This is an optimization exercise on Yosys and OpenROAD, whose aim is small area, a short achievable clock period and few clock cycles, not a production implementation. At most, simulation tests tie the RTL to the original design; equivalence was not proved. The series may have gaps, and a smaller design here may also do less where the tests do not look. No functional check of the RTL was part of runs 1 to 6, 17 and 18.

### flow/flow/run.sh
#!/bin/bash
set -euo pipefail
SETUP_MARGIN=${SETUP_MARGIN:-6.3}
sed "s/SETUP_SLACK_MARGIN=[0-9.]*/SETUP_SLACK_MARGIN=${SETUP_MARGIN}/" standard.sh > standard_margin.sh
grep -q "SETUP_SLACK_MARGIN=${SETUP_MARGIN}" standard_margin.sh
bash standard_margin.sh > standard.log 2>&1
### flow/standard.sh
#!/bin/bash
# synth_recipe.tcl (not shown) runs the flow's synth.tcl, then flattens the netlist and writes it again
# the make line also repeats each setting of config.mk as NAME=value (left out here)
make -C /OpenROAD-flow-scripts/flow DESIGN_CONFIG=/design/flow/config.mk WORK_HOME=/design/flow/orfs CLKGATE_MAP_FILE= SYNTH_SCRIPT=/design/flow/synth_recipe.tcl "${@:-finish}"
### flow/constraint.sdc
create_clock -name core_clock -period 10.0 [get_ports {clk}]
set_input_delay 2.0000 -clock core_clock [delete_from_list [all_inputs] [get_ports {clk}]]
set_output_delay 2.0000 -clock core_clock [all_outputs]
set_load 0.01 [all_outputs]
### flow/config.mk
export PLATFORM = sky130hd
export DESIGN_NAME = CONVCOR
export DESIGN_NICKNAME = CONVCOR
export VERILOG_FILES = /design/flow/design.v
export SDC_FILE = /design/flow/constraint.sdc
export NUM_CORES = 4
export LEC_CHECK = 0
export ABC_CLOCK_PERIOD_IN_PS = 3000
export CAP_MARGIN = 20
export CORE_MARGIN = 2
export CORE_UTILIZATION = 35
export PLACE_DENSITY = 0.55
export SETUP_SLACK_MARGIN = 5
export SLEW_MARGIN = 20
### flow/design.v
module CONVCOR(
    clk,
    rst_n,
    in_valid,
    in_a,
    in_b,
    in_mode,
    out_valid,
    out
);
input              clk;
input              rst_n;
input              in_valid;
input      [15:0]  in_a;
input      [15:0]  in_b;
input              in_mode;
output reg         out_valid;
output reg [35:0]  out;
reg [15:0] ra0, ra1, ra2, rb0, rb1, rb2;
reg [1:0]  icnt;     
reg        mode;     
reg        busy;     
reg [3:0]  st;       
wire [3:0] cs = busy ? st : 4'd0;
wire       md = busy ? mode : in_mode;
reg  [1:0] ia, ib;
reg        sclr, svld, slast;
always @(*) begin
    ia = 2'd0; ib = 2'd0; sclr = 1'b0; svld = 1'b0; slast = 1'b0;
    if (md) begin
        case (cs)
            4'd0: sclr = 1'b1;
            4'd1: ;
            default: begin svld = 1'b1; slast = 1'b1; end
        endcase
    end else begin
        case (cs)
            4'd0: begin ia = 2'd0; ib = 2'd0; sclr = 1'b1; svld = 1'b1; end   
            4'd1: begin ia = 2'd3; ib = 2'd0; sclr = 1'b1; end                
            4'd2: begin ia = 2'd3; ib = 2'd2; svld = 1'b1; end                
            4'd3: begin ia = 2'd1; ib = 2'd3; sclr = 1'b1; end                
            4'd4: begin ia = 2'd1; ib = 2'd1; end                             
            4'd5: begin ia = 2'd1; ib = 2'd2; svld = 1'b1; end                
            4'd6: begin ia = 2'd2; ib = 2'd3; sclr = 1'b1; end                
            4'd7: begin ia = 2'd2; ib = 2'd1; svld = 1'b1; end                
            default: begin ia = 2'd1; ib = 2'd1; sclr = 1'b1; svld = 1'b1; slast = 1'b1; end  
        endcase
    end
end
reg [15:0] sa, sb;
always @(*) begin
    case (ia)
        2'd0: sa = in_a;
        2'd1: sa = ra0;
        2'd2: sa = ra1;
        default: sa = ra2;
    endcase
    case (ib)
        2'd0: sb = in_b;
        2'd1: sb = rb0;
        2'd2: sb = rb1;
        default: sb = rb2;
    endcase
end
wire [8:0] ebr = {sb[15:8], 1'b0};
wire [8:0] ebi = {sb[7:0], 1'b0};
wire [3:0] br_n_d, br_o_d, br_t_d, bi_n_d, bi_o_d, bi_t_d;
genvar gk;
generate
    for (gk = 0; gk < 4; gk = gk + 1) begin : benc
        assign br_n_d[gk] = ebr[2*gk+2];
        assign br_o_d[gk] = ebr[2*gk+1] ^ ebr[2*gk];
        assign br_t_d[gk] = (ebr[2*gk+2] & ~ebr[2*gk+1] & ~ebr[2*gk]) | (~ebr[2*gk+2] & ebr[2*gk+1] & ebr[2*gk]);
        assign bi_n_d[gk] = ebi[2*gk+2] ^ md;
        assign bi_o_d[gk] = ebi[2*gk+1] ^ ebi[2*gk];
        assign bi_t_d[gk] = (ebi[2*gk+2] & ~ebi[2*gk+1] & ~ebi[2*gk]) | (~ebi[2*gk+2] & ebi[2*gk+1] & ebi[2*gk]);
    end
endgenerate
reg [7:0] xr, xi;
reg [3:0] br_n, br_o, br_t, bi_n, bi_o, bi_t;
reg       clr1, vld1, clr2, vld2;
wire step = busy | (in_valid & (icnt == 2'd0));
always @(posedge clk) begin
    if (!rst_n) begin
        icnt <= 2'd0;
        busy <= 1'b0;
        vld1 <= 1'b0;
        vld2 <= 1'b0;
        out_valid <= 1'b0;
    end else begin
        if (in_valid)
            icnt <= (icnt == 2'd2) ? 2'd0 : icnt + 2'd1;
        if (step) begin
            st <= cs + 4'd1;
            busy <= ~slast;
        end
        vld1 <= step & svld;
        vld2 <= vld1;
        out_valid <= vld2;
    end
end
always @(posedge clk) begin
    if (in_valid & (icnt == 2'd0))
        mode <= in_mode;
    ra0 <= ra1; ra1 <= ra2; ra2 <= in_valid ? in_a : ra0;
    rb0 <= rb1; rb1 <= rb2; rb2 <= in_valid ? in_b : rb0;
    xr <= sa[15:8];
    xi <= sa[7:0];
    br_n <= br_n_d; br_o <= br_o_d; br_t <= br_t_d;
    bi_n <= bi_n_d; bi_o <= bi_o_d; bi_t <= bi_t_d;
    clr1 <= sclr;
    clr2 <= clr1;
end
wire [7:0] nre, nim;
generate
    for (gk = 0; gk < 4; gk = gk + 1) begin : nrow
        assign nre[2*gk]   = br_n[gk] ^ ~bi_n[gk];
        assign nre[2*gk+1] = br_n[gk] & ~bi_n[gk];
        assign nim[2*gk]   = bi_n[gk] ^ br_n[gk];
        assign nim[2*gk+1] = bi_n[gk] & br_n[gk];
    end
endgenerate
wire [8:0] sre_xr_br_r0 = (br_o[0] ? {xr[7], xr} : br_t[0] ? {xr, 1'b0} : 9'd0) ^ {9{br_n[0]}};
wire [8:0] sre_xr_br_r1 = (br_o[1] ? {xr[7], xr} : br_t[1] ? {xr, 1'b0} : 9'd0) ^ {9{br_n[1]}};
wire [8:0] sre_xr_br_r2 = (br_o[2] ? {xr[7], xr} : br_t[2] ? {xr, 1'b0} : 9'd0) ^ {9{br_n[2]}};
wire [8:0] sre_xr_br_r3 = (br_o[3] ? {xr[7], xr} : br_t[3] ? {xr, 1'b0} : 9'd0) ^ {9{br_n[3]}};
wire [8:0] sre_xi_bi_r0 = (bi_o[0] ? {xi[7], xi} : bi_t[0] ? {xi, 1'b0} : 9'd0) ^ {9{~bi_n[0]}};
wire [8:0] sre_xi_bi_r1 = (bi_o[1] ? {xi[7], xi} : bi_t[1] ? {xi, 1'b0} : 9'd0) ^ {9{~bi_n[1]}};
wire [8:0] sre_xi_bi_r2 = (bi_o[2] ? {xi[7], xi} : bi_t[2] ? {xi, 1'b0} : 9'd0) ^ {9{~bi_n[2]}};
wire [8:0] sre_xi_bi_r3 = (bi_o[3] ? {xi[7], xi} : bi_t[3] ? {xi, 1'b0} : 9'd0) ^ {9{~bi_n[3]}};
wire sre_w1 = sre_xr_br_r0[4] ^ sre_xr_br_r1[2];
wire sre_w2 = sre_xr_br_r0[4] & sre_xr_br_r1[2];
wire sre_w3 = sre_xr_br_r0[5] ^ sre_xr_br_r1[3] ^ sre_xr_br_r2[1];
wire sre_w4 = (sre_xr_br_r0[5] & sre_xr_br_r1[3]) | (sre_xr_br_r0[5] & sre_xr_br_r2[1]) | (sre_xr_br_r1[3] & sre_xr_br_r2[1]);
wire sre_w5 = sre_xr_br_r0[6] ^ sre_xr_br_r1[4] ^ sre_xr_br_r2[2];
wire sre_w6 = (sre_xr_br_r0[6] & sre_xr_br_r1[4]) | (sre_xr_br_r0[6] & sre_xr_br_r2[2]) | (sre_xr_br_r1[4] & sre_xr_br_r2[2]);
wire sre_w7 = sre_xr_br_r3[0] ^ sre_xi_bi_r0[6] ^ sre_xi_bi_r1[4];
wire sre_w8 = (sre_xr_br_r3[0] & sre_xi_bi_r0[6]) | (sre_xr_br_r3[0] & sre_xi_bi_r1[4]) | (sre_xi_bi_r0[6] & sre_xi_bi_r1[4]);
wire sre_w9 = sre_xr_br_r0[7] ^ sre_xr_br_r1[5] ^ sre_xr_br_r2[3];
wire sre_w10 = (sre_xr_br_r0[7] & sre_xr_br_r1[5]) | (sre_xr_br_r0[7] & sre_xr_br_r2[3]) | (sre_xr_br_r1[5] & sre_xr_br_r2[3]);
wire sre_w11 = sre_xr_br_r3[1] ^ sre_xi_bi_r0[7] ^ sre_xi_bi_r1[5];
wire sre_w12 = (sre_xr_br_r3[1] & sre_xi_bi_r0[7]) | (sre_xr_br_r3[1] & sre_xi_bi_r1[5]) | (sre_xi_bi_r0[7] & sre_xi_bi_r1[5]);
wire sre_w13 = sre_xi_bi_r2[3] ^ sre_xi_bi_r3[1];
wire sre_w14 = sre_xi_bi_r2[3] & sre_xi_bi_r3[1];
wire sre_w15 = ~sre_xr_br_r0[8] ^ sre_xr_br_r1[6] ^ sre_xr_br_r2[4];
wire sre_w16 = (~sre_xr_br_r0[8] & sre_xr_br_r1[6]) | (~sre_xr_br_r0[8] & sre_xr_br_r2[4]) | (sre_xr_br_r1[6] & sre_xr_br_r2[4]);
wire sre_w17 = sre_xr_br_r3[2] ^ ~sre_xi_bi_r0[8] ^ sre_xi_bi_r1[6];
wire sre_w18 = (sre_xr_br_r3[2] & ~sre_xi_bi_r0[8]) | (sre_xr_br_r3[2] & sre_xi_bi_r1[6]) | (~sre_xi_bi_r0[8] & sre_xi_bi_r1[6]);
wire sre_w19 = sre_xi_bi_r2[4] ^ sre_xi_bi_r3[2];
wire sre_w20 = sre_xi_bi_r2[4] & sre_xi_bi_r3[2];
wire sre_w21 = sre_xr_br_r1[7] ^ sre_xr_br_r2[5] ^ sre_xr_br_r3[3];
wire sre_w22 = (sre_xr_br_r1[7] & sre_xr_br_r2[5]) | (sre_xr_br_r1[7] & sre_xr_br_r3[3]) | (sre_xr_br_r2[5] & sre_xr_br_r3[3]);
wire sre_w23 = sre_xi_bi_r1[7] ^ sre_xi_bi_r2[5] ^ sre_xi_bi_r3[3];
wire sre_w24 = (sre_xi_bi_r1[7] & sre_xi_bi_r2[5]) | (sre_xi_bi_r1[7] & sre_xi_bi_r3[3]) | (sre_xi_bi_r2[5] & sre_xi_bi_r3[3]);
wire sre_w25 = ~sre_xr_br_r1[8] ^ sre_xr_br_r2[6] ^ sre_xr_br_r3[4];
wire sre_w26 = (~sre_xr_br_r1[8] & sre_xr_br_r2[6]) | (~sre_xr_br_r1[8] & sre_xr_br_r3[4]) | (sre_xr_br_r2[6] & sre_xr_br_r3[4]);
wire sre_w27 = ~sre_xi_bi_r1[8] ^ sre_xi_bi_r2[6];
wire sre_w28 = ~sre_xi_bi_r1[8] & sre_xi_bi_r2[6];
wire sre_w29 = sre_xr_br_r0[2] ^ sre_xr_br_r1[0];
wire sre_w30 = sre_xr_br_r0[2] & sre_xr_br_r1[0];
wire sre_w31 = sre_xr_br_r0[3] ^ sre_xr_br_r1[1] ^ sre_xi_bi_r0[3];
wire sre_w32 = (sre_xr_br_r0[3] & sre_xr_br_r1[1]) | (sre_xr_br_r0[3] & sre_xi_bi_r0[3]) | (sre_xr_br_r1[1] & sre_xi_bi_r0[3]);
wire sre_w33 = sre_w1 ^ sre_xr_br_r2[0] ^ sre_xi_bi_r0[4];
wire sre_w34 = (sre_w1 & sre_xr_br_r2[0]) | (sre_w1 & sre_xi_bi_r0[4]) | (sre_xr_br_r2[0] & sre_xi_bi_r0[4]);
wire sre_w35 = sre_xi_bi_r1[2] ^ sre_xi_bi_r2[0];
wire sre_w36 = sre_xi_bi_r1[2] & sre_xi_bi_r2[0];
wire sre_w37 = sre_w2 ^ sre_w3 ^ sre_xi_bi_r0[5];
wire sre_w38 = (sre_w2 & sre_w3) | (sre_w2 & sre_xi_bi_r0[5]) | (sre_w3 & sre_xi_bi_r0[5]);
wire sre_w39 = sre_xi_bi_r1[3] ^ sre_xi_bi_r2[1] ^ nre[5];
wire sre_w40 = (sre_xi_bi_r1[3] & sre_xi_bi_r2[1]) | (sre_xi_bi_r1[3] & nre[5]) | (sre_xi_bi_r2[1] & nre[5]);
wire sre_w41 = sre_w4 ^ sre_w5 ^ sre_w7;
wire sre_w42 = (sre_w4 & sre_w5) | (sre_w4 & sre_w7) | (sre_w5 & sre_w7);
wire sre_w43 = sre_xi_bi_r2[2] ^ sre_xi_bi_r3[0] ^ nre[6];
wire sre_w44 = (sre_xi_bi_r2[2] & sre_xi_bi_r3[0]) | (sre_xi_bi_r2[2] & nre[6]) | (sre_xi_bi_r3[0] & nre[6]);
wire sre_w45 = sre_w6 ^ sre_w8 ^ sre_w9;
wire sre_w46 = (sre_w6 & sre_w8) | (sre_w6 & sre_w9) | (sre_w8 & sre_w9);
wire sre_w47 = sre_w11 ^ sre_w13 ^ nre[7];
wire sre_w48 = (sre_w11 & sre_w13) | (sre_w11 & nre[7]) | (sre_w13 & nre[7]);
wire sre_w49 = sre_w10 ^ sre_w12 ^ sre_w14;
wire sre_w50 = (sre_w10 & sre_w12) | (sre_w10 & sre_w14) | (sre_w12 & sre_w14);
wire sre_w51 = sre_w15 ^ sre_w17 ^ sre_w19;
wire sre_w52 = (sre_w15 & sre_w17) | (sre_w15 & sre_w19) | (sre_w17 & sre_w19);
wire sre_w53 = sre_w16 ^ sre_w18 ^ sre_w20;
wire sre_w54 = (sre_w16 & sre_w18) | (sre_w16 & sre_w20) | (sre_w18 & sre_w20);
wire sre_w55 = sre_w21 ^ sre_w23 ^ 1'b1;
wire sre_w56 = (sre_w21 & sre_w23) | (sre_w21 & 1'b1) | (sre_w23 & 1'b1);
wire sre_w57 = sre_w22 ^ sre_w24 ^ sre_w25;
wire sre_w58 = (sre_w22 & sre_w24) | (sre_w22 & sre_w25) | (sre_w24 & sre_w25);
wire sre_w59 = sre_w27 ^ sre_xi_bi_r3[4] ^ 1'b1;
wire sre_w60 = (sre_w27 & sre_xi_bi_r3[4]) | (sre_w27 & 1'b1) | (sre_xi_bi_r3[4] & 1'b1);
wire sre_w61 = sre_w26 ^ sre_w28 ^ sre_xr_br_r2[7];
wire sre_w62 = (sre_w26 & sre_w28) | (sre_w26 & sre_xr_br_r2[7]) | (sre_w28 & sre_xr_br_r2[7]);
wire sre_w63 = sre_xr_br_r3[5] ^ sre_xi_bi_r2[7] ^ sre_xi_bi_r3[5];
wire sre_w64 = (sre_xr_br_r3[5] & sre_xi_bi_r2[7]) | (sre_xr_br_r3[5] & sre_xi_bi_r3[5]) | (sre_xi_bi_r2[7] & sre_xi_bi_r3[5]);
wire sre_w65 = ~sre_xr_br_r2[8] ^ sre_xr_br_r3[6] ^ ~sre_xi_bi_r2[8];
wire sre_w66 = (~sre_xr_br_r2[8] & sre_xr_br_r3[6]) | (~sre_xr_br_r2[8] & ~sre_xi_bi_r2[8]) | (sre_xr_br_r3[6] & ~sre_xi_bi_r2[8]);
wire sre_w67 = sre_xi_bi_r3[6] ^ 1'b1;
wire sre_w68 = sre_xi_bi_r3[6] & 1'b1;
wire sre_w69 = sre_w29 ^ sre_xi_bi_r0[2];
wire sre_w70 = sre_w29 & sre_xi_bi_r0[2];
wire sre_w71 = sre_w30 ^ sre_w31 ^ sre_xi_bi_r1[1];
wire sre_w72 = (sre_w30 & sre_w31) | (sre_w30 & sre_xi_bi_r1[1]) | (sre_w31 & sre_xi_bi_r1[1]);
wire sre_w73 = sre_w32 ^ sre_w33 ^ sre_w35;
wire sre_w74 = (sre_w32 & sre_w33) | (sre_w32 & sre_w35) | (sre_w33 & sre_w35);
wire sre_w75 = sre_w34 ^ sre_w36 ^ sre_w37;
wire sre_w76 = (sre_w34 & sre_w36) | (sre_w34 & sre_w37) | (sre_w36 & sre_w37);
wire sre_w77 = sre_w38 ^ sre_w40 ^ sre_w41;
wire sre_w78 = (sre_w38 & sre_w40) | (sre_w38 & sre_w41) | (sre_w40 & sre_w41);
wire sre_w79 = sre_w42 ^ sre_w44 ^ sre_w45;
wire sre_w80 = (sre_w42 & sre_w44) | (sre_w42 & sre_w45) | (sre_w44 & sre_w45);
wire sre_w81 = sre_w46 ^ sre_w48 ^ sre_w49;
wire sre_w82 = (sre_w46 & sre_w48) | (sre_w46 & sre_w49) | (sre_w48 & sre_w49);
wire sre_w83 = sre_w50 ^ sre_w52 ^ sre_w53;
wire sre_w84 = (sre_w50 & sre_w52) | (sre_w50 & sre_w53) | (sre_w52 & sre_w53);
wire sre_w85 = sre_w54 ^ sre_w56 ^ sre_w57;
wire sre_w86 = (sre_w54 & sre_w56) | (sre_w54 & sre_w57) | (sre_w56 & sre_w57);
wire sre_w87 = sre_w58 ^ sre_w60 ^ sre_w61;
wire sre_w88 = (sre_w58 & sre_w60) | (sre_w58 & sre_w61) | (sre_w60 & sre_w61);
wire sre_w89 = sre_w62 ^ sre_w64 ^ sre_w65;
wire sre_w90 = (sre_w62 & sre_w64) | (sre_w62 & sre_w65) | (sre_w64 & sre_w65);
wire sre_w91 = sre_w66 ^ sre_w68 ^ sre_xr_br_r3[7];
wire sre_w92 = (sre_w66 & sre_w68) | (sre_w66 & sre_xr_br_r3[7]) | (sre_w68 & sre_xr_br_r3[7]);
wire sre_w93 = ~sre_xr_br_r3[8] ^ ~sre_xi_bi_r3[8];
wire sre_w94 = ~sre_xr_br_r3[8] & ~sre_xi_bi_r3[8];
wire sre_w95 = sre_xr_br_r0[0] ^ sre_xi_bi_r0[0];
wire sre_w96 = sre_xr_br_r0[0] & sre_xi_bi_r0[0];
wire sre_w97 = sre_xr_br_r0[1] ^ sre_xi_bi_r0[1] ^ nre[1];
wire sre_w98 = (sre_xr_br_r0[1] & sre_xi_bi_r0[1]) | (sre_xr_br_r0[1] & nre[1]) | (sre_xi_bi_r0[1] & nre[1]);
wire sre_w99 = sre_w69 ^ sre_xi_bi_r1[0] ^ nre[2];
wire sre_w100 = (sre_w69 & sre_xi_bi_r1[0]) | (sre_w69 & nre[2]) | (sre_xi_bi_r1[0] & nre[2]);
wire sre_w101 = sre_w70 ^ sre_w71 ^ nre[3];
wire sre_w102 = (sre_w70 & sre_w71) | (sre_w70 & nre[3]) | (sre_w71 & nre[3]);
wire sre_w103 = sre_w72 ^ sre_w73 ^ nre[4];
wire sre_w104 = (sre_w72 & sre_w73) | (sre_w72 & nre[4]) | (sre_w73 & nre[4]);
wire sre_w105 = sre_w74 ^ sre_w75 ^ sre_w39;
wire sre_w106 = (sre_w74 & sre_w75) | (sre_w74 & sre_w39) | (sre_w75 & sre_w39);
wire sre_w107 = sre_w76 ^ sre_w77 ^ sre_w43;
wire sre_w108 = (sre_w76 & sre_w77) | (sre_w76 & sre_w43) | (sre_w77 & sre_w43);
wire sre_w109 = sre_w78 ^ sre_w79 ^ sre_w47;
wire sre_w110 = (sre_w78 & sre_w79) | (sre_w78 & sre_w47) | (sre_w79 & sre_w47);
wire sre_w111 = sre_w80 ^ sre_w81 ^ sre_w51;
wire sre_w112 = (sre_w80 & sre_w81) | (sre_w80 & sre_w51) | (sre_w81 & sre_w51);
wire sre_w113 = sre_w82 ^ sre_w83 ^ sre_w55;
wire sre_w114 = (sre_w82 & sre_w83) | (sre_w82 & sre_w55) | (sre_w83 & sre_w55);
wire sre_w115 = sre_w84 ^ sre_w85 ^ sre_w59;
wire sre_w116 = (sre_w84 & sre_w85) | (sre_w84 & sre_w59) | (sre_w85 & sre_w59);
wire sre_w117 = sre_w86 ^ sre_w87 ^ sre_w63;
wire sre_w118 = (sre_w86 & sre_w87) | (sre_w86 & sre_w63) | (sre_w87 & sre_w63);
wire sre_w119 = sre_w88 ^ sre_w89 ^ sre_w67;
wire sre_w120 = (sre_w88 & sre_w89) | (sre_w88 & sre_w67) | (sre_w89 & sre_w67);
wire sre_w121 = sre_w90 ^ sre_w91 ^ sre_xi_bi_r3[7];
wire sre_w122 = (sre_w90 & sre_w91) | (sre_w90 & sre_xi_bi_r3[7]) | (sre_w91 & sre_xi_bi_r3[7]);
wire sre_w123 = sre_w92 ^ sre_w93 ^ 1'b1;
wire sre_w124 = (sre_w92 & sre_w93) | (sre_w92 & 1'b1) | (sre_w93 & 1'b1);
wire [17:0] sre_s = {1'b1, 1'b1, sre_w124, sre_w122, sre_w120, sre_w118, sre_w116, sre_w114, sre_w112, sre_w110, sre_w108, sre_w106, sre_w104, sre_w102, sre_w100, sre_w98, sre_w96, sre_w95};
wire [17:0] sre_c = {1'b0, 1'b0, sre_w94, sre_w123, sre_w121, sre_w119, sre_w117, sre_w115, sre_w113, sre_w111, sre_w109, sre_w107, sre_w105, sre_w103, sre_w101, sre_w99, sre_w97, nre[0]};
wire [8:0] sim_xr_bi_r0 = (bi_o[0] ? {xr[7], xr} : bi_t[0] ? {xr, 1'b0} : 9'd0) ^ {9{bi_n[0]}};
wire [8:0] sim_xr_bi_r1 = (bi_o[1] ? {xr[7], xr} : bi_t[1] ? {xr, 1'b0} : 9'd0) ^ {9{bi_n[1]}};
wire [8:0] sim_xr_bi_r2 = (bi_o[2] ? {xr[7], xr} : bi_t[2] ? {xr, 1'b0} : 9'd0) ^ {9{bi_n[2]}};
wire [8:0] sim_xr_bi_r3 = (bi_o[3] ? {xr[7], xr} : bi_t[3] ? {xr, 1'b0} : 9'd0) ^ {9{bi_n[3]}};
wire [8:0] sim_xi_br_r0 = (br_o[0] ? {xi[7], xi} : br_t[0] ? {xi, 1'b0} : 9'd0) ^ {9{br_n[0]}};
wire [8:0] sim_xi_br_r1 = (br_o[1] ? {xi[7], xi} : br_t[1] ? {xi, 1'b0} : 9'd0) ^ {9{br_n[1]}};
wire [8:0] sim_xi_br_r2 = (br_o[2] ? {xi[7], xi} : br_t[2] ? {xi, 1'b0} : 9'd0) ^ {9{br_n[2]}};
wire [8:0] sim_xi_br_r3 = (br_o[3] ? {xi[7], xi} : br_t[3] ? {xi, 1'b0} : 9'd0) ^ {9{br_n[3]}};
wire sim_w1 = sim_xr_bi_r0[4] ^ sim_xr_bi_r1[2];
wire sim_w2 = sim_xr_bi_r0[4] & sim_xr_bi_r1[2];
wire sim_w3 = sim_xr_bi_r0[5] ^ sim_xr_bi_r1[3] ^ sim_xr_bi_r2[1];
wire sim_w4 = (sim_xr_bi_r0[5] & sim_xr_bi_r1[3]) | (sim_xr_bi_r0[5] & sim_xr_bi_r2[1]) | (sim_xr_bi_r1[3] & sim_xr_bi_r2[1]);
wire sim_w5 = sim_xr_bi_r0[6] ^ sim_xr_bi_r1[4] ^ sim_xr_bi_r2[2];
wire sim_w6 = (sim_xr_bi_r0[6] & sim_xr_bi_r1[4]) | (sim_xr_bi_r0[6] & sim_xr_bi_r2[2]) | (sim_xr_bi_r1[4] & sim_xr_bi_r2[2]);
wire sim_w7 = sim_xr_bi_r3[0] ^ sim_xi_br_r0[6] ^ sim_xi_br_r1[4];
wire sim_w8 = (sim_xr_bi_r3[0] & sim_xi_br_r0[6]) | (sim_xr_bi_r3[0] & sim_xi_br_r1[4]) | (sim_xi_br_r0[6] & sim_xi_br_r1[4]);
wire sim_w9 = sim_xr_bi_r0[7] ^ sim_xr_bi_r1[5] ^ sim_xr_bi_r2[3];
wire sim_w10 = (sim_xr_bi_r0[7] & sim_xr_bi_r1[5]) | (sim_xr_bi_r0[7] & sim_xr_bi_r2[3]) | (sim_xr_bi_r1[5] & sim_xr_bi_r2[3]);
wire sim_w11 = sim_xr_bi_r3[1] ^ sim_xi_br_r0[7] ^ sim_xi_br_r1[5];
wire sim_w12 = (sim_xr_bi_r3[1] & sim_xi_br_r0[7]) | (sim_xr_bi_r3[1] & sim_xi_br_r1[5]) | (sim_xi_br_r0[7] & sim_xi_br_r1[5]);
wire sim_w13 = sim_xi_br_r2[3] ^ sim_xi_br_r3[1];
wire sim_w14 = sim_xi_br_r2[3] & sim_xi_br_r3[1];
wire sim_w15 = ~sim_xr_bi_r0[8] ^ sim_xr_bi_r1[6] ^ sim_xr_bi_r2[4];
wire sim_w16 = (~sim_xr_bi_r0[8] & sim_xr_bi_r1[6]) | (~sim_xr_bi_r0[8] & sim_xr_bi_r2[4]) | (sim_xr_bi_r1[6] & sim_xr_bi_r2[4]);
wire sim_w17 = sim_xr_bi_r3[2] ^ ~sim_xi_br_r0[8] ^ sim_xi_br_r1[6];
wire sim_w18 = (sim_xr_bi_r3[2] & ~sim_xi_br_r0[8]) | (sim_xr_bi_r3[2] & sim_xi_br_r1[6]) | (~sim_xi_br_r0[8] & sim_xi_br_r1[6]);
wire sim_w19 = sim_xi_br_r2[4] ^ sim_xi_br_r3[2];
wire sim_w20 = sim_xi_br_r2[4] & sim_xi_br_r3[2];
wire sim_w21 = sim_xr_bi_r1[7] ^ sim_xr_bi_r2[5] ^ sim_xr_bi_r3[3];
wire sim_w22 = (sim_xr_bi_r1[7] & sim_xr_bi_r2[5]) | (sim_xr_bi_r1[7] & sim_xr_bi_r3[3]) | (sim_xr_bi_r2[5] & sim_xr_bi_r3[3]);
wire sim_w23 = sim_xi_br_r1[7] ^ sim_xi_br_r2[5] ^ sim_xi_br_r3[3];
wire sim_w24 = (sim_xi_br_r1[7] & sim_xi_br_r2[5]) | (sim_xi_br_r1[7] & sim_xi_br_r3[3]) | (sim_xi_br_r2[5] & sim_xi_br_r3[3]);
wire sim_w25 = ~sim_xr_bi_r1[8] ^ sim_xr_bi_r2[6] ^ sim_xr_bi_r3[4];
wire sim_w26 = (~sim_xr_bi_r1[8] & sim_xr_bi_r2[6]) | (~sim_xr_bi_r1[8] & sim_xr_bi_r3[4]) | (sim_xr_bi_r2[6] & sim_xr_bi_r3[4]);
wire sim_w27 = ~sim_xi_br_r1[8] ^ sim_xi_br_r2[6];
wire sim_w28 = ~sim_xi_br_r1[8] & sim_xi_br_r2[6];
wire sim_w29 = sim_xr_bi_r0[2] ^ sim_xr_bi_r1[0];
wire sim_w30 = sim_xr_bi_r0[2] & sim_xr_bi_r1[0];
wire sim_w31 = sim_xr_bi_r0[3] ^ sim_xr_bi_r1[1] ^ sim_xi_br_r0[3];
wire sim_w32 = (sim_xr_bi_r0[3] & sim_xr_bi_r1[1]) | (sim_xr_bi_r0[3] & sim_xi_br_r0[3]) | (sim_xr_bi_r1[1] & sim_xi_br_r0[3]);
wire sim_w33 = sim_w1 ^ sim_xr_bi_r2[0] ^ sim_xi_br_r0[4];
wire sim_w34 = (sim_w1 & sim_xr_bi_r2[0]) | (sim_w1 & sim_xi_br_r0[4]) | (sim_xr_bi_r2[0] & sim_xi_br_r0[4]);
wire sim_w35 = sim_xi_br_r1[2] ^ sim_xi_br_r2[0];
wire sim_w36 = sim_xi_br_r1[2] & sim_xi_br_r2[0];
wire sim_w37 = sim_w2 ^ sim_w3 ^ sim_xi_br_r0[5];
wire sim_w38 = (sim_w2 & sim_w3) | (sim_w2 & sim_xi_br_r0[5]) | (sim_w3 & sim_xi_br_r0[5]);
wire sim_w39 = sim_xi_br_r1[3] ^ sim_xi_br_r2[1] ^ nim[5];
wire sim_w40 = (sim_xi_br_r1[3] & sim_xi_br_r2[1]) | (sim_xi_br_r1[3] & nim[5]) | (sim_xi_br_r2[1] & nim[5]);
wire sim_w41 = sim_w4 ^ sim_w5 ^ sim_w7;
wire sim_w42 = (sim_w4 & sim_w5) | (sim_w4 & sim_w7) | (sim_w5 & sim_w7);
wire sim_w43 = sim_xi_br_r2[2] ^ sim_xi_br_r3[0] ^ nim[6];
wire sim_w44 = (sim_xi_br_r2[2] & sim_xi_br_r3[0]) | (sim_xi_br_r2[2] & nim[6]) | (sim_xi_br_r3[0] & nim[6]);
wire sim_w45 = sim_w6 ^ sim_w8 ^ sim_w9;
wire sim_w46 = (sim_w6 & sim_w8) | (sim_w6 & sim_w9) | (sim_w8 & sim_w9);
wire sim_w47 = sim_w11 ^ sim_w13 ^ nim[7];
wire sim_w48 = (sim_w11 & sim_w13) | (sim_w11 & nim[7]) | (sim_w13 & nim[7]);
wire sim_w49 = sim_w10 ^ sim_w12 ^ sim_w14;
wire sim_w50 = (sim_w10 & sim_w12) | (sim_w10 & sim_w14) | (sim_w12 & sim_w14);
wire sim_w51 = sim_w15 ^ sim_w17 ^ sim_w19;
wire sim_w52 = (sim_w15 & sim_w17) | (sim_w15 & sim_w19) | (sim_w17 & sim_w19);
wire sim_w53 = sim_w16 ^ sim_w18 ^ sim_w20;
wire sim_w54 = (sim_w16 & sim_w18) | (sim_w16 & sim_w20) | (sim_w18 & sim_w20);
wire sim_w55 = sim_w21 ^ sim_w23 ^ 1'b1;
wire sim_w56 = (sim_w21 & sim_w23) | (sim_w21 & 1'b1) | (sim_w23 & 1'b1);
wire sim_w57 = sim_w22 ^ sim_w24 ^ sim_w25;
wire sim_w58 = (sim_w22 & sim_w24) | (sim_w22 & sim_w25) | (sim_w24 & sim_w25);
wire sim_w59 = sim_w27 ^ sim_xi_br_r3[4] ^ 1'b1;
wire sim_w60 = (sim_w27 & sim_xi_br_r3[4]) | (sim_w27 & 1'b1) | (sim_xi_br_r3[4] & 1'b1);
wire sim_w61 = sim_w26 ^ sim_w28 ^ sim_xr_bi_r2[7];
wire sim_w62 = (sim_w26 & sim_w28) | (sim_w26 & sim_xr_bi_r2[7]) | (sim_w28 & sim_xr_bi_r2[7]);
wire sim_w63 = sim_xr_bi_r3[5] ^ sim_xi_br_r2[7] ^ sim_xi_br_r3[5];
wire sim_w64 = (sim_xr_bi_r3[5] & sim_xi_br_r2[7]) | (sim_xr_bi_r3[5] & sim_xi_br_r3[5]) | (sim_xi_br_r2[7] & sim_xi_br_r3[5]);
wire sim_w65 = ~sim_xr_bi_r2[8] ^ sim_xr_bi_r3[6] ^ ~sim_xi_br_r2[8];
wire sim_w66 = (~sim_xr_bi_r2[8] & sim_xr_bi_r3[6]) | (~sim_xr_bi_r2[8] & ~sim_xi_br_r2[8]) | (sim_xr_bi_r3[6] & ~sim_xi_br_r2[8]);
wire sim_w67 = sim_xi_br_r3[6] ^ 1'b1;
wire sim_w68 = sim_xi_br_r3[6] & 1'b1;
wire sim_w69 = sim_w29 ^ sim_xi_br_r0[2];
wire sim_w70 = sim_w29 & sim_xi_br_r0[2];
wire sim_w71 = sim_w30 ^ sim_w31 ^ sim_xi_br_r1[1];
wire sim_w72 = (sim_w30 & sim_w31) | (sim_w30 & sim_xi_br_r1[1]) | (sim_w31 & sim_xi_br_r1[1]);
wire sim_w73 = sim_w32 ^ sim_w33 ^ sim_w35;
wire sim_w74 = (sim_w32 & sim_w33) | (sim_w32 & sim_w35) | (sim_w33 & sim_w35);
wire sim_w75 = sim_w34 ^ sim_w36 ^ sim_w37;
wire sim_w76 = (sim_w34 & sim_w36) | (sim_w34 & sim_w37) | (sim_w36 & sim_w37);
wire sim_w77 = sim_w38 ^ sim_w40 ^ sim_w41;
wire sim_w78 = (sim_w38 & sim_w40) | (sim_w38 & sim_w41) | (sim_w40 & sim_w41);
wire sim_w79 = sim_w42 ^ sim_w44 ^ sim_w45;
wire sim_w80 = (sim_w42 & sim_w44) | (sim_w42 & sim_w45) | (sim_w44 & sim_w45);
wire sim_w81 = sim_w46 ^ sim_w48 ^ sim_w49;
wire sim_w82 = (sim_w46 & sim_w48) | (sim_w46 & sim_w49) | (sim_w48 & sim_w49);
wire sim_w83 = sim_w50 ^ sim_w52 ^ sim_w53;
wire sim_w84 = (sim_w50 & sim_w52) | (sim_w50 & sim_w53) | (sim_w52 & sim_w53);
wire sim_w85 = sim_w54 ^ sim_w56 ^ sim_w57;
wire sim_w86 = (sim_w54 & sim_w56) | (sim_w54 & sim_w57) | (sim_w56 & sim_w57);
wire sim_w87 = sim_w58 ^ sim_w60 ^ sim_w61;
wire sim_w88 = (sim_w58 & sim_w60) | (sim_w58 & sim_w61) | (sim_w60 & sim_w61);
wire sim_w89 = sim_w62 ^ sim_w64 ^ sim_w65;
wire sim_w90 = (sim_w62 & sim_w64) | (sim_w62 & sim_w65) | (sim_w64 & sim_w65);
wire sim_w91 = sim_w66 ^ sim_w68 ^ sim_xr_bi_r3[7];
wire sim_w92 = (sim_w66 & sim_w68) | (sim_w66 & sim_xr_bi_r3[7]) | (sim_w68 & sim_xr_bi_r3[7]);
wire sim_w93 = ~sim_xr_bi_r3[8] ^ ~sim_xi_br_r3[8];
wire sim_w94 = ~sim_xr_bi_r3[8] & ~sim_xi_br_r3[8];
wire sim_w95 = sim_xr_bi_r0[0] ^ sim_xi_br_r0[0];
wire sim_w96 = sim_xr_bi_r0[0] & sim_xi_br_r0[0];
wire sim_w97 = sim_xr_bi_r0[1] ^ sim_xi_br_r0[1] ^ nim[1];
wire sim_w98 = (sim_xr_bi_r0[1] & sim_xi_br_r0[1]) | (sim_xr_bi_r0[1] & nim[1]) | (sim_xi_br_r0[1] & nim[1]);
wire sim_w99 = sim_w69 ^ sim_xi_br_r1[0] ^ nim[2];
wire sim_w100 = (sim_w69 & sim_xi_br_r1[0]) | (sim_w69 & nim[2]) | (sim_xi_br_r1[0] & nim[2]);
wire sim_w101 = sim_w70 ^ sim_w71 ^ nim[3];
wire sim_w102 = (sim_w70 & sim_w71) | (sim_w70 & nim[3]) | (sim_w71 & nim[3]);
wire sim_w103 = sim_w72 ^ sim_w73 ^ nim[4];
wire sim_w104 = (sim_w72 & sim_w73) | (sim_w72 & nim[4]) | (sim_w73 & nim[4]);
wire sim_w105 = sim_w74 ^ sim_w75 ^ sim_w39;
wire sim_w106 = (sim_w74 & sim_w75) | (sim_w74 & sim_w39) | (sim_w75 & sim_w39);
wire sim_w107 = sim_w76 ^ sim_w77 ^ sim_w43;
wire sim_w108 = (sim_w76 & sim_w77) | (sim_w76 & sim_w43) | (sim_w77 & sim_w43);
wire sim_w109 = sim_w78 ^ sim_w79 ^ sim_w47;
wire sim_w110 = (sim_w78 & sim_w79) | (sim_w78 & sim_w47) | (sim_w79 & sim_w47);
wire sim_w111 = sim_w80 ^ sim_w81 ^ sim_w51;
wire sim_w112 = (sim_w80 & sim_w81) | (sim_w80 & sim_w51) | (sim_w81 & sim_w51);
wire sim_w113 = sim_w82 ^ sim_w83 ^ sim_w55;
wire sim_w114 = (sim_w82 & sim_w83) | (sim_w82 & sim_w55) | (sim_w83 & sim_w55);
wire sim_w115 = sim_w84 ^ sim_w85 ^ sim_w59;
wire sim_w116 = (sim_w84 & sim_w85) | (sim_w84 & sim_w59) | (sim_w85 & sim_w59);
wire sim_w117 = sim_w86 ^ sim_w87 ^ sim_w63;
wire sim_w118 = (sim_w86 & sim_w87) | (sim_w86 & sim_w63) | (sim_w87 & sim_w63);
wire sim_w119 = sim_w88 ^ sim_w89 ^ sim_w67;
wire sim_w120 = (sim_w88 & sim_w89) | (sim_w88 & sim_w67) | (sim_w89 & sim_w67);
wire sim_w121 = sim_w90 ^ sim_w91 ^ sim_xi_br_r3[7];
wire sim_w122 = (sim_w90 & sim_w91) | (sim_w90 & sim_xi_br_r3[7]) | (sim_w91 & sim_xi_br_r3[7]);
wire sim_w123 = sim_w92 ^ sim_w93 ^ 1'b1;
wire sim_w124 = (sim_w92 & sim_w93) | (sim_w92 & 1'b1) | (sim_w93 & 1'b1);
wire [17:0] sim_s = {1'b1, 1'b1, sim_w124, sim_w122, sim_w120, sim_w118, sim_w116, sim_w114, sim_w112, sim_w110, sim_w108, sim_w106, sim_w104, sim_w102, sim_w100, sim_w98, sim_w96, sim_w95};
wire [17:0] sim_c = {1'b0, 1'b0, sim_w94, sim_w123, sim_w121, sim_w119, sim_w117, sim_w115, sim_w113, sim_w111, sim_w109, sim_w107, sim_w105, sim_w103, sim_w101, sim_w99, sim_w97, nim[0]};
reg [17:0] pre_s, pre_c, pim_s, pim_c;
always @(posedge clk) begin
    pre_s <= sre_s; pre_c <= sre_c;
    pim_s <= sim_s; pim_c <= sim_c;
end
wire [17:0] acc_re = clr2 ? 18'd0 : out[35:18];
wire [17:0] acc_im = clr2 ? 18'd0 : out[17:0];
always @(posedge clk) begin
    out[35:18] <= acc_re + pre_s + pre_c;
    out[17:0]  <= acc_im + pim_s + pim_c;
end
endmodule
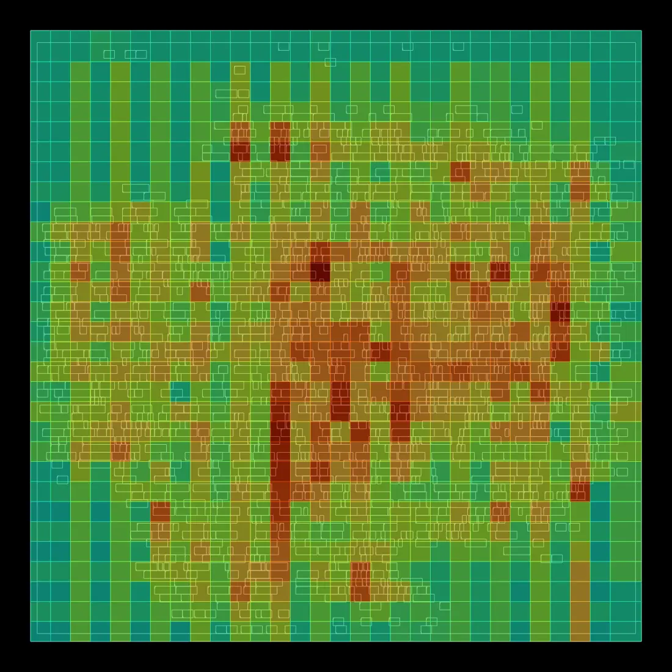
Fig. 1. Track usage over the die (run 1).
Total GRT Usage: 16.3%
grt met3 use: 2.57%

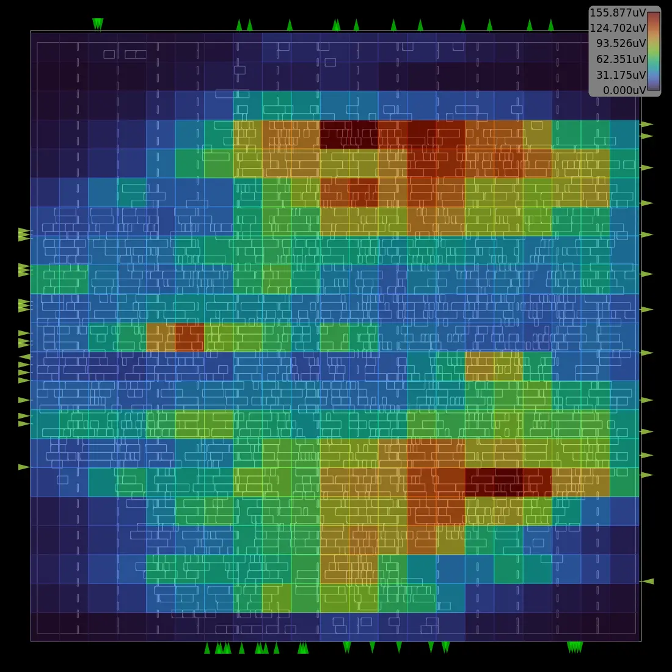
Fig. 2. Supply voltage drop heat map (run 1).

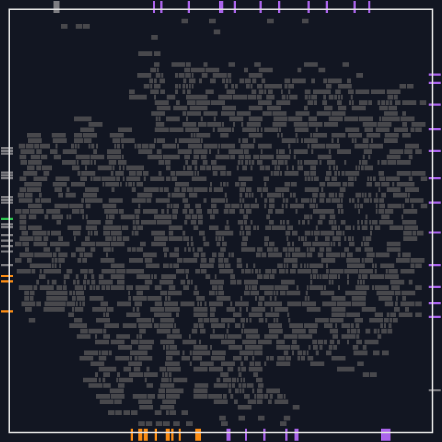
Fig. 3. Pin placement (run 1).
(2 px per um) Pins as bars across the die edge, other pins in gray.
legend:
  `in_a`:
    color: orange
    pins: 16
    direction: input
    edge: 13 bottom, 3 left
  `out`:
    color: purple
    pins: 36
    direction: output
    edge: 12 right, 12 bottom, 12 top
  `rst_n`:
    color: green
    pins: 1
    direction: input
    edge: left
all pins by edge: 25 bottom, 20 left, 15 top, 13 right
die height: 211 um
Port Buffer Count: 72
Die Span X: 211 um

[run 1: state kept, by name (all words and copies together), names as in the netlist, 8 cells and up]
signal,cells
rb1,16
pim_c,16
pre_c,16
xi,8
ra1,16
rb0,16
out,36
xr,8
pim_s,16
ra0,16
ra2,16
pre_s,16
rb2,16
[run 1: layout by cell type (no fill, tap or decap), types with 4 or more instances in the layout]
cell and count:
a211oi_1 5, a21o_1 13, a21oi_1 42, a222oi_1 16, a22oi_1 73, a31oi_1 7, a31oi_2 5, and2_1 8
buf_4 15, clkbuf_1 4, clkbuf_16 29, clkbuf_8 6, clkdlybuf4s50_1 72, clkinv_2 5, dfxtp_1 227, dfxtp_2 16
edfxtp_1 5, fa_1 132, ha_1 70, inv_1 151, mux2_2 33, mux2i_1 12, nand2_1 141, nand2b_1 10
nand3_1 12, nand4_1 5, nand4b_1 4, nor2_1 44, nor2b_1 36, nor3_1 5, o21a_1 6, o21ai_0 81
o2bb2ai_2 4, xnor2_1 141, xor2_1 40
[run 1: worst paths after layout]
kind / depth (start not counted) / to / slack, ps / startpoint
hold / removal: 0 / clr2 / 330 / clr1
hold reg to reg: 0 / clr2 / 330 / clr1
setup / recovery: 10 / pre_c[6] / 6420 / bi_n[1]
setup reg to reg: 10 / pre_c[6] / 6420 / bi_n[1]
[run 1: per-layer routing]
layer	track usage (%)	vias up	wire, um	part of all wire (%)
met3	2.57	57	1800	5.1
met1	21.9	5145	16100	46
met5	0	-	0	0
li1	-	4989	-	-
met2	27.3	261	16600	47
met4	4.20	0	825	2.3
[run 1: worst reg2reg max path, cell delays in order, from the launching register on]
cell,delay (ps)
dfxtp_1,300
buf_4,190
inv_1,520
xnor2_1,210
fa_1,560
inv_1,50
fa_1,520
inv_1,50
fa_1,530
inv_1,50
fa_1,430
[run 1: repair_timing]
item | 4_1_cts | 5_1_grt
gates cloned | 0 | 0
setup buffers | 2 | 0
setup endpoints to repair | 33 | 24
pin swaps | 0 | 0
resized for setup | 17 | 18
[run 1: final cells by class]
| class | count | area (um2) |
|---|---|---|
| Multi-Input combinational cell | 1004 | 9020 |
| Tap cell | 539 | 674 |
| Clock buffer | 39 | 823 |
| Clock inverter | 11 | 161 |
| Sequential cell | 249 | 5060 |
| Inverter | 154 | 587 |
| Timing Repair Buffer | 88 | 845 |
| Fill cell | 4123 | 25000 |
==> summary.txt, run 1 <==
Worst setup path
  • WS Path Type: reg -> reg
  • CP arrival: 4010 ps
  • CP Cell Sequence: buf_4 -> inv_1 -> xnor2_1 -> fa_1 -> inv_1 -> fa_1 -> inv_1 -> fa_1 -> inv_1 -> fa_1
  • WP data required: 10430 ps

Yosys
  • Yosys top cell area share: 32.6%
  • Commonest cells post-synth: dfxtp_1 (244), inv_1 (152), nand2_1 (142)
  • Share of flip-flops with an asynchronous set or reset: 0%
  • Register area share after synthesis: 33.6%
  • Largest family of logic cells by synthesized area: adder cells
  • Main synth FF type: dfxtp_1
  • Syn_nets: 1742
  • Simple-gate share of the synthesized area: 8.91%
  • Unique cell type count in the Yosys netlist: 69
  • Number of enable flip-flop cells after synthesis: 5
  • Cell area after synthesis: 15000 um2

Global routing
  • Vias in the first global route: 10900

Timing
  • Actual slew at the worst max-slew pin: 945 ps
  • Fin worst setup slack: 6420 ps
  • Minimum clock period: 3580 ps
  • Setup TNS: 0 ps
  • Slew Viols, Final: 0
  • Slew margin rel.: 36.9%
  • Final hold slack: 334 ps

Die
  • IO Count: 73
  • Row count: 75

Status
  • Status: complete, no violations

Clocking
  • CTS tree: done
  • Root Driver: clkbuf_16
  • Skew-Pair Late Insertion Delay: 590 ps

Finish
  • Share of layout cells above drive strength 1: 9.45%
  • Layout Utilization: 40.7%
  • Design area: 17200 um2
  • Area growth from synthesis to layout: 14.6%

Routing
  • Drt wl/cell: 16.9 um
  • Antenna Violating Nets Remaining: 0
  • Residual DRC: 0
==> run 2, diff against run 1 <==
==> flow/flow/run.sh (replaced) <==
#!/bin/bash
set -euo pipefail
SETUP_MARGIN=${SETUP_MARGIN:-6.6}
sed "s/SETUP_SLACK_MARGIN=[0-9.]*/SETUP_SLACK_MARGIN=${SETUP_MARGIN}/" standard.sh > standard_margin.sh
grep -q "SETUP_SLACK_MARGIN=${SETUP_MARGIN}" standard_margin.sh
bash standard_margin.sh > standard.log 2>&1
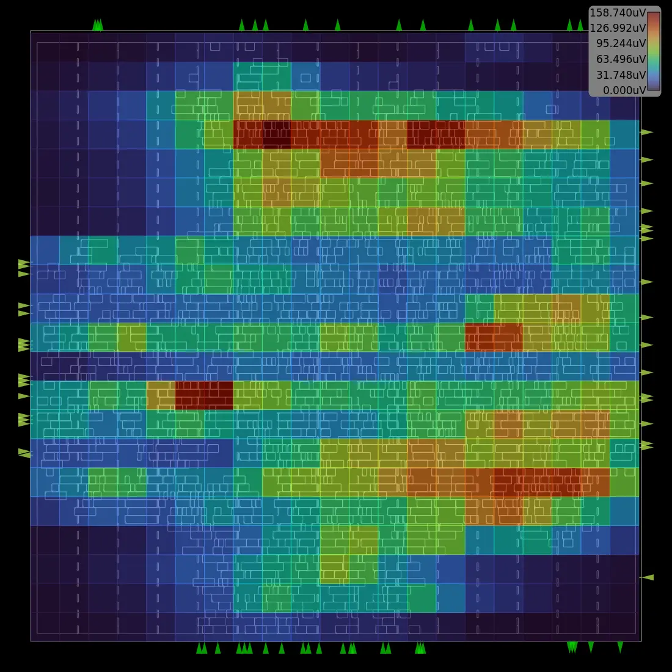
Fig. 4. Supply voltage drop heat map (run 2).

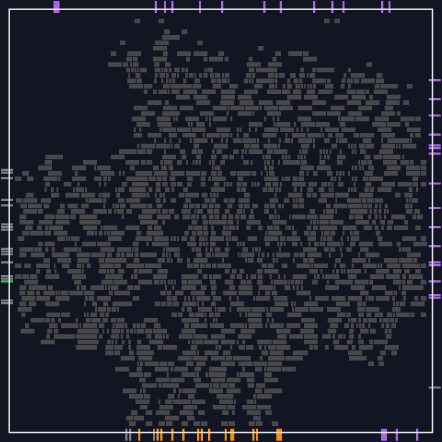
Fig. 5. Pin placement (run 2).
(2 px per um) Pins as bars across the die edge, other pins in gray.
legend:
  `out`:
    color: purple
    pins: 36
    direction: output
    edge: 16 right, 15 top, 5 bottom
  `in_a`:
    color: orange
    pins: 16
    direction: input
    edge: bottom
  `rst_n`:
    color: green
    pins: 1
    direction: input
    edge: left

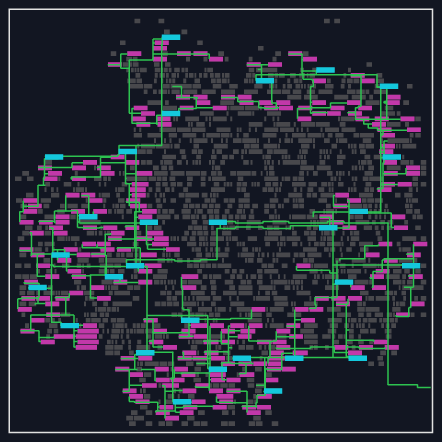
Fig. 6. Clock distribution (run 2).
(2 px per um)
legend:
  flip-flops:
    color: magenta
    count: 249
  clock wires:
    color: green
    length: 3440 um
  clock-net drivers:
    color: cyan
    count: 28
routed clock nets: 29

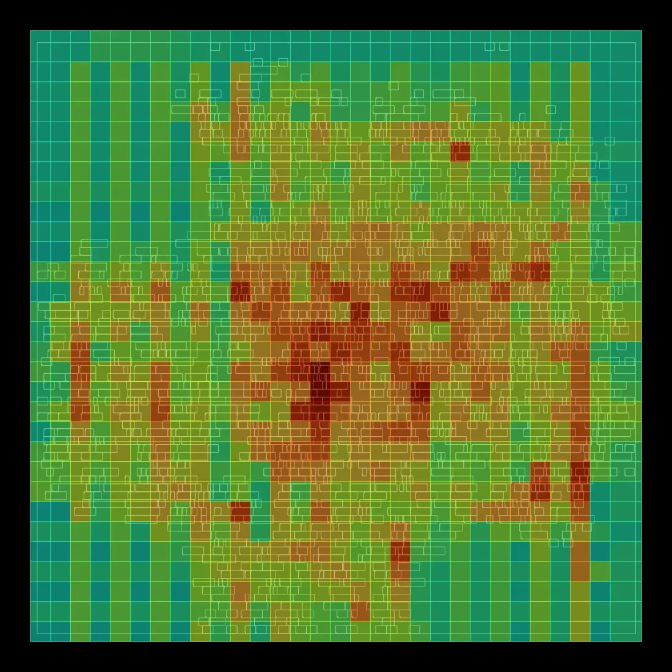
Fig. 7. Track usage over the die (run 2).
grt met3 use: 2.60%
met2 usage: 27.9%

==> summary.txt, run 2 <==
Routing
  • Drt wl/cell: 17.7 um (was 16.9 um)
  • Antenna Violating Nets Remaining: 0 (unchanged)
  • Residual DRC: 0 (unchanged)

Die
  • Die height: 211 um (unchanged)
  • Die Span X: 211 um (unchanged)
  • Row count: 75 (unchanged)
  • IO Count: 73 (unchanged)

Placement
  • GP Congestion: 0.822 (was 0.797)
  • Port Buffer Count: 72 (unchanged)

Clocking
  • Worst-case clock buffer depth: 3 (unchanged)
  • Root Driver: clkbuf_16 (unchanged)
  • Skew-Pair Late Insertion Delay: 570 ps (was 590 ps)
  • Clk slew on worst S/H paths: 60 ps (about the same)
  • CTS tree: done (unchanged)

Global routing
  • Overflow after GRT: 0 (unchanged)
  • Vias in the first global route: 10800 (was 10900)
  • Total GRT Usage: 16.9% (was 16.3%)
  • Routing usage on met1: 23.4% (was 21.9%)
  • Largest net degree at the start of global routing: 37 (unchanged)
  • Gr busiest metal: met2 (unchanged)

Timing
  • Setup TNS: 0 ps (unchanged)
  • Slew Viols, Final: 0 (unchanged)
  • Final period util: 33.2% (was 35.8%)
  • Max Clock Freq: 301 MHz (was 279 MHz)
  • Minimum clock period: 3320 ps (was 3580 ps)
  • Final hold slack: 332 ps (was 334 ps)
  • Setup violators final: 0 (unchanged)
  • Actual slew at the worst max-slew pin: 912 ps (was 945 ps)
  • Slew margin rel.: 39.1% (was 36.9%)

Finish
  • Max reg flops: 36 (unchanged)
  • Design area: 17700 um2 (was 17200 um2)
  • Area growth from synthesis to layout: 17.9% (was 14.6%)
  • Share of layout cells above drive strength 1: 12.5% (was 9.45%)
  • Layout Utilization: 41.9% (was 40.7%)
  • Largest Register: out (unchanged)
  • Commonest non-fill, non-tap cell in the layout: dfxtp_1 (unchanged)
  • Most frequent cells in the layout: dfxtp_1 (218), inv_1 (150), nand2_1 (141), xnor2_1 (140), fa_1 (132) (was dfxtp_1 (227), inv_1 (151), nand2_1 (141), xnor2_1 (141), fa_1 (132))

Worst setup path
  • Setup crit start kind: flip-flop (unchanged)
  • WS Path Type: reg -> reg (unchanged)
  • CP Cell Sequence: buf_12 -> nor2b_4 -> a22oi_1 -> xor2_1 -> fa_1 -> inv_1 -> fa_1 -> inv_1 -> fa_1 -> inv_1 -> fa_1 (was buf_4 -> inv_1 -> xnor2_1 -> fa_1 -> inv_1 -> fa_1 -> inv_1 -> fa_1 -> inv_1 -> fa_1)
  • WP data required: 10430 ps (about the same)
  • CP arrival: 3750 ps (was 4010 ps)

Yosys
  • Syn_nets: 1742 (unchanged)
  • Unique cell type count in the Yosys netlist: 69 (unchanged)
  • Number of enable flip-flop cells after synthesis: 5 (unchanged)
  • Share of flip-flops with an asynchronous set or reset: 0% (unchanged)
  • Commonest cells post-synth: dfxtp_1 (244), inv_1 (152), nand2_1 (142) (unchanged)
  • Register area share after synthesis: 33.6% (unchanged)
  • Count leader, synth: dfxtp_1 (unchanged)
  • Main synth FF type: dfxtp_1 (unchanged)
  • Yosys top cell area share: 32.6% (unchanged)
  • Cell area after synthesis: 15000 um2 (unchanged)

Status
  • Status: complete, no violations (unchanged)
[run 2: final timing paths]
kind | from | slack [ps] | end | cells after the start
max | br_o[2] | 6680 | pre_c[6] | 11
min | clr1 | 330 | clr2 | 0
max reg2reg | br_o[2] | 6680 | pre_c[6] | 11
min reg2reg | clr1 | 330 | clr2 | 0
[run 2: logic make-up (layout without fill, tap and decap cells)]
family / Yosys count / after routing / synth area share [%]
buffers and inverters: 251 / 325 / 6.50
AND/OR/NAND/NOR: 286 / 286 / 8.91
adder cells (fa/ha/maj): 202 / 202 / 23.5
XOR/XNOR: 181 / 181 / 10.6
AO/OA/AOI/OAI: 289 / 289 / 13.5
flip-flops: 249 / 249 / 33.6
multiplexers: 46 / 46 / 3.38
[run 2: per-stage QoR]
stage / setup slack [ps] / std cells
2_1_floorplan: 6540 / 1504
3_3_place_gp: 5660 / 2035
3_5_place_dp: 5690 / 2035
4_1_cts: 6600 / 2105
5_1_grt: 6600 / 2117
6_report: 6680 / 2117
[run 2: timing repair]
item	CTS	global route
endpoints found under the hold margin	0	0
gates cloned	0	1
endpoints found under the setup margin	101	37
gates resized for setup	86	32
setup buffers	18	11
pin swaps	2	3
[run 2: area by class of cell]
| class | count | area, um2 |
|---|---|---|
| tap | 539 | 674 |
| sequential | 249 | 5100 |
| multi-input combinational | 1004 | 9070 |
| clock buffer | 33 | 759 |
| clock inverter | 19 | 305 |
| inverter | 154 | 596 |
| fill | 4097 | 24500 |
| timing repair buffer | 119 | 1140 |
[run 2: layer usage]
| metal | routed length (um) | vias up | share of wire [%] |
|---|---|---|---|
| met1 | 17300 | 5186 | 46 |
| li1 | - | 5060 | - |
| met5 | 0 | - | 0 |
| met3 | 2120 | 56 | 5.6 |
| met2 | 17200 | 322 | 46 |
| met4 | 924 | 0 | 2.5 |
==> run 3, diff against run 2 <==
--- a/flow/config.mk
+++ b/flow/config.mk
@@ -9,6 +9,6 @@
 export CAP_MARGIN = 20
 export CORE_MARGIN = 2
-export CORE_UTILIZATION = 35
-export PLACE_DENSITY = 0.55
+export CORE_UTILIZATION = 50
+export PLACE_DENSITY = 0.7
 export SETUP_SLACK_MARGIN = 5
 export SLEW_MARGIN = 20
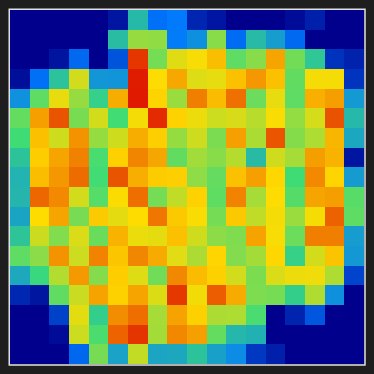
Fig. 8. Local utilization (run 3).
(2 px per um) 18 x 18 tiles, from dark blue (low) to red (high), 0 to 100% covered.
fullest tile: 97%
mean over tiles: 54%
tiles over 75% full: 29%
nearly empty tiles: 13%

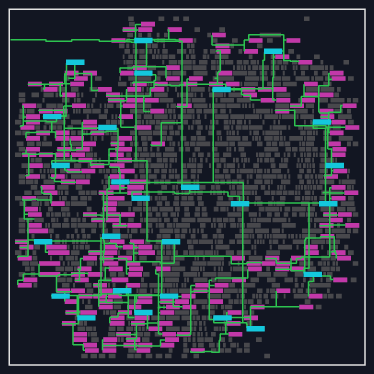
Fig. 9. Clock distribution (run 3).
(2 px per um)
legend:
  flip-flops:
    color: magenta
    count: 249
  clock wires:
    color: green
    length: 3160 um
  clock-net drivers:
    color: cyan
    count: 26
routed clock nets: 27
flops lie: all over the die

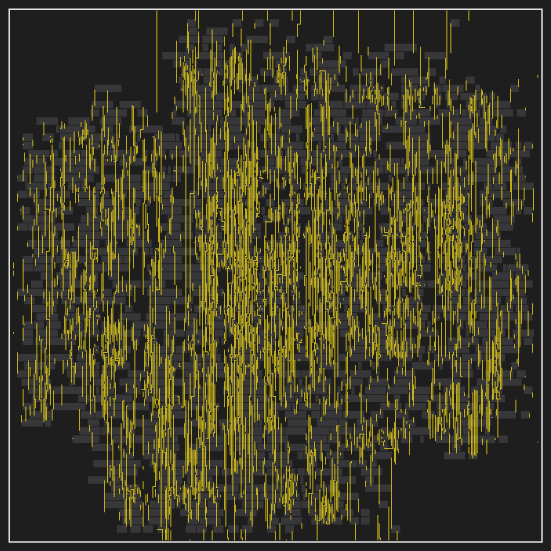
Fig. 10. The metal 2 layer (run 3).
(3 px per um) Cells faint in the background.
nets with wire on the layer: 1529
share of all routed wire: 48%
wire length on this layer: 16000 um
main direction: vertical
longest straight run: 61.5 um

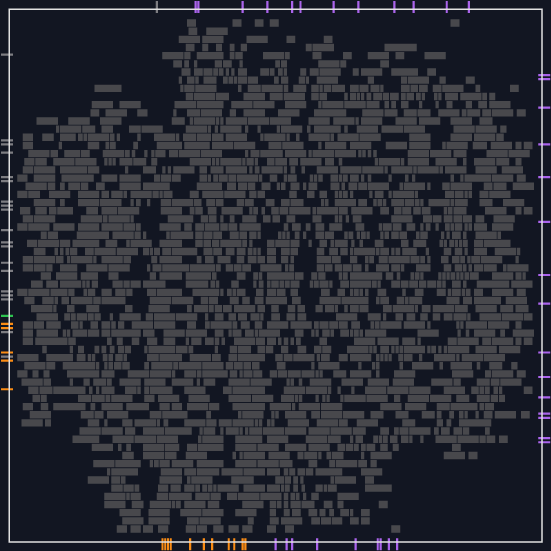
Fig. 11. Pin placement (run 3).
(3 px per um) Pins as bars across the die edge, other pins in gray.
legend:
  `out`:
    color: purple
    pins: 36
    direction: output
    edge: 15 right, 12 top, 9 bottom
  `rst_n`:
    color: green
    pins: 1
    direction: input
    edge: left
  `in_a`:
    color: orange
    pins: 16
    direction: input
    edge: 11 bottom, 5 left
all pins by edge: 25 left, 20 bottom, 15 right, 13 top

==> summary.txt, run 3 <==
Routing
  • Residual DRC: 0 (unchanged)
  • Antenna Violating Nets Remaining: 0 (unchanged)
  • Drt wl/cell: 17.0 um (was 17.7 um)

Timing
  • Actual slew at the worst max-slew pin: 869 ps (was 912 ps)
  • Slew Viols, Final: 0 (unchanged)
  • Slew margin rel.: 42.0% (was 39.1%)
  • Minimum clock period: 3320 ps (about the same)
  • Setup TNS: 0 ps (unchanged)
  • Max Clock Freq: 302 MHz (was 301 MHz)
  • Final period util: 33.2% (about the same)

Clocking
  • Worst-case clock buffer depth: 3 (unchanged)
  • Skew-Pair Late Insertion Delay: 560 ps (was 570 ps)
  • Root Driver: clkbuf_16 (unchanged)
  • CTS tree: done (unchanged)

Yosys
  • Commonest cells post-synth: dfxtp_1 (244), inv_1 (152), nand2_1 (142) (unchanged)
  • Syn_nets: 1742 (unchanged)
  • Count leader, synth: dfxtp_1 (unchanged)
  • Register area share after synthesis: 33.6% (unchanged)
  • Adder-cell share of the synthesized area: 23.5% (unchanged)
  • Post-synthesis xor/xnor area fraction: 10.6% (unchanged)
  • Simple-gate share of the synthesized area: 8.91% (unchanged)
  • Main synth FF type: dfxtp_1 (unchanged)
  • Yosys top cell area share: 32.6% (unchanged)
  • Number of enable flip-flop cells after synthesis: 5 (unchanged)
  • Unique cell type count in the Yosys netlist: 69 (unchanged)
  • Top cells by area, synth: dfxtp_1 (33%), fa_1 (18%), xnor2_1 (8.2%) (unchanged)
  • Share of flip-flops with an asynchronous set or reset: 0% (unchanged)
  • Mux share of post-synthesis cell area: 3.38% (unchanged)

Placement
  • GP Congestion: 0.882 (was 0.822)
  • Port Buffer Count: 72 (unchanged)

Worst setup path
  • CP arrival: 3750 ps (about the same)
  • WP data required: 10430 ps (about the same)
  • WS Path Type: reg -> reg (unchanged)
  • Worst r2r src: bi_n[0] (was br_o[2])
  • Critical path launch point: bi_n[0] (was br_o[2])
  • Setup slack, reg-to-reg: 6680 ps (about the same)
  • R2r worst-path depth: 10 (was 11)
  • Critical path endpoint: pre_c[6] (unchanged)

Die
  • Die Span X: 177 um (was 211 um)
  • Row count: 63 (was 75)
  • IO Count: 73 (unchanged)

Finish
  • Layout Utilization: 58.5% (was 41.9%)
  • Share of layout cells above drive strength 1: 11.8% (was 12.5%)
  • Area growth from synthesis to layout: 15.4% (was 17.9%)
  • Largest Register: out (unchanged)
  • Commonest non-fill, non-tap cell in the layout: dfxtp_1 (unchanged)

Global routing
  • Vias in the first global route: 10700 (was 10800)
  • Largest net degree at the start of global routing: 37 (unchanged)
  • Overflow after GRT: 0 (unchanged)
  • Total GRT Usage: 21.5% (was 16.9%)

Status
  • Status: complete, no violations (unchanged)
run 3: worst min path at each step:
| stage | startpoint | to | cells past startpoint |
|---|---|---|---|
| 4_1_cts | clr1 | clr2 | 0 |
| 5_1_grt | rb1[12] | rb0[12] | 0 |
| 2_1_floorplan | clr1 | clr2 | 0 |
| 3_5_place_dp | clr1 | clr2 | 0 |
| 6_report | clr1 | clr2 | 0 |
| 3_3_place_gp | clr1 | clr2 | 0 |
run 3: kinds of logic (layout without fill, tap and decap cells):
group / count (synthesis) / after routing
buffers and inverters: 251 / 311
multiplexers: 46 / 46
adder cells (fa/ha/maj): 202 / 202
XOR/XNOR: 181 / 181
AND/OR/NAND/NOR: 286 / 286
AO/OA/AOI/OAI: 289 / 289
flip-flops: 249 / 249
run 3: metal layers:
layer | share of wire, % | vias up | global-route usage, % | wire length, um
li1 | - | 5027 | - | -
met1 | 42 | 5184 | 28.6 | 14000
met2 | 48 | 406 | 36.5 | 16000
met3 | 7.1 | 67 | 3.22 | 2360
met4 | 2.8 | 0 | 5.89 | 939
met5 | 0 | - | 0 | 0
run 3: critical path, stage by stage (launching register included):
cell and delay (ps):
dfxtp_2 580, clkinvlp_4 160, buf_4 170, xnor2_1 140, fa_1 510, inv_1 60, fa_1 520, inv_1 50
fa_1 520, inv_1 50, fa_1 430
run 3: repair_timing:
action,CTS,global route
cloned,0,0
resized for setup,84,26
setup endpoints to repair,100,44
pin swaps,0,2
buffers inserted,15,7
run 3: area by class of cell:
cell class	count	area (um2)
clock inverters	17	334
well taps	390	488
multi-input cells	1004	9050
inverters	154	596
repair buffers	109	996
fillers	2478	12300
flip-flops and latches	249	5100
clock buffers	31	719
run 3: through the flow:
step	hold WS [ps]	std cells	cell area, um2	setup slack [ps]
4_1_cts	338	1947	17200	6560
6_report	344	1954	17300	6680
5_1_grt	348	1954	17300	6560
2_1_floorplan	310	1504	15000	6540
3_5_place_dp	318	1884	15900	5810
3_3_place_gp	316	1883	15900	5770
==> run 4, diff against run 3 <==
--- a/flow/config.mk
+++ b/flow/config.mk
@@ -9,6 +9,7 @@
 export CAP_MARGIN = 20
 export CORE_MARGIN = 2
-export CORE_UTILIZATION = 50
-export PLACE_DENSITY = 0.7
+export CORE_UTILIZATION = 35
+export CTS_BUF_LIST = sky130_fd_sc_hd__clkbuf_4 sky130_fd_sc_hd__clkbuf_8
+export PLACE_DENSITY = 0.55
 export SETUP_SLACK_MARGIN = 5
 export SLEW_MARGIN = 20
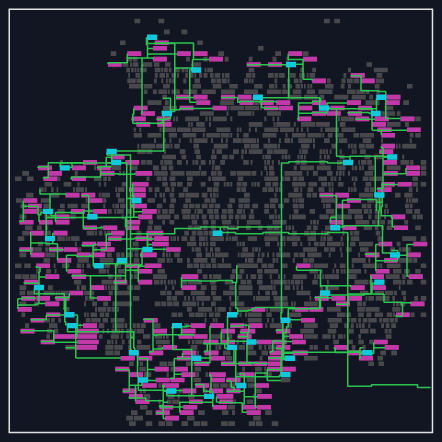
Fig. 12. Clock distribution (run 4).
(2 px per um)
Skew-Pair Late Insertion Delay: 600 ps

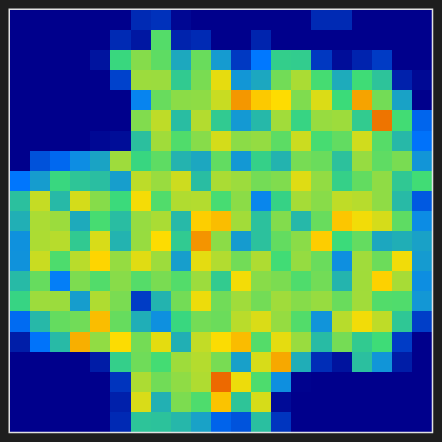
Fig. 13. Local utilization (run 4).
(2 px per um) 21 x 21 tiles, from dark blue (low) to red (high), 0 to 100% covered.
emptiest ninth of the die: top left
nearly empty tiles: 24%
mean over tiles: 38%
tiles over 75% full: 3.9%
fullest tile: 88%

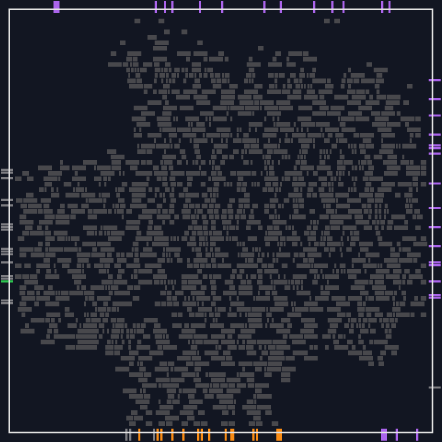
Fig. 14. Pin placement (run 4).
(2 px per um) Pins as bars across the die edge, other pins in gray.

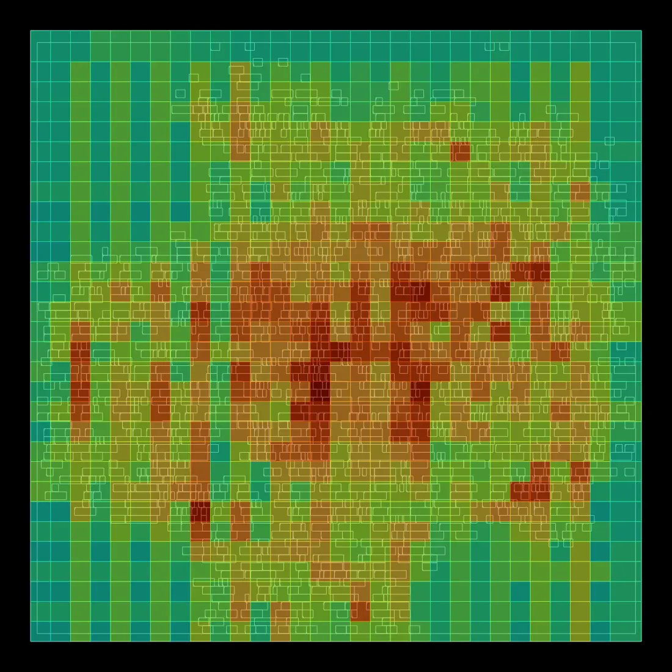
Fig. 15. Track usage over the die (run 4).
Total GRT Usage: 17.3%
routing usage on met1: 23.5%
met2 usage: 27.8%
Layout Utilization: 41.5%
grt met3 use: 2.96%

==> summary.txt, run 4 <==
Timing
  • Setup violators final: 0 (unchanged)
  • Final Hold Fails: 0 (unchanged)
  • Unrepaired setup endpoints after global routing: true (unchanged)
  • Slew margin rel.: 40.8% (was 42.0%)
  • Final period util: 33.7% (was 33.2%)
  • Actual slew at the worst max-slew pin: 887 ps (was 869 ps)
  • Setup TNS: 0 ps (unchanged)
  • Slew Viols, Final: 0 (unchanged)
  • Max Clock Freq: 297 MHz (was 302 MHz)
  • Minimum clock period: 3370 ps (was 3320 ps)
  • Worst Skew: 21.2 ps (was 15.4 ps)

Finish
  • Most frequent cells in the layout: dfxtp_1 (217), inv_1 (150), nand2_1 (141), xnor2_1 (140), fa_1 (132) (was dfxtp_1 (216), inv_1 (150), nand2_1 (141), xnor2_1 (141), fa_1 (132))
  • Max reg flops: 36 (unchanged)
  • Nets: 1810 (was 1782)
  • Area growth from synthesis to layout: 16.8% (was 15.4%)
  • Ant. Diodes: 0 (unchanged)
  • Commonest non-fill, non-tap cell in the layout: dfxtp_1 (unchanged)
  • Largest Register: out (unchanged)
  • Design area: 17500 um2 (was 17300 um2)
  • Share of layout cells above drive strength 1: 14.0% (was 11.8%)

Routing
  • Antenna Violating Nets Remaining: 0 (unchanged)
  • DRT Pass-1 Iters: 7 (was 8)
  • Drt wl/cell: 17.7 um (was 17.0 um)
  • Number of DRC markers in iteration 0: 906 (was 969)
  • Top sig layer: met4 (unchanged)
  • WL met1: 17300 um (was 14000 um)
  • Met3 wire length: 2260 um (was 2360 um)
  • WL met2: 17500 um (was 16000 um)
  • Vias per cell: 5.03 (was 5.47)
  • Vias: 10800 (was 10700)
  • Residual DRC: 0 (unchanged)
  • Detailed Route WL: 37900 um (was 33300 um)

Placement
  • GP Congestion: 0.822 (was 0.882)
  • DPL Wire Length: 25600 um (was 23000 um)
  • Placement Cell Area: 16100 um2 (was 15900 um2)
  • Port Buffer Count: 72 (unchanged)

Clocking
  • Num CTS Buffers: 43 (was 26)
  • Root Driver: clkbuf_8 (was clkbuf_16)
  • # hold bufs at CTS: 0 (unchanged)
  • Clock sink count: 249 (unchanged)
  • H-tree depth: 2 (was 1)
  • Worst-case clock buffer depth: 3 (unchanged)
  • CTS tree: done (unchanged)
  • Clk slew on worst S/H paths: 60 ps (about the same)

Yosys
  • Register area share after synthesis: 33.6% (unchanged)
  • Yosys top cell area share: 32.6% (unchanged)
  • Synth warn: 1 (unchanged)
  • Unique cell type count in the Yosys netlist: 69 (unchanged)
  • Synth Register Bits: 249 (unchanged)
  • Synth Instances: 1504 (unchanged)
  • Syn_nets: 1742 (unchanged)
  • Leading area contributor after synthesis: dfxtp_1 (unchanged)
  • Commonest cells post-synth: dfxtp_1 (244), inv_1 (152), nand2_1 (142) (unchanged)
  • Syn Area/Cell: 9.96 um2 (unchanged)
  • Share of flip-flops with an asynchronous set or reset: 0% (unchanged)
  • Cell area after synthesis: 15000 um2 (unchanged)
  • Main synth FF type: dfxtp_1 (unchanged)
  • Top cells by area, synth: dfxtp_1 (33%), fa_1 (18%), xnor2_1 (8.2%) (unchanged)
  • Number of enable flip-flop cells after synthesis: 5 (unchanged)
  • Count leader, synth: dfxtp_1 (unchanged)

Worst setup path
  • WP data required: 10460 ps (was 10430 ps)
  • CP delay by family, top: adder cells (unchanged)
  • WS Path Type: reg -> reg (unchanged)
  • Setup crit start kind: flip-flop (unchanged)
  • WP buf/inv: 5 (unchanged)
  • Slowest cell on crit path: fa_1 (was dfxtp_2)
  • CP Cell Sequence: buf_6 -> clkinvlp_4 -> buf_12 -> xnor2_1 -> fa_1 -> inv_1 -> fa_1 -> fa_1 -> inv_1 -> fa_1 (was clkinvlp_4 -> buf_4 -> xnor2_1 -> fa_1 -> inv_1 -> fa_1 -> inv_1 -> fa_1 -> inv_1 -> fa_1)
  • Crit path capture type: flip-flop (unchanged)
  • RR Endpoint: pim_c[10] (was pre_c[6])
  • Critical path endpoint: pim_c[10] (was pre_c[6])
  • Slowest cell delay on critical path: 560 ps (was 580 ps)
  • Stages on the worst setup path: 10 (unchanged)
  • Crit Path Max Fanout: 10 (unchanged)
  • Worst r2r src: bi_n[1] (was bi_n[0])
  • Setup slack, reg-to-reg: 6630 ps (was 6680 ps)
  • Cell repeated most along the worst path: fa_1 (unchanged)
  • Critical path launch point: bi_n[1] (was bi_n[0])
  • R2r worst-path depth: 10 (unchanged)
  • CP arrival: 3820 ps (was 3750 ps)

Flow run
  • Max Cap Viol: 0 (unchanged)

Die
  • Die height: 211 um (was 177 um)
  • Die Span X: 211 um (was 177 um)
  • Core area: 42100 um2 (was 29600 um2)
  • Row count: 75 (was 63)
  • IO Count: 73 (unchanged)
  • Initial core utilization: 35.5% (was 50.7%)
  • DIE AREA: 44500 um2 (was 31400 um2)

Min path
  • Worst min-delay path class: reg -> reg (unchanged)

Global routing
  • Gr busiest metal: met2 (unchanged)
  • Initial antenna violation count: 0 (unchanged)
  • Vias in the first global route: 10900 (was 10700)
  • Overflow after GRT: 0 (unchanged)
  • First-pass GRT wire length: 60100 um (was 54200 um)
  • Largest net degree at the start of global routing: 37 (unchanged)

Status
  • Status: complete, no violations (unchanged)
==> run 4: per-stage QoR <==
| step | util [%] | hold WS, ps | setup slack (ps) | std cells |
|---|---|---|---|---|
| 2_1_floorplan | - | 310 | 6540 | 1504 |
| 6_report | 41.5 | 332 | 6630 | 2142 |
| 3_5_place_dp | 38.3 | 328 | 5690 | 2035 |
| 4_1_cts | 40.9 | 338 | 6570 | 2126 |
| 5_1_grt | 41.5 | 341 | 6550 | 2142 |
| 3_3_place_gp | 38.2 | 311 | 5660 | 2035 |
==> run 4: repair_timing <==
action | in CTS | in global routing
cloned | 0 | 2
setup endpoints to repair | 100 | 47
pin swaps | 2 | 3
resized for setup | 82 | 35
setup buffers | 15 | 14
==> run 4: layout make-up <==
type / count / area, um2
Timing Repair Buffer: 119 / 1130
Tap cell: 539 / 674
Clock buffer: 65 / 801
Inverter: 154 / 596
Multi-Input combinational cell: 1005 / 9080
Fill cell: 4150 / 24600
Clock inverter: 11 / 113
Sequential cell: 249 / 5100
==> run 4: worst register-to-register path, cell delays in order (launching register included) <==
cell and delay [ps]:
dfxtp_1 330, buf_6 230, clkinvlp_4 240, buf_12 180, xnor2_1 130, fa_1 490, inv_1 60, fa_1 510
fa_1 560, inv_1 50, fa_1 440
==> run 4: cell families after synthesis <==
| group | Yosys count | share of synthesized area [%] |
|---|---|---|
| and+or+nand+nor | 286 | 8.91 |
| DFF | 249 | 33.6 |
| buffers and inverters | 251 | 6.50 |
| xor gates and xnor gates | 181 | 10.6 |
| AOI/OAI and AO/OA | 289 | 13.5 |
| adders and majority gates | 202 | 23.5 |
| muxes | 46 | 3.38 |
==> run 4: worst min-delay path by stage <==
stage	start	end	slack (ps)	cells past startpoint
3_5_place_dp	clr1	clr2	330	0
3_3_place_gp	clr1	clr2	310	0
5_1_grt	clr1	clr2	340	0
6_report	clr1	clr2	330	0
2_1_floorplan	clr1	clr2	310	0
4_1_cts	clr1	clr2	340	0
==> run 5, diff against run 4 <==
==> flow/flow/run.sh (replaced) <==
#!/bin/bash
# The standard layout (standard.sh, with the standard synthesis
# unchanged), with two make variables changed:
#  - BUFFER_PORTS_ARGS: every input and output port still gets a buffer, but a
#    plain buffer cell instead of the delay buffer that buffer_ports picks.
# Each tool's output goes to the ORFS logs under orfs/ and to standard.log here.
set -euo pipefail
SETUP_MARGIN=${SETUP_MARGIN:-6.6}
PORT_BUF=${PORT_BUF:-sky130_fd_sc_hd__buf_2}
sed -e "s/SETUP_SLACK_MARGIN=[0-9.]*/SETUP_SLACK_MARGIN=${SETUP_MARGIN} BUFFER_PORTS_ARGS='-buffer_cell ${PORT_BUF}'/" standard.sh > standard_margin.sh
grep -q "SETUP_SLACK_MARGIN=${SETUP_MARGIN} " standard_margin.sh
bash standard_margin.sh > standard.log 2>&1
--- a/flow/config.mk
+++ b/flow/config.mk
@@ -10,5 +10,4 @@
 export CORE_MARGIN = 2
 export CORE_UTILIZATION = 35
-export CTS_BUF_LIST = sky130_fd_sc_hd__clkbuf_4 sky130_fd_sc_hd__clkbuf_8
 export PLACE_DENSITY = 0.55
 export SETUP_SLACK_MARGIN = 5
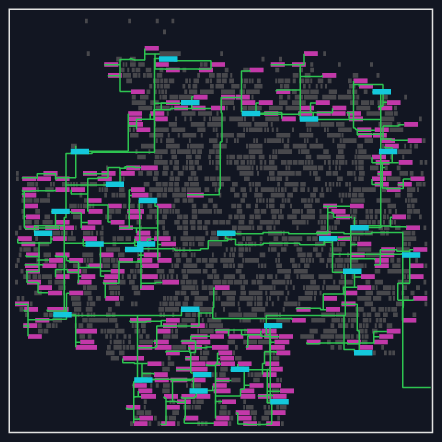
Fig. 16. Clock distribution (run 5).
(2 px per um)
legend:
  flip-flops:
    color: magenta
    count: 249
  clock wires:
    color: green
    length: 3470 um
  clock-net drivers:
    color: cyan
    count: 28
routed clock nets: 29

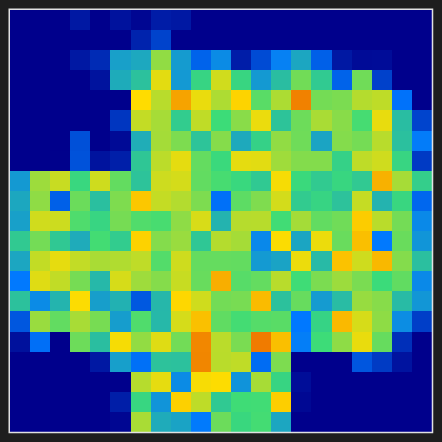
Fig. 17. Local utilization (run 5).
(2 px per um) 21 x 21 tiles, from dark blue (low) to red (high), 0 to 100% covered.
emptiest ninth of the die: top left
nearly empty tiles: 26%
fullest tile: 86%
mean over tiles: 37%
core area: 42100 um2
Layout Utilization: 40.5%

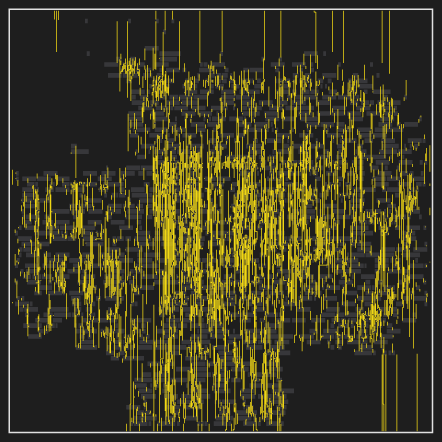
Fig. 18. The metal 2 layer (run 5).
(2 px per um) Cells faint in the background.
longest straight run: 71.1 um
nets with wire on the layer: 1484

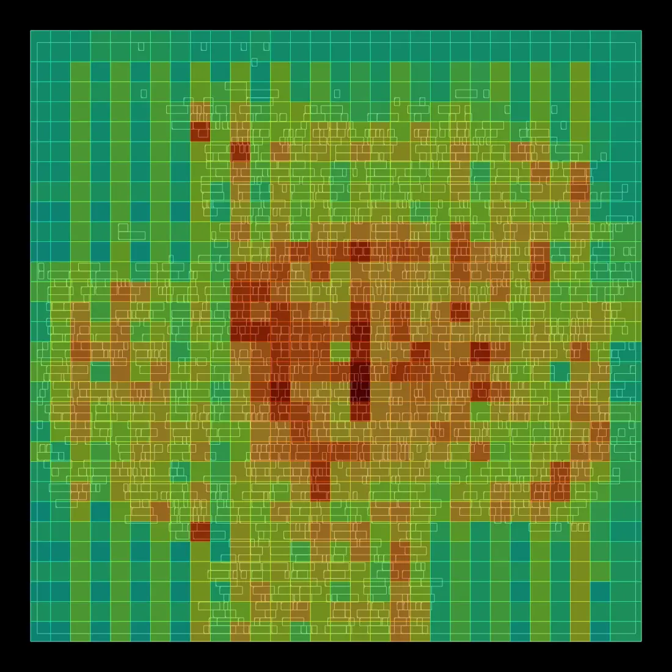
Fig. 19. Track usage over the die (run 5).
grt met3 use: 2.74%
Total GRT Usage: 16.7%

==> summary.txt, run 5 <==
Die
  • Die height: 211 um (unchanged)
  • Row count: 75 (unchanged)
  • DIE AREA: 44500 um2 (unchanged)
  • Initial core utilization: 35.5% (unchanged)
  • IO Count: 73 (unchanged)
  • Die Span X: 211 um (unchanged)

Clocking
  • # hold bufs at CTS: 0 (unchanged)
  • Num CTS Buffers: 28 (was 43)
  • Root Driver: clkbuf_16 (was clkbuf_8)
  • H-tree depth: 1 (was 2)

Worst setup path
  • Setup slack, reg-to-reg: 6680 ps (was 6630 ps)
  • CP Cell Sequence: nor2b_4 -> a22oi_1 -> xnor2_1 -> fa_1 -> inv_1 -> fa_1 -> inv_1 -> fa_1 -> inv_1 -> fa_1 (was buf_6 -> clkinvlp_4 -> buf_12 -> xnor2_1 -> fa_1 -> inv_1 -> fa_1 -> fa_1 -> inv_1 -> fa_1)
  • RR Endpoint: pim_c[6] (was pim_c[10])
  • Crit path capture type: flip-flop (unchanged)
  • Worst r2r src: bi_t[2] (was bi_n[1])
  • WP data required: 10430 ps (was 10460 ps)
  • WS Path Type: reg -> reg (unchanged)
  • Cell repeated most along the worst path: fa_1 (unchanged)
  • Slowest cell delay on critical path: 530 ps (was 560 ps)
  • R2r worst-path depth: 10 (unchanged)
  • Crit Path Max Fanout: 7 (was 10)

Timing
  • Minimum clock period: 3320 ps (was 3370 ps)
  • Actual slew at the worst max-slew pin: 882 ps (was 887 ps)
  • Setup TNS: 0 ps (unchanged)
  • Max Clock Freq: 301 MHz (was 297 MHz)
  • Slew Viols, Final: 0 (unchanged)
  • Slew margin rel.: 40.9% (was 40.8%)

Min path
  • Hold Path Origin: clr1 (unchanged)

Routing
  • Antenna Violating Nets Remaining: 0 (unchanged)
  • Detailed Route WL: 37100 um (was 37900 um)
  • DRT Pass-1 Iters: 8 (was 7)
  • Vias: 10600 (was 10800)
  • Residual DRC: 0 (unchanged)
  • Drt wl/cell: 17.6 um (was 17.7 um)
  • Vias per cell: 5.03 (about the same)

Yosys
  • Commonest cells post-synth: dfxtp_1 (244), inv_1 (152), nand2_1 (142) (unchanged)
  • Cell area after synthesis: 15000 um2 (unchanged)
  • Share of flip-flops with an asynchronous set or reset: 0% (unchanged)
  • Post-synthesis xor/xnor area fraction: 10.6% (unchanged)
  • Yosys top cell area share: 32.6% (unchanged)
  • Number of enable flip-flop cells after synthesis: 5 (unchanged)
  • Largest family of logic cells by synthesized area: adder cells (unchanged)
  • Syn_nets: 1742 (unchanged)
  • Simple-gate share of the synthesized area: 8.91% (unchanged)
  • Mux share of post-synthesis cell area: 3.38% (unchanged)

Placement
  • Post-placement cell count: 2030 (was 2035)
  • GP Congestion: 0.862 (was 0.822)

Finish
  • Share of layout cells above drive strength 1: 16.7% (was 14.0%)
  • Largest Register: out (unchanged)
  • Finished Layout Cells: 2106 (was 2142)
  • Area of the multi-input gates: 9070 um2 (was 9080 um2)
  • Ant. Diodes: 0 (unchanged)
  • Nets: 1785 (was 1810)
  • Filler instances: 4107 (was 4150)
  • Commonest non-fill, non-tap cell in the layout: dfxtp_1 (unchanged)

Global routing
  • Overflow after GRT: 0 (unchanged)
  • Gr busiest metal: met2 (unchanged)
  • Met2 usage: 27.4% (was 27.8%)
  • Initial antenna violation count: 0 (unchanged)
  • Largest net degree at the start of global routing: 37 (unchanged)
  • Routing usage on met1: 23.1% (was 23.5%)
  • First-pass GRT wire length: 58500 um (was 60100 um)

Status
  • Status: complete, no violations (unchanged)
run 5: cell counts after synthesis:
No cell type changed its count.
run 5: per-stage QoR:
stage / utilization (%) / setup WS, ps / cell area (um2)
floorplan: - / 6540 / 15000
global placement: 37.3 / 5750 / 15700
detailed placement: 37.3 / 5960 / 15700
CTS: 40.1 / 6550 / 16900
global route: 40.5 / 6520 / 17100
finish: 40.5 / 6680 / 17100
run 5: final cells by class:
class | count | area share, %
Sequential cell | 249 | 29.9
Clock inverter | 12 | 0.659
Inverter | 154 | 3.49
Tap cell | 539 | 3.95
Multi-Input combinational cell | 1004 | 53.1
Clock buffer | 38 | 4.62
Timing Repair Buffer | 110 | 4.22
run 5: how the worst max path moves through the flow:
stage / start / slack (ps) / cells past startpoint / to
finish: bi_t[2] / 6680 / 10 / pim_c[6]
CTS: bi_n[3] / 6550 / 9 / pim_c[6]
global route: bi_t[2] / 6520 / 10 / pim_c[6]
floorplan: bi_n[3] / 6540 / 11 / pim_c[6]
detailed placement: in_mode / 5960 / 5 / xr[2]
global placement: br_o[3] / 5750 / 9 / pre_c[10]
run 5: logic make-up (layout without fill, tap and decap cells):
| family | Yosys count | in the layout |
|---|---|---|
| DFF | 249 | 249 |
| buffers and inverters | 251 | 314 |
| AOI/OAI and AO/OA | 289 | 289 |
| adders and majority gates | 202 | 202 |
| xor gates and xnor gates | 181 | 181 |
| muxes | 46 | 46 |
| and+or+nand+nor | 286 | 286 |
run 5: what timing repair did:
action | 4_1_cts | 5_1_grt
buffers inserted | 16 | 9
endpoints found under the setup margin | 54 | 27
pin swaps | 1 | 0
gates resized for setup | 48 | 31
gates cloned | 0 | 1
run 5: metal layers:
metal	part of all wire (%)	wire, um	vias up
met2	47	17300	363
met3	6.1	2250	46
met5	0	0	-
li1	-	-	5027
met1	45	16800	5165
met4	1.9	712	0
==> run 6, diff against run 5 <==
--- a/flow/flow/run.sh
+++ b/flow/flow/run.sh
@@ -6,5 +6,5 @@
 # Each tool's output goes to the ORFS logs under orfs/ and to standard.log here.
 set -euo pipefail
-SETUP_MARGIN=${SETUP_MARGIN:-6.6}
+SETUP_MARGIN=${SETUP_MARGIN:-6.8}
 PORT_BUF=${PORT_BUF:-sky130_fd_sc_hd__buf_2}
 sed -e "s/SETUP_SLACK_MARGIN=[0-9.]*/SETUP_SLACK_MARGIN=${SETUP_MARGIN} BUFFER_PORTS_ARGS='-buffer_cell ${PORT_BUF}'/" standard.sh > standard_margin.sh
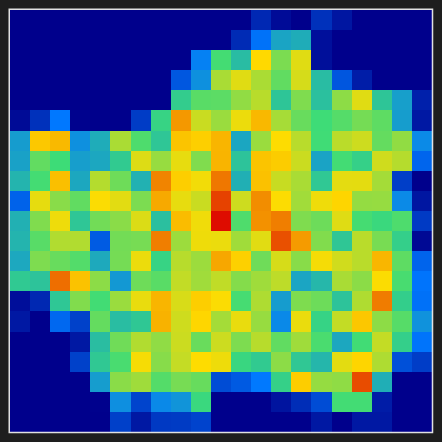
Fig. 20. Local utilization (run 6).
(2 px per um) 21 x 21 tiles, from dark blue (low) to red (high), 0 to 100% covered.
emptiest ninth of the die: top left
tiles over 75% full: 9.3%
mean over tiles: 40%
Layout Utilization: 43.3%
initial core utilization: 35.5%

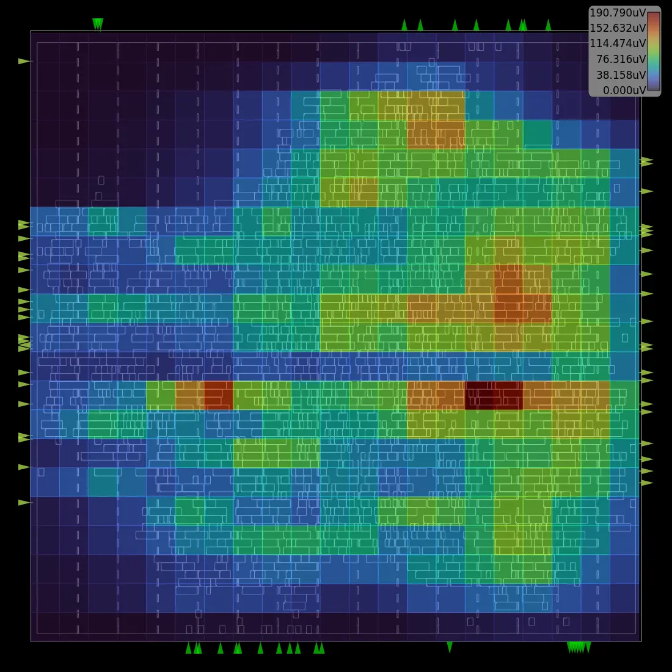
Fig. 21. Supply voltage drop heat map (run 6).

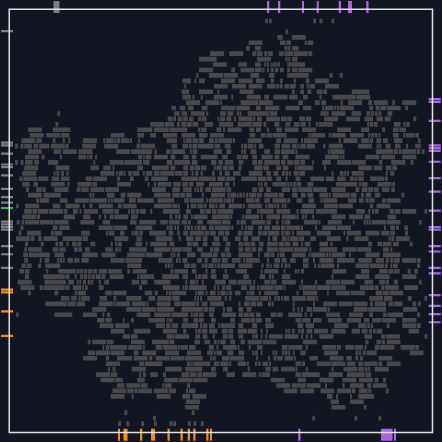
Fig. 22. Pin placement (run 6).
(2 px per um) Pins as bars across the die edge, other pins in gray.
legend:
  `in_a`:
    color: orange
    pins: 16
    direction: input
    edge: 12 bottom, 4 left
  `rst_n`:
    color: green
    pins: 1
    direction: input
    edge: left
  `out`:
    color: purple
    pins: 36
    direction: output
    edge: 20 right, 8 bottom, 8 top

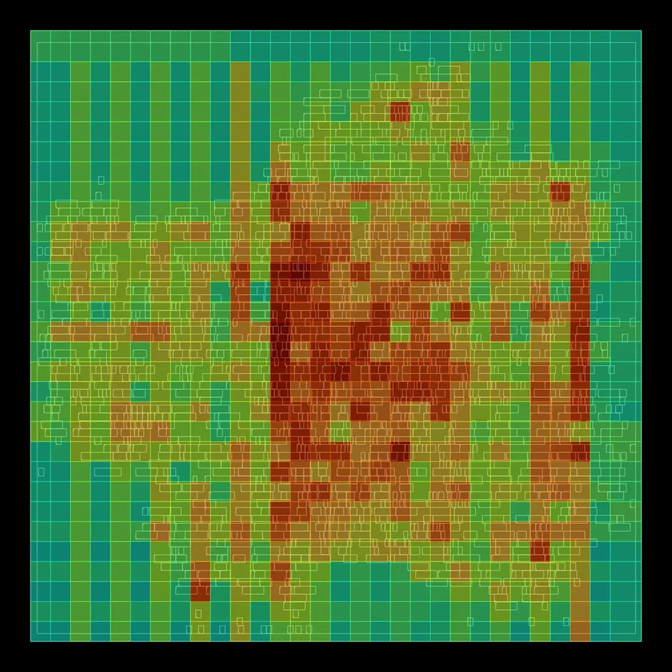
Fig. 23. Track usage over the die (run 6).
grt met3 use: 3.51%
met2 usage: 29.9%

==> summary.txt, run 6 <==
Worst setup path
  • RR Endpoint: out[33] (was pim_c[6])
  • Worst r2r src: clr2 (was bi_t[2])
  • R2r worst-path depth: 11 (was 10)
  • Setup slack, reg-to-reg: 6850 ps (was 6680 ps)
  • WS Path Type: reg -> reg (unchanged)
  • Critical path launch point: clr2 (was bi_t[2])
  • CP arrival: 3640 ps (was 3750 ps)
  • Setup crit start kind: flip-flop (unchanged)
  • WP data required: 10490 ps (was 10430 ps)

Timing
  • Unrepaired setup endpoints after global routing: true (unchanged)
  • Fin worst setup slack: 6850 ps (was 6680 ps)
  • Final period util: 31.5% (was 33.2%)
  • Setup TNS: 0 ps (unchanged)
  • Final hold slack: 330 ps (was 327 ps)
  • Slew margin rel.: 37.5% (was 40.9%)
  • Slew Viols, Final: 0 (unchanged)
  • Actual slew at the worst max-slew pin: 933 ps (was 882 ps)
  • Worst Skew: 32.5 ps (was 22.4 ps)
  • Max Clock Freq: 317 MHz (was 301 MHz)
  • Setup violators final: 0 (unchanged)
  • Final Hold Fails: 0 (unchanged)
  • Minimum clock period: 3150 ps (was 3320 ps)

Clocking
  • Clk slew on worst S/H paths: 60 ps (was 70 ps)
  • Worst-case clock buffer depth: 3 (unchanged)
  • Root Driver: clkbuf_16 (unchanged)
  • Clock sink count: 249 (unchanged)
  • # hold bufs at CTS: 0 (unchanged)
  • H-tree depth: 1 (unchanged)

Routing
  • Vias per cell: 5.04 (was 5.03)
  • Detailed Route WL: 40600 um (was 37100 um)
  • Residual DRC: 0 (unchanged)
  • DRT Pass-1 Iters: 8 (unchanged)
  • Drt wl/cell: 18.5 um (was 17.6 um)
  • Vias: 11100 (was 10600)

Placement
  • GP Congestion: 0.845 (was 0.862)
  • DPL Wire Length: 26800 um (was 25400 um)
  • Pre-CTS WS: 5920 ps (was 5960 ps)
  • Post-placement cell count: 2032 (was 2030)

Yosys
  • Syn_nets: 1742 (unchanged)
  • Mux share of post-synthesis cell area: 3.38% (unchanged)
  • Synth Register Bits: 249 (unchanged)
  • Top cells by area, synth: dfxtp_1 (33%), fa_1 (18%), xnor2_1 (8.2%) (unchanged)
  • Simple-gate share of the synthesized area: 8.91% (unchanged)
  • Count leader, synth: dfxtp_1 (unchanged)
  • Leading area contributor after synthesis: dfxtp_1 (unchanged)
  • Syn Area/Cell: 9.96 um2 (unchanged)
  • Unique cell type count in the Yosys netlist: 69 (unchanged)
  • Cell area after synthesis: 15000 um2 (unchanged)
  • Share of flip-flops with an asynchronous set or reset: 0% (unchanged)
  • Number of enable flip-flop cells after synthesis: 5 (unchanged)
  • Adder-cell share of the synthesized area: 23.5% (unchanged)
  • Post-synthesis xor/xnor area fraction: 10.6% (unchanged)
  • Main synth FF type: dfxtp_1 (unchanged)
  • Compound-Gate Fraction of Synth Area: 13.5% (unchanged)
  • Synth warn: 1 (unchanged)

Min path
  • Min-Delay Path Depth: 0 (unchanged)
  • Worst min-delay path class: reg -> reg (unchanged)
  • Hold Path Origin: clr1 (unchanged)

Die
  • Die Span X: 211 um (unchanged)
  • Die height: 211 um (unchanged)
  • Core area: 42100 um2 (unchanged)
  • DIE AREA: 44500 um2 (unchanged)

Finish
  • Finished Layout Cells: 2192 (was 2106)
  • Max reg flops: 36 (unchanged)
  • Ant. Diodes: 0 (unchanged)
  • Largest Register: out (unchanged)
  • Nets: 1869 (was 1785)
  • Share of layout cells above drive strength 1: 24.5% (was 16.7%)
  • Area growth from synthesis to layout: 21.7% (was 14.0%)
  • Commonest non-fill, non-tap cell in the layout: dfxtp_1 (unchanged)

Global routing
  • First-pass GRT wire length: 63000 um (was 58500 um)
  • Largest net degree at the start of global routing: 37 (unchanged)
  • Initial antenna violation count: 2 (was 0)
  • Overflow after GRT: 0 (unchanged)

Status
  • Status: complete, no violations (unchanged)

Flow run
  • Max Cap Viol: 0 (unchanged)
[run 6: area by class of cell]
class / instances / area (um2)
repair buffers: 194 / 1480
fillers: 3993 / 23900
clock buffers: 34 / 763
inverters: 154 / 606
well taps: 539 / 674
flip-flops and latches: 249 / 5150
clock inverters: 18 / 253
multi-input cells: 1004 / 9290
[run 6: routing by layer]
| layer | track usage, % | share of wire (%) | vias to the layer above |
|---|---|---|---|
| met2 | 29.9 | 46 | 377 |
| met5 | 0 | 0.032 | - |
| met4 | 5.76 | 3.1 | 2 |
| met3 | 3.51 | 6.4 | 91 |
| li1 | - | - | 5206 |
| met1 | 23.9 | 45 | 5378 |
[run 6: critical path, stage by stage, from the launching register on]
cell	delay, ps
dfxtp_4	380
buf_12	160
nor2b_1	140
fa_1	430
ha_2	210
fa_2	410
nand3_2	110
a211o_1	170
a31o_4	190
o21ai_2	110
or4b_2	630
nand4b_1	110
[run 6: how the worst max path moves through the flow]
stage	end	slack (ps)	cells after the start
after detailed placement	pim_c[6]	5920	10
after floorplan	pim_c[6]	6750	11
after global routing	out[15]	6750	11
after global placement	pim_c[6]	6030	10
final	out[33]	6850	11
after CTS	pim_c[6]	6750	10
[run 6: cell families (layout without fill, tap and decap cells)]
family	count (synthesis)	after routing
mux	46	46
simple gates	286	286
buf+inv	251	400
flops	249	249
fa+ha+maj	202	202
xor+xnor	181	181
compound gates	289	289
[run 6: repair_timing]
action,4_1_cts,5_1_grt
gates cloned,1,0
pin swaps,3,32
endpoints found under the setup margin,58,44
buffers inserted,56,51
resized for setup,96,83
[run 6: through the flow]
stage               area (um2)
floorplan                15100
global placement         15800
detailed placement       15800
CTS                      17500
global route             18200
finish                   18200
==> run 7, diff against run 6 <==
--- a/flow/design.v
+++ b/flow/design.v
@@ -22,5 +22,4 @@
 reg        busy;     
 reg [3:0]  st;       
-wire [3:0] cs = busy ? st : 4'd0;
 wire       md = busy ? mode : in_mode;
 reg  [1:0] ia, ib;
@@ -28,13 +27,10 @@
 always @(*) begin
     ia = 2'd0; ib = 2'd0; sclr = 1'b0; svld = 1'b0; slast = 1'b0;
-    if (md) begin
-        case (cs)
-            4'd0: sclr = 1'b1;
-            4'd1: ;
-            default: begin svld = 1'b1; slast = 1'b1; end
-        endcase
+    if (!busy) begin
+        sclr = 1'b1; svld = ~in_mode;
+    end else if (mode) begin
+        if (st != 4'd1) begin svld = 1'b1; slast = 1'b1; end
     end else begin
-        case (cs)
-            4'd0: begin ia = 2'd0; ib = 2'd0; sclr = 1'b1; svld = 1'b1; end   
+        case (st)
             4'd1: begin ia = 2'd3; ib = 2'd0; sclr = 1'b1; end                
             4'd2: begin ia = 2'd3; ib = 2'd2; svld = 1'b1; end                
@@ -92,5 +88,5 @@
             icnt <= (icnt == 2'd2) ? 2'd0 : icnt + 2'd1;
         if (step) begin
-            st <= cs + 4'd1;
+            st <= busy ? st + 4'd1 : 4'd1;
             busy <= ~slast;
         end
--- a/flow/flow/run.sh
+++ b/flow/flow/run.sh
@@ -6,5 +6,5 @@
 # Each tool's output goes to the ORFS logs under orfs/ and to standard.log here.
 set -euo pipefail
-SETUP_MARGIN=${SETUP_MARGIN:-6.8}
+SETUP_MARGIN=${SETUP_MARGIN:-6.6}
 PORT_BUF=${PORT_BUF:-sky130_fd_sc_hd__buf_2}
 sed -e "s/SETUP_SLACK_MARGIN=[0-9.]*/SETUP_SLACK_MARGIN=${SETUP_MARGIN} BUFFER_PORTS_ARGS='-buffer_cell ${PORT_BUF}'/" standard.sh > standard_margin.sh
--- a/flow/config.mk
+++ b/flow/config.mk
@@ -6,5 +6,5 @@
 export NUM_CORES = 4
 export LEC_CHECK = 0
-export ABC_CLOCK_PERIOD_IN_PS = 3000
+export ABC_AREA = 1
 export CAP_MARGIN = 20
 export CORE_MARGIN = 2
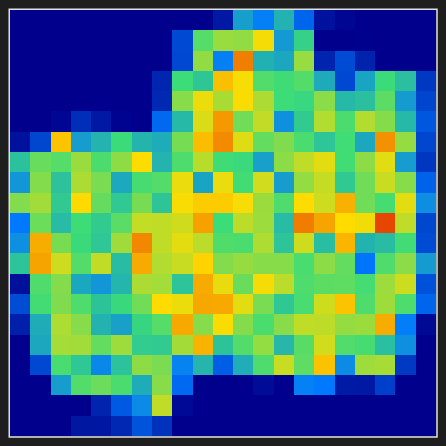
Fig. 24. Local utilization (run 7).
(2 px per um) 21 x 21 tiles, from dark blue (low) to red (high), 0 to 100% covered.
emptiest ninth of the die: top left
densest ninth of the die: middle
tiles over 75% full: 6.8%
mean over tiles: 38%
core area: 43100 um2
Layout Utilization: 42.1%
initial core utilization: 35.5%

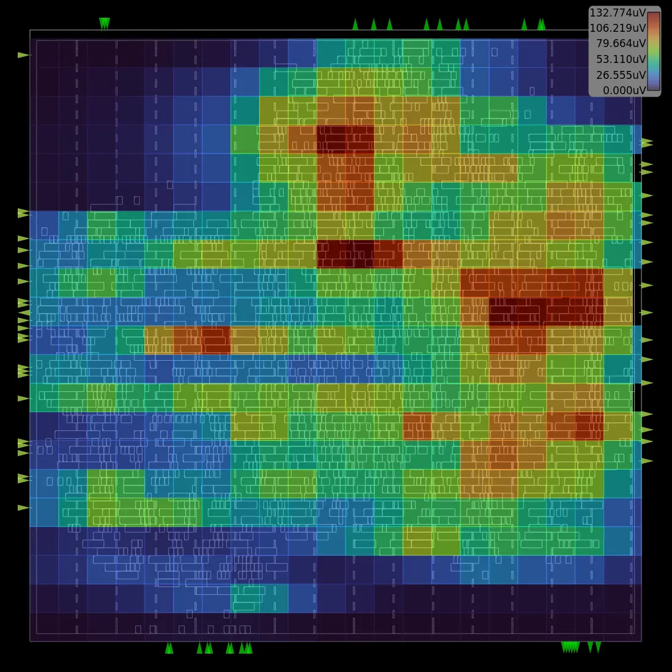
Fig. 25. Supply voltage drop heat map (run 7).

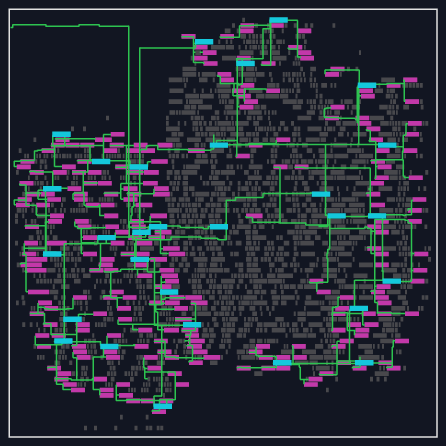
Fig. 26. Clock distribution (run 7).
(2 px per um)
legend:
  clock wires:
    color: green
    length: 3540 um
  flip-flops:
    color: magenta
    count: 249
  clock-net drivers:
    color: cyan
    count: 29
flops lie: all over the die
Worst Skew: 15.1 ps

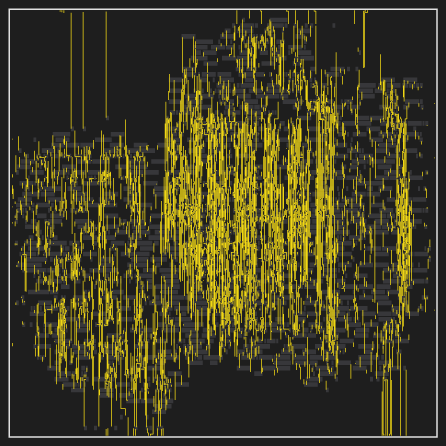
Fig. 27. The metal 2 layer (run 7).
(2 px per um) Cells faint in the background.
wire length on this layer: 19200 um
nets with wire on the layer: 1706
share of all routed wire: 45%
main direction: vertical

==> summary.txt, run 7 <==
Finish
  • Max reg flops: 36 (unchanged)
  • Area growth from synthesis to layout: 18.6% (was 21.7%)
  • Most frequent cells in the layout: nand2_1 (306), inv_1 (282), dfxtp_1 (209), o21ai_0 (188), xor2_1 (168) (was dfxtp_1 (209), inv_1 (143), nand2_1 (139), xnor2_1 (135), fa_1 (123))
  • Largest Register: out (unchanged)
  • Ant. Diodes: 0 (unchanged)

Timing
  • Slew Viols, Final: 0 (unchanged)
  • Setup violators final: 0 (unchanged)
  • Max Clock Freq: 297 MHz (was 317 MHz)
  • Actual slew at the worst max-slew pin: 900 ps (was 933 ps)
  • Minimum clock period: 3370 ps (was 3150 ps)
  • Final period util: 33.7% (was 31.5%)
  • Setup TNS: 0 ps (unchanged)
  • Final Hold Fails: 0 (unchanged)

Yosys
  • Count leader, synth: inv_1 (was dfxtp_1)
  • Register area share after synthesis: 32.9% (was 33.6%)
  • Yosys top cell area share: 31.9% (was 32.6%)
  • Share of flip-flops with an asynchronous set or reset: 0% (unchanged)
  • Leading area contributor after synthesis: dfxtp_1 (unchanged)
  • Syn Area/Cell: 8.40 um2 (was 9.96 um2)
  • Cell area after synthesis: 15300 um2 (was 15000 um2)

Clocking
  • Root Driver: clkbuf_16 (unchanged)
  • Worst-case clock buffer depth: 3 (unchanged)
  • Clock sink count: 249 (unchanged)
  • Num CTS Buffers: 29 (was 28)
  • Skew-Pair Late Insertion Delay: 580 ps (about the same)
  • # hold bufs at CTS: 0 (unchanged)
  • H-tree depth: 1 (unchanged)

Global routing
  • Initial antenna violation count: 0 (was 2)
  • First-pass GRT wire length: 67000 um (was 63000 um)
  • Total GRT Usage: 19.1% (was 18.1%)

Worst setup path
  • WS Path Type: reg -> reg (unchanged)
  • WP data required: 10450 ps (was 10490 ps)
  • Crit path capture type: flip-flop (unchanged)
  • Worst r2r src: br_o[2] (was clr2)
  • R2r worst-path depth: 11 (unchanged)
  • Setup slack, reg-to-reg: 6630 ps (was 6850 ps)
  • CP arrival: 3820 ps (was 3640 ps)
  • Critical path launch point: br_o[2] (was clr2)

Status
  • Status: complete, no violations (unchanged)

Routing
  • Antenna Violating Nets Remaining: 0 (unchanged)
  • Vias per cell: 4.81 (was 5.04)
  • Vias: 12300 (was 11100)

Die
  • Die height: 213 um (was 211 um)
  • IO Count: 73 (unchanged)

Min path
  • Min-Delay Path Depth: 0 (unchanged)

Flow run
  • Max Cap Viol: 0 (unchanged)
Testbench counts for the RTL of run 7, summed over its fixed seeds: cycles 16,262.
-- run 7: changes by cell type after synthesis, sizes merged, moves of 16 or more --
cell	change
clkbuf	-23
nor2b	-41
a22oi	-73
a222oi	-16
o21ai	+155
xnor2	-128
nand2	+169
nand3	+56
inv	+173
nand4	+36
mux2	-33
xor2	+129
-- run 7: logic make-up (layout without fill, tap and decap cells) --
logic type	after synthesis	in the layout	share of synthesized area (%)
AO/OA/AOI/OAI	292	292	9.77
XOR/XNOR	182	182	10.4
adder cells (fa/ha/maj)	200	200	22.8
buffers and inverters	405	557	10.2
flip-flops	249	249	32.9
AND/OR/NAND/NOR	494	494	13.9
-- run 7: repair_timing --
action,in CTS,in global routing
resized for setup,61,120
gates cloned,13,2
setup endpoints to repair,39,36
pin swaps,0,21
buffers inserted,38,41
-- run 7: area by class of cell --
class	instances	area, um2	area share (%)
clock buffers	39	825	4.54
clock inverters	15	158	0.869
inverters	329	1330	7.35
multi-input cells	1168	8770	48.3
flip-flops and latches	249	5130	28.3
well taps	585	732	4.03
repair buffers	159	1090	6.02
repair inverters	15	97.6	0.538
-- run 7: worst max-delay path, cell delays in order, from the launching register on --
cell        delay [ps]
dfxtp_4            410
clkinvlp_4         230
o21ai_1            140
o21ai_1             90
xor2_1             200
fa_1               560
inv_1               50
fa_1               490
inv_1               50
fa_1               530
inv_1               50
fa_1               430
-- run 7: how the worst min path moves through the flow --
stage | endpoint | start
final | clr2 | clr1
after global routing | clr2 | clr1
after CTS | clr2 | clr1
after detailed placement | clr2 | clr1
after global placement | clr2 | clr1
after floorplan | clr2 | clr1
-- run 7: stage by stage --
stage	cells	setup WS, ps	hold slack, ps	utilization (%)
2_1_floorplan	1822	6620	310	-
3_3_place_gp	2411	6090	311	37.4
3_5_place_dp	2411	6050	318	37.4
4_1_cts	2516	6580	332	40.9
5_1_grt	2559	6550	344	42.1
6_report	2559	6630	331	42.1
-- run 7: routing by layer --
metal  GRT usage [%]  routed length, um  vias to the layer above
li1                -                  -                     5901
met2            30.6              19200                      483
met5               0                  0                        -
met1            25.5              18800                     5790
met3            3.19               3050                      137
met4            7.86               1900                        0
==> run 8, diff against run 7 <==
--- a/flow/config.mk
+++ b/flow/config.mk
@@ -6,5 +6,5 @@
 export NUM_CORES = 4
 export LEC_CHECK = 0
-export ABC_AREA = 1
+export ABC_CLOCK_PERIOD_IN_PS = 2000
 export CAP_MARGIN = 20
 export CORE_MARGIN = 2
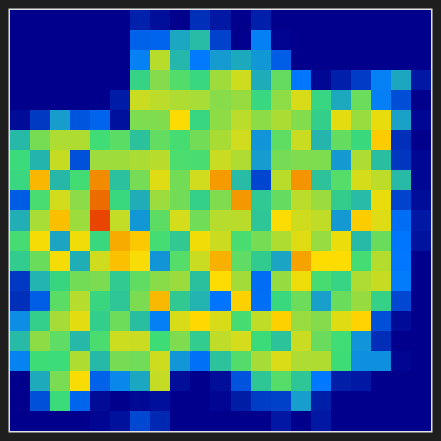
Fig. 28. Local utilization (run 8).
(2 px per um) 21 x 21 tiles, from dark blue (low) to red (high), 0 to 100% covered.
mean over tiles: 37%
nearly empty tiles: 23%
fullest tile: 92%
tiles over 75% full: 4.5%
emptiest ninth of the die: top left

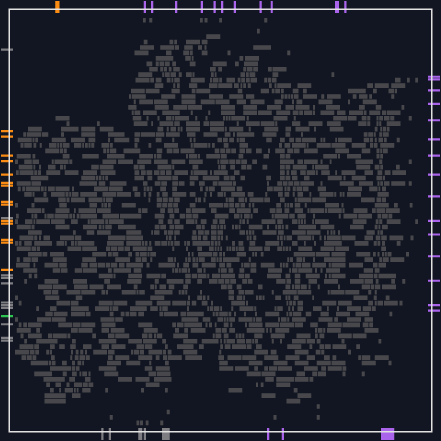
Fig. 29. Pin placement (run 8).
(2 px per um) Pins as bars across the die edge, other pins in gray.
legend:
  `rst_n`:
    color: green
    pins: 1
    direction: input
    edge: left
  `in_a`:
    color: orange
    pins: 16
    direction: input
    edge: 14 left, 2 top
  `out`:
    color: purple
    pins: 36
    direction: output
    edge: 15 right, 12 top, 9 bottom
Die Span X: 211 um
die height: 211 um

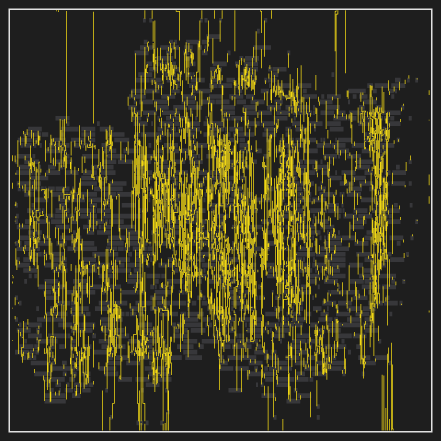
Fig. 30. The metal 2 layer (run 8).
(2 px per um) Cells faint in the background.
longest straight run: 80.3 um
wire length on this layer: 16100 um
met2 usage: 26.4%
Vias: 10400
Detailed Route WL: 36200 um

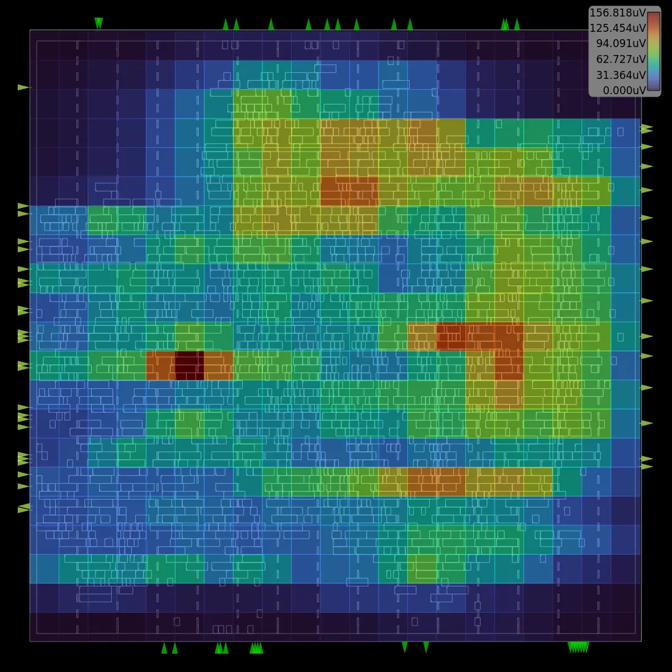
Fig. 31. Supply voltage drop heat map (run 8).

==> summary.txt, run 8 <==
Yosys
  • Synth warn: 1 (unchanged)
  • Syn Area/Cell: 9.96 um2 (was 8.40 um2)
  • Share of flip-flops with an asynchronous set or reset: 0% (unchanged)
  • Count leader, synth: dfxtp_1 (was inv_1)
  • Main synth FF type: dfxtp_1 (unchanged)
  • Synth Instances: 1499 (was 1822)
  • Yosys top cell area share: 32.7% (was 31.9%)
  • Commonest cells post-synth: dfxtp_1 (244), nand2_1 (150), xnor2_1 (142) (was inv_1 (312), nand2_1 (306), dfxtp_1 (244))

Timing
  • Worst Skew: 34.1 ps (was 15.1 ps)
  • Setup violators final: 0 (unchanged)
  • Slew margin rel.: 31.2% (was 40.0%)
  • Slew Viols, Final: 0 (unchanged)
  • Minimum clock period: 3270 ps (was 3370 ps)
  • Unrepaired setup endpoints after global routing: true (unchanged)
  • Setup TNS: 0 ps (unchanged)
  • Max Clock Freq: 306 MHz (was 297 MHz)
  • Final period util: 32.7% (was 33.7%)

Worst setup path
  • WP data required: 10430 ps (was 10450 ps)
  • Setup crit start kind: flip-flop (unchanged)
  • Crit path capture type: flip-flop (unchanged)
  • Crit Path Max Fanout: 10 (was 6)
  • R2r worst-path depth: 10 (was 11)
  • Setup slack, reg-to-reg: 6730 ps (was 6630 ps)
  • Worst r2r src: br_t[1] (was br_o[2])

Placement
  • DPL Wire Length: 25800 um (was 29400 um)
  • Pre-CTS WS: 6050 ps (about the same)
  • GP Congestion: 0.860 (was 0.920)
  • Port Buffer Count: 72 (unchanged)

Die
  • IO Count: 73 (unchanged)
  • Initial core utilization: 35.5% (about the same)
  • Row count: 75 (was 76)
  • Core area: 42000 um2 (was 43100 um2)

Clocking
  • Num CTS Buffers: 28 (was 29)
  • H-tree depth: 1 (unchanged)
  • Worst-case clock buffer depth: 3 (unchanged)
  • CTS tree: done (unchanged)
  • Clk slew on worst S/H paths: 60 ps (about the same)
  • Root Driver: clkbuf_16 (unchanged)
  • Clock sink count: 249 (unchanged)

Min path
  • Worst min-delay path class: reg -> reg (unchanged)

Finish
  • Nets: 1777 (was 2187)
  • Share of layout cells above drive strength 1: 16.2% (was 17.1%)
  • Largest Register: out (unchanged)
  • Max reg flops: 36 (unchanged)
  • Commonest non-fill, non-tap cell in the layout: dfxtp_1 (was nand2_1)

Routing
  • Vias per cell: 4.95 (was 4.81)
  • Antenna Violating Nets Remaining: 0 (unchanged)
  • DRT Pass-1 Iters: 6 (unchanged)
  • Number of DRC markers in iteration 0: 646 (was 900)
  • Drt wl/cell: 17.3 um (was 16.8 um)

Global routing
  • Vias in the first global route: 10500 (was 12200)
  • Largest net degree at the start of global routing: 44 (was 36)
  • Overflow after GRT: 0 (unchanged)
  • First-pass GRT wire length: 57900 um (was 67000 um)

Status
  • Status: complete, no violations (unchanged)
==> run 8: cell type report <==
cell class                      instances  area [um2]
Sequential cell                       249        5130
Clock inverter                          9         129
Inverter                              135         524
Timing Repair Buffer                  114         717
Tap cell                              539         674
Fill cell                            4108       25000
Multi-Input combinational cell       1013        9070
Clock buffer                           37         807
==> run 8: stage by stage <==
stage               cell area [um2]  cells  utilization, %  hold slack [ps]
global route                  17000   2096            40.6              352
global placement              15600   2016            37.1              314
CTS                           16800   2077            39.9              328
detailed placement            15600   2016            37.1              316
finish                        17000   2096            40.6              325
floorplan                     14900   1499               -              310
==> run 8: worst min path at each step <==
stage	from	to	slack, ps
CTS	clr1	clr2	330
detailed placement	clr1	clr2	320
global route	clr1	clr2	350
global placement	clr1	clr2	310
finish	clr1	clr2	320
floorplan	clr1	clr2	310
==> run 8: cells by family after synthesis <==
| family | count (synthesis) | synth area share [%] |
|---|---|---|
| simple gates | 293 | 9.37 |
| compound gates | 283 | 12.7 |
| flops | 249 | 33.7 |
| buf+inv | 237 | 6.18 |
| fa+ha+maj | 200 | 23.4 |
| xor+xnor | 183 | 10.7 |
| mux | 54 | 3.89 |
==> run 8: metal layers <==
| layer | track usage (%) | vias up | share of wire [%] |
|---|---|---|---|
| met1 | 22.7 | 4983 | 46 |
| li1 | - | 4995 | - |
| met3 | 2.76 | 66 | 6.0 |
| met2 | 26.4 | 321 | 44 |
| met4 | 5.10 | 0 | 3.7 |
| met5 | 0 | - | 0 |
==> run 8: critical path, cell delays in order, from the launching register on <==
cell and delay, ps:
dfxtp_4 430, nor2b_2 220, a22oi_1 90, xor2_1 170, fa_1 540, inv_1 50
fa_1 530, inv_1 50, fa_1 530, inv_1 60, fa_1 440
==> run 8: timing repair <==
action,CTS,global route
hold buffers,0,0
resized for setup,54,29
pin swaps,0,2
buffers inserted,15,19
endpoints found under the setup margin,47,27
==> run 9, diff against run 8 <==
--- a/flow/config.mk
+++ b/flow/config.mk
@@ -6,5 +6,5 @@
 export NUM_CORES = 4
 export LEC_CHECK = 0
-export ABC_CLOCK_PERIOD_IN_PS = 2000
+export ABC_CLOCK_PERIOD_IN_PS = 3000
 export CAP_MARGIN = 20
 export CORE_MARGIN = 2
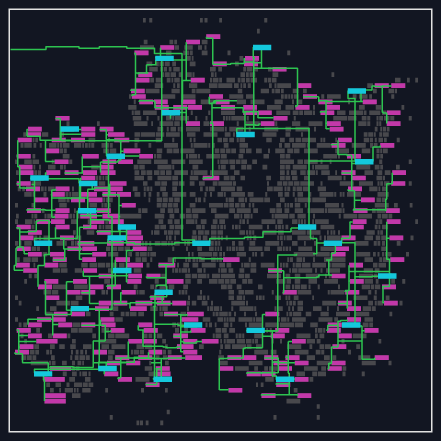
Fig. 32. Clock distribution (run 9).
(2 px per um)
legend:
  clock-net drivers:
    color: cyan
    count: 28
  flip-flops:
    color: magenta
    count: 249
  clock wires:
    color: green
    length: 3370 um
routed clock nets: 29
Skew-Pair Late Insertion Delay: 580 ps
Worst Skew: 34.1 ps

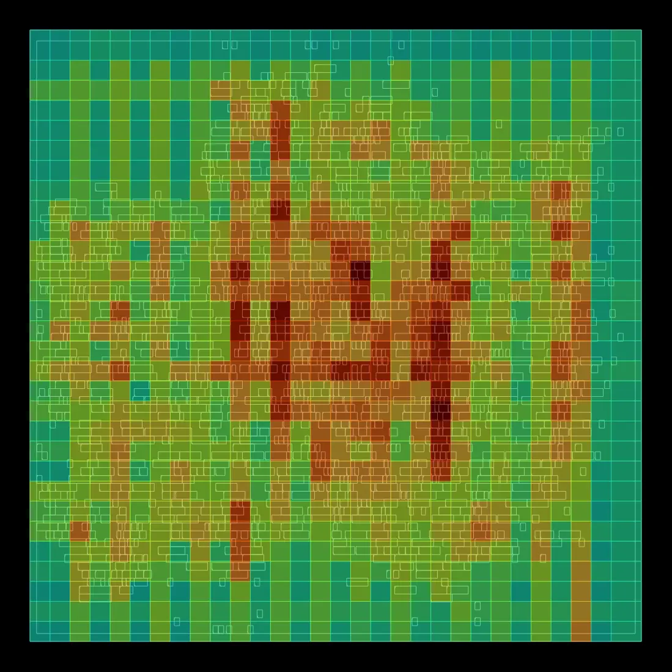
Fig. 33. Track usage over the die (run 9).
Layout Utilization: 40.6%
routing usage on met1: 22.7%
grt met3 use: 2.76%
gr busiest metal: met2

==> summary.txt, run 9 <==
Status
  • Status: complete, no violations (unchanged)

Global routing
  • Vias in the first global route: 10500 (unchanged)
  • Total GRT Usage: 16.5% (unchanged)
  • Initial antenna violation count: 0 (unchanged)
  • Overflow after GRT: 0 (unchanged)
  • First-pass GRT wire length: 57900 um (unchanged)
  • Largest net degree at the start of global routing: 44 (unchanged)
  • Met2 usage: 26.4% (unchanged)

Placement
  • Port Buffer Count: 72 (unchanged)
  • GP Congestion: 0.860 (unchanged)
  • Post-placement cell count: 2016 (unchanged)
  • Placement Cell Area: 15600 um2 (unchanged)
  • DPL Wire Length: 25800 um (unchanged)

Yosys
  • Syn_nets: 1735 (unchanged)
  • Unique cell type count in the Yosys netlist: 62 (unchanged)
  • Leading area contributor after synthesis: dfxtp_1 (unchanged)
  • Syn Area/Cell: 9.96 um2 (unchanged)
  • Number of enable flip-flop cells after synthesis: 5 (unchanged)
  • Register area share after synthesis: 33.7% (unchanged)
  • Main synth FF type: dfxtp_1 (unchanged)
  • Simple-gate share of the synthesized area: 9.37% (unchanged)
  • Share of flip-flops with an asynchronous set or reset: 0% (unchanged)
  • Adder-cell share of the synthesized area: 23.4% (unchanged)
  • Top cells by area, synth: dfxtp_1 (33%), fa_1 (18%), xnor2_1 (8.3%) (unchanged)
  • Commonest cells post-synth: dfxtp_1 (244), nand2_1 (150), xnor2_1 (142) (unchanged)
  • Post-synthesis xor/xnor area fraction: 10.7% (unchanged)
  • Cell area after synthesis: 14900 um2 (unchanged)
  • Count leader, synth: dfxtp_1 (unchanged)
  • Synth warn: 1 (unchanged)
  • Largest family of logic cells by synthesized area: adder cells (unchanged)
  • Yosys top cell area share: 32.7% (unchanged)
  • Synth Register Bits: 249 (unchanged)
  • Compound-Gate Fraction of Synth Area: 12.7% (unchanged)
  • Mux share of post-synthesis cell area: 3.89% (unchanged)
  • Synth Instances: 1499 (unchanged)

Finish
  • Area growth from synthesis to layout: 14.2% (unchanged)
  • Ant. Diodes: 0 (unchanged)
  • Commonest non-fill, non-tap cell in the layout: dfxtp_1 (unchanged)
  • Design area: 17000 um2 (unchanged)
  • Nets: 1777 (unchanged)
  • Max reg flops: 36 (unchanged)
  • Area of the multi-input gates: 9070 um2 (unchanged)
  • Share of layout cells above drive strength 1: 16.2% (unchanged)
  • Most frequent cells in the layout: dfxtp_1 (212), nand2_1 (150), xnor2_1 (142), fa_1 (132), inv_1 (131) (unchanged)
  • Finished Layout Cells: 2096 (unchanged)
  • Largest Register: out (unchanged)
  • Filler instances: 4108 (unchanged)
  • Register area: 5130 um2 (unchanged)

Die
  • Row count: 75 (unchanged)
  • IO Count: 73 (unchanged)
  • Initial core utilization: 35.5% (unchanged)
  • Core area: 42000 um2 (unchanged)
  • DIE AREA: 44300 um2 (unchanged)
  • Die Span X: 211 um (unchanged)
  • Die height: 211 um (unchanged)

Min path
  • Worst min-delay path class: reg -> reg (unchanged)

Routing
  • DRT Pass-1 Iters: 6 (unchanged)
  • Residual DRC: 0 (unchanged)
  • Drt wl/cell: 17.3 um (unchanged)
  • Vias per cell: 4.95 (unchanged)
  • Antenna Violating Nets Remaining: 0 (unchanged)
  • Number of DRC markers in iteration 0: 646 (unchanged)
  • Detailed Route WL: 36200 um (unchanged)
  • Vias: 10400 (unchanged)

Timing
  • Final Hold Fails: 0 (unchanged)
  • Slew margin rel.: 31.2% (unchanged)
  • Unrepaired setup endpoints after global routing: true (unchanged)
  • Setup violators final: 0 (unchanged)
  • Max Clock Freq: 306 MHz (unchanged)
  • Final period util: 32.7% (unchanged)
  • Actual slew at the worst max-slew pin: 1030 ps (unchanged)
  • Setup TNS: 0 ps (unchanged)
  • Slew Viols, Final: 0 (unchanged)
  • Minimum clock period: 3270 ps (unchanged)

Clocking
  • Num CTS Buffers: 28 (unchanged)
  • Root Driver: clkbuf_16 (unchanged)
  • Clk slew on worst S/H paths: 60 ps (about the same)
  • CTS tree: done (unchanged)
  • # hold bufs at CTS: 0 (unchanged)
  • H-tree depth: 1 (unchanged)
  • Clock sink count: 249 (unchanged)
  • Worst-case clock buffer depth: 3 (unchanged)

Worst setup path
  • WP data required: 10430 ps (about the same)
  • Crit Path Max Fanout: 10 (unchanged)
  • WS Path Type: reg -> reg (unchanged)
  • Setup crit start kind: flip-flop (unchanged)
  • Crit path capture type: flip-flop (unchanged)
  • CP arrival: 3700 ps (about the same)

Flow run
  • Max Cap Viol: 0 (unchanged)
run 9: what timing repair did:
item,4_1_cts,5_1_grt
endpoints found under the setup margin,47,27
buffers inserted,15,19
pin swaps,0,2
gates resized for setup,54,29
run 9: cell families after synthesis:
logic type | after synthesis
flops | 249
mux | 54
buf+inv | 237
compound gates | 283
simple gates | 293
xor+xnor | 183
fa+ha+maj | 200
run 9: final cells by class:
type	count	share of cell area, %
Multi-Input combinational cell	1013	53.2
Inverter	135	3.08
Clock inverter	9	0.756
Sequential cell	249	30.1
Clock buffer	37	4.73
Timing Repair Buffer	114	4.21
Tap cell	539	3.96
run 9: final timing paths:
kind / slack [ps] / start / cells after the start / end
worst min-delay path: 320 / clr1 / 0 / clr2
worst max register to register: 6730 / br_t[1] / 10 / pim_c[6]
worst max-delay path: 6730 / br_t[1] / 10 / pim_c[6]
worst min register to register: 320 / clr1 / 0 / clr2
run 9: stage by stage:
stage | hold slack (ps) | worst slack [ps]
2_1_floorplan | 310 | 6540
3_3_place_gp | 314 | 6090
6_report | 325 | 6730
4_1_cts | 328 | 6600
5_1_grt | 352 | 6570
3_5_place_dp | 316 | 6050
run 9: per-layer routing:
layer | vias up | wire length [um]
met5 | - | 0
met4 | 0 | 1350
met3 | 66 | 2170
li1 | 4995 | -
met1 | 4983 | 16600
met2 | 321 | 16100
run 9: critical path, stage by stage, from the launching register on:
cell and delay (ps):
dfxtp_4 430, nor2b_2 220, a22oi_1 90, xor2_1 170, fa_1 540, inv_1 50
fa_1 530, inv_1 50, fa_1 530, inv_1 60, fa_1 440
==> run 10, diff against run 9 <==
--- a/flow/flow/run.sh
+++ b/flow/flow/run.sh
@@ -6,5 +6,5 @@
 # Each tool's output goes to the ORFS logs under orfs/ and to standard.log here.
 set -euo pipefail
-SETUP_MARGIN=${SETUP_MARGIN:-6.6}
+SETUP_MARGIN=${SETUP_MARGIN:-6.5}
 PORT_BUF=${PORT_BUF:-sky130_fd_sc_hd__buf_2}
 sed -e "s/SETUP_SLACK_MARGIN=[0-9.]*/SETUP_SLACK_MARGIN=${SETUP_MARGIN} BUFFER_PORTS_ARGS='-buffer_cell ${PORT_BUF}'/" standard.sh > standard_margin.sh
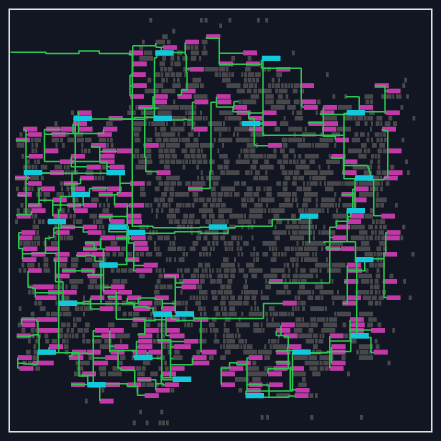
Fig. 34. Clock distribution (run 10).
(2 px per um)
legend:
  clock-net drivers:
    color: cyan
    count: 28
  clock wires:
    color: green
    length: 3400 um
  flip-flops:
    color: magenta
    count: 249
flops lie: all over the die
Worst Skew: 45.8 ps
Skew-Pair Late Insertion Delay: 590 ps

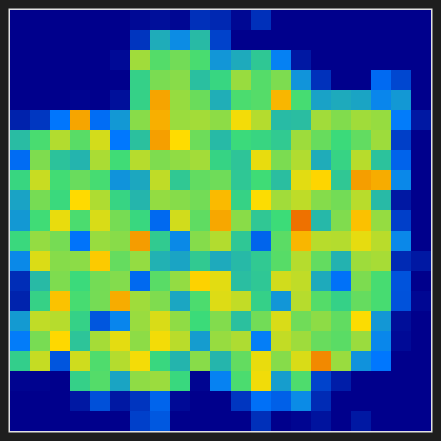
Fig. 35. Local utilization (run 10).
(2 px per um) 21 x 21 tiles, from dark blue (low) to red (high), 0 to 100% covered.
emptiest ninth of the die: top left
nearly empty tiles: 24%
mean over tiles: 37%
fullest tile: 87%
tiles over 75% full: 5.0%

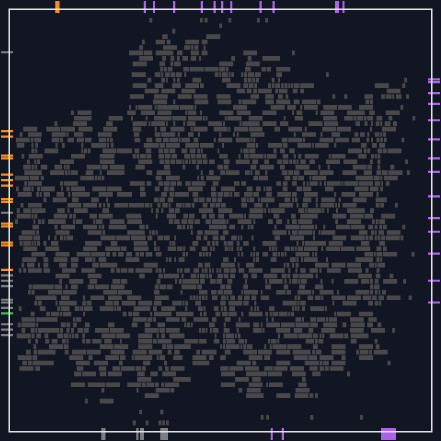
Fig. 36. Pin placement (run 10).
(2 px per um) Pins as bars across the die edge, other pins in gray.
legend:
  `in_a`:
    color: orange
    pins: 16
    direction: input
    edge: 14 left, 2 top
  `rst_n`:
    color: green
    pins: 1
    direction: input
    edge: left
  `out`:
    color: purple
    pins: 36
    direction: output
    edge: 14 right, 12 top, 10 bottom
all pins by edge: 26 left, 19 bottom, 14 top, 14 right

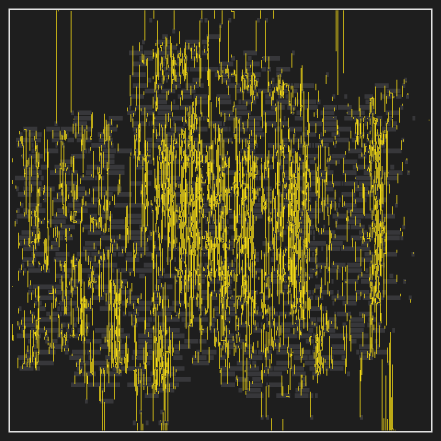
Fig. 37. The metal 2 layer (run 10).
(2 px per um) Cells faint in the background.
Vias: 10300
Detailed Route WL: 36100 um
met2 usage: 27.4%

==> summary.txt, run 10 <==
Worst setup path
  • Worst r2r src: xr[3] (was br_t[1])
  • RR Endpoint: pim_c[6] (unchanged)
  • Cell repeated most along the worst path: fa_1 (unchanged)
  • Slowest cell on crit path: dfxtp_2 (was fa_1)
  • Critical path launch point: xr[3] (was br_t[1])
  • Crit Path Max Fanout: 16 (was 10)
  • Stages on the worst setup path: 10 (unchanged)
  • Slowest cell delay on critical path: 600 ps (was 540 ps)
  • Critical path endpoint: pim_c[6] (unchanged)
  • Setup crit start kind: flip-flop (unchanged)
  • WS Path Type: reg -> reg (unchanged)
  • CP Cell Sequence: nand2_1 -> o21ai_0 -> xnor2_1 -> fa_1 -> inv_1 -> fa_1 -> inv_1 -> fa_1 -> inv_1 -> fa_1 (was nor2b_2 -> a22oi_1 -> xor2_1 -> fa_1 -> inv_1 -> fa_1 -> inv_1 -> fa_1 -> inv_1 -> fa_1)
  • CP delay by family, top: adder cells (unchanged)
  • R2r worst-path depth: 10 (unchanged)
  • Crit path capture type: flip-flop (unchanged)
  • CP arrival: 3820 ps (was 3700 ps)
  • WP data required: 10420 ps (was 10430 ps)
  • WP buf/inv: 3 (unchanged)
  • Setup slack, reg-to-reg: 6600 ps (was 6730 ps)

Global routing
  • First-pass GRT wire length: 57700 um (was 57900 um)
  • Initial antenna violation count: 0 (unchanged)
  • Overflow after GRT: 0 (unchanged)
  • Largest net degree at the start of global routing: 44 (unchanged)
  • Vias in the first global route: 10500 (about the same)
  • Total GRT Usage: 16.6% (was 16.5%)

Timing
  • Final period util: 34.0% (was 32.7%)
  • Setup TNS: 0 ps (unchanged)
  • Setup violators final: 0 (unchanged)
  • Minimum clock period: 3400 ps (was 3270 ps)
  • Actual slew at the worst max-slew pin: 1000 ps (was 1030 ps)
  • Slew margin rel.: 33.3% (was 31.2%)
  • Max Clock Freq: 294 MHz (was 306 MHz)
  • Unrepaired setup endpoints after global routing: true (unchanged)
  • Slew Viols, Final: 0 (unchanged)
  • Final Hold Fails: 0 (unchanged)

Yosys
  • Commonest cells post-synth: dfxtp_1 (244), nand2_1 (150), xnor2_1 (142) (unchanged)
  • Count leader, synth: dfxtp_1 (unchanged)
  • Unique cell type count in the Yosys netlist: 62 (unchanged)
  • Yosys top cell area share: 32.7% (unchanged)
  • Cell area after synthesis: 14900 um2 (unchanged)
  • Leading area contributor after synthesis: dfxtp_1 (unchanged)
  • Share of flip-flops with an asynchronous set or reset: 0% (unchanged)
  • Synth Instances: 1499 (unchanged)
  • Syn Area/Cell: 9.96 um2 (unchanged)
  • Synth Register Bits: 249 (unchanged)
  • Synth warn: 1 (unchanged)
  • Top cells by area, synth: dfxtp_1 (33%), fa_1 (18%), xnor2_1 (8.3%) (unchanged)
  • Register area share after synthesis: 33.7% (unchanged)
  • Number of enable flip-flop cells after synthesis: 5 (unchanged)
  • Syn_nets: 1735 (unchanged)
  • Main synth FF type: dfxtp_1 (unchanged)

Die
  • Core area: 42000 um2 (unchanged)
  • Row count: 75 (unchanged)
  • Initial core utilization: 35.5% (unchanged)
  • Die height: 211 um (unchanged)
  • DIE AREA: 44300 um2 (unchanged)
  • IO Count: 73 (unchanged)
  • Die Span X: 211 um (unchanged)

Finish
  • Area growth from synthesis to layout: 13.1% (was 14.2%)
  • Share of layout cells above drive strength 1: 15.4% (was 16.2%)
  • Most frequent cells in the layout: dfxtp_1 (215), nand2_1 (150), xnor2_1 (142), fa_1 (132), inv_1 (131) (was dfxtp_1 (212), nand2_1 (150), xnor2_1 (142), fa_1 (132), inv_1 (131))
  • Design area: 16900 um2 (was 17000 um2)
  • Finished Layout Cells: 2087 (was 2096)
  • Ant. Diodes: 0 (unchanged)
  • Area of the multi-input gates: 9040 um2 (was 9070 um2)
  • Largest Register: out (unchanged)
  • Commonest non-fill, non-tap cell in the layout: dfxtp_1 (unchanged)
  • Max reg flops: 36 (unchanged)
  • Nets: 1764 (was 1777)
  • Register area: 5090 um2 (was 5130 um2)
  • Filler instances: 4131 (was 4108)

Placement
  • Placement Cell Area: 15600 um2 (about the same)
  • GP Congestion: 0.889 (was 0.860)
  • DPL Wire Length: 26200 um (was 25800 um)
  • Port Buffer Count: 72 (unchanged)
  • Post-placement cell count: 2019 (was 2016)

Clocking
  • Root Driver: clkbuf_16 (unchanged)
  • Num CTS Buffers: 28 (unchanged)
  • CTS tree: done (unchanged)
  • # hold bufs at CTS: 0 (unchanged)
  • H-tree depth: 1 (unchanged)
  • Worst-case clock buffer depth: 3 (unchanged)
  • Clock sink count: 249 (unchanged)
  • Clk slew on worst S/H paths: 60 ps (about the same)

Routing
  • Residual DRC: 0 (unchanged)
  • Drt wl/cell: 17.3 um (about the same)
  • Vias per cell: 4.92 (was 4.95)
  • Number of DRC markers in iteration 0: 632 (was 646)
  • Antenna Violating Nets Remaining: 0 (unchanged)
  • DRT Pass-1 Iters: 5 (was 6)

Min path
  • Worst min-delay path class: reg -> reg (unchanged)

Status
  • Status: complete, no violations (unchanged)

Flow run
  • Max Cap Viol: 0 (unchanged)
==> run 10: cell type report <==
cell class / count / share of cell area, %
timing repair buffer: 101 / 3.60
clock inverter: 13 / 0.882
multi-input combinational: 1013 / 53.6
clock buffer: 37 / 4.71
inverter: 135 / 3.11
sequential: 249 / 30.1
tap: 539 / 4.00
==> run 10: kinds of logic (layout without fill, tap and decap cells) <==
group | Yosys count | in the layout | synth area share [%]
flops | 249 | 249 | 33.7
buf+inv | 237 | 286 | 6.18
xor+xnor | 183 | 183 | 10.7
compound gates | 283 | 283 | 12.7
fa+ha+maj | 200 | 200 | 23.4
simple gates | 293 | 293 | 9.37
mux | 54 | 54 | 3.89
==> run 10: worst register-to-register path, stage by stage, from the launching register on <==
cell	delay (ps)
dfxtp_2	600
nand2_1	90
o21ai_0	220
xnor2_1	160
fa_1	520
inv_1	50
fa_1	490
inv_1	50
fa_1	550
inv_1	60
fa_1	450
==> run 10: timing repair <==
item / in CTS / in global routing
gates resized for setup: 40 / 22
buffers inserted: 10 / 8
setup endpoints to repair: 41 / 24
endpoints found under the hold margin: 0 / 0
==> run 10: stage by stage <==
stage                     setup slack (ps)  util, %  hold WS [ps]
after floorplan                       6510        -           310
after global placement                6040     37.2           313
after detailed placement              5950     37.2           312
after CTS                             6510     39.8           326
after global routing                  6480     40.1           331
final                                 6600     40.1           328
==> run 10: how the worst min path moves through the flow <==
stage	start	depth (start not counted)	endpoint
detailed placement	clr1	0	clr2
global route	clr1	0	clr2
CTS	clr1	0	clr2
global placement	clr1	0	clr2
floorplan	clr1	0	clr2
finish	clr1	0	clr2
==> run 10: per-layer routing <==
metal | track usage, % | up-vias | part of all wire (%) | routed length [um]
met3 | 3.19 | 69 | 5.9 | 2130
met1 | 22.1 | 4947 | 46 | 16600
met2 | 27.4 | 279 | 45 | 16200
met5 | 0 | - | 0 | 0
met4 | 4.78 | 0 | 3.2 | 1160
li1 | - | 4977 | - | -
==> run 11, diff against run 10 <==
--- a/flow/flow/run.sh
+++ b/flow/flow/run.sh
@@ -6,5 +6,5 @@
 # Each tool's output goes to the ORFS logs under orfs/ and to standard.log here.
 set -euo pipefail
-SETUP_MARGIN=${SETUP_MARGIN:-6.5}
+SETUP_MARGIN=${SETUP_MARGIN:-6.6}
 PORT_BUF=${PORT_BUF:-sky130_fd_sc_hd__buf_2}
 sed -e "s/SETUP_SLACK_MARGIN=[0-9.]*/SETUP_SLACK_MARGIN=${SETUP_MARGIN} BUFFER_PORTS_ARGS='-buffer_cell ${PORT_BUF}'/" standard.sh > standard_margin.sh
--- a/flow/config.mk
+++ b/flow/config.mk
@@ -10,4 +10,6 @@
 export CORE_MARGIN = 2
 export CORE_UTILIZATION = 35
+export CTS_CLUSTER_DIAMETER = 100
+export CTS_CLUSTER_SIZE = 24
 export PLACE_DENSITY = 0.55
 export SETUP_SLACK_MARGIN = 5
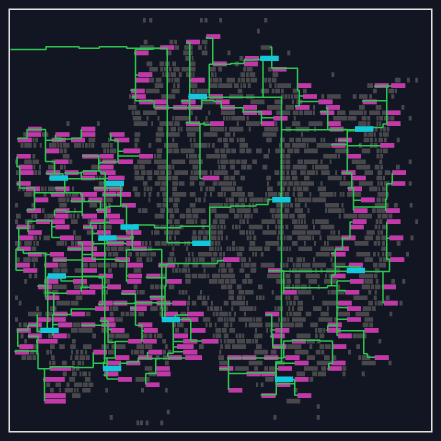
Fig. 38. Clock distribution (run 11).
(2 px per um)
legend:
  clock-net drivers:
    color: cyan
    count: 15
  flip-flops:
    color: magenta
    count: 249
  clock wires:
    color: green
    length: 3110 um
routed clock nets: 16

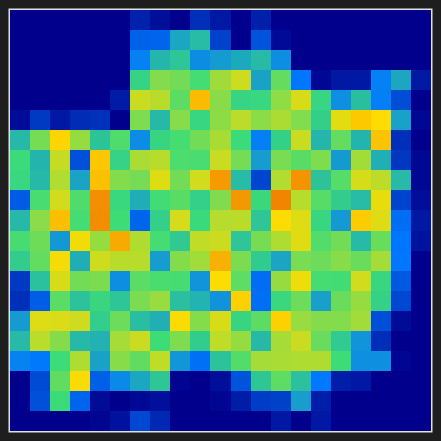
Fig. 39. Local utilization (run 11).
(2 px per um) 21 x 21 tiles, from dark blue (low) to red (high), 0 to 100% covered.
Layout Utilization: 39.1%
initial core utilization: 35.5%
core area: 42000 um2

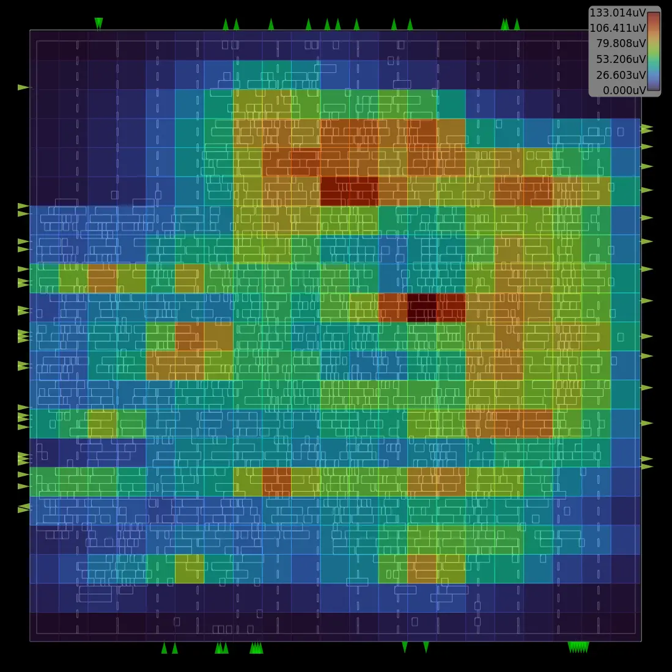
Fig. 40. Supply voltage drop heat map (run 11).

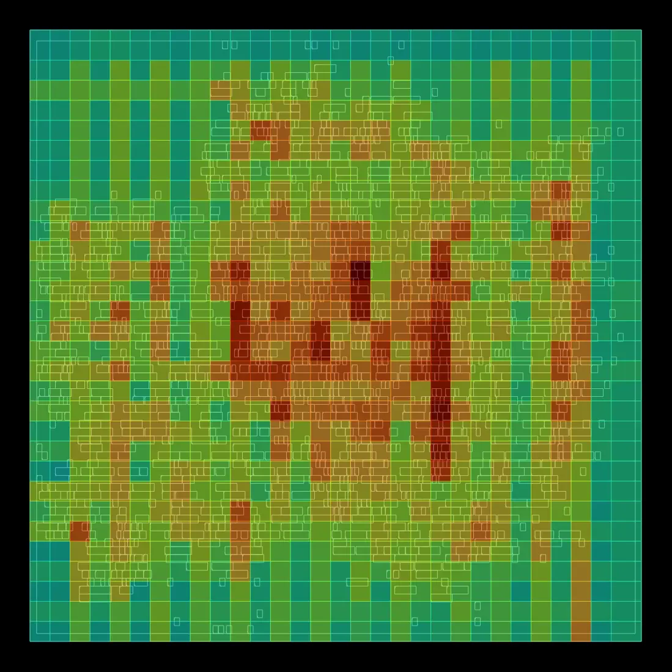
Fig. 41. Track usage over the die (run 11).
routing usage on met1: 22.7%
drt wl/cell: 17.3 um
met2 usage: 26.4%

==> summary.txt, run 11 <==
Global routing
  • First-pass GRT wire length: 57300 um (was 57700 um)
  • Initial antenna violation count: 0 (unchanged)
  • Largest net degree at the start of global routing: 44 (unchanged)
  • Total GRT Usage: 16.3% (was 16.6%)
  • Vias in the first global route: 10400 (was 10500)

Timing
  • Max Clock Freq: 299 MHz (was 294 MHz)
  • Actual slew at the worst max-slew pin: 1010 ps (was 1000 ps)
  • Slew Viols, Final: 0 (unchanged)
  • Minimum clock period: 3350 ps (was 3400 ps)
  • Fin worst setup slack: 6650 ps (was 6600 ps)
  • Unrepaired setup endpoints after global routing: true (unchanged)
  • Setup TNS: 0 ps (unchanged)
  • Slew margin rel.: 32.3% (was 33.3%)
  • Final period util: 33.5% (was 34.0%)

Clocking
  • Clock sink count: 249 (unchanged)
  • # hold bufs at CTS: 0 (unchanged)
  • H-tree depth: 1 (unchanged)
  • Root Driver: clkbuf_16 (unchanged)
  • Skew-Pair Late Insertion Delay: 510 ps (was 590 ps)
  • Clk slew on worst S/H paths: 100 ps (was 60 ps)
  • Num CTS Buffers: 15 (was 28)
  • CTS tree: done (unchanged)

Finish
  • Most frequent cells in the layout: dfxtp_1 (212), nand2_1 (150), xnor2_1 (142), fa_1 (132), inv_1 (131) (was dfxtp_1 (215), nand2_1 (150), xnor2_1 (142), fa_1 (132), inv_1 (131))
  • Share of layout cells above drive strength 1: 14.5% (was 15.4%)
  • Largest Register: out (unchanged)
  • Area growth from synthesis to layout: 10.2% (was 13.1%)
  • Ant. Diodes: 0 (unchanged)
  • Nets: 1754 (was 1764)
  • Max reg flops: 36 (unchanged)
  • Commonest non-fill, non-tap cell in the layout: dfxtp_1 (unchanged)
  • Finished Layout Cells: 2061 (was 2087)

Worst setup path
  • Cell repeated most along the worst path: fa_1 (unchanged)
  • CP arrival: 3740 ps (was 3820 ps)
  • Slowest cell delay on critical path: 670 ps (was 600 ps)
  • CP Cell Sequence: a22oi_1 -> xnor2_1 -> fa_1 -> inv_1 -> fa_1 -> inv_1 -> fa_1 -> inv_1 -> fa_1 (was nand2_1 -> o21ai_0 -> xnor2_1 -> fa_1 -> inv_1 -> fa_1 -> inv_1 -> fa_1 -> inv_1 -> fa_1)
  • Crit Path Max Fanout: 16 (unchanged)
  • Slowest cell on crit path: dfxtp_2 (unchanged)
  • Setup crit start kind: flip-flop (unchanged)

Min path
  • Worst min-delay path class: reg -> reg (unchanged)

Flow run
  • Max Cap Viol: 0 (unchanged)

Routing
  • Detailed Route WL: 35600 um (was 36100 um)
  • Met3 wire length: 1990 um (was 2130 um)
  • WL met2: 16000 um (was 16200 um)
  • Antenna Violating Nets Remaining: 0 (unchanged)
  • DRT Pass-1 Iters: 6 (was 5)
  • Vias per cell: 4.96 (was 4.92)
  • Residual DRC: 0 (unchanged)
  • WL met1: 16600 um (about the same)
  • Vias: 10200 (was 10300)

Yosys
  • Cell area after synthesis: 14900 um2 (unchanged)
  • Synth Register Bits: 249 (unchanged)
  • Synth Instances: 1499 (unchanged)
  • Syn Area/Cell: 9.96 um2 (unchanged)
  • Share of flip-flops with an asynchronous set or reset: 0% (unchanged)
  • Main synth FF type: dfxtp_1 (unchanged)
  • Leading area contributor after synthesis: dfxtp_1 (unchanged)
  • Commonest cells post-synth: dfxtp_1 (244), nand2_1 (150), xnor2_1 (142) (unchanged)
  • Synth warn: 1 (unchanged)
  • Yosys top cell area share: 32.7% (unchanged)
  • Number of enable flip-flop cells after synthesis: 5 (unchanged)
  • Top cells by area, synth: dfxtp_1 (33%), fa_1 (18%), xnor2_1 (8.3%) (unchanged)
  • Syn_nets: 1735 (unchanged)

Placement
  • DPL Wire Length: 25800 um (was 26200 um)
  • Port Buffer Count: 72 (unchanged)
  • Post-placement cell count: 2016 (was 2019)

Die
  • DIE AREA: 44300 um2 (unchanged)
  • Die height: 211 um (unchanged)
  • Row count: 75 (unchanged)

Status
  • Status: complete, no violations (unchanged)
[run 11: worst max-delay path: cells and delay by family, from the launching register on]
family          cells  cell delay, ps
compound gates      1             190
xor+xnor            1             190
fa+ha+maj           4            2010
buf+inv             3             160
flops               1             670
[run 11: path summary, 6_finish.rpt]
path | start | to | cells after the start
max | xr[1] | pim_c[6] | 9
min | clr1 | clr2 | 0
max reg2reg | xr[1] | pim_c[6] | 9
min reg2reg | clr1 | clr2 | 0
[run 11: timing repair]
item                       in CTS  in global routing
setup buffers                  13                 11
setup endpoints to repair      45                 32
pin swaps                       0                  2
resized for setup              47                 31
gates cloned                    0                  0
[run 11: final cells by class]
class | count | area, um2
multi-input cells | 1013 | 9060
repair buffers | 104 | 619
inverters | 135 | 524
clock inverters | 4 | 50.0
fillers | 4162 | 25600
clock buffers | 17 | 393
flip-flops and latches | 249 | 5120
well taps | 539 | 674
[run 11: through the flow]
stage	cell area (um2)	utilization (%)	hold WS, ps
floorplan	14900	-	310
global placement	15600	37.1	314
detailed placement	15600	37.1	316
CTS	16300	38.7	341
global route	16400	39.1	361
finish	16400	39.1	337
[run 11: kinds of logic after synthesis]
family / count (synthesis) / synth area share [%]
AO/OA/AOI/OAI: 283 / 12.7
XOR/XNOR: 183 / 10.7
adder cells (fa/ha/maj): 200 / 23.4
buffers and inverters: 237 / 6.18
flip-flops: 249 / 33.7
multiplexers: 54 / 3.89
AND/OR/NAND/NOR: 293 / 9.37
[run 11: routing by layer]
metal  GRT usage [%]  vias up
li1                -     4930
met1            22.7     4956
met2            26.4      290
met3            2.40       44
met4            4.69        0
met5               0        -
==> run 12, diff against run 11 <==
--- a/flow/config.mk
+++ b/flow/config.mk
@@ -10,6 +10,6 @@
 export CORE_MARGIN = 2
 export CORE_UTILIZATION = 35
-export CTS_CLUSTER_DIAMETER = 100
-export CTS_CLUSTER_SIZE = 24
+export CTS_CLUSTER_DIAMETER = 80
+export CTS_CLUSTER_SIZE = 18
 export PLACE_DENSITY = 0.55
 export SETUP_SLACK_MARGIN = 5
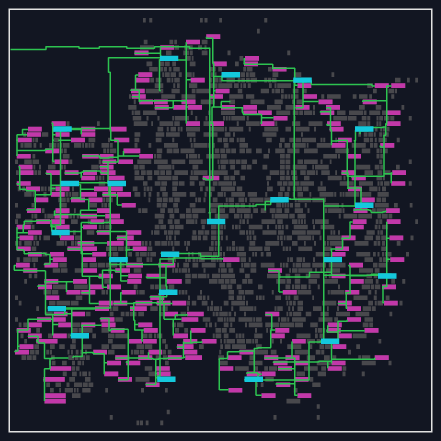
Fig. 42. Clock distribution (run 12).
(2 px per um)
Skew-Pair Late Insertion Delay: 530 ps
Worst Skew: 21.4 ps

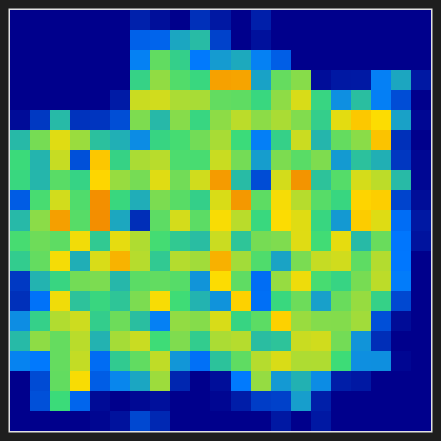
Fig. 43. Local utilization (run 12).
(2 px per um) 21 x 21 tiles, from dark blue (low) to red (high), 0 to 100% covered.
fullest tile: 84%
nearly empty tiles: 23%
mean over tiles: 36%
tiles over 75% full: 4.3%
emptiest ninth of the die: top left
Layout Utilization: 39.6%

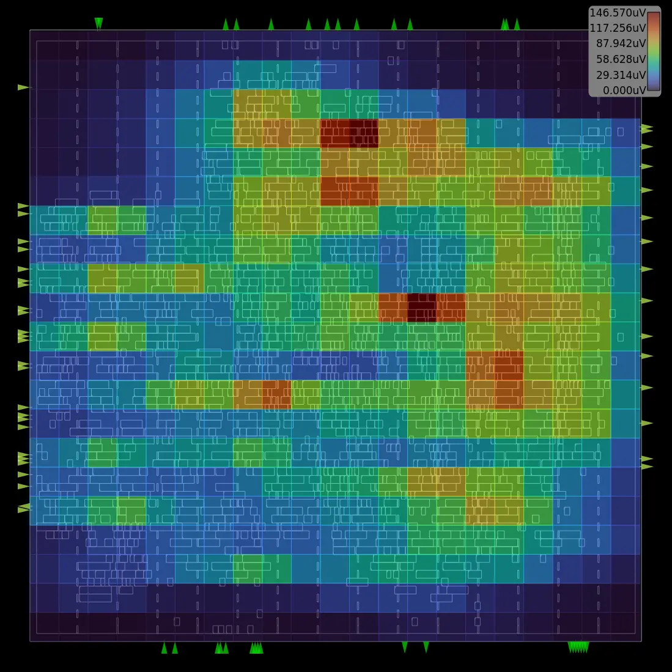
Fig. 44. Supply voltage drop heat map (run 12).

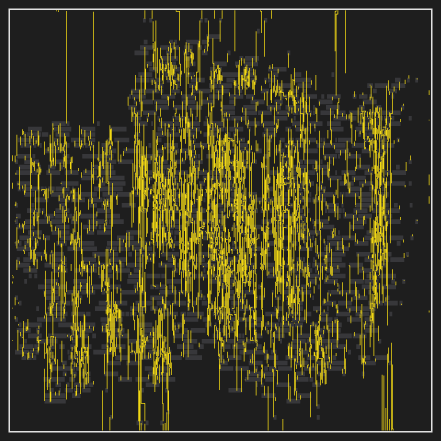
Fig. 45. The metal 2 layer (run 12).
(2 px per um) Cells faint in the background.
share of all routed wire: 44%
nets with wire on the layer: 1423

==> summary.txt, run 12 <==
Timing
  • Setup violators final: 0 (unchanged)
  • Final Hold Fails: 0 (unchanged)
  • Final period util: 33.1% (was 33.5%)
  • Setup TNS: 0 ps (unchanged)
  • Actual slew at the worst max-slew pin: 1020 ps (was 1010 ps)
  • Slew Viols, Final: 0 (unchanged)
  • Slew margin rel.: 31.8% (was 32.3%)
  • Max Clock Freq: 302 MHz (was 299 MHz)
  • Minimum clock period: 3310 ps (was 3350 ps)
  • Unrepaired setup endpoints after global routing: true (unchanged)

Global routing
  • Overflow after GRT: 0 (unchanged)
  • Total GRT Usage: 16.4% (was 16.3%)
  • Largest net degree at the start of global routing: 44 (unchanged)
  • First-pass GRT wire length: 57600 um (was 57300 um)
  • Vias in the first global route: 10500 (was 10400)
  • Initial antenna violation count: 0 (unchanged)

Die
  • Die Span X: 211 um (unchanged)
  • Initial core utilization: 35.5% (unchanged)
  • IO Count: 73 (unchanged)
  • Core area: 42000 um2 (unchanged)
  • DIE AREA: 44300 um2 (unchanged)
  • Row count: 75 (unchanged)
  • Die height: 211 um (unchanged)

Routing
  • Drt wl/cell: 17.3 um (about the same)
  • DRT Pass-1 Iters: 5 (was 6)
  • Vias per cell: 4.98 (was 4.96)
  • Number of DRC markers in iteration 0: 744 (was 684)
  • Residual DRC: 0 (unchanged)
  • Detailed Route WL: 35900 um (was 35600 um)
  • Antenna Violating Nets Remaining: 0 (unchanged)
  • Vias: 10300 (was 10200)

Worst setup path
  • Slowest cell delay on critical path: 530 ps (was 670 ps)
  • Crit path capture type: flip-flop (unchanged)
  • Slowest cell on crit path: fa_1 (was dfxtp_2)
  • Stages on the worst setup path: 10 (was 9)
  • WS Path Type: reg -> reg (unchanged)
  • CP delay by family, top: adder cells (unchanged)
  • Crit Path Max Fanout: 10 (was 16)
  • Critical path launch point: bi_n[0] (was xr[1])
  • CP arrival: 3700 ps (was 3740 ps)
  • Setup crit start kind: flip-flop (unchanged)
  • Worst r2r src: bi_n[0] (was xr[1])
  • R2r worst-path depth: 10 (was 9)
  • Critical path endpoint: pre_c[6] (was pim_c[6])
  • WP buf/inv: 5 (was 3)
  • WP data required: 10400 ps (about the same)
  • CP Cell Sequence: clkinvlp_4 -> buf_4 -> xnor2_1 -> fa_1 -> inv_1 -> fa_1 -> inv_1 -> fa_1 -> inv_1 -> fa_1 (was a22oi_1 -> xnor2_1 -> fa_1 -> inv_1 -> fa_1 -> inv_1 -> fa_1 -> inv_1 -> fa_1)
  • Setup slack, reg-to-reg: 6690 ps (was 6650 ps)
  • RR Endpoint: pre_c[6] (was pim_c[6])
  • Cell repeated most along the worst path: fa_1 (unchanged)

Finish
  • Nets: 1761 (was 1754)
  • Ant. Diodes: 0 (unchanged)
  • Design area: 16700 um2 (was 16400 um2)
  • Most frequent cells in the layout: dfxtp_1 (212), nand2_1 (150), xnor2_1 (142), fa_1 (132), inv_1 (131) (unchanged)
  • Register area: 5120 um2 (about the same)
  • Finished Layout Cells: 2073 (was 2061)
  • Largest Register: out (unchanged)
  • Filler instances: 4137 (was 4162)
  • Area of the multi-input gates: 9080 um2 (was 9060 um2)
  • Share of layout cells above drive strength 1: 15.3% (was 14.5%)
  • Max reg flops: 36 (unchanged)
  • Commonest non-fill, non-tap cell in the layout: dfxtp_1 (unchanged)
  • Area growth from synthesis to layout: 11.6% (was 10.2%)

Flow run
  • Max Cap Viol: 0 (unchanged)

Placement
  • Post-placement cell count: 2016 (unchanged)
  • GP Congestion: 0.860 (unchanged)
  • DPL Wire Length: 25800 um (unchanged)
  • Port Buffer Count: 72 (unchanged)
  • Placement Cell Area: 15600 um2 (unchanged)

Clocking
  • Worst-case clock buffer depth: 3 (unchanged)
  • Root Driver: clkbuf_16 (unchanged)
  • Num CTS Buffers: 21 (was 15)
  • H-tree depth: 1 (unchanged)
  • # hold bufs at CTS: 0 (unchanged)
  • Clk slew on worst S/H paths: 70 ps (was 100 ps)
  • CTS tree: done (unchanged)
  • Clock sink count: 249 (unchanged)

Yosys
  • Share of flip-flops with an asynchronous set or reset: 0% (unchanged)
  • Synth warn: 1 (unchanged)
  • Count leader, synth: dfxtp_1 (unchanged)
  • Top cells by area, synth: dfxtp_1 (33%), fa_1 (18%), xnor2_1 (8.3%) (unchanged)
  • Yosys top cell area share: 32.7% (unchanged)
  • Leading area contributor after synthesis: dfxtp_1 (unchanged)
  • Commonest cells post-synth: dfxtp_1 (244), nand2_1 (150), xnor2_1 (142) (unchanged)
  • Syn_nets: 1735 (unchanged)
  • Number of enable flip-flop cells after synthesis: 5 (unchanged)
  • Main synth FF type: dfxtp_1 (unchanged)
  • Unique cell type count in the Yosys netlist: 62 (unchanged)
  • Cell area after synthesis: 14900 um2 (unchanged)
  • Synth Register Bits: 249 (unchanged)
  • Synth Instances: 1499 (unchanged)
  • Register area share after synthesis: 33.7% (unchanged)
  • Syn Area/Cell: 9.96 um2 (unchanged)

Min path
  • Worst min-delay path class: reg -> reg (unchanged)

Status
  • Status: complete, no violations (unchanged)
run 12: cell count changes in the layout (fill, tap and decap cells not counted), moves of 2 or more:
| cell | change |
|---|---|
| inv_6 | +4 |
| inv_8 | +2 |
| nor2b_4 | +2 |
| nor2b_2 | -2 |
| clkbuf_16 | +6 |
run 12: worst min-delay path by stage:
stage,start,to,slack (ps),depth (start not counted)
after global placement,clr1,clr2,310,0
after detailed placement,clr1,clr2,320,0
after floorplan,clr1,clr2,310,0
after CTS,clr1,clr2,330,0
final,clr1,clr2,330,0
after global routing,clr1,clr2,350,0
run 12: what timing repair did:
item / in CTS / in global routing
hold endpoints to repair: 0 / 0
setup endpoints to repair: 47 / 29
gates resized for setup: 52 / 30
pin swaps: 0 / 2
buffers inserted: 16 / 9
run 12: area by class of cell:
type                    instances  share of cell area, %
clock buffers                  21                   3.16
inverters                     135                   3.15
multi-input cells            1013                   54.5
flip-flops and latches        249                   30.8
repair buffers                105                   3.76
clock inverters                11                  0.609
well taps                     539                   4.05
run 12: kinds of logic (layout without fill, tap and decap cells):
kind of cell,after synthesis,after routing,share of synthesized area (%)
DFF,249,249,33.7
and+or+nand+nor,293,293,9.37
AOI/OAI and AO/OA,283,283,12.7
buffers and inverters,237,272,6.18
xor gates and xnor gates,183,183,10.7
adders and majority gates,200,200,23.4
muxes,54,54,3.89
run 12: stage by stage:
stage	setup slack, ps	hold slack (ps)
floorplan	6540	310
global placement	6090	314
detailed placement	6050	316
CTS	6610	331
global route	6550	350
finish	6690	327
run 12: layer usage:
metal	global-route usage, %	vias up	share of wire (%)
met5	0	-	0
met4	5.20	0	3.4
met3	2.44	53	5.7
met2	26.2	288	44
met1	22.9	5019	47
li1	-	4956	-
==> run 13, diff against run 12 <==
--- a/flow/config.mk
+++ b/flow/config.mk
@@ -9,8 +9,8 @@
 export CAP_MARGIN = 20
 export CORE_MARGIN = 2
-export CORE_UTILIZATION = 35
+export CORE_UTILIZATION = 40
 export CTS_CLUSTER_DIAMETER = 80
 export CTS_CLUSTER_SIZE = 18
-export PLACE_DENSITY = 0.55
+export PLACE_DENSITY = 0.62
 export SETUP_SLACK_MARGIN = 5
 export SLEW_MARGIN = 20
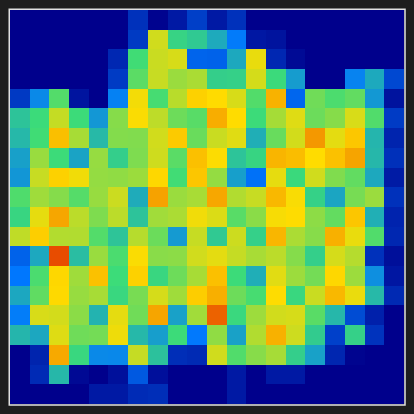
Fig. 46. Local utilization (run 13).
(2 px per um) 20 x 20 tiles, from dark blue (low) to red (high), 0 to 100% covered.
emptiest ninth of the die: top left
mean over tiles: 41%
nearly empty tiles: 20%
tiles over 75% full: 9.5%
fullest tile: 91%

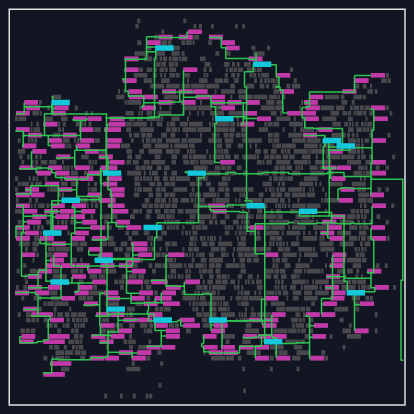
Fig. 47. Clock distribution (run 13).
(2 px per um)
legend:
  clock-net drivers:
    color: cyan
    count: 20
  clock wires:
    color: green
    length: 3210 um
  flip-flops:
    color: magenta
    count: 249
routed clock nets: 21
Skew-Pair Late Insertion Delay: 520 ps
Worst Skew: 15.9 ps

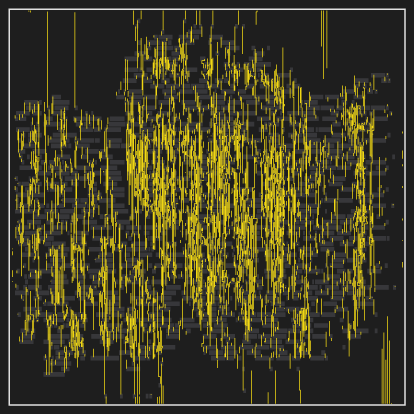
Fig. 48. The metal 2 layer (run 13).
(2 px per um) Cells faint in the background.
nets with wire on the layer: 1426
share of all routed wire: 44%

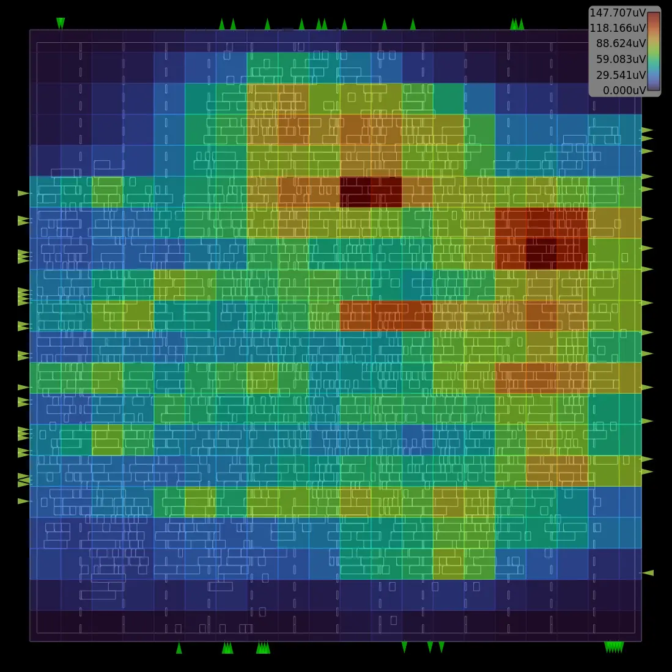
Fig. 49. Supply voltage drop heat map (run 13).

==> summary.txt, run 13 <==
Status
  • Status: complete, no violations (unchanged)

Timing
  • Final period util: 33.6% (was 33.1%)
  • Unrepaired setup endpoints after global routing: true (unchanged)
  • Setup violators final: 0 (unchanged)
  • Max Clock Freq: 298 MHz (was 302 MHz)
  • Minimum clock period: 3360 ps (was 3310 ps)
  • Slew margin rel.: 41.6% (was 31.8%)
  • Final Hold Fails: 0 (unchanged)
  • Slew Viols, Final: 0 (unchanged)
  • Actual slew at the worst max-slew pin: 876 ps (was 1020 ps)

Global routing
  • Vias in the first global route: 10500 (about the same)
  • Total GRT Usage: 18.4% (was 16.4%)
  • Initial antenna violation count: 0 (unchanged)
  • Overflow after GRT: 0 (unchanged)
  • First-pass GRT wire length: 56300 um (was 57600 um)
  • Largest net degree at the start of global routing: 44 (unchanged)

Yosys
  • Number of enable flip-flop cells after synthesis: 5 (unchanged)
  • Unique cell type count in the Yosys netlist: 62 (unchanged)
  • Main synth FF type: dfxtp_1 (unchanged)
  • Yosys top cell area share: 32.7% (unchanged)
  • Leading area contributor after synthesis: dfxtp_1 (unchanged)
  • Synth warn: 1 (unchanged)
  • Top cells by area, synth: dfxtp_1 (33%), fa_1 (18%), xnor2_1 (8.3%) (unchanged)
  • Share of flip-flops with an asynchronous set or reset: 0% (unchanged)
  • Synth Instances: 1499 (unchanged)
  • Commonest cells post-synth: dfxtp_1 (244), nand2_1 (150), xnor2_1 (142) (unchanged)
  • Syn_nets: 1735 (unchanged)
  • Register area share after synthesis: 33.7% (unchanged)
  • Cell area after synthesis: 14900 um2 (unchanged)
  • Synth Register Bits: 249 (unchanged)

Worst setup path
  • RR Endpoint: pre_c[10] (was pre_c[6])
  • WP data required: 10380 ps (was 10400 ps)
  • WS Path Type: reg -> reg (unchanged)
  • Crit path capture type: flip-flop (unchanged)
  • Worst r2r src: br_o[3] (was bi_n[0])
  • CP arrival: 3740 ps (was 3700 ps)

Clocking
  • Clock sink count: 249 (unchanged)
  • Clk slew on worst S/H paths: 80 ps (was 70 ps)
  • # hold bufs at CTS: 0 (unchanged)
  • CTS tree: done (unchanged)
  • Worst-case clock buffer depth: 3 (unchanged)
  • H-tree depth: 1 (unchanged)
  • Root Driver: clkbuf_16 (unchanged)
  • Num CTS Buffers: 20 (was 21)

Die
  • Die height: 197 um (was 211 um)
  • Core area: 36700 um2 (was 42000 um2)
  • Row count: 70 (was 75)
  • DIE AREA: 38900 um2 (was 44300 um2)
  • IO Count: 73 (unchanged)

Finish
  • Nets: 1757 (was 1761)
  • Design area: 16500 um2 (was 16700 um2)
  • Layout Utilization: 45.0% (was 39.6%)
  • Most frequent cells in the layout: dfxtp_1 (214), nand2_1 (150), xnor2_1 (142), fa_1 (132), inv_1 (131) (was dfxtp_1 (212), nand2_1 (150), xnor2_1 (142), fa_1 (132), inv_1 (131))
  • Commonest non-fill, non-tap cell in the layout: dfxtp_1 (unchanged)
  • Share of layout cells above drive strength 1: 14.8% (was 15.3%)
  • Ant. Diodes: 0 (unchanged)

Routing
  • Vias per cell: 5.17 (was 4.98)
  • Drt wl/cell: 17.5 um (was 17.3 um)
  • DRT Pass-1 Iters: 6 (was 5)
  • Vias: 10300 (about the same)
  • Detailed Route WL: 34900 um (was 35900 um)
  • Antenna Violating Nets Remaining: 0 (unchanged)
  • Residual DRC: 0 (unchanged)

Flow run
  • Max Cap Viol: 0 (unchanged)

Placement
  • Port Buffer Count: 72 (unchanged)
  • Placement Cell Area: 15500 um2 (was 15600 um2)
  • GP Congestion: 0.909 (was 0.860)
  • DPL Wire Length: 25400 um (was 25800 um)

Min path
  • Worst min-delay path class: reg -> reg (unchanged)
  • Endpoint of the worst hold-timing path: clr2 (unchanged)
  • Hold Path Origin: clr1 (unchanged)
-- run 13: critical path, cell delays in order, from the launching register on --
cell and delay [ps]:
dfxtp_2 430, nor2b_4 330, a22oi_1 130, xnor2_1 180
fa_1 560, inv_1 60, fa_1 500, fa_1 540
inv_1 50, fa_1 440
-- run 13: cell type report --
cell class | count | area, um2
flip-flops and latches | 249 | 5110
multi-input cells | 1013 | 9050
well taps | 468 | 586
fillers | 3446 | 20200
clock buffers | 25 | 571
clock inverters | 6 | 66.3
repair buffers | 102 | 611
inverters | 135 | 524
-- run 13: per-stage QoR --
step,setup slack [ps],cells,hold slack [ps]
after floorplan,6540,1499,310
after global placement,6210,1948,316
after detailed placement,6090,1948,312
after CTS,6550,1993,331
after global routing,6540,1998,352
final,6640,1998,331
-- run 13: kinds of logic (layout without fill, tap and decap cells) --
| group | Yosys count | in the layout | share of synthesized area [%] |
|---|---|---|---|
| simple gates | 293 | 293 | 9.37 |
| compound gates | 283 | 283 | 12.7 |
| flops | 249 | 249 | 33.7 |
| buf+inv | 237 | 268 | 6.18 |
| fa+ha+maj | 200 | 200 | 23.4 |
| xor+xnor | 183 | 183 | 10.7 |
| mux | 54 | 54 | 3.89 |
-- run 13: what timing repair did --
action                                  in CTS  in global routing
gates resized for setup                     44                 31
endpoints found under the setup margin      44                 27
setup buffers                               14                  5
gates cloned                                 0                  0
-- run 13: how the worst max path moves through the flow --
stage                     slack, ps  cells after the start    start        end
after floorplan                6540                     11  bi_n[3]   pim_c[6]
after global placement         6210                      9  bi_n[3]   pim_c[6]
after detailed placement       6090                      9  br_o[3]  pre_c[10]
after CTS                      6550                      8    xi[2]  pre_c[10]
after global routing           6540                      9  br_o[3]  pre_c[10]
final                          6640                      9  br_o[3]  pre_c[10]
-- run 13: routing by layer --
metal / GRT usage (%) / vias up / wire length (um)
met5: 0 / - / 0
met3: 2.80 / 62 / 2310
met2: 29.2 / 328 / 15500
met1: 25.3 / 4970 / 15900
met4: 6.85 / 0 / 1180
li1: - / 4961 / -
==> run 14, diff against run 13 <==
--- a/flow/flow/run.sh
+++ b/flow/flow/run.sh
@@ -6,5 +6,5 @@
 # Each tool's output goes to the ORFS logs under orfs/ and to standard.log here.
 set -euo pipefail
-SETUP_MARGIN=${SETUP_MARGIN:-6.6}
+SETUP_MARGIN=${SETUP_MARGIN:-6.7}
 PORT_BUF=${PORT_BUF:-sky130_fd_sc_hd__buf_2}
 sed -e "s/SETUP_SLACK_MARGIN=[0-9.]*/SETUP_SLACK_MARGIN=${SETUP_MARGIN} BUFFER_PORTS_ARGS='-buffer_cell ${PORT_BUF}'/" standard.sh > standard_margin.sh
--- a/flow/config.mk
+++ b/flow/config.mk
@@ -9,8 +9,9 @@
 export CAP_MARGIN = 20
 export CORE_MARGIN = 2
-export CORE_UTILIZATION = 40
+export CORE_UTILIZATION = 35
 export CTS_CLUSTER_DIAMETER = 80
 export CTS_CLUSTER_SIZE = 18
-export PLACE_DENSITY = 0.62
+export PLACE_DENSITY = 0.55
 export SETUP_SLACK_MARGIN = 5
 export SLEW_MARGIN = 20
+export TNS_END_PERCENT = 60
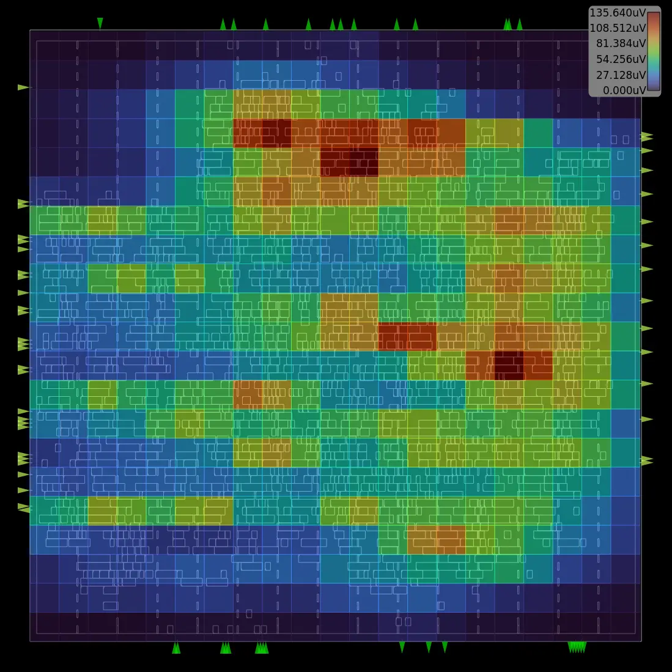
Fig. 50. Supply voltage drop heat map (run 14).

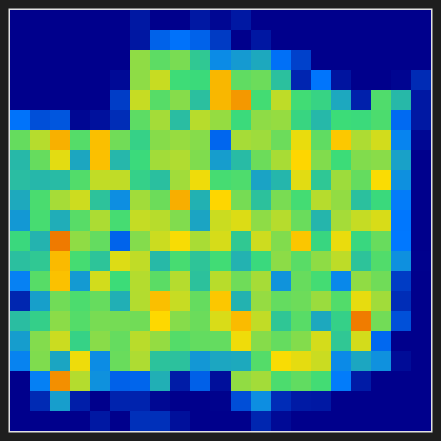
Fig. 51. Local utilization (run 14).
(2 px per um) 21 x 21 tiles, from dark blue (low) to red (high), 0 to 100% covered.
Layout Utilization: 40.3%

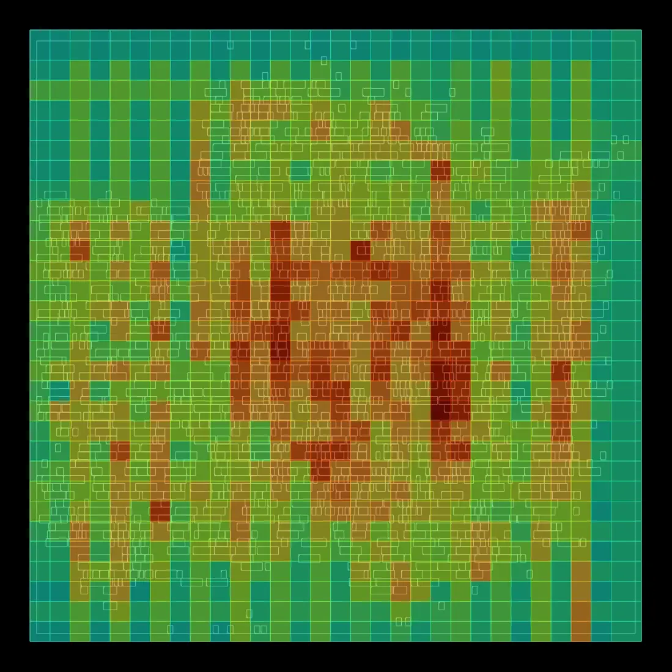
Fig. 52. Track usage over the die (run 14).
routing usage on met1: 23.2%
grt met3 use: 2.01%

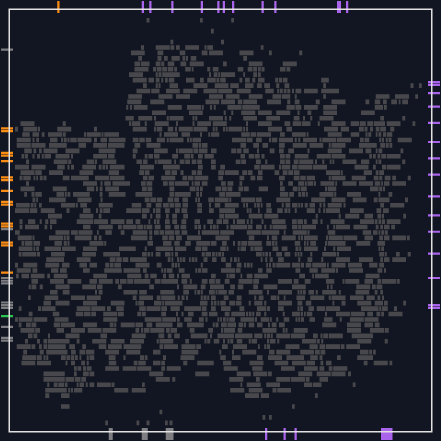
Fig. 53. Pin placement (run 14).
(2 px per um) Pins as bars across the die edge, other pins in gray.

==> summary.txt, run 14 <==
Yosys
  • Synth warn: 1 (unchanged)
  • Unique cell type count in the Yosys netlist: 62 (unchanged)
  • Main synth FF type: dfxtp_1 (unchanged)
  • Syn Area/Cell: 9.96 um2 (unchanged)
  • Number of enable flip-flop cells after synthesis: 5 (unchanged)
  • Cell area after synthesis: 14900 um2 (unchanged)
  • Register area share after synthesis: 33.7% (unchanged)
  • Commonest cells post-synth: dfxtp_1 (244), nand2_1 (150), xnor2_1 (142) (unchanged)
  • Syn_nets: 1735 (unchanged)
  • Share of flip-flops with an asynchronous set or reset: 0% (unchanged)
  • Synth Instances: 1499 (unchanged)
  • Leading area contributor after synthesis: dfxtp_1 (unchanged)
  • Yosys top cell area share: 32.7% (unchanged)
  • Top cells by area, synth: dfxtp_1 (33%), fa_1 (18%), xnor2_1 (8.3%) (unchanged)
  • Count leader, synth: dfxtp_1 (unchanged)
  • Synth Register Bits: 249 (unchanged)

Routing
  • Detailed Route WL: 37200 um (was 34900 um)
  • Drt wl/cell: 17.7 um (was 17.5 um)
  • Number of DRC markers in iteration 0: 642 (was 508)
  • Top sig layer: met4 (unchanged)
  • Met3 wire length: 1910 um (was 2310 um)
  • Vias: 10400 (was 10300)
  • DRT Pass-1 Iters: 5 (was 6)
  • WL met1: 17400 um (was 15900 um)
  • Residual DRC: 0 (unchanged)
  • Antenna Violating Nets Remaining: 0 (unchanged)
  • WL met2: 16900 um (was 15500 um)
  • Vias per cell: 4.95 (was 5.17)

Finish
  • Most frequent cells in the layout: dfxtp_1 (211), nand2_1 (150), xnor2_1 (141), inv_1 (131), fa_1 (129) (was dfxtp_1 (214), nand2_1 (150), xnor2_1 (142), fa_1 (132), inv_1 (131))
  • Share of layout cells above drive strength 1: 17.3% (was 14.8%)
  • Nets: 1795 (was 1757)
  • Commonest non-fill, non-tap cell in the layout: dfxtp_1 (unchanged)
  • Filler instances: 4172 (was 3446)
  • Design area: 17000 um2 (was 16500 um2)
  • Area growth from synthesis to layout: 13.6% (was 10.7%)
  • Ant. Diodes: 0 (unchanged)
  • Max reg flops: 36 (unchanged)
  • Largest Register: out (unchanged)

Placement
  • Port Buffer Count: 72 (unchanged)
  • DPL Wire Length: 26000 um (was 25400 um)
  • GP Congestion: 0.871 (was 0.909)
  • Placement Cell Area: 15600 um2 (was 15500 um2)

Die
  • Die height: 211 um (was 197 um)
  • Die Span X: 211 um (was 197 um)
  • DIE AREA: 44300 um2 (was 38900 um2)
  • Core area: 42000 um2 (was 36700 um2)
  • Initial core utilization: 35.5% (was 40.7%)
  • Row count: 75 (was 70)
  • IO Count: 73 (unchanged)

Global routing
  • Overflow after GRT: 0 (unchanged)
  • Largest net degree at the start of global routing: 44 (unchanged)
  • Vias in the first global route: 10400 (was 10500)
  • First-pass GRT wire length: 58300 um (was 56300 um)
  • Gr busiest metal: met2 (unchanged)
  • Total GRT Usage: 16.6% (was 18.4%)
  • Initial antenna violation count: 0 (unchanged)
  • Met2 usage: 27.7% (was 29.2%)

Timing
  • Unrepaired setup endpoints after global routing: true (unchanged)
  • Slew margin rel.: 48.7% (was 41.6%)
  • Final Hold Fails: 0 (unchanged)
  • Final period util: 31.9% (was 33.6%)
  • Minimum clock period: 3190 ps (was 3360 ps)
  • Setup violators final: 0 (unchanged)
  • Slew Viols, Final: 0 (unchanged)
  • Worst Skew: 12.7 ps (was 15.9 ps)
  • Max Clock Freq: 314 MHz (was 298 MHz)
  • Actual slew at the worst max-slew pin: 769 ps (was 876 ps)

Worst setup path
  • WP data required: 10410 ps (was 10380 ps)
  • WS Path Type: reg -> reg (unchanged)
  • Slowest cell delay on critical path: 550 ps (was 560 ps)
  • Setup crit start kind: flip-flop (unchanged)
  • Critical path launch point: br_t[2] (was br_o[3])
  • Worst r2r src: br_t[2] (was br_o[3])
  • Slowest cell on crit path: fa_1 (unchanged)
  • Cell repeated most along the worst path: fa_1 (unchanged)
  • CP arrival: 3590 ps (was 3740 ps)
  • Crit Path Max Fanout: 7 (was 19)
  • CP Cell Sequence: nor2b_4 -> a22oi_1 -> xor2_1 -> fa_1 -> inv_1 -> fa_1 -> inv_1 -> fa_1 -> inv_1 -> fa_1 (was nor2b_4 -> a22oi_1 -> xnor2_1 -> fa_1 -> inv_1 -> fa_1 -> fa_1 -> inv_1 -> fa_1)
  • CP delay by family, top: adder cells (unchanged)
  • WP buf/inv: 3 (was 2)
  • Crit path capture type: flip-flop (unchanged)

Clocking
  • Root Driver: clkbuf_16 (unchanged)
  • Worst-case clock buffer depth: 3 (unchanged)
  • H-tree depth: 1 (unchanged)
  • Skew-Pair Late Insertion Delay: 520 ps (about the same)
  • Clk slew on worst S/H paths: 80 ps (about the same)
  • Num CTS Buffers: 19 (was 20)
  • Clock sink count: 249 (unchanged)
  • CTS tree: done (unchanged)

Flow run
  • Max Cap Viol: 0 (unchanged)

Min path
  • Worst min-delay path class: reg -> reg (unchanged)
  • Hold Path Origin: clr1 (unchanged)

Status
  • Status: complete, no violations (unchanged)
==> run 14: cell count changes in the layout (fill, tap and decap cells not counted), sizes merged <==
cell	change
buf	+36
clkinv	-3
bufinv	+1
clkinvlp	+1
inv	+1
==> run 14: metrics by stage <==
stage               hold WS [ps]  instances  setup slack (ps)
floorplan                    310       1499              6660
global placement             312       2019              6080
detailed placement           319       2019              6100
CTS                          339       2065              6650
global route                 350       2105              6680
finish                       336       2105              6810
==> run 14: worst reg2reg max path, delay by kind of cell, from the launching register on <==
| kind | cells | cell delay (ps) |
|---|---|---|
| AOI/OAI and AO/OA | 1 | 110 |
| DFF | 1 | 380 |
| buffers and inverters | 3 | 150 |
| xor gates and xnor gates | 1 | 180 |
| and+or+nand+nor | 1 | 270 |
| adders and majority gates | 4 | 1990 |
==> run 14: logic make-up (layout without fill, tap and decap cells) <==
| group | after synthesis | in the layout | synth area share (%) |
|---|---|---|---|
| and+or+nand+nor | 293 | 293 | 9.37 |
| AOI/OAI and AO/OA | 283 | 283 | 12.7 |
| DFF | 249 | 249 | 33.7 |
| buffers and inverters | 237 | 304 | 6.18 |
| adders and majority gates | 200 | 200 | 23.4 |
| xor gates and xnor gates | 183 | 183 | 10.7 |
| muxes | 54 | 54 | 3.89 |
==> run 14: cell type report <==
type / count / area, um2 / share of cell area, %
multi-input combinational: 1013 / 9090 / 53.6
tap: 539 / 674 / 3.98
sequential: 249 / 5140 / 30.3
clock buffer: 22 / 487 / 2.87
inverter: 135 / 527 / 3.11
timing repair buffer: 141 / 950 / 5.60
clock inverter: 6 / 85.1 / 0.502
==> run 14: path summary, 6_finish.rpt <==
| path | to | slack (ps) | cells after the start |
|---|---|---|---|
| worst max register to register | pre_c[6] | 6810 | 10 |
| worst min-delay path | clr2 | 340 | 0 |
| worst min register to register | clr2 | 340 | 0 |
| worst max-delay path | pre_c[6] | 6810 | 10 |
==> run 14: timing repair <==
| action | in CTS | in global routing |
|---|---|---|
| gates resized for setup | 60 | 47 |
| endpoints found under the hold margin | 0 | 0 |
| endpoints found under the setup margin | 48 | 39 |
| pin swaps | 0 | 3 |
| setup buffers | 18 | 40 |
==> run 15, diff against run 14 <==
--- a/flow/config.mk
+++ b/flow/config.mk
@@ -15,3 +15,2 @@
 export SETUP_SLACK_MARGIN = 5
 export SLEW_MARGIN = 20
-export TNS_END_PERCENT = 60
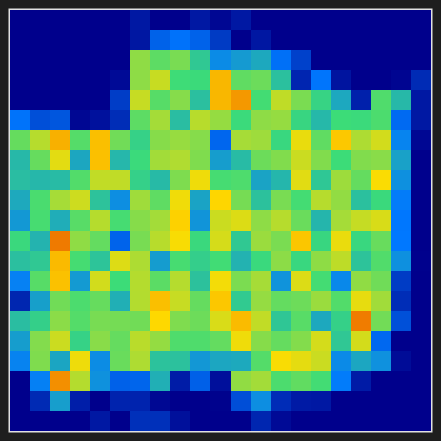
Fig. 54. Local utilization (run 15).
(2 px per um) 21 x 21 tiles, from dark blue (low) to red (high), 0 to 100% covered.
tiles over 75% full: 4.3%
fullest tile: 86%
mean over tiles: 37%
emptiest ninth of the die: top left
nearly empty tiles: 23%

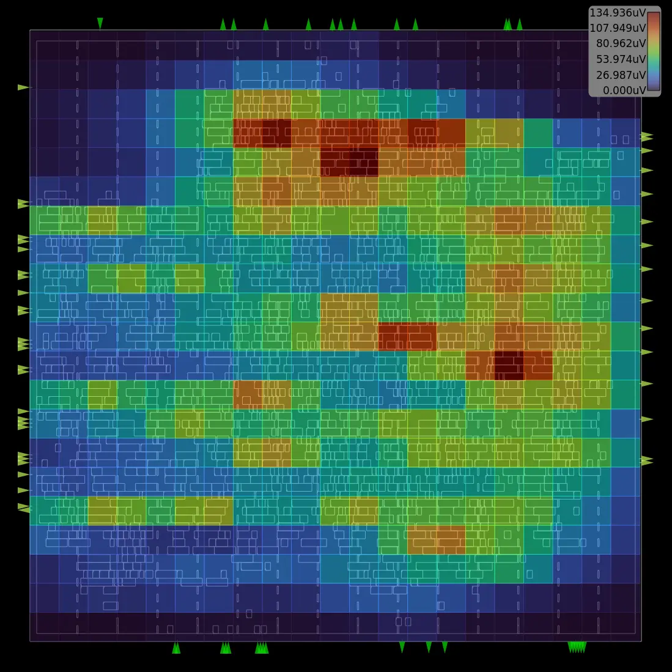
Fig. 55. Supply voltage drop heat map (run 15).

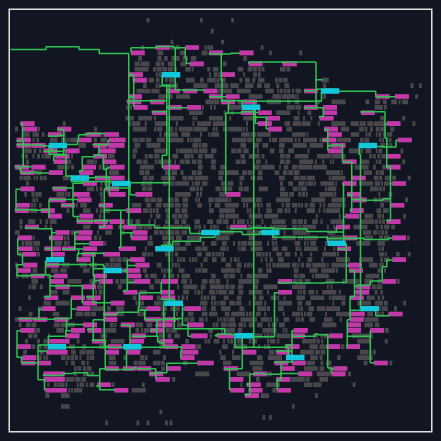
Fig. 56. Clock distribution (run 15).
(2 px per um)
legend:
  clock wires:
    color: green
    length: 3360 um
  clock-net drivers:
    color: cyan
    count: 19
  flip-flops:
    color: magenta
    count: 249
routed clock nets: 20
flops lie: all over the die
Worst Skew: 14.5 ps

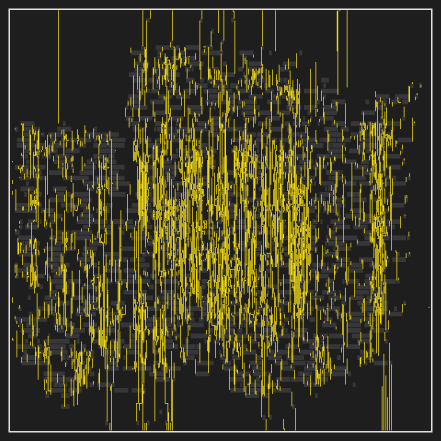
Fig. 57. The metal 2 layer (run 15).
(2 px per um) Cells faint in the background.
share of all routed wire: 45%
main direction: vertical

==> summary.txt, run 15 <==
Status
  • Status: complete, no violations (unchanged)

Placement
  • DPL Wire Length: 26000 um (unchanged)
  • Post-placement cell count: 2019 (unchanged)

Global routing
  • Initial antenna violation count: 0 (unchanged)
  • First-pass GRT wire length: 58300 um (about the same)
  • Overflow after GRT: 0 (unchanged)
  • Met2 usage: 27.6% (was 27.7%)
  • Gr busiest metal: met2 (unchanged)

Routing
  • Drt wl/cell: 17.6 um (was 17.7 um)
  • Number of DRC markers in iteration 0: 590 (was 642)
  • Detailed Route WL: 36900 um (was 37200 um)
  • Vias: 10400 (about the same)
  • Vias per cell: 4.95 (about the same)

Worst setup path
  • WP data required: 10390 ps (was 10410 ps)
  • Setup slack, reg-to-reg: 6790 ps (was 6810 ps)
  • WS Path Type: reg -> reg (unchanged)
  • Crit path capture type: flip-flop (unchanged)

Yosys
  • Count leader, synth: dfxtp_1 (unchanged)
  • Cell area after synthesis: 14900 um2 (unchanged)
  • Syn Area/Cell: 9.96 um2 (unchanged)
  • Share of flip-flops with an asynchronous set or reset: 0% (unchanged)
  • Unique cell type count in the Yosys netlist: 62 (unchanged)
  • Synth warn: 1 (unchanged)

Finish
  • Most frequent cells in the layout: dfxtp_1 (210), nand2_1 (150), xnor2_1 (141), inv_1 (131), fa_1 (129) (was dfxtp_1 (211), nand2_1 (150), xnor2_1 (141), inv_1 (131), fa_1 (129))
  • Nets: 1791 (was 1795)
  • Register area: 5140 um2 (about the same)

Die
  • IO Count: 73 (unchanged)
  • Initial core utilization: 35.5% (unchanged)
  • Core area: 42000 um2 (unchanged)
  • DIE AREA: 44300 um2 (unchanged)
  • Die height: 211 um (unchanged)

Timing
  • Actual slew at the worst max-slew pin: 766 ps (was 769 ps)
  • Final Hold Fails: 0 (unchanged)

Clocking
  • H-tree depth: 1 (unchanged)
  • Clk slew on worst S/H paths: 80 ps (about the same)
  • Skew-Pair Late Insertion Delay: 520 ps (about the same)
  • Worst-case clock buffer depth: 3 (unchanged)
  • Clock sink count: 249 (unchanged)
  • CTS tree: done (unchanged)
-- run 15: cell counts after synthesis --
Identical to the previous run, type by type.
-- run 15: critical path, cell delays in order, from the launching register on --
cell and delay (ps):
dfxtp_4 420, nor2b_2 170, a22oi_1 90, xor2_1 170, fa_1 540, inv_1 50
fa_1 520, inv_1 50, fa_1 550, inv_1 60, fa_1 430
-- run 15: final timing paths --
path | to | startpoint | cells past startpoint
worst max-delay path | pim_c[6] | br_o[1] | 10
worst min-delay path | clr2 | clr1 | 0
worst max register to register | pim_c[6] | br_o[1] | 10
worst min register to register | clr2 | clr1 | 0
-- run 15: layout make-up --
type	count	share of cell area (%)
multi-input combinational	1013	53.7
timing repair buffer	137	5.41
clock buffer	22	2.88
inverter	135	3.10
tap	539	3.99
clock inverter	6	0.503
sequential	249	30.4
-- run 15: per-stage QoR --
stage / util (%) / instance area (um2) / worst slack (ps) / hold WS [ps]
floorplan: - / 15000 / 6660 / 310
global placement: 37.2 / 15600 / 6080 / 312
detailed placement: 37.2 / 15600 / 6100 / 319
CTS: 39.2 / 16500 / 6700 / 339
global route: 40.2 / 16900 / 6670 / 350
finish: 40.2 / 16900 / 6790 / 336
-- run 15: logic make-up (layout without fill, tap and decap cells) --
family                     after synthesis  count (layout)  share of synthesized area (%)
and+or+nand+nor                        293             293                           9.37
AOI/OAI and AO/OA                      283             283                           12.7
DFF                                    249             249                           33.7
buffers and inverters                  237             300                           6.18
adders and majority gates              200             200                           23.4
xor gates and xnor gates               183             183                           10.7
muxes                                   54              54                           3.89
-- run 15: timing repair --
item                                    4_1_cts  5_1_grt
pin swaps                                     0        3
gates cloned                                  0        0
resized for setup                            63       41
setup buffers                                18       36
endpoints found under the setup margin       48       37
-- run 15: layer usage --
metal	share of wire, %	wire length, um	up-vias
li1	-	-	5027
met1	46	17200	5023
met2	45	16700	303
met3	5.7	2110	40
met4	2.7	981	0
met5	0	0	-
==> run 16, diff against run 15 <==
--- a/flow/config.mk
+++ b/flow/config.mk
@@ -15,2 +15,3 @@
 export SETUP_SLACK_MARGIN = 5
 export SLEW_MARGIN = 20
+export TNS_END_PERCENT = 30
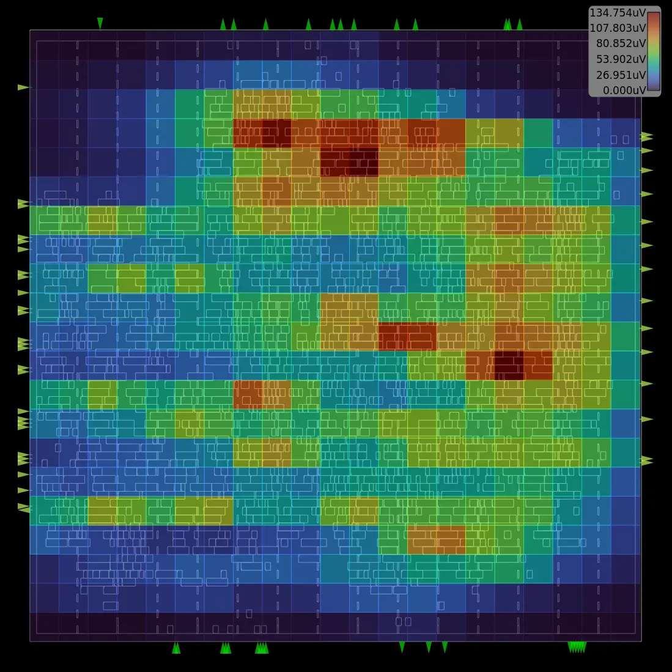
Fig. 58. Supply voltage drop heat map (run 16).

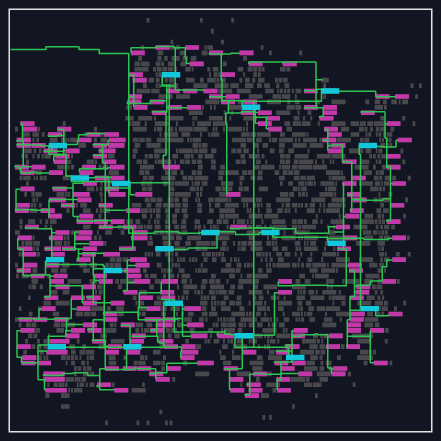
Fig. 59. Clock distribution (run 16).
(2 px per um)
legend:
  clock wires:
    color: green
    length: 3380 um
  clock-net drivers:
    color: cyan
    count: 19
  flip-flops:
    color: magenta
    count: 249
flops lie: all over the die
routed clock nets: 20

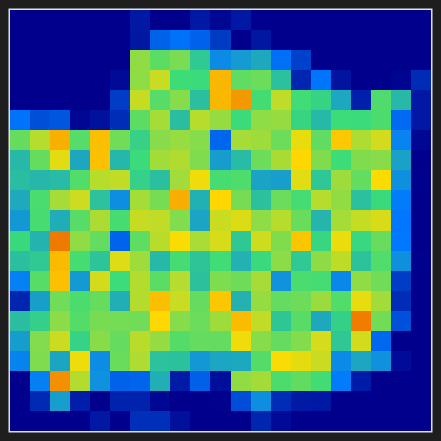
Fig. 60. Local utilization (run 16).
(2 px per um) 21 x 21 tiles, from dark blue (low) to red (high), 0 to 100% covered.
Layout Utilization: 40.2%

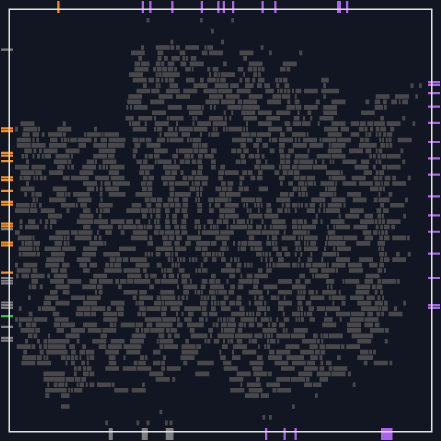
Fig. 61. Pin placement (run 16).
(2 px per um) Pins as bars across the die edge, other pins in gray.
legend:
  `rst_n`:
    color: green
    pins: 1
    direction: input
    edge: left
  `in_a`:
    color: orange
    pins: 16
    direction: input
    edge: 15 left, 1 top
  `out`:
    color: purple
    pins: 36
    direction: output
    edge: 15 right, 12 top, 9 bottom

==> summary.txt, run 16 <==
Min path
  • Endpoint of the worst hold-timing path: clr2 (unchanged)
  • Hold Path Origin: clr1 (unchanged)
  • Worst min-delay path class: reg -> reg (unchanged)

Die
  • Row count: 75 (unchanged)
  • Core area: 42000 um2 (unchanged)
  • DIE AREA: 44300 um2 (unchanged)

Global routing
  • First-pass GRT wire length: 58300 um (about the same)
  • Vias in the first global route: 10400 (was 10500)
  • Total GRT Usage: 16.6% (about the same)
  • Largest net degree at the start of global routing: 44 (unchanged)
  • Overflow after GRT: 0 (unchanged)
  • Initial antenna violation count: 0 (unchanged)

Clocking
  • H-tree depth: 1 (unchanged)
  • Clock sink count: 249 (unchanged)
  • # hold bufs at CTS: 0 (unchanged)
  • CTS tree: done (unchanged)
  • Worst-case clock buffer depth: 3 (unchanged)
  • Skew-Pair Late Insertion Delay: 520 ps (about the same)
  • Root Driver: clkbuf_16 (unchanged)

Worst setup path
  • WP data required: 10400 ps (was 10390 ps)
  • RR Endpoint: pre_c[9] (was pim_c[6])
  • Worst r2r src: xi[1] (was br_o[1])
  • WS Path Type: reg -> reg (unchanged)
  • Setup slack, reg-to-reg: 6660 ps (was 6790 ps)

Timing
  • Setup violators final: 0 (unchanged)
  • Worst Skew: 13.4 ps (was 14.5 ps)
  • Fin worst setup slack: 6660 ps (was 6790 ps)
  • Actual slew at the worst max-slew pin: 862 ps (was 766 ps)
  • Final period util: 33.4% (was 32.1%)
  • Max Clock Freq: 299 MHz (was 312 MHz)
  • Slew Viols, Final: 0 (unchanged)
  • Setup TNS: 0 ps (unchanged)
  • Final hold slack: 336 ps (about the same)
  • Final Hold Fails: 0 (unchanged)

Placement
  • DPL Wire Length: 26000 um (unchanged)
  • Port Buffer Count: 72 (unchanged)
  • GP Congestion: 0.871 (unchanged)

Routing
  • Drt wl/cell: 17.6 um (about the same)
  • Vias per cell: 4.95 (about the same)
  • Vias: 10400 (about the same)
  • Detailed Route WL: 37000 um (was 36900 um)
  • Number of DRC markers in iteration 0: 657 (was 590)
  • Antenna Violating Nets Remaining: 0 (unchanged)
  • DRT Pass-1 Iters: 6 (unchanged)

Yosys
  • Register area share after synthesis: 33.7% (unchanged)
  • Leading area contributor after synthesis: dfxtp_1 (unchanged)
  • Synth Register Bits: 249 (unchanged)
  • Syn_nets: 1735 (unchanged)
  • Mux share of post-synthesis cell area: 3.89% (unchanged)
  • Largest family of logic cells by synthesized area: adder cells (unchanged)
  • Commonest cells post-synth: dfxtp_1 (244), nand2_1 (150), xnor2_1 (142) (unchanged)
  • Share of flip-flops with an asynchronous set or reset: 0% (unchanged)
  • Number of enable flip-flop cells after synthesis: 5 (unchanged)
  • Compound-Gate Fraction of Synth Area: 12.7% (unchanged)
  • Adder-cell share of the synthesized area: 23.4% (unchanged)
  • Cell area after synthesis: 14900 um2 (unchanged)
  • Top cells by area, synth: dfxtp_1 (33%), fa_1 (18%), xnor2_1 (8.3%) (unchanged)
  • Synth warn: 1 (unchanged)
  • Synth Instances: 1499 (unchanged)
  • Count leader, synth: dfxtp_1 (unchanged)

Status
  • Status: complete, no violations (unchanged)

Finish
  • Area growth from synthesis to layout: 13.3% (about the same)
  • Largest Register: out (unchanged)
  • Most frequent cells in the layout: dfxtp_1 (213), nand2_1 (150), xnor2_1 (141), inv_1 (131), fa_1 (129) (was dfxtp_1 (210), nand2_1 (150), xnor2_1 (141), inv_1 (131), fa_1 (129))
  • Register area: 5140 um2 (about the same)
  • Commonest non-fill, non-tap cell in the layout: dfxtp_1 (unchanged)
  • Share of layout cells above drive strength 1: 16.8% (was 17.0%)
  • Nets: 1790 (was 1791)
  • Filler instances: 4171 (was 4166)

Flow run
  • Max Cap Viol: 0 (unchanged)
run 16: cell counts after synthesis:
No cell type changed its count.
run 16: final cells by class:
class                      count  share of cell area [%]
multi-input combinational   1013                    53.7
timing repair buffer         136                    5.39
clock inverter                 6                   0.503
clock buffer                  22                    2.88
tap                          539                    3.99
inverter                     135                    3.12
sequential                   249                    30.4
run 16: cell families (layout without fill, tap and decap cells):
logic type,after synthesis,in the layout
AO/OA/AOI/OAI,283,283
XOR/XNOR,183,183
adder cells (fa/ha/maj),200,200
buffers and inverters,237,299
flip-flops,249,249
multiplexers,54,54
AND/OR/NAND/NOR,293,293
run 16: critical path: stages (launching register included):
cell,delay (ps)
dfxtp_1,880
a22oi_1,190
xnor2_1,360
ha_1,210
inv_1,50
fa_1,500
fa_1,540
inv_1,50
fa_1,440
run 16: how the worst max path moves through the flow:
stage / cells after the start / startpoint / slack (ps) / to
global placement: 9 / bi_n[3] / 6080 / pim_c[6]
global route: 8 / xi[1] / 6590 / pre_c[9]
floorplan: 11 / xi[3] / 6660 / pim_c[6]
finish: 8 / xi[1] / 6660 / pre_c[9]
CTS: 11 / clr2 / 6650 / out[35]
detailed placement: 10 / br_o[2] / 6100 / pre_c[6]
run 16: layer usage:
| metal | part of all wire [%] | global-route usage, % | wire length, um |
|---|---|---|---|
| met3 | 5.8 | 2.01 | 2160 |
| met2 | 45 | 27.7 | 16800 |
| met1 | 46 | 23.2 | 17100 |
| met4 | 2.7 | 3.67 | 1010 |
| met5 | 0 | 0 | 0 |
run 16: through the flow:
stage                     std cells  util, %
after detailed placement       2019     37.2
after global routing           2100     40.2
after CTS                      2065     39.2
after floorplan                1499        -
after global placement         2019     37.2
final                          2100     40.2
run 16: timing repair:
item / in CTS / in global routing
pin swaps: 0 / 3
gates resized for setup: 60 / 44
buffers inserted: 18 / 35
endpoints found under the setup margin: 48 / 39
--- run 17: outline of the changes from run 16 ---
flow/design.v: 398 -> 405 lines; modules unchanged: 0
  CONVCOR: edited, 398 -> 405 lines
--- a/flow/flow/run.sh
+++ b/flow/flow/run.sh
@@ -6,5 +6,5 @@
 # Each tool's output goes to the ORFS logs under orfs/ and to standard.log here.
 set -euo pipefail
-SETUP_MARGIN=${SETUP_MARGIN:-6.7}
+SETUP_MARGIN=${SETUP_MARGIN:-6.6}
 PORT_BUF=${PORT_BUF:-sky130_fd_sc_hd__buf_2}
 sed -e "s/SETUP_SLACK_MARGIN=[0-9.]*/SETUP_SLACK_MARGIN=${SETUP_MARGIN} BUFFER_PORTS_ARGS='-buffer_cell ${PORT_BUF}'/" standard.sh > standard_margin.sh
--- a/flow/config.mk
+++ b/flow/config.mk
@@ -10,8 +10,5 @@
 export CORE_MARGIN = 2
 export CORE_UTILIZATION = 35
-export CTS_CLUSTER_DIAMETER = 80
-export CTS_CLUSTER_SIZE = 18
 export PLACE_DENSITY = 0.55
 export SETUP_SLACK_MARGIN = 5
 export SLEW_MARGIN = 20
-export TNS_END_PERCENT = 30
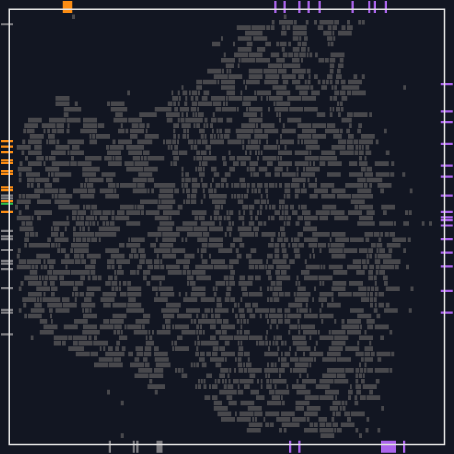
Fig. 62. Pin placement (run 17).
(2 px per um) Pins as bars across the die edge, other pins in gray.
legend:
  `out`:
    color: purple
    pins: 36
    direction: output
    edge: 16 right, 11 bottom, 9 top
  `in_a`:
    color: orange
    pins: 16
    direction: input
    edge: 11 left, 5 top
  `rst_n`:
    color: green
    pins: 1
    direction: input
    edge: left
all pins by edge: 26 left, 17 bottom, 16 right, 14 top

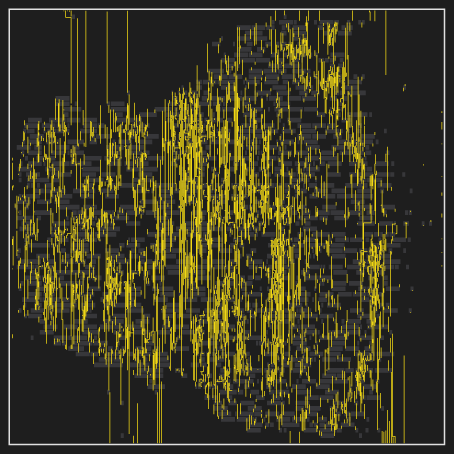
Fig. 63. The metal 2 layer (run 17).
(2 px per um) Cells faint in the background.
Vias: 10800
Detailed Route WL: 37300 um

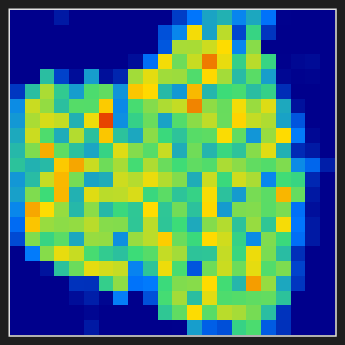
Fig. 64. Local utilization (run 17).
(1.5 px per um) 22 x 22 tiles, from dark blue (low) to red (high), 0 to 100% covered.
mean over tiles: 37%
fullest tile: 92%
tiles over 75% full: 5.2%
Layout Utilization: 39.7%
core area: 45100 um2
initial core utilization: 35.2%

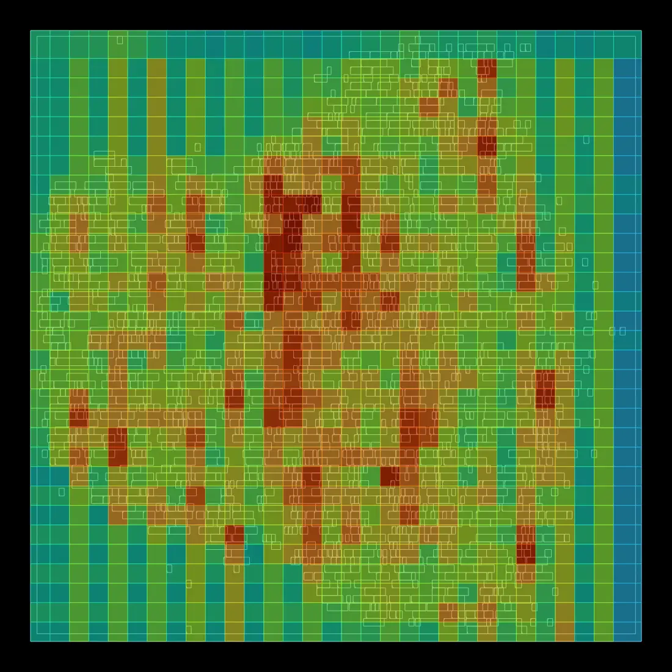
Fig. 65. Track usage over the die (run 17).
Total GRT Usage: 15.8%
met2 usage: 25.7%

==> summary.txt, run 17 <==
Worst setup path
  • R2r worst-path depth: 8 (unchanged)
  • Stages on the worst setup path: 8 (unchanged)
  • Crit path capture type: flip-flop (unchanged)
  • WS Path Type: reg -> reg (unchanged)
  • Crit Path Max Fanout: 16 (unchanged)
  • Slowest cell on crit path: fa_1 (was dfxtp_1)
  • Slowest cell delay on critical path: 590 ps (was 880 ps)
  • CP arrival: 3750 ps (was 3740 ps)
  • WP data required: 10450 ps (was 10400 ps)
  • Cell repeated most along the worst path: fa_1 (unchanged)

Clocking
  • Worst-case clock buffer depth: 3 (unchanged)
  • Root Driver: clkbuf_16 (unchanged)
  • Skew-Pair Late Insertion Delay: 570 ps (was 520 ps)
  • Num CTS Buffers: 30 (was 19)
  • Clk slew on worst S/H paths: 60 ps (was 80 ps)

Routing
  • DRT Pass-1 Iters: 5 (was 6)
  • Drt wl/cell: 16.6 um (was 17.6 um)
  • Residual DRC: 0 (unchanged)
  • Vias per cell: 4.81 (was 4.95)
  • Number of DRC markers in iteration 0: 626 (was 657)

Finish
  • Max reg flops: 36 (unchanged)
  • Finished Layout Cells: 2249 (was 2100)
  • Register area: 5590 um2 (was 5140 um2)
  • Area growth from synthesis to layout: 12.9% (was 13.3%)
  • Ant. Diodes: 0 (unchanged)
  • Largest Register: out (unchanged)

Yosys
  • Compound-Gate Fraction of Synth Area: 13.2% (was 12.7%)
  • Simple-gate share of the synthesized area: 10.1% (was 9.37%)
  • Main synth FF type: dfxtp_1 (unchanged)
  • Largest family of logic cells by synthesized area: adder cells (unchanged)
  • Register area share after synthesis: 34.8% (was 33.7%)
  • Commonest cells post-synth: dfxtp_1 (268), inv_1 (169), nand2_1 (153), xnor2_1 (153), fa_1 (132) (was dfxtp_1 (244), nand2_1 (150), xnor2_1 (142))
  • Adder-cell share of the synthesized area: 22.2% (was 23.4%)
  • Syn Area/Cell: 9.93 um2 (was 9.96 um2)
  • Count leader, synth: dfxtp_1 (unchanged)
  • Mux share of post-synthesis cell area: 2.88% (was 3.89%)
  • Number of enable flip-flop cells after synthesis: 5 (unchanged)
  • Yosys top cell area share: 33.8% (was 32.7%)
  • Syn_nets: 1835 (was 1735)

Global routing
  • Largest net degree at the start of global routing: 37 (was 44)
  • First-pass GRT wire length: 59300 um (was 58300 um)
  • Overflow after GRT: 0 (unchanged)

Flow run
  • Max Cap Viol: 0 (unchanged)

Die
  • Die Span X: 217 um (was 211 um)
  • Die height: 217 um (was 211 um)
  • IO Count: 73 (unchanged)

Timing
  • Setup TNS: 0 ps (unchanged)
  • Actual slew at the worst max-slew pin: 897 ps (was 862 ps)
  • Slew margin rel.: 40.2% (was 42.4%)
  • Unrepaired setup endpoints after global routing: true (unchanged)
  • Setup violators final: 0 (unchanged)
  • Worst Skew: 11.6 ps (was 13.4 ps)
  • Minimum clock period: 3300 ps (was 3340 ps)
  • Final period util: 33.0% (was 33.4%)

Min path
  • Worst min-delay path class: reg -> reg (unchanged)
  • Min-Delay Path Depth: 0 (unchanged)

Placement
  • Post-placement cell count: 2188 (was 2019)
  • Port Buffer Count: 72 (unchanged)
  • DPL Wire Length: 28500 um (was 26000 um)
  • GP Congestion: 0.861 (was 0.871)

Status
  • Status: complete, no violations (unchanged)
-- run 17: cell types whose count changed in the layout (fill, tap and decap cells not counted), sizes merged, moves of 24 or more --
| cell | before | now |
|---|---|---|
| inv | 135 | 179 |
| o22ai | 11 | 36 |
| buf | 133 | 81 |
| a22oi | 68 | 39 |
| o21ai | 110 | 82 |
| dfxtp | 244 | 268 |
-- run 17: routing by layer --
metal	global-route usage, %	vias to the layer above	part of all wire, %
met5	0	-	0
met4	4.95	0	2.4
met3	2.11	60	4.5
met2	25.7	248	45
met1	22.0	5197	48
li1	-	5323	-
-- run 17: layout make-up --
class / instances / share of cell area (%)
multi-input cells: 1061 / 52.4
well taps: 600 / 4.19
flip-flops and latches: 273 / 31.2
clock inverters: 15 / 0.901
clock buffers: 39 / 4.78
inverters: 179 / 3.79
repair buffers: 82 / 2.74
-- run 17: final timing paths --
check | to | from | slack [ps]
worst max-delay path | pre_c[5] | xr[0] | 6700
worst min-delay path | rb0[5] | rb1[5] | 340
worst max register to register | pre_c[5] | xr[0] | 6700
worst min register to register | rb0[5] | rb1[5] | 340
-- run 17: kinds of logic (layout without fill, tap and decap cells) --
| group | Yosys count | count (layout) |
|---|---|---|
| AO/OA/AOI/OAI | 299 | 299 |
| XOR/XNOR | 187 | 187 |
| adder cells (fa/ha/maj) | 202 | 202 |
| buffers and inverters | 263 | 315 |
| flip-flops | 273 | 273 |
| multiplexers | 40 | 40 |
| AND/OR/NAND/NOR | 333 | 333 |
-- run 17: what timing repair did --
action,4_1_cts,5_1_grt
cloned,0,1
setup buffers,0,6
setup endpoints to repair,55,57
resized for setup,27,43
hold buffers,0,0
hold endpoints to repair,0,0
pin swaps,0,2
-- run 17: through the flow --
stage | worst slack (ps) | utilization, % | hold WS (ps) | cell area, um2
3_3_place_gp | 6090 | 36.9 | 329 | 16600
5_1_grt | 6560 | 39.7 | 347 | 17900
2_1_floorplan | 6640 | - | 310 | 15900
3_5_place_dp | 5970 | 36.9 | 333 | 16600
4_1_cts | 6610 | 39.3 | 347 | 17700
6_report | 6700 | 39.7 | 342 | 17900
==> run 18, diff against run 17 <==
--- a/flow/design.v
+++ b/flow/design.v
@@ -22,5 +22,4 @@
 reg        busy;     
 reg [3:0]  st;       
-wire [3:0] cs = busy ? st : 4'd0;
 wire       md = busy ? mode : in_mode;
 reg  [1:0] ia, ib;
@@ -28,13 +27,10 @@
 always @(*) begin
     ia = 2'd0; ib = 2'd0; sclr = 1'b0; svld = 1'b0; slast = 1'b0;
-    if (md) begin
-        case (cs)
-            4'd0: sclr = 1'b1;
-            4'd1: ;
-            default: begin svld = 1'b1; slast = 1'b1; end
-        endcase
+    if (!busy) begin
+        sclr = 1'b1; svld = ~in_mode;
+    end else if (mode) begin
+        if (st != 4'd1) begin svld = 1'b1; slast = 1'b1; end
     end else begin
-        case (cs)
-            4'd0: begin ia = 2'd0; ib = 2'd0; sclr = 1'b1; svld = 1'b1; end   
+        case (st)
             4'd1: begin ia = 2'd3; ib = 2'd0; sclr = 1'b1; end                
             4'd2: begin ia = 2'd3; ib = 2'd2; svld = 1'b1; end                
@@ -93,5 +89,5 @@
             icnt <= (icnt == 2'd2) ? 2'd0 : icnt + 2'd1;
         if (step) begin
-            st <= cs + 4'd1;
+            st <= busy ? st + 4'd1 : 4'd1;
             busy <= ~slast;
         end
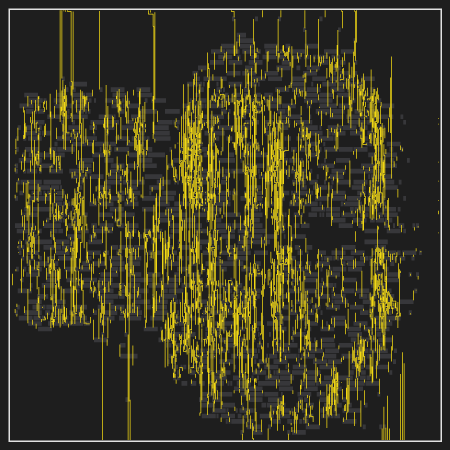
Fig. 66. The metal 2 layer (run 18).
(2 px per um) Cells faint in the background.
main direction: vertical
wire length on this layer: 15600 um
nets with wire on the layer: 1466

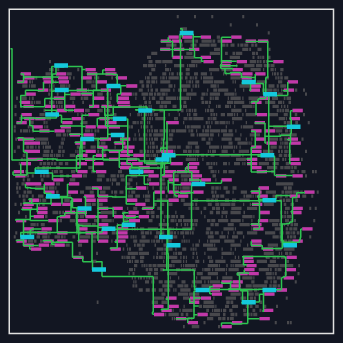
Fig. 67. Clock distribution (run 18).
(1.5 px per um)
legend:
  clock wires:
    color: green
    length: 3760 um
  flip-flops:
    color: magenta
    count: 273
  clock-net drivers:
    color: cyan
    count: 31
routed clock nets: 32
flops lie: all over the die
Skew-Pair Late Insertion Delay: 580 ps
Worst Skew: 14.9 ps

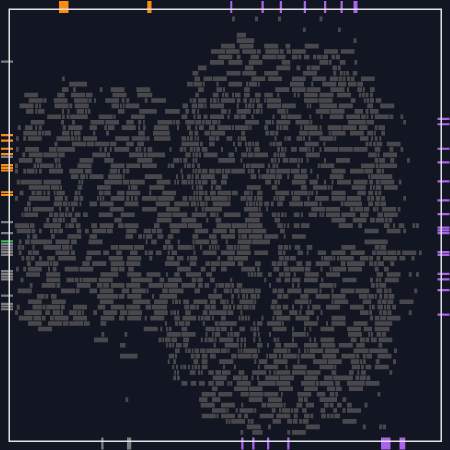
Fig. 68. Pin placement (run 18).
(2 px per um) Pins as bars across the die edge, other pins in gray.
Die Span X: 215 um
die height: 215 um

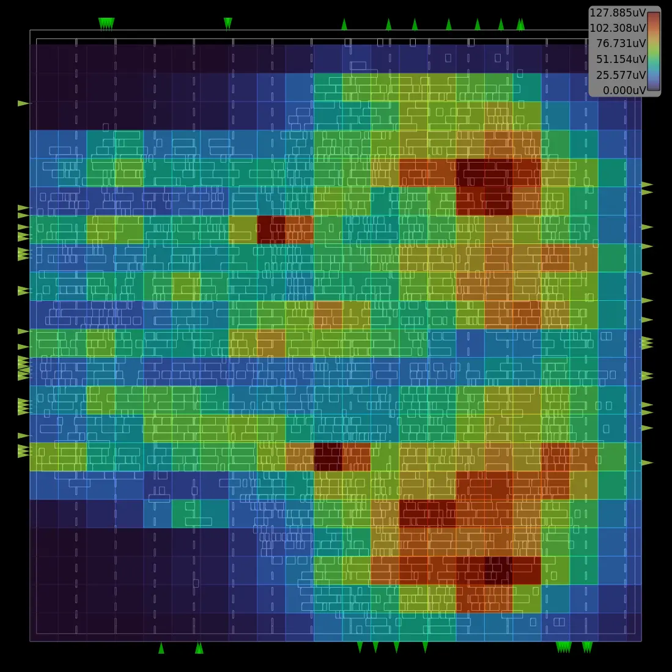
Fig. 69. Supply voltage drop heat map (run 18).

==> summary.txt, run 18 <==
Status
  • Status: complete, no violations (unchanged)

Die
  • Initial core utilization: 35.4% (was 35.2%)
  • Row count: 77 (was 78)
  • DIE AREA: 46300 um2 (was 47000 um2)
  • Core area: 44100 um2 (was 45100 um2)
  • IO Count: 73 (unchanged)

Yosys
  • Post-synthesis xor/xnor area fraction: 10.5% (was 10.4%)
  • Main synth FF type: dfxtp_1 (unchanged)
  • Yosys top cell area share: 34.4% (was 33.8%)
  • Syn_nets: 1810 (was 1835)
  • Unique cell type count in the Yosys netlist: 60 (was 86)
  • Number of enable flip-flop cells after synthesis: 5 (unchanged)
  • Synth Register Bits: 273 (unchanged)
  • Syn Area/Cell: 9.92 um2 (was 9.93 um2)
  • Largest family of logic cells by synthesized area: adder cells (unchanged)
  • Commonest cells post-synth: dfxtp_1 (268), inv_1 (178), nand2_1 (177) (was dfxtp_1 (268), inv_1 (169), nand2_1 (153), xnor2_1 (153), fa_1 (132))
  • Compound-Gate Fraction of Synth Area: 11.8% (was 13.2%)
  • Share of flip-flops with an asynchronous set or reset: 0% (unchanged)
  • Cell area after synthesis: 15600 um2 (was 15900 um2)
  • Adder-cell share of the synthesized area: 22.4% (was 22.2%)
  • Leading area contributor after synthesis: dfxtp_1 (unchanged)
  • Synth warn: 1 (unchanged)
  • Simple-gate share of the synthesized area: 9.23% (was 10.1%)
  • Register area share after synthesis: 35.3% (was 34.8%)
  • Top cells by area, synth: dfxtp_1 (34%), fa_1 (17%), xnor2_1 (9.0%) (was dfxtp_1 (34%), fa_1 (17%), xnor2_1 (8.4%))
  • Mux share of post-synthesis cell area: 4.23% (was 2.88%)

Routing
  • Top sig layer: met4 (unchanged)
  • Drt wl/cell: 16.0 um (was 16.6 um)
  • Number of DRC markers in iteration 0: 585 (was 626)
  • Residual DRC: 0 (unchanged)
  • Vias: 10600 (was 10800)
  • WL met2: 15600 um (was 16800 um)
  • Vias per cell: 4.73 (was 4.81)
  • WL met1: 17700 um (was 17900 um)
  • Detailed Route WL: 35700 um (was 37300 um)
  • DRT Pass-1 Iters: 5 (unchanged)
  • Met3 wire length: 1650 um (was 1680 um)

Timing
  • Minimum clock period: 3300 ps (about the same)
  • Slew margin rel.: 36.1% (was 40.2%)
  • Final Hold Fails: 0 (unchanged)
  • Fin worst setup slack: 6700 ps (about the same)
  • Setup violators final: 0 (unchanged)
  • Setup TNS: 0 ps (unchanged)
  • Slew Viols, Final: 0 (unchanged)
  • Final period util: 33.0% (about the same)
  • Actual slew at the worst max-slew pin: 958 ps (was 897 ps)
  • Unrepaired setup endpoints after global routing: true (unchanged)
  • Max Clock Freq: 303 MHz (about the same)

Global routing
  • First-pass GRT wire length: 57700 um (was 59300 um)
  • Overflow after GRT: 0 (unchanged)
  • Largest net degree at the start of global routing: 37 (unchanged)
  • Vias in the first global route: 10700 (was 10800)

Finish
  • Most frequent cells in the layout: dfxtp_1 (236), inv_1 (178), nand2_1 (177), xnor2_1 (160), fa_1 (131) (was dfxtp_1 (235), inv_1 (169), xnor2_1 (153), nand2_1 (152), fa_1 (131))
  • Commonest non-fill, non-tap cell in the layout: dfxtp_1 (unchanged)
  • Area growth from synthesis to layout: 14.1% (was 12.9%)
  • Nets: 1852 (was 1865)
  • Finished Layout Cells: 2232 (was 2249)
  • Max reg flops: 36 (unchanged)
  • Largest Register: out (unchanged)
  • Ant. Diodes: 0 (unchanged)
  • Register area: 5570 um2 (was 5590 um2)
  • Layout Utilization: 40.4% (was 39.7%)

Worst setup path
  • CP arrival: 3760 ps (was 3750 ps)
  • CP delay by family, top: compound AO/OA/AOI/OAI gates (was adder cells)
  • Slowest cell on crit path: fa_1 (unchanged)
  • WS Path Type: reg -> reg (unchanged)
  • Slowest cell delay on critical path: 470 ps (was 590 ps)
  • WP data required: 10470 ps (was 10450 ps)
  • WP buf/inv: 2 (was 1)
  • Crit Path Max Fanout: 6 (was 16)
  • Crit path capture type: flip-flop (unchanged)
  • Setup crit start kind: flip-flop (unchanged)
  • CP Cell Sequence: buf_12 -> nand2b_1 -> fa_1 -> inv_1 -> ha_2 -> fa_2 -> a211o_1 -> a2111oi_4 -> o31ai_4 -> a31oi_4 -> mux2i_1 -> a2111oi_2 (was nand2_1 -> o21ai_0 -> xnor2_1 -> fa_1 -> inv_1 -> fa_1 -> fa_1 -> fa_1)

Flow run
  • Max Cap Viol: 0 (unchanged)

Placement
  • DPL Wire Length: 27200 um (was 28500 um)
  • Pre-CTS WS: 6180 ps (was 5970 ps)
  • Post-placement cell count: 2167 (was 2188)
  • Port Buffer Count: 72 (unchanged)
  • GP Congestion: 0.900 (was 0.861)

Min path
  • Worst min-delay path class: reg -> reg (unchanged)

Clocking
  • Clk slew on worst S/H paths: 60 ps (about the same)
  • Worst-case clock buffer depth: 3 (unchanged)
  • Num CTS Buffers: 31 (was 30)
  • Root Driver: clkbuf_16 (unchanged)
  • CTS tree: done (unchanged)
  • Clock sink count: 273 (unchanged)
  • H-tree depth: 1 (unchanged)
  • # hold bufs at CTS: 0 (unchanged)
run 18: repair_timing:
| item | in CTS | in global routing |
|---|---|---|
| endpoints found under the setup margin | 25 | 30 |
| gates cloned | 1 | 0 |
| resized for setup | 29 | 36 |
| pin swaps | 6 | 4 |
| buffers inserted | 5 | 2 |
run 18: worst paths after layout:
| check | from | endpoint | slack (ps) | cells past startpoint |
|---|---|---|---|---|
| max reg2reg | clr2 | out[35] | 6700 | 12 |
| min | ra2[10] | ra1[10] | 340 | 0 |
| max | clr2 | out[35] | 6700 | 12 |
| min reg2reg | ra2[10] | ra1[10] | 340 | 0 |
run 18: metal layers:
layer	track usage, %	up-vias
li1	-	5221
met1	21.9	5025
met2	24.1	268
met3	2.35	51
met4	3.93	0
met5	0	-
run 18: layout make-up:
cell class,instances,share of cell area [%]
clock inverter,19,1.15
tap,592,4.16
timing repair buffer,86,2.89
sequential,273,31.3
inverter,188,3.97
multi-input combinational,1036,51.6
clock buffer,38,4.97
run 18: cells by family after synthesis:
kind of cell | count (synthesis)
xor gates and xnor gates | 188
muxes | 61
adders and majority gates | 200
AOI/OAI and AO/OA | 281
DFF | 273
and+or+nand+nor | 306
buffers and inverters | 265
run 18: worst register-to-register path, cell delays in order (launching register included):
cell	delay, ps
dfxtp_4	360
buf_12	140
nand2b_1	150
fa_1	470
inv_1	40
ha_2	190
fa_2	360
a211o_1	340
a2111oi_4	410
o31ai_4	120
a31oi_4	240
mux2i_1	110
a2111oi_2	270
run 18: per-stage QoR:
stage | hold slack [ps] | area, um2
final | 345 | 17800
after global routing | 349 | 17800
after CTS | 337 | 17700
after detailed placement | 332 | 16500
after global placement | 329 | 16500
after floorplan | 310 | 15600

==> layout pictures side by side <==
Supply voltage drop heat map.
(a)
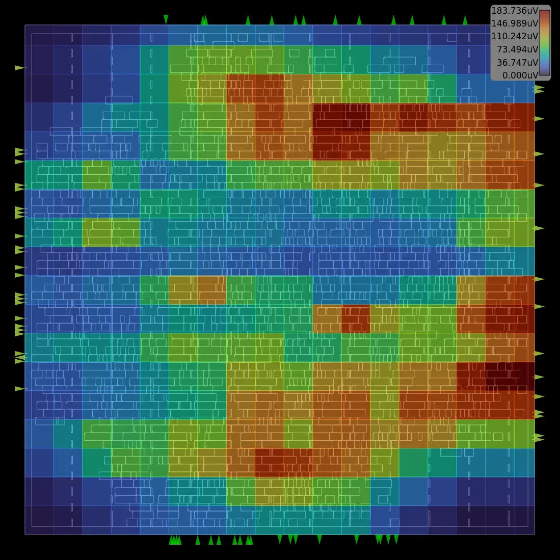
(b)
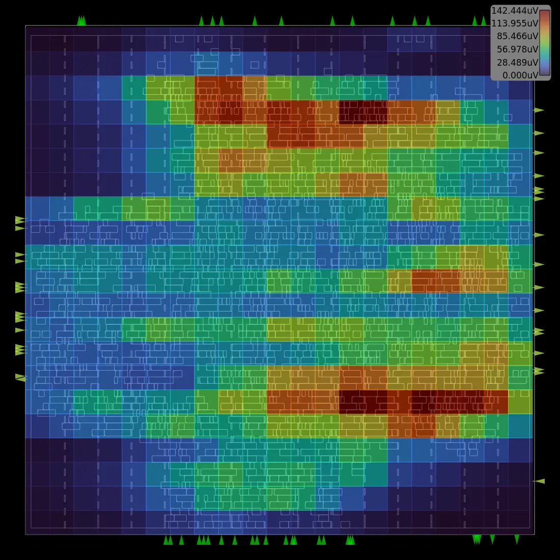
(c)
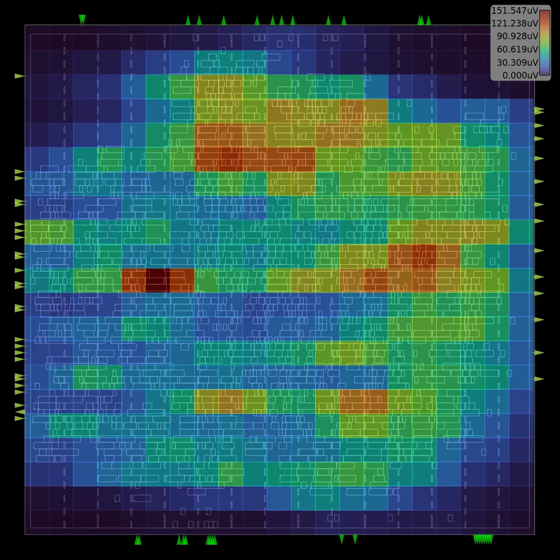
(d)
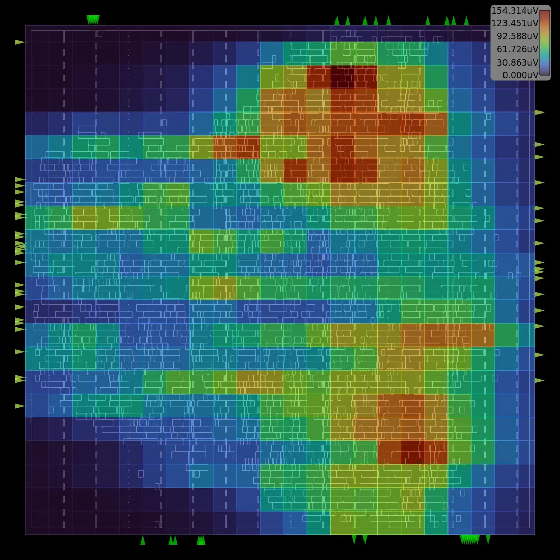
Run 4 is (b).
Run 17 is (d).
Run 10 is (c).
Run 3 is (a).


## Gallery

Local utilization.
Plate I
(1.5 px per um) 22 x 22 tiles, from dark blue (low) to red (high), 0 to 100% covered.
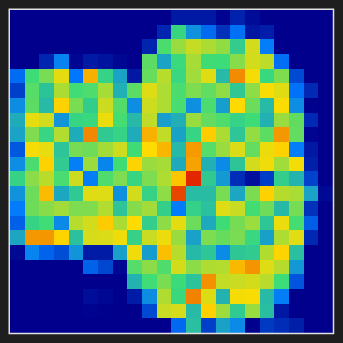
Plate II
(2 px per um) 21 x 21 tiles, from dark blue (low) to red (high), 0 to 100% covered.
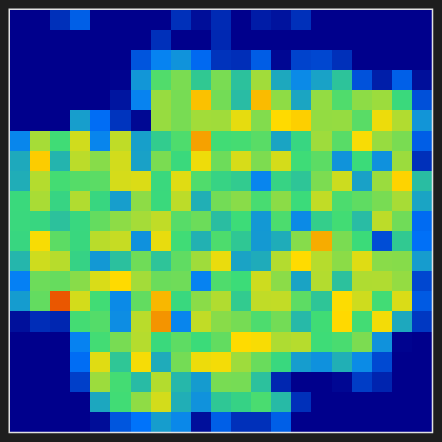
Run 18 is Plate I.
Run 1 is Plate II.

Key to Plate I:
tiles over 75% full: 6.4%
nearly empty tiles: 26%
emptiest ninth of the die: bottom left

-- what the ideal ports hide --
The flow's constraints put no driver on any port. The routed layouts listed below were extracted and timed again, unchanged, in two steps.
Step 1: set_driving_cell puts a clkbuf_16 on clk and a buf_2 on each other input, an assumption about the parent block.
Step 2 times the ports against the registers' clock, not the clock port: input delays grow and output delays shrink by t, the midpoint of the rising clock arrivals with the driver on.
Slacks: ideal / step 1 / step 2; pairs: ideal / step 1.
| run | shift t [ns] | setup WS [ns] | worst setup path after step 2 | worst slew at a driven data input, ns | cell pins on the clock port's net |
|---|---|---|---|---|---|
| run 1 | 0.619 | 6.421 / 6.421 / 5.847 | input to register | 0.05 | 1 |
| run 2 | 0.611 | 6.682 / 6.673 / 6.135 | input to register | 0.04 | 1 |
| run 3 | 0.605 | 6.683 / 6.683 / 6.151 | input to register | 0.04 | 1 |
| run 4 | 0.639 | 6.634 / 6.634 / 6.111 | input to register | 0.04 | 1 |
| run 5 | 0.611 | 6.676 / 6.676 / 6.129 | input to register | 0.06 | 1 |
| run 6 | 0.611 | 6.847 / 6.847 / 6.508 | input to register | 0.06 | 1 |
| run 7 | 0.624 | 6.629 / 6.629 / 6.295 | input to register | 0.06 | 1 |
| run 8 | 0.619 | 6.728 / 6.728 / 6.227 | input to register | 0.06 | 1 |
| run 9 | 0.619 | 6.728 / 6.728 / 6.227 | input to register | 0.06 | 1 |
| run 10 | 0.613 | 6.600 / 6.600 / 6.200 | input to register | 0.05 | 1 |
| run 11 | 0.553 | 6.655 / 6.655 / 6.444 | input to register | 0.06 | 1 |
| run 12 | 0.574 | 6.693 / 6.693 / 6.430 | input to register | 0.06 | 1 |
| run 13 | 0.566 | 6.641 / 6.641 / 6.222 | input to register | 0.05 | 1 |
| run 14 | 0.568 | 6.812 / 6.812 / 6.403 | input to register | 0.05 | 1 |
| run 15 | 0.566 | 6.794 / 6.794 / 6.404 | input to register | 0.05 | 1 |
| run 16 | 0.567 | 6.658 / 6.658 / 6.403 | input to register | 0.05 | 1 |
| run 17 | 0.623 | 6.704 / 6.704 / 6.215 | input to register | 0.07 | 1 |
| run 18 | 0.620 | 6.704 / 6.704 / 6.194 | input to register | 0.07 | 1 |
After both steps every run listed still meets setup and hold. For run 1, which loses most, drivers alone change the setup slack by 0.000 ns; drivers and shift together by -0.574 ns.
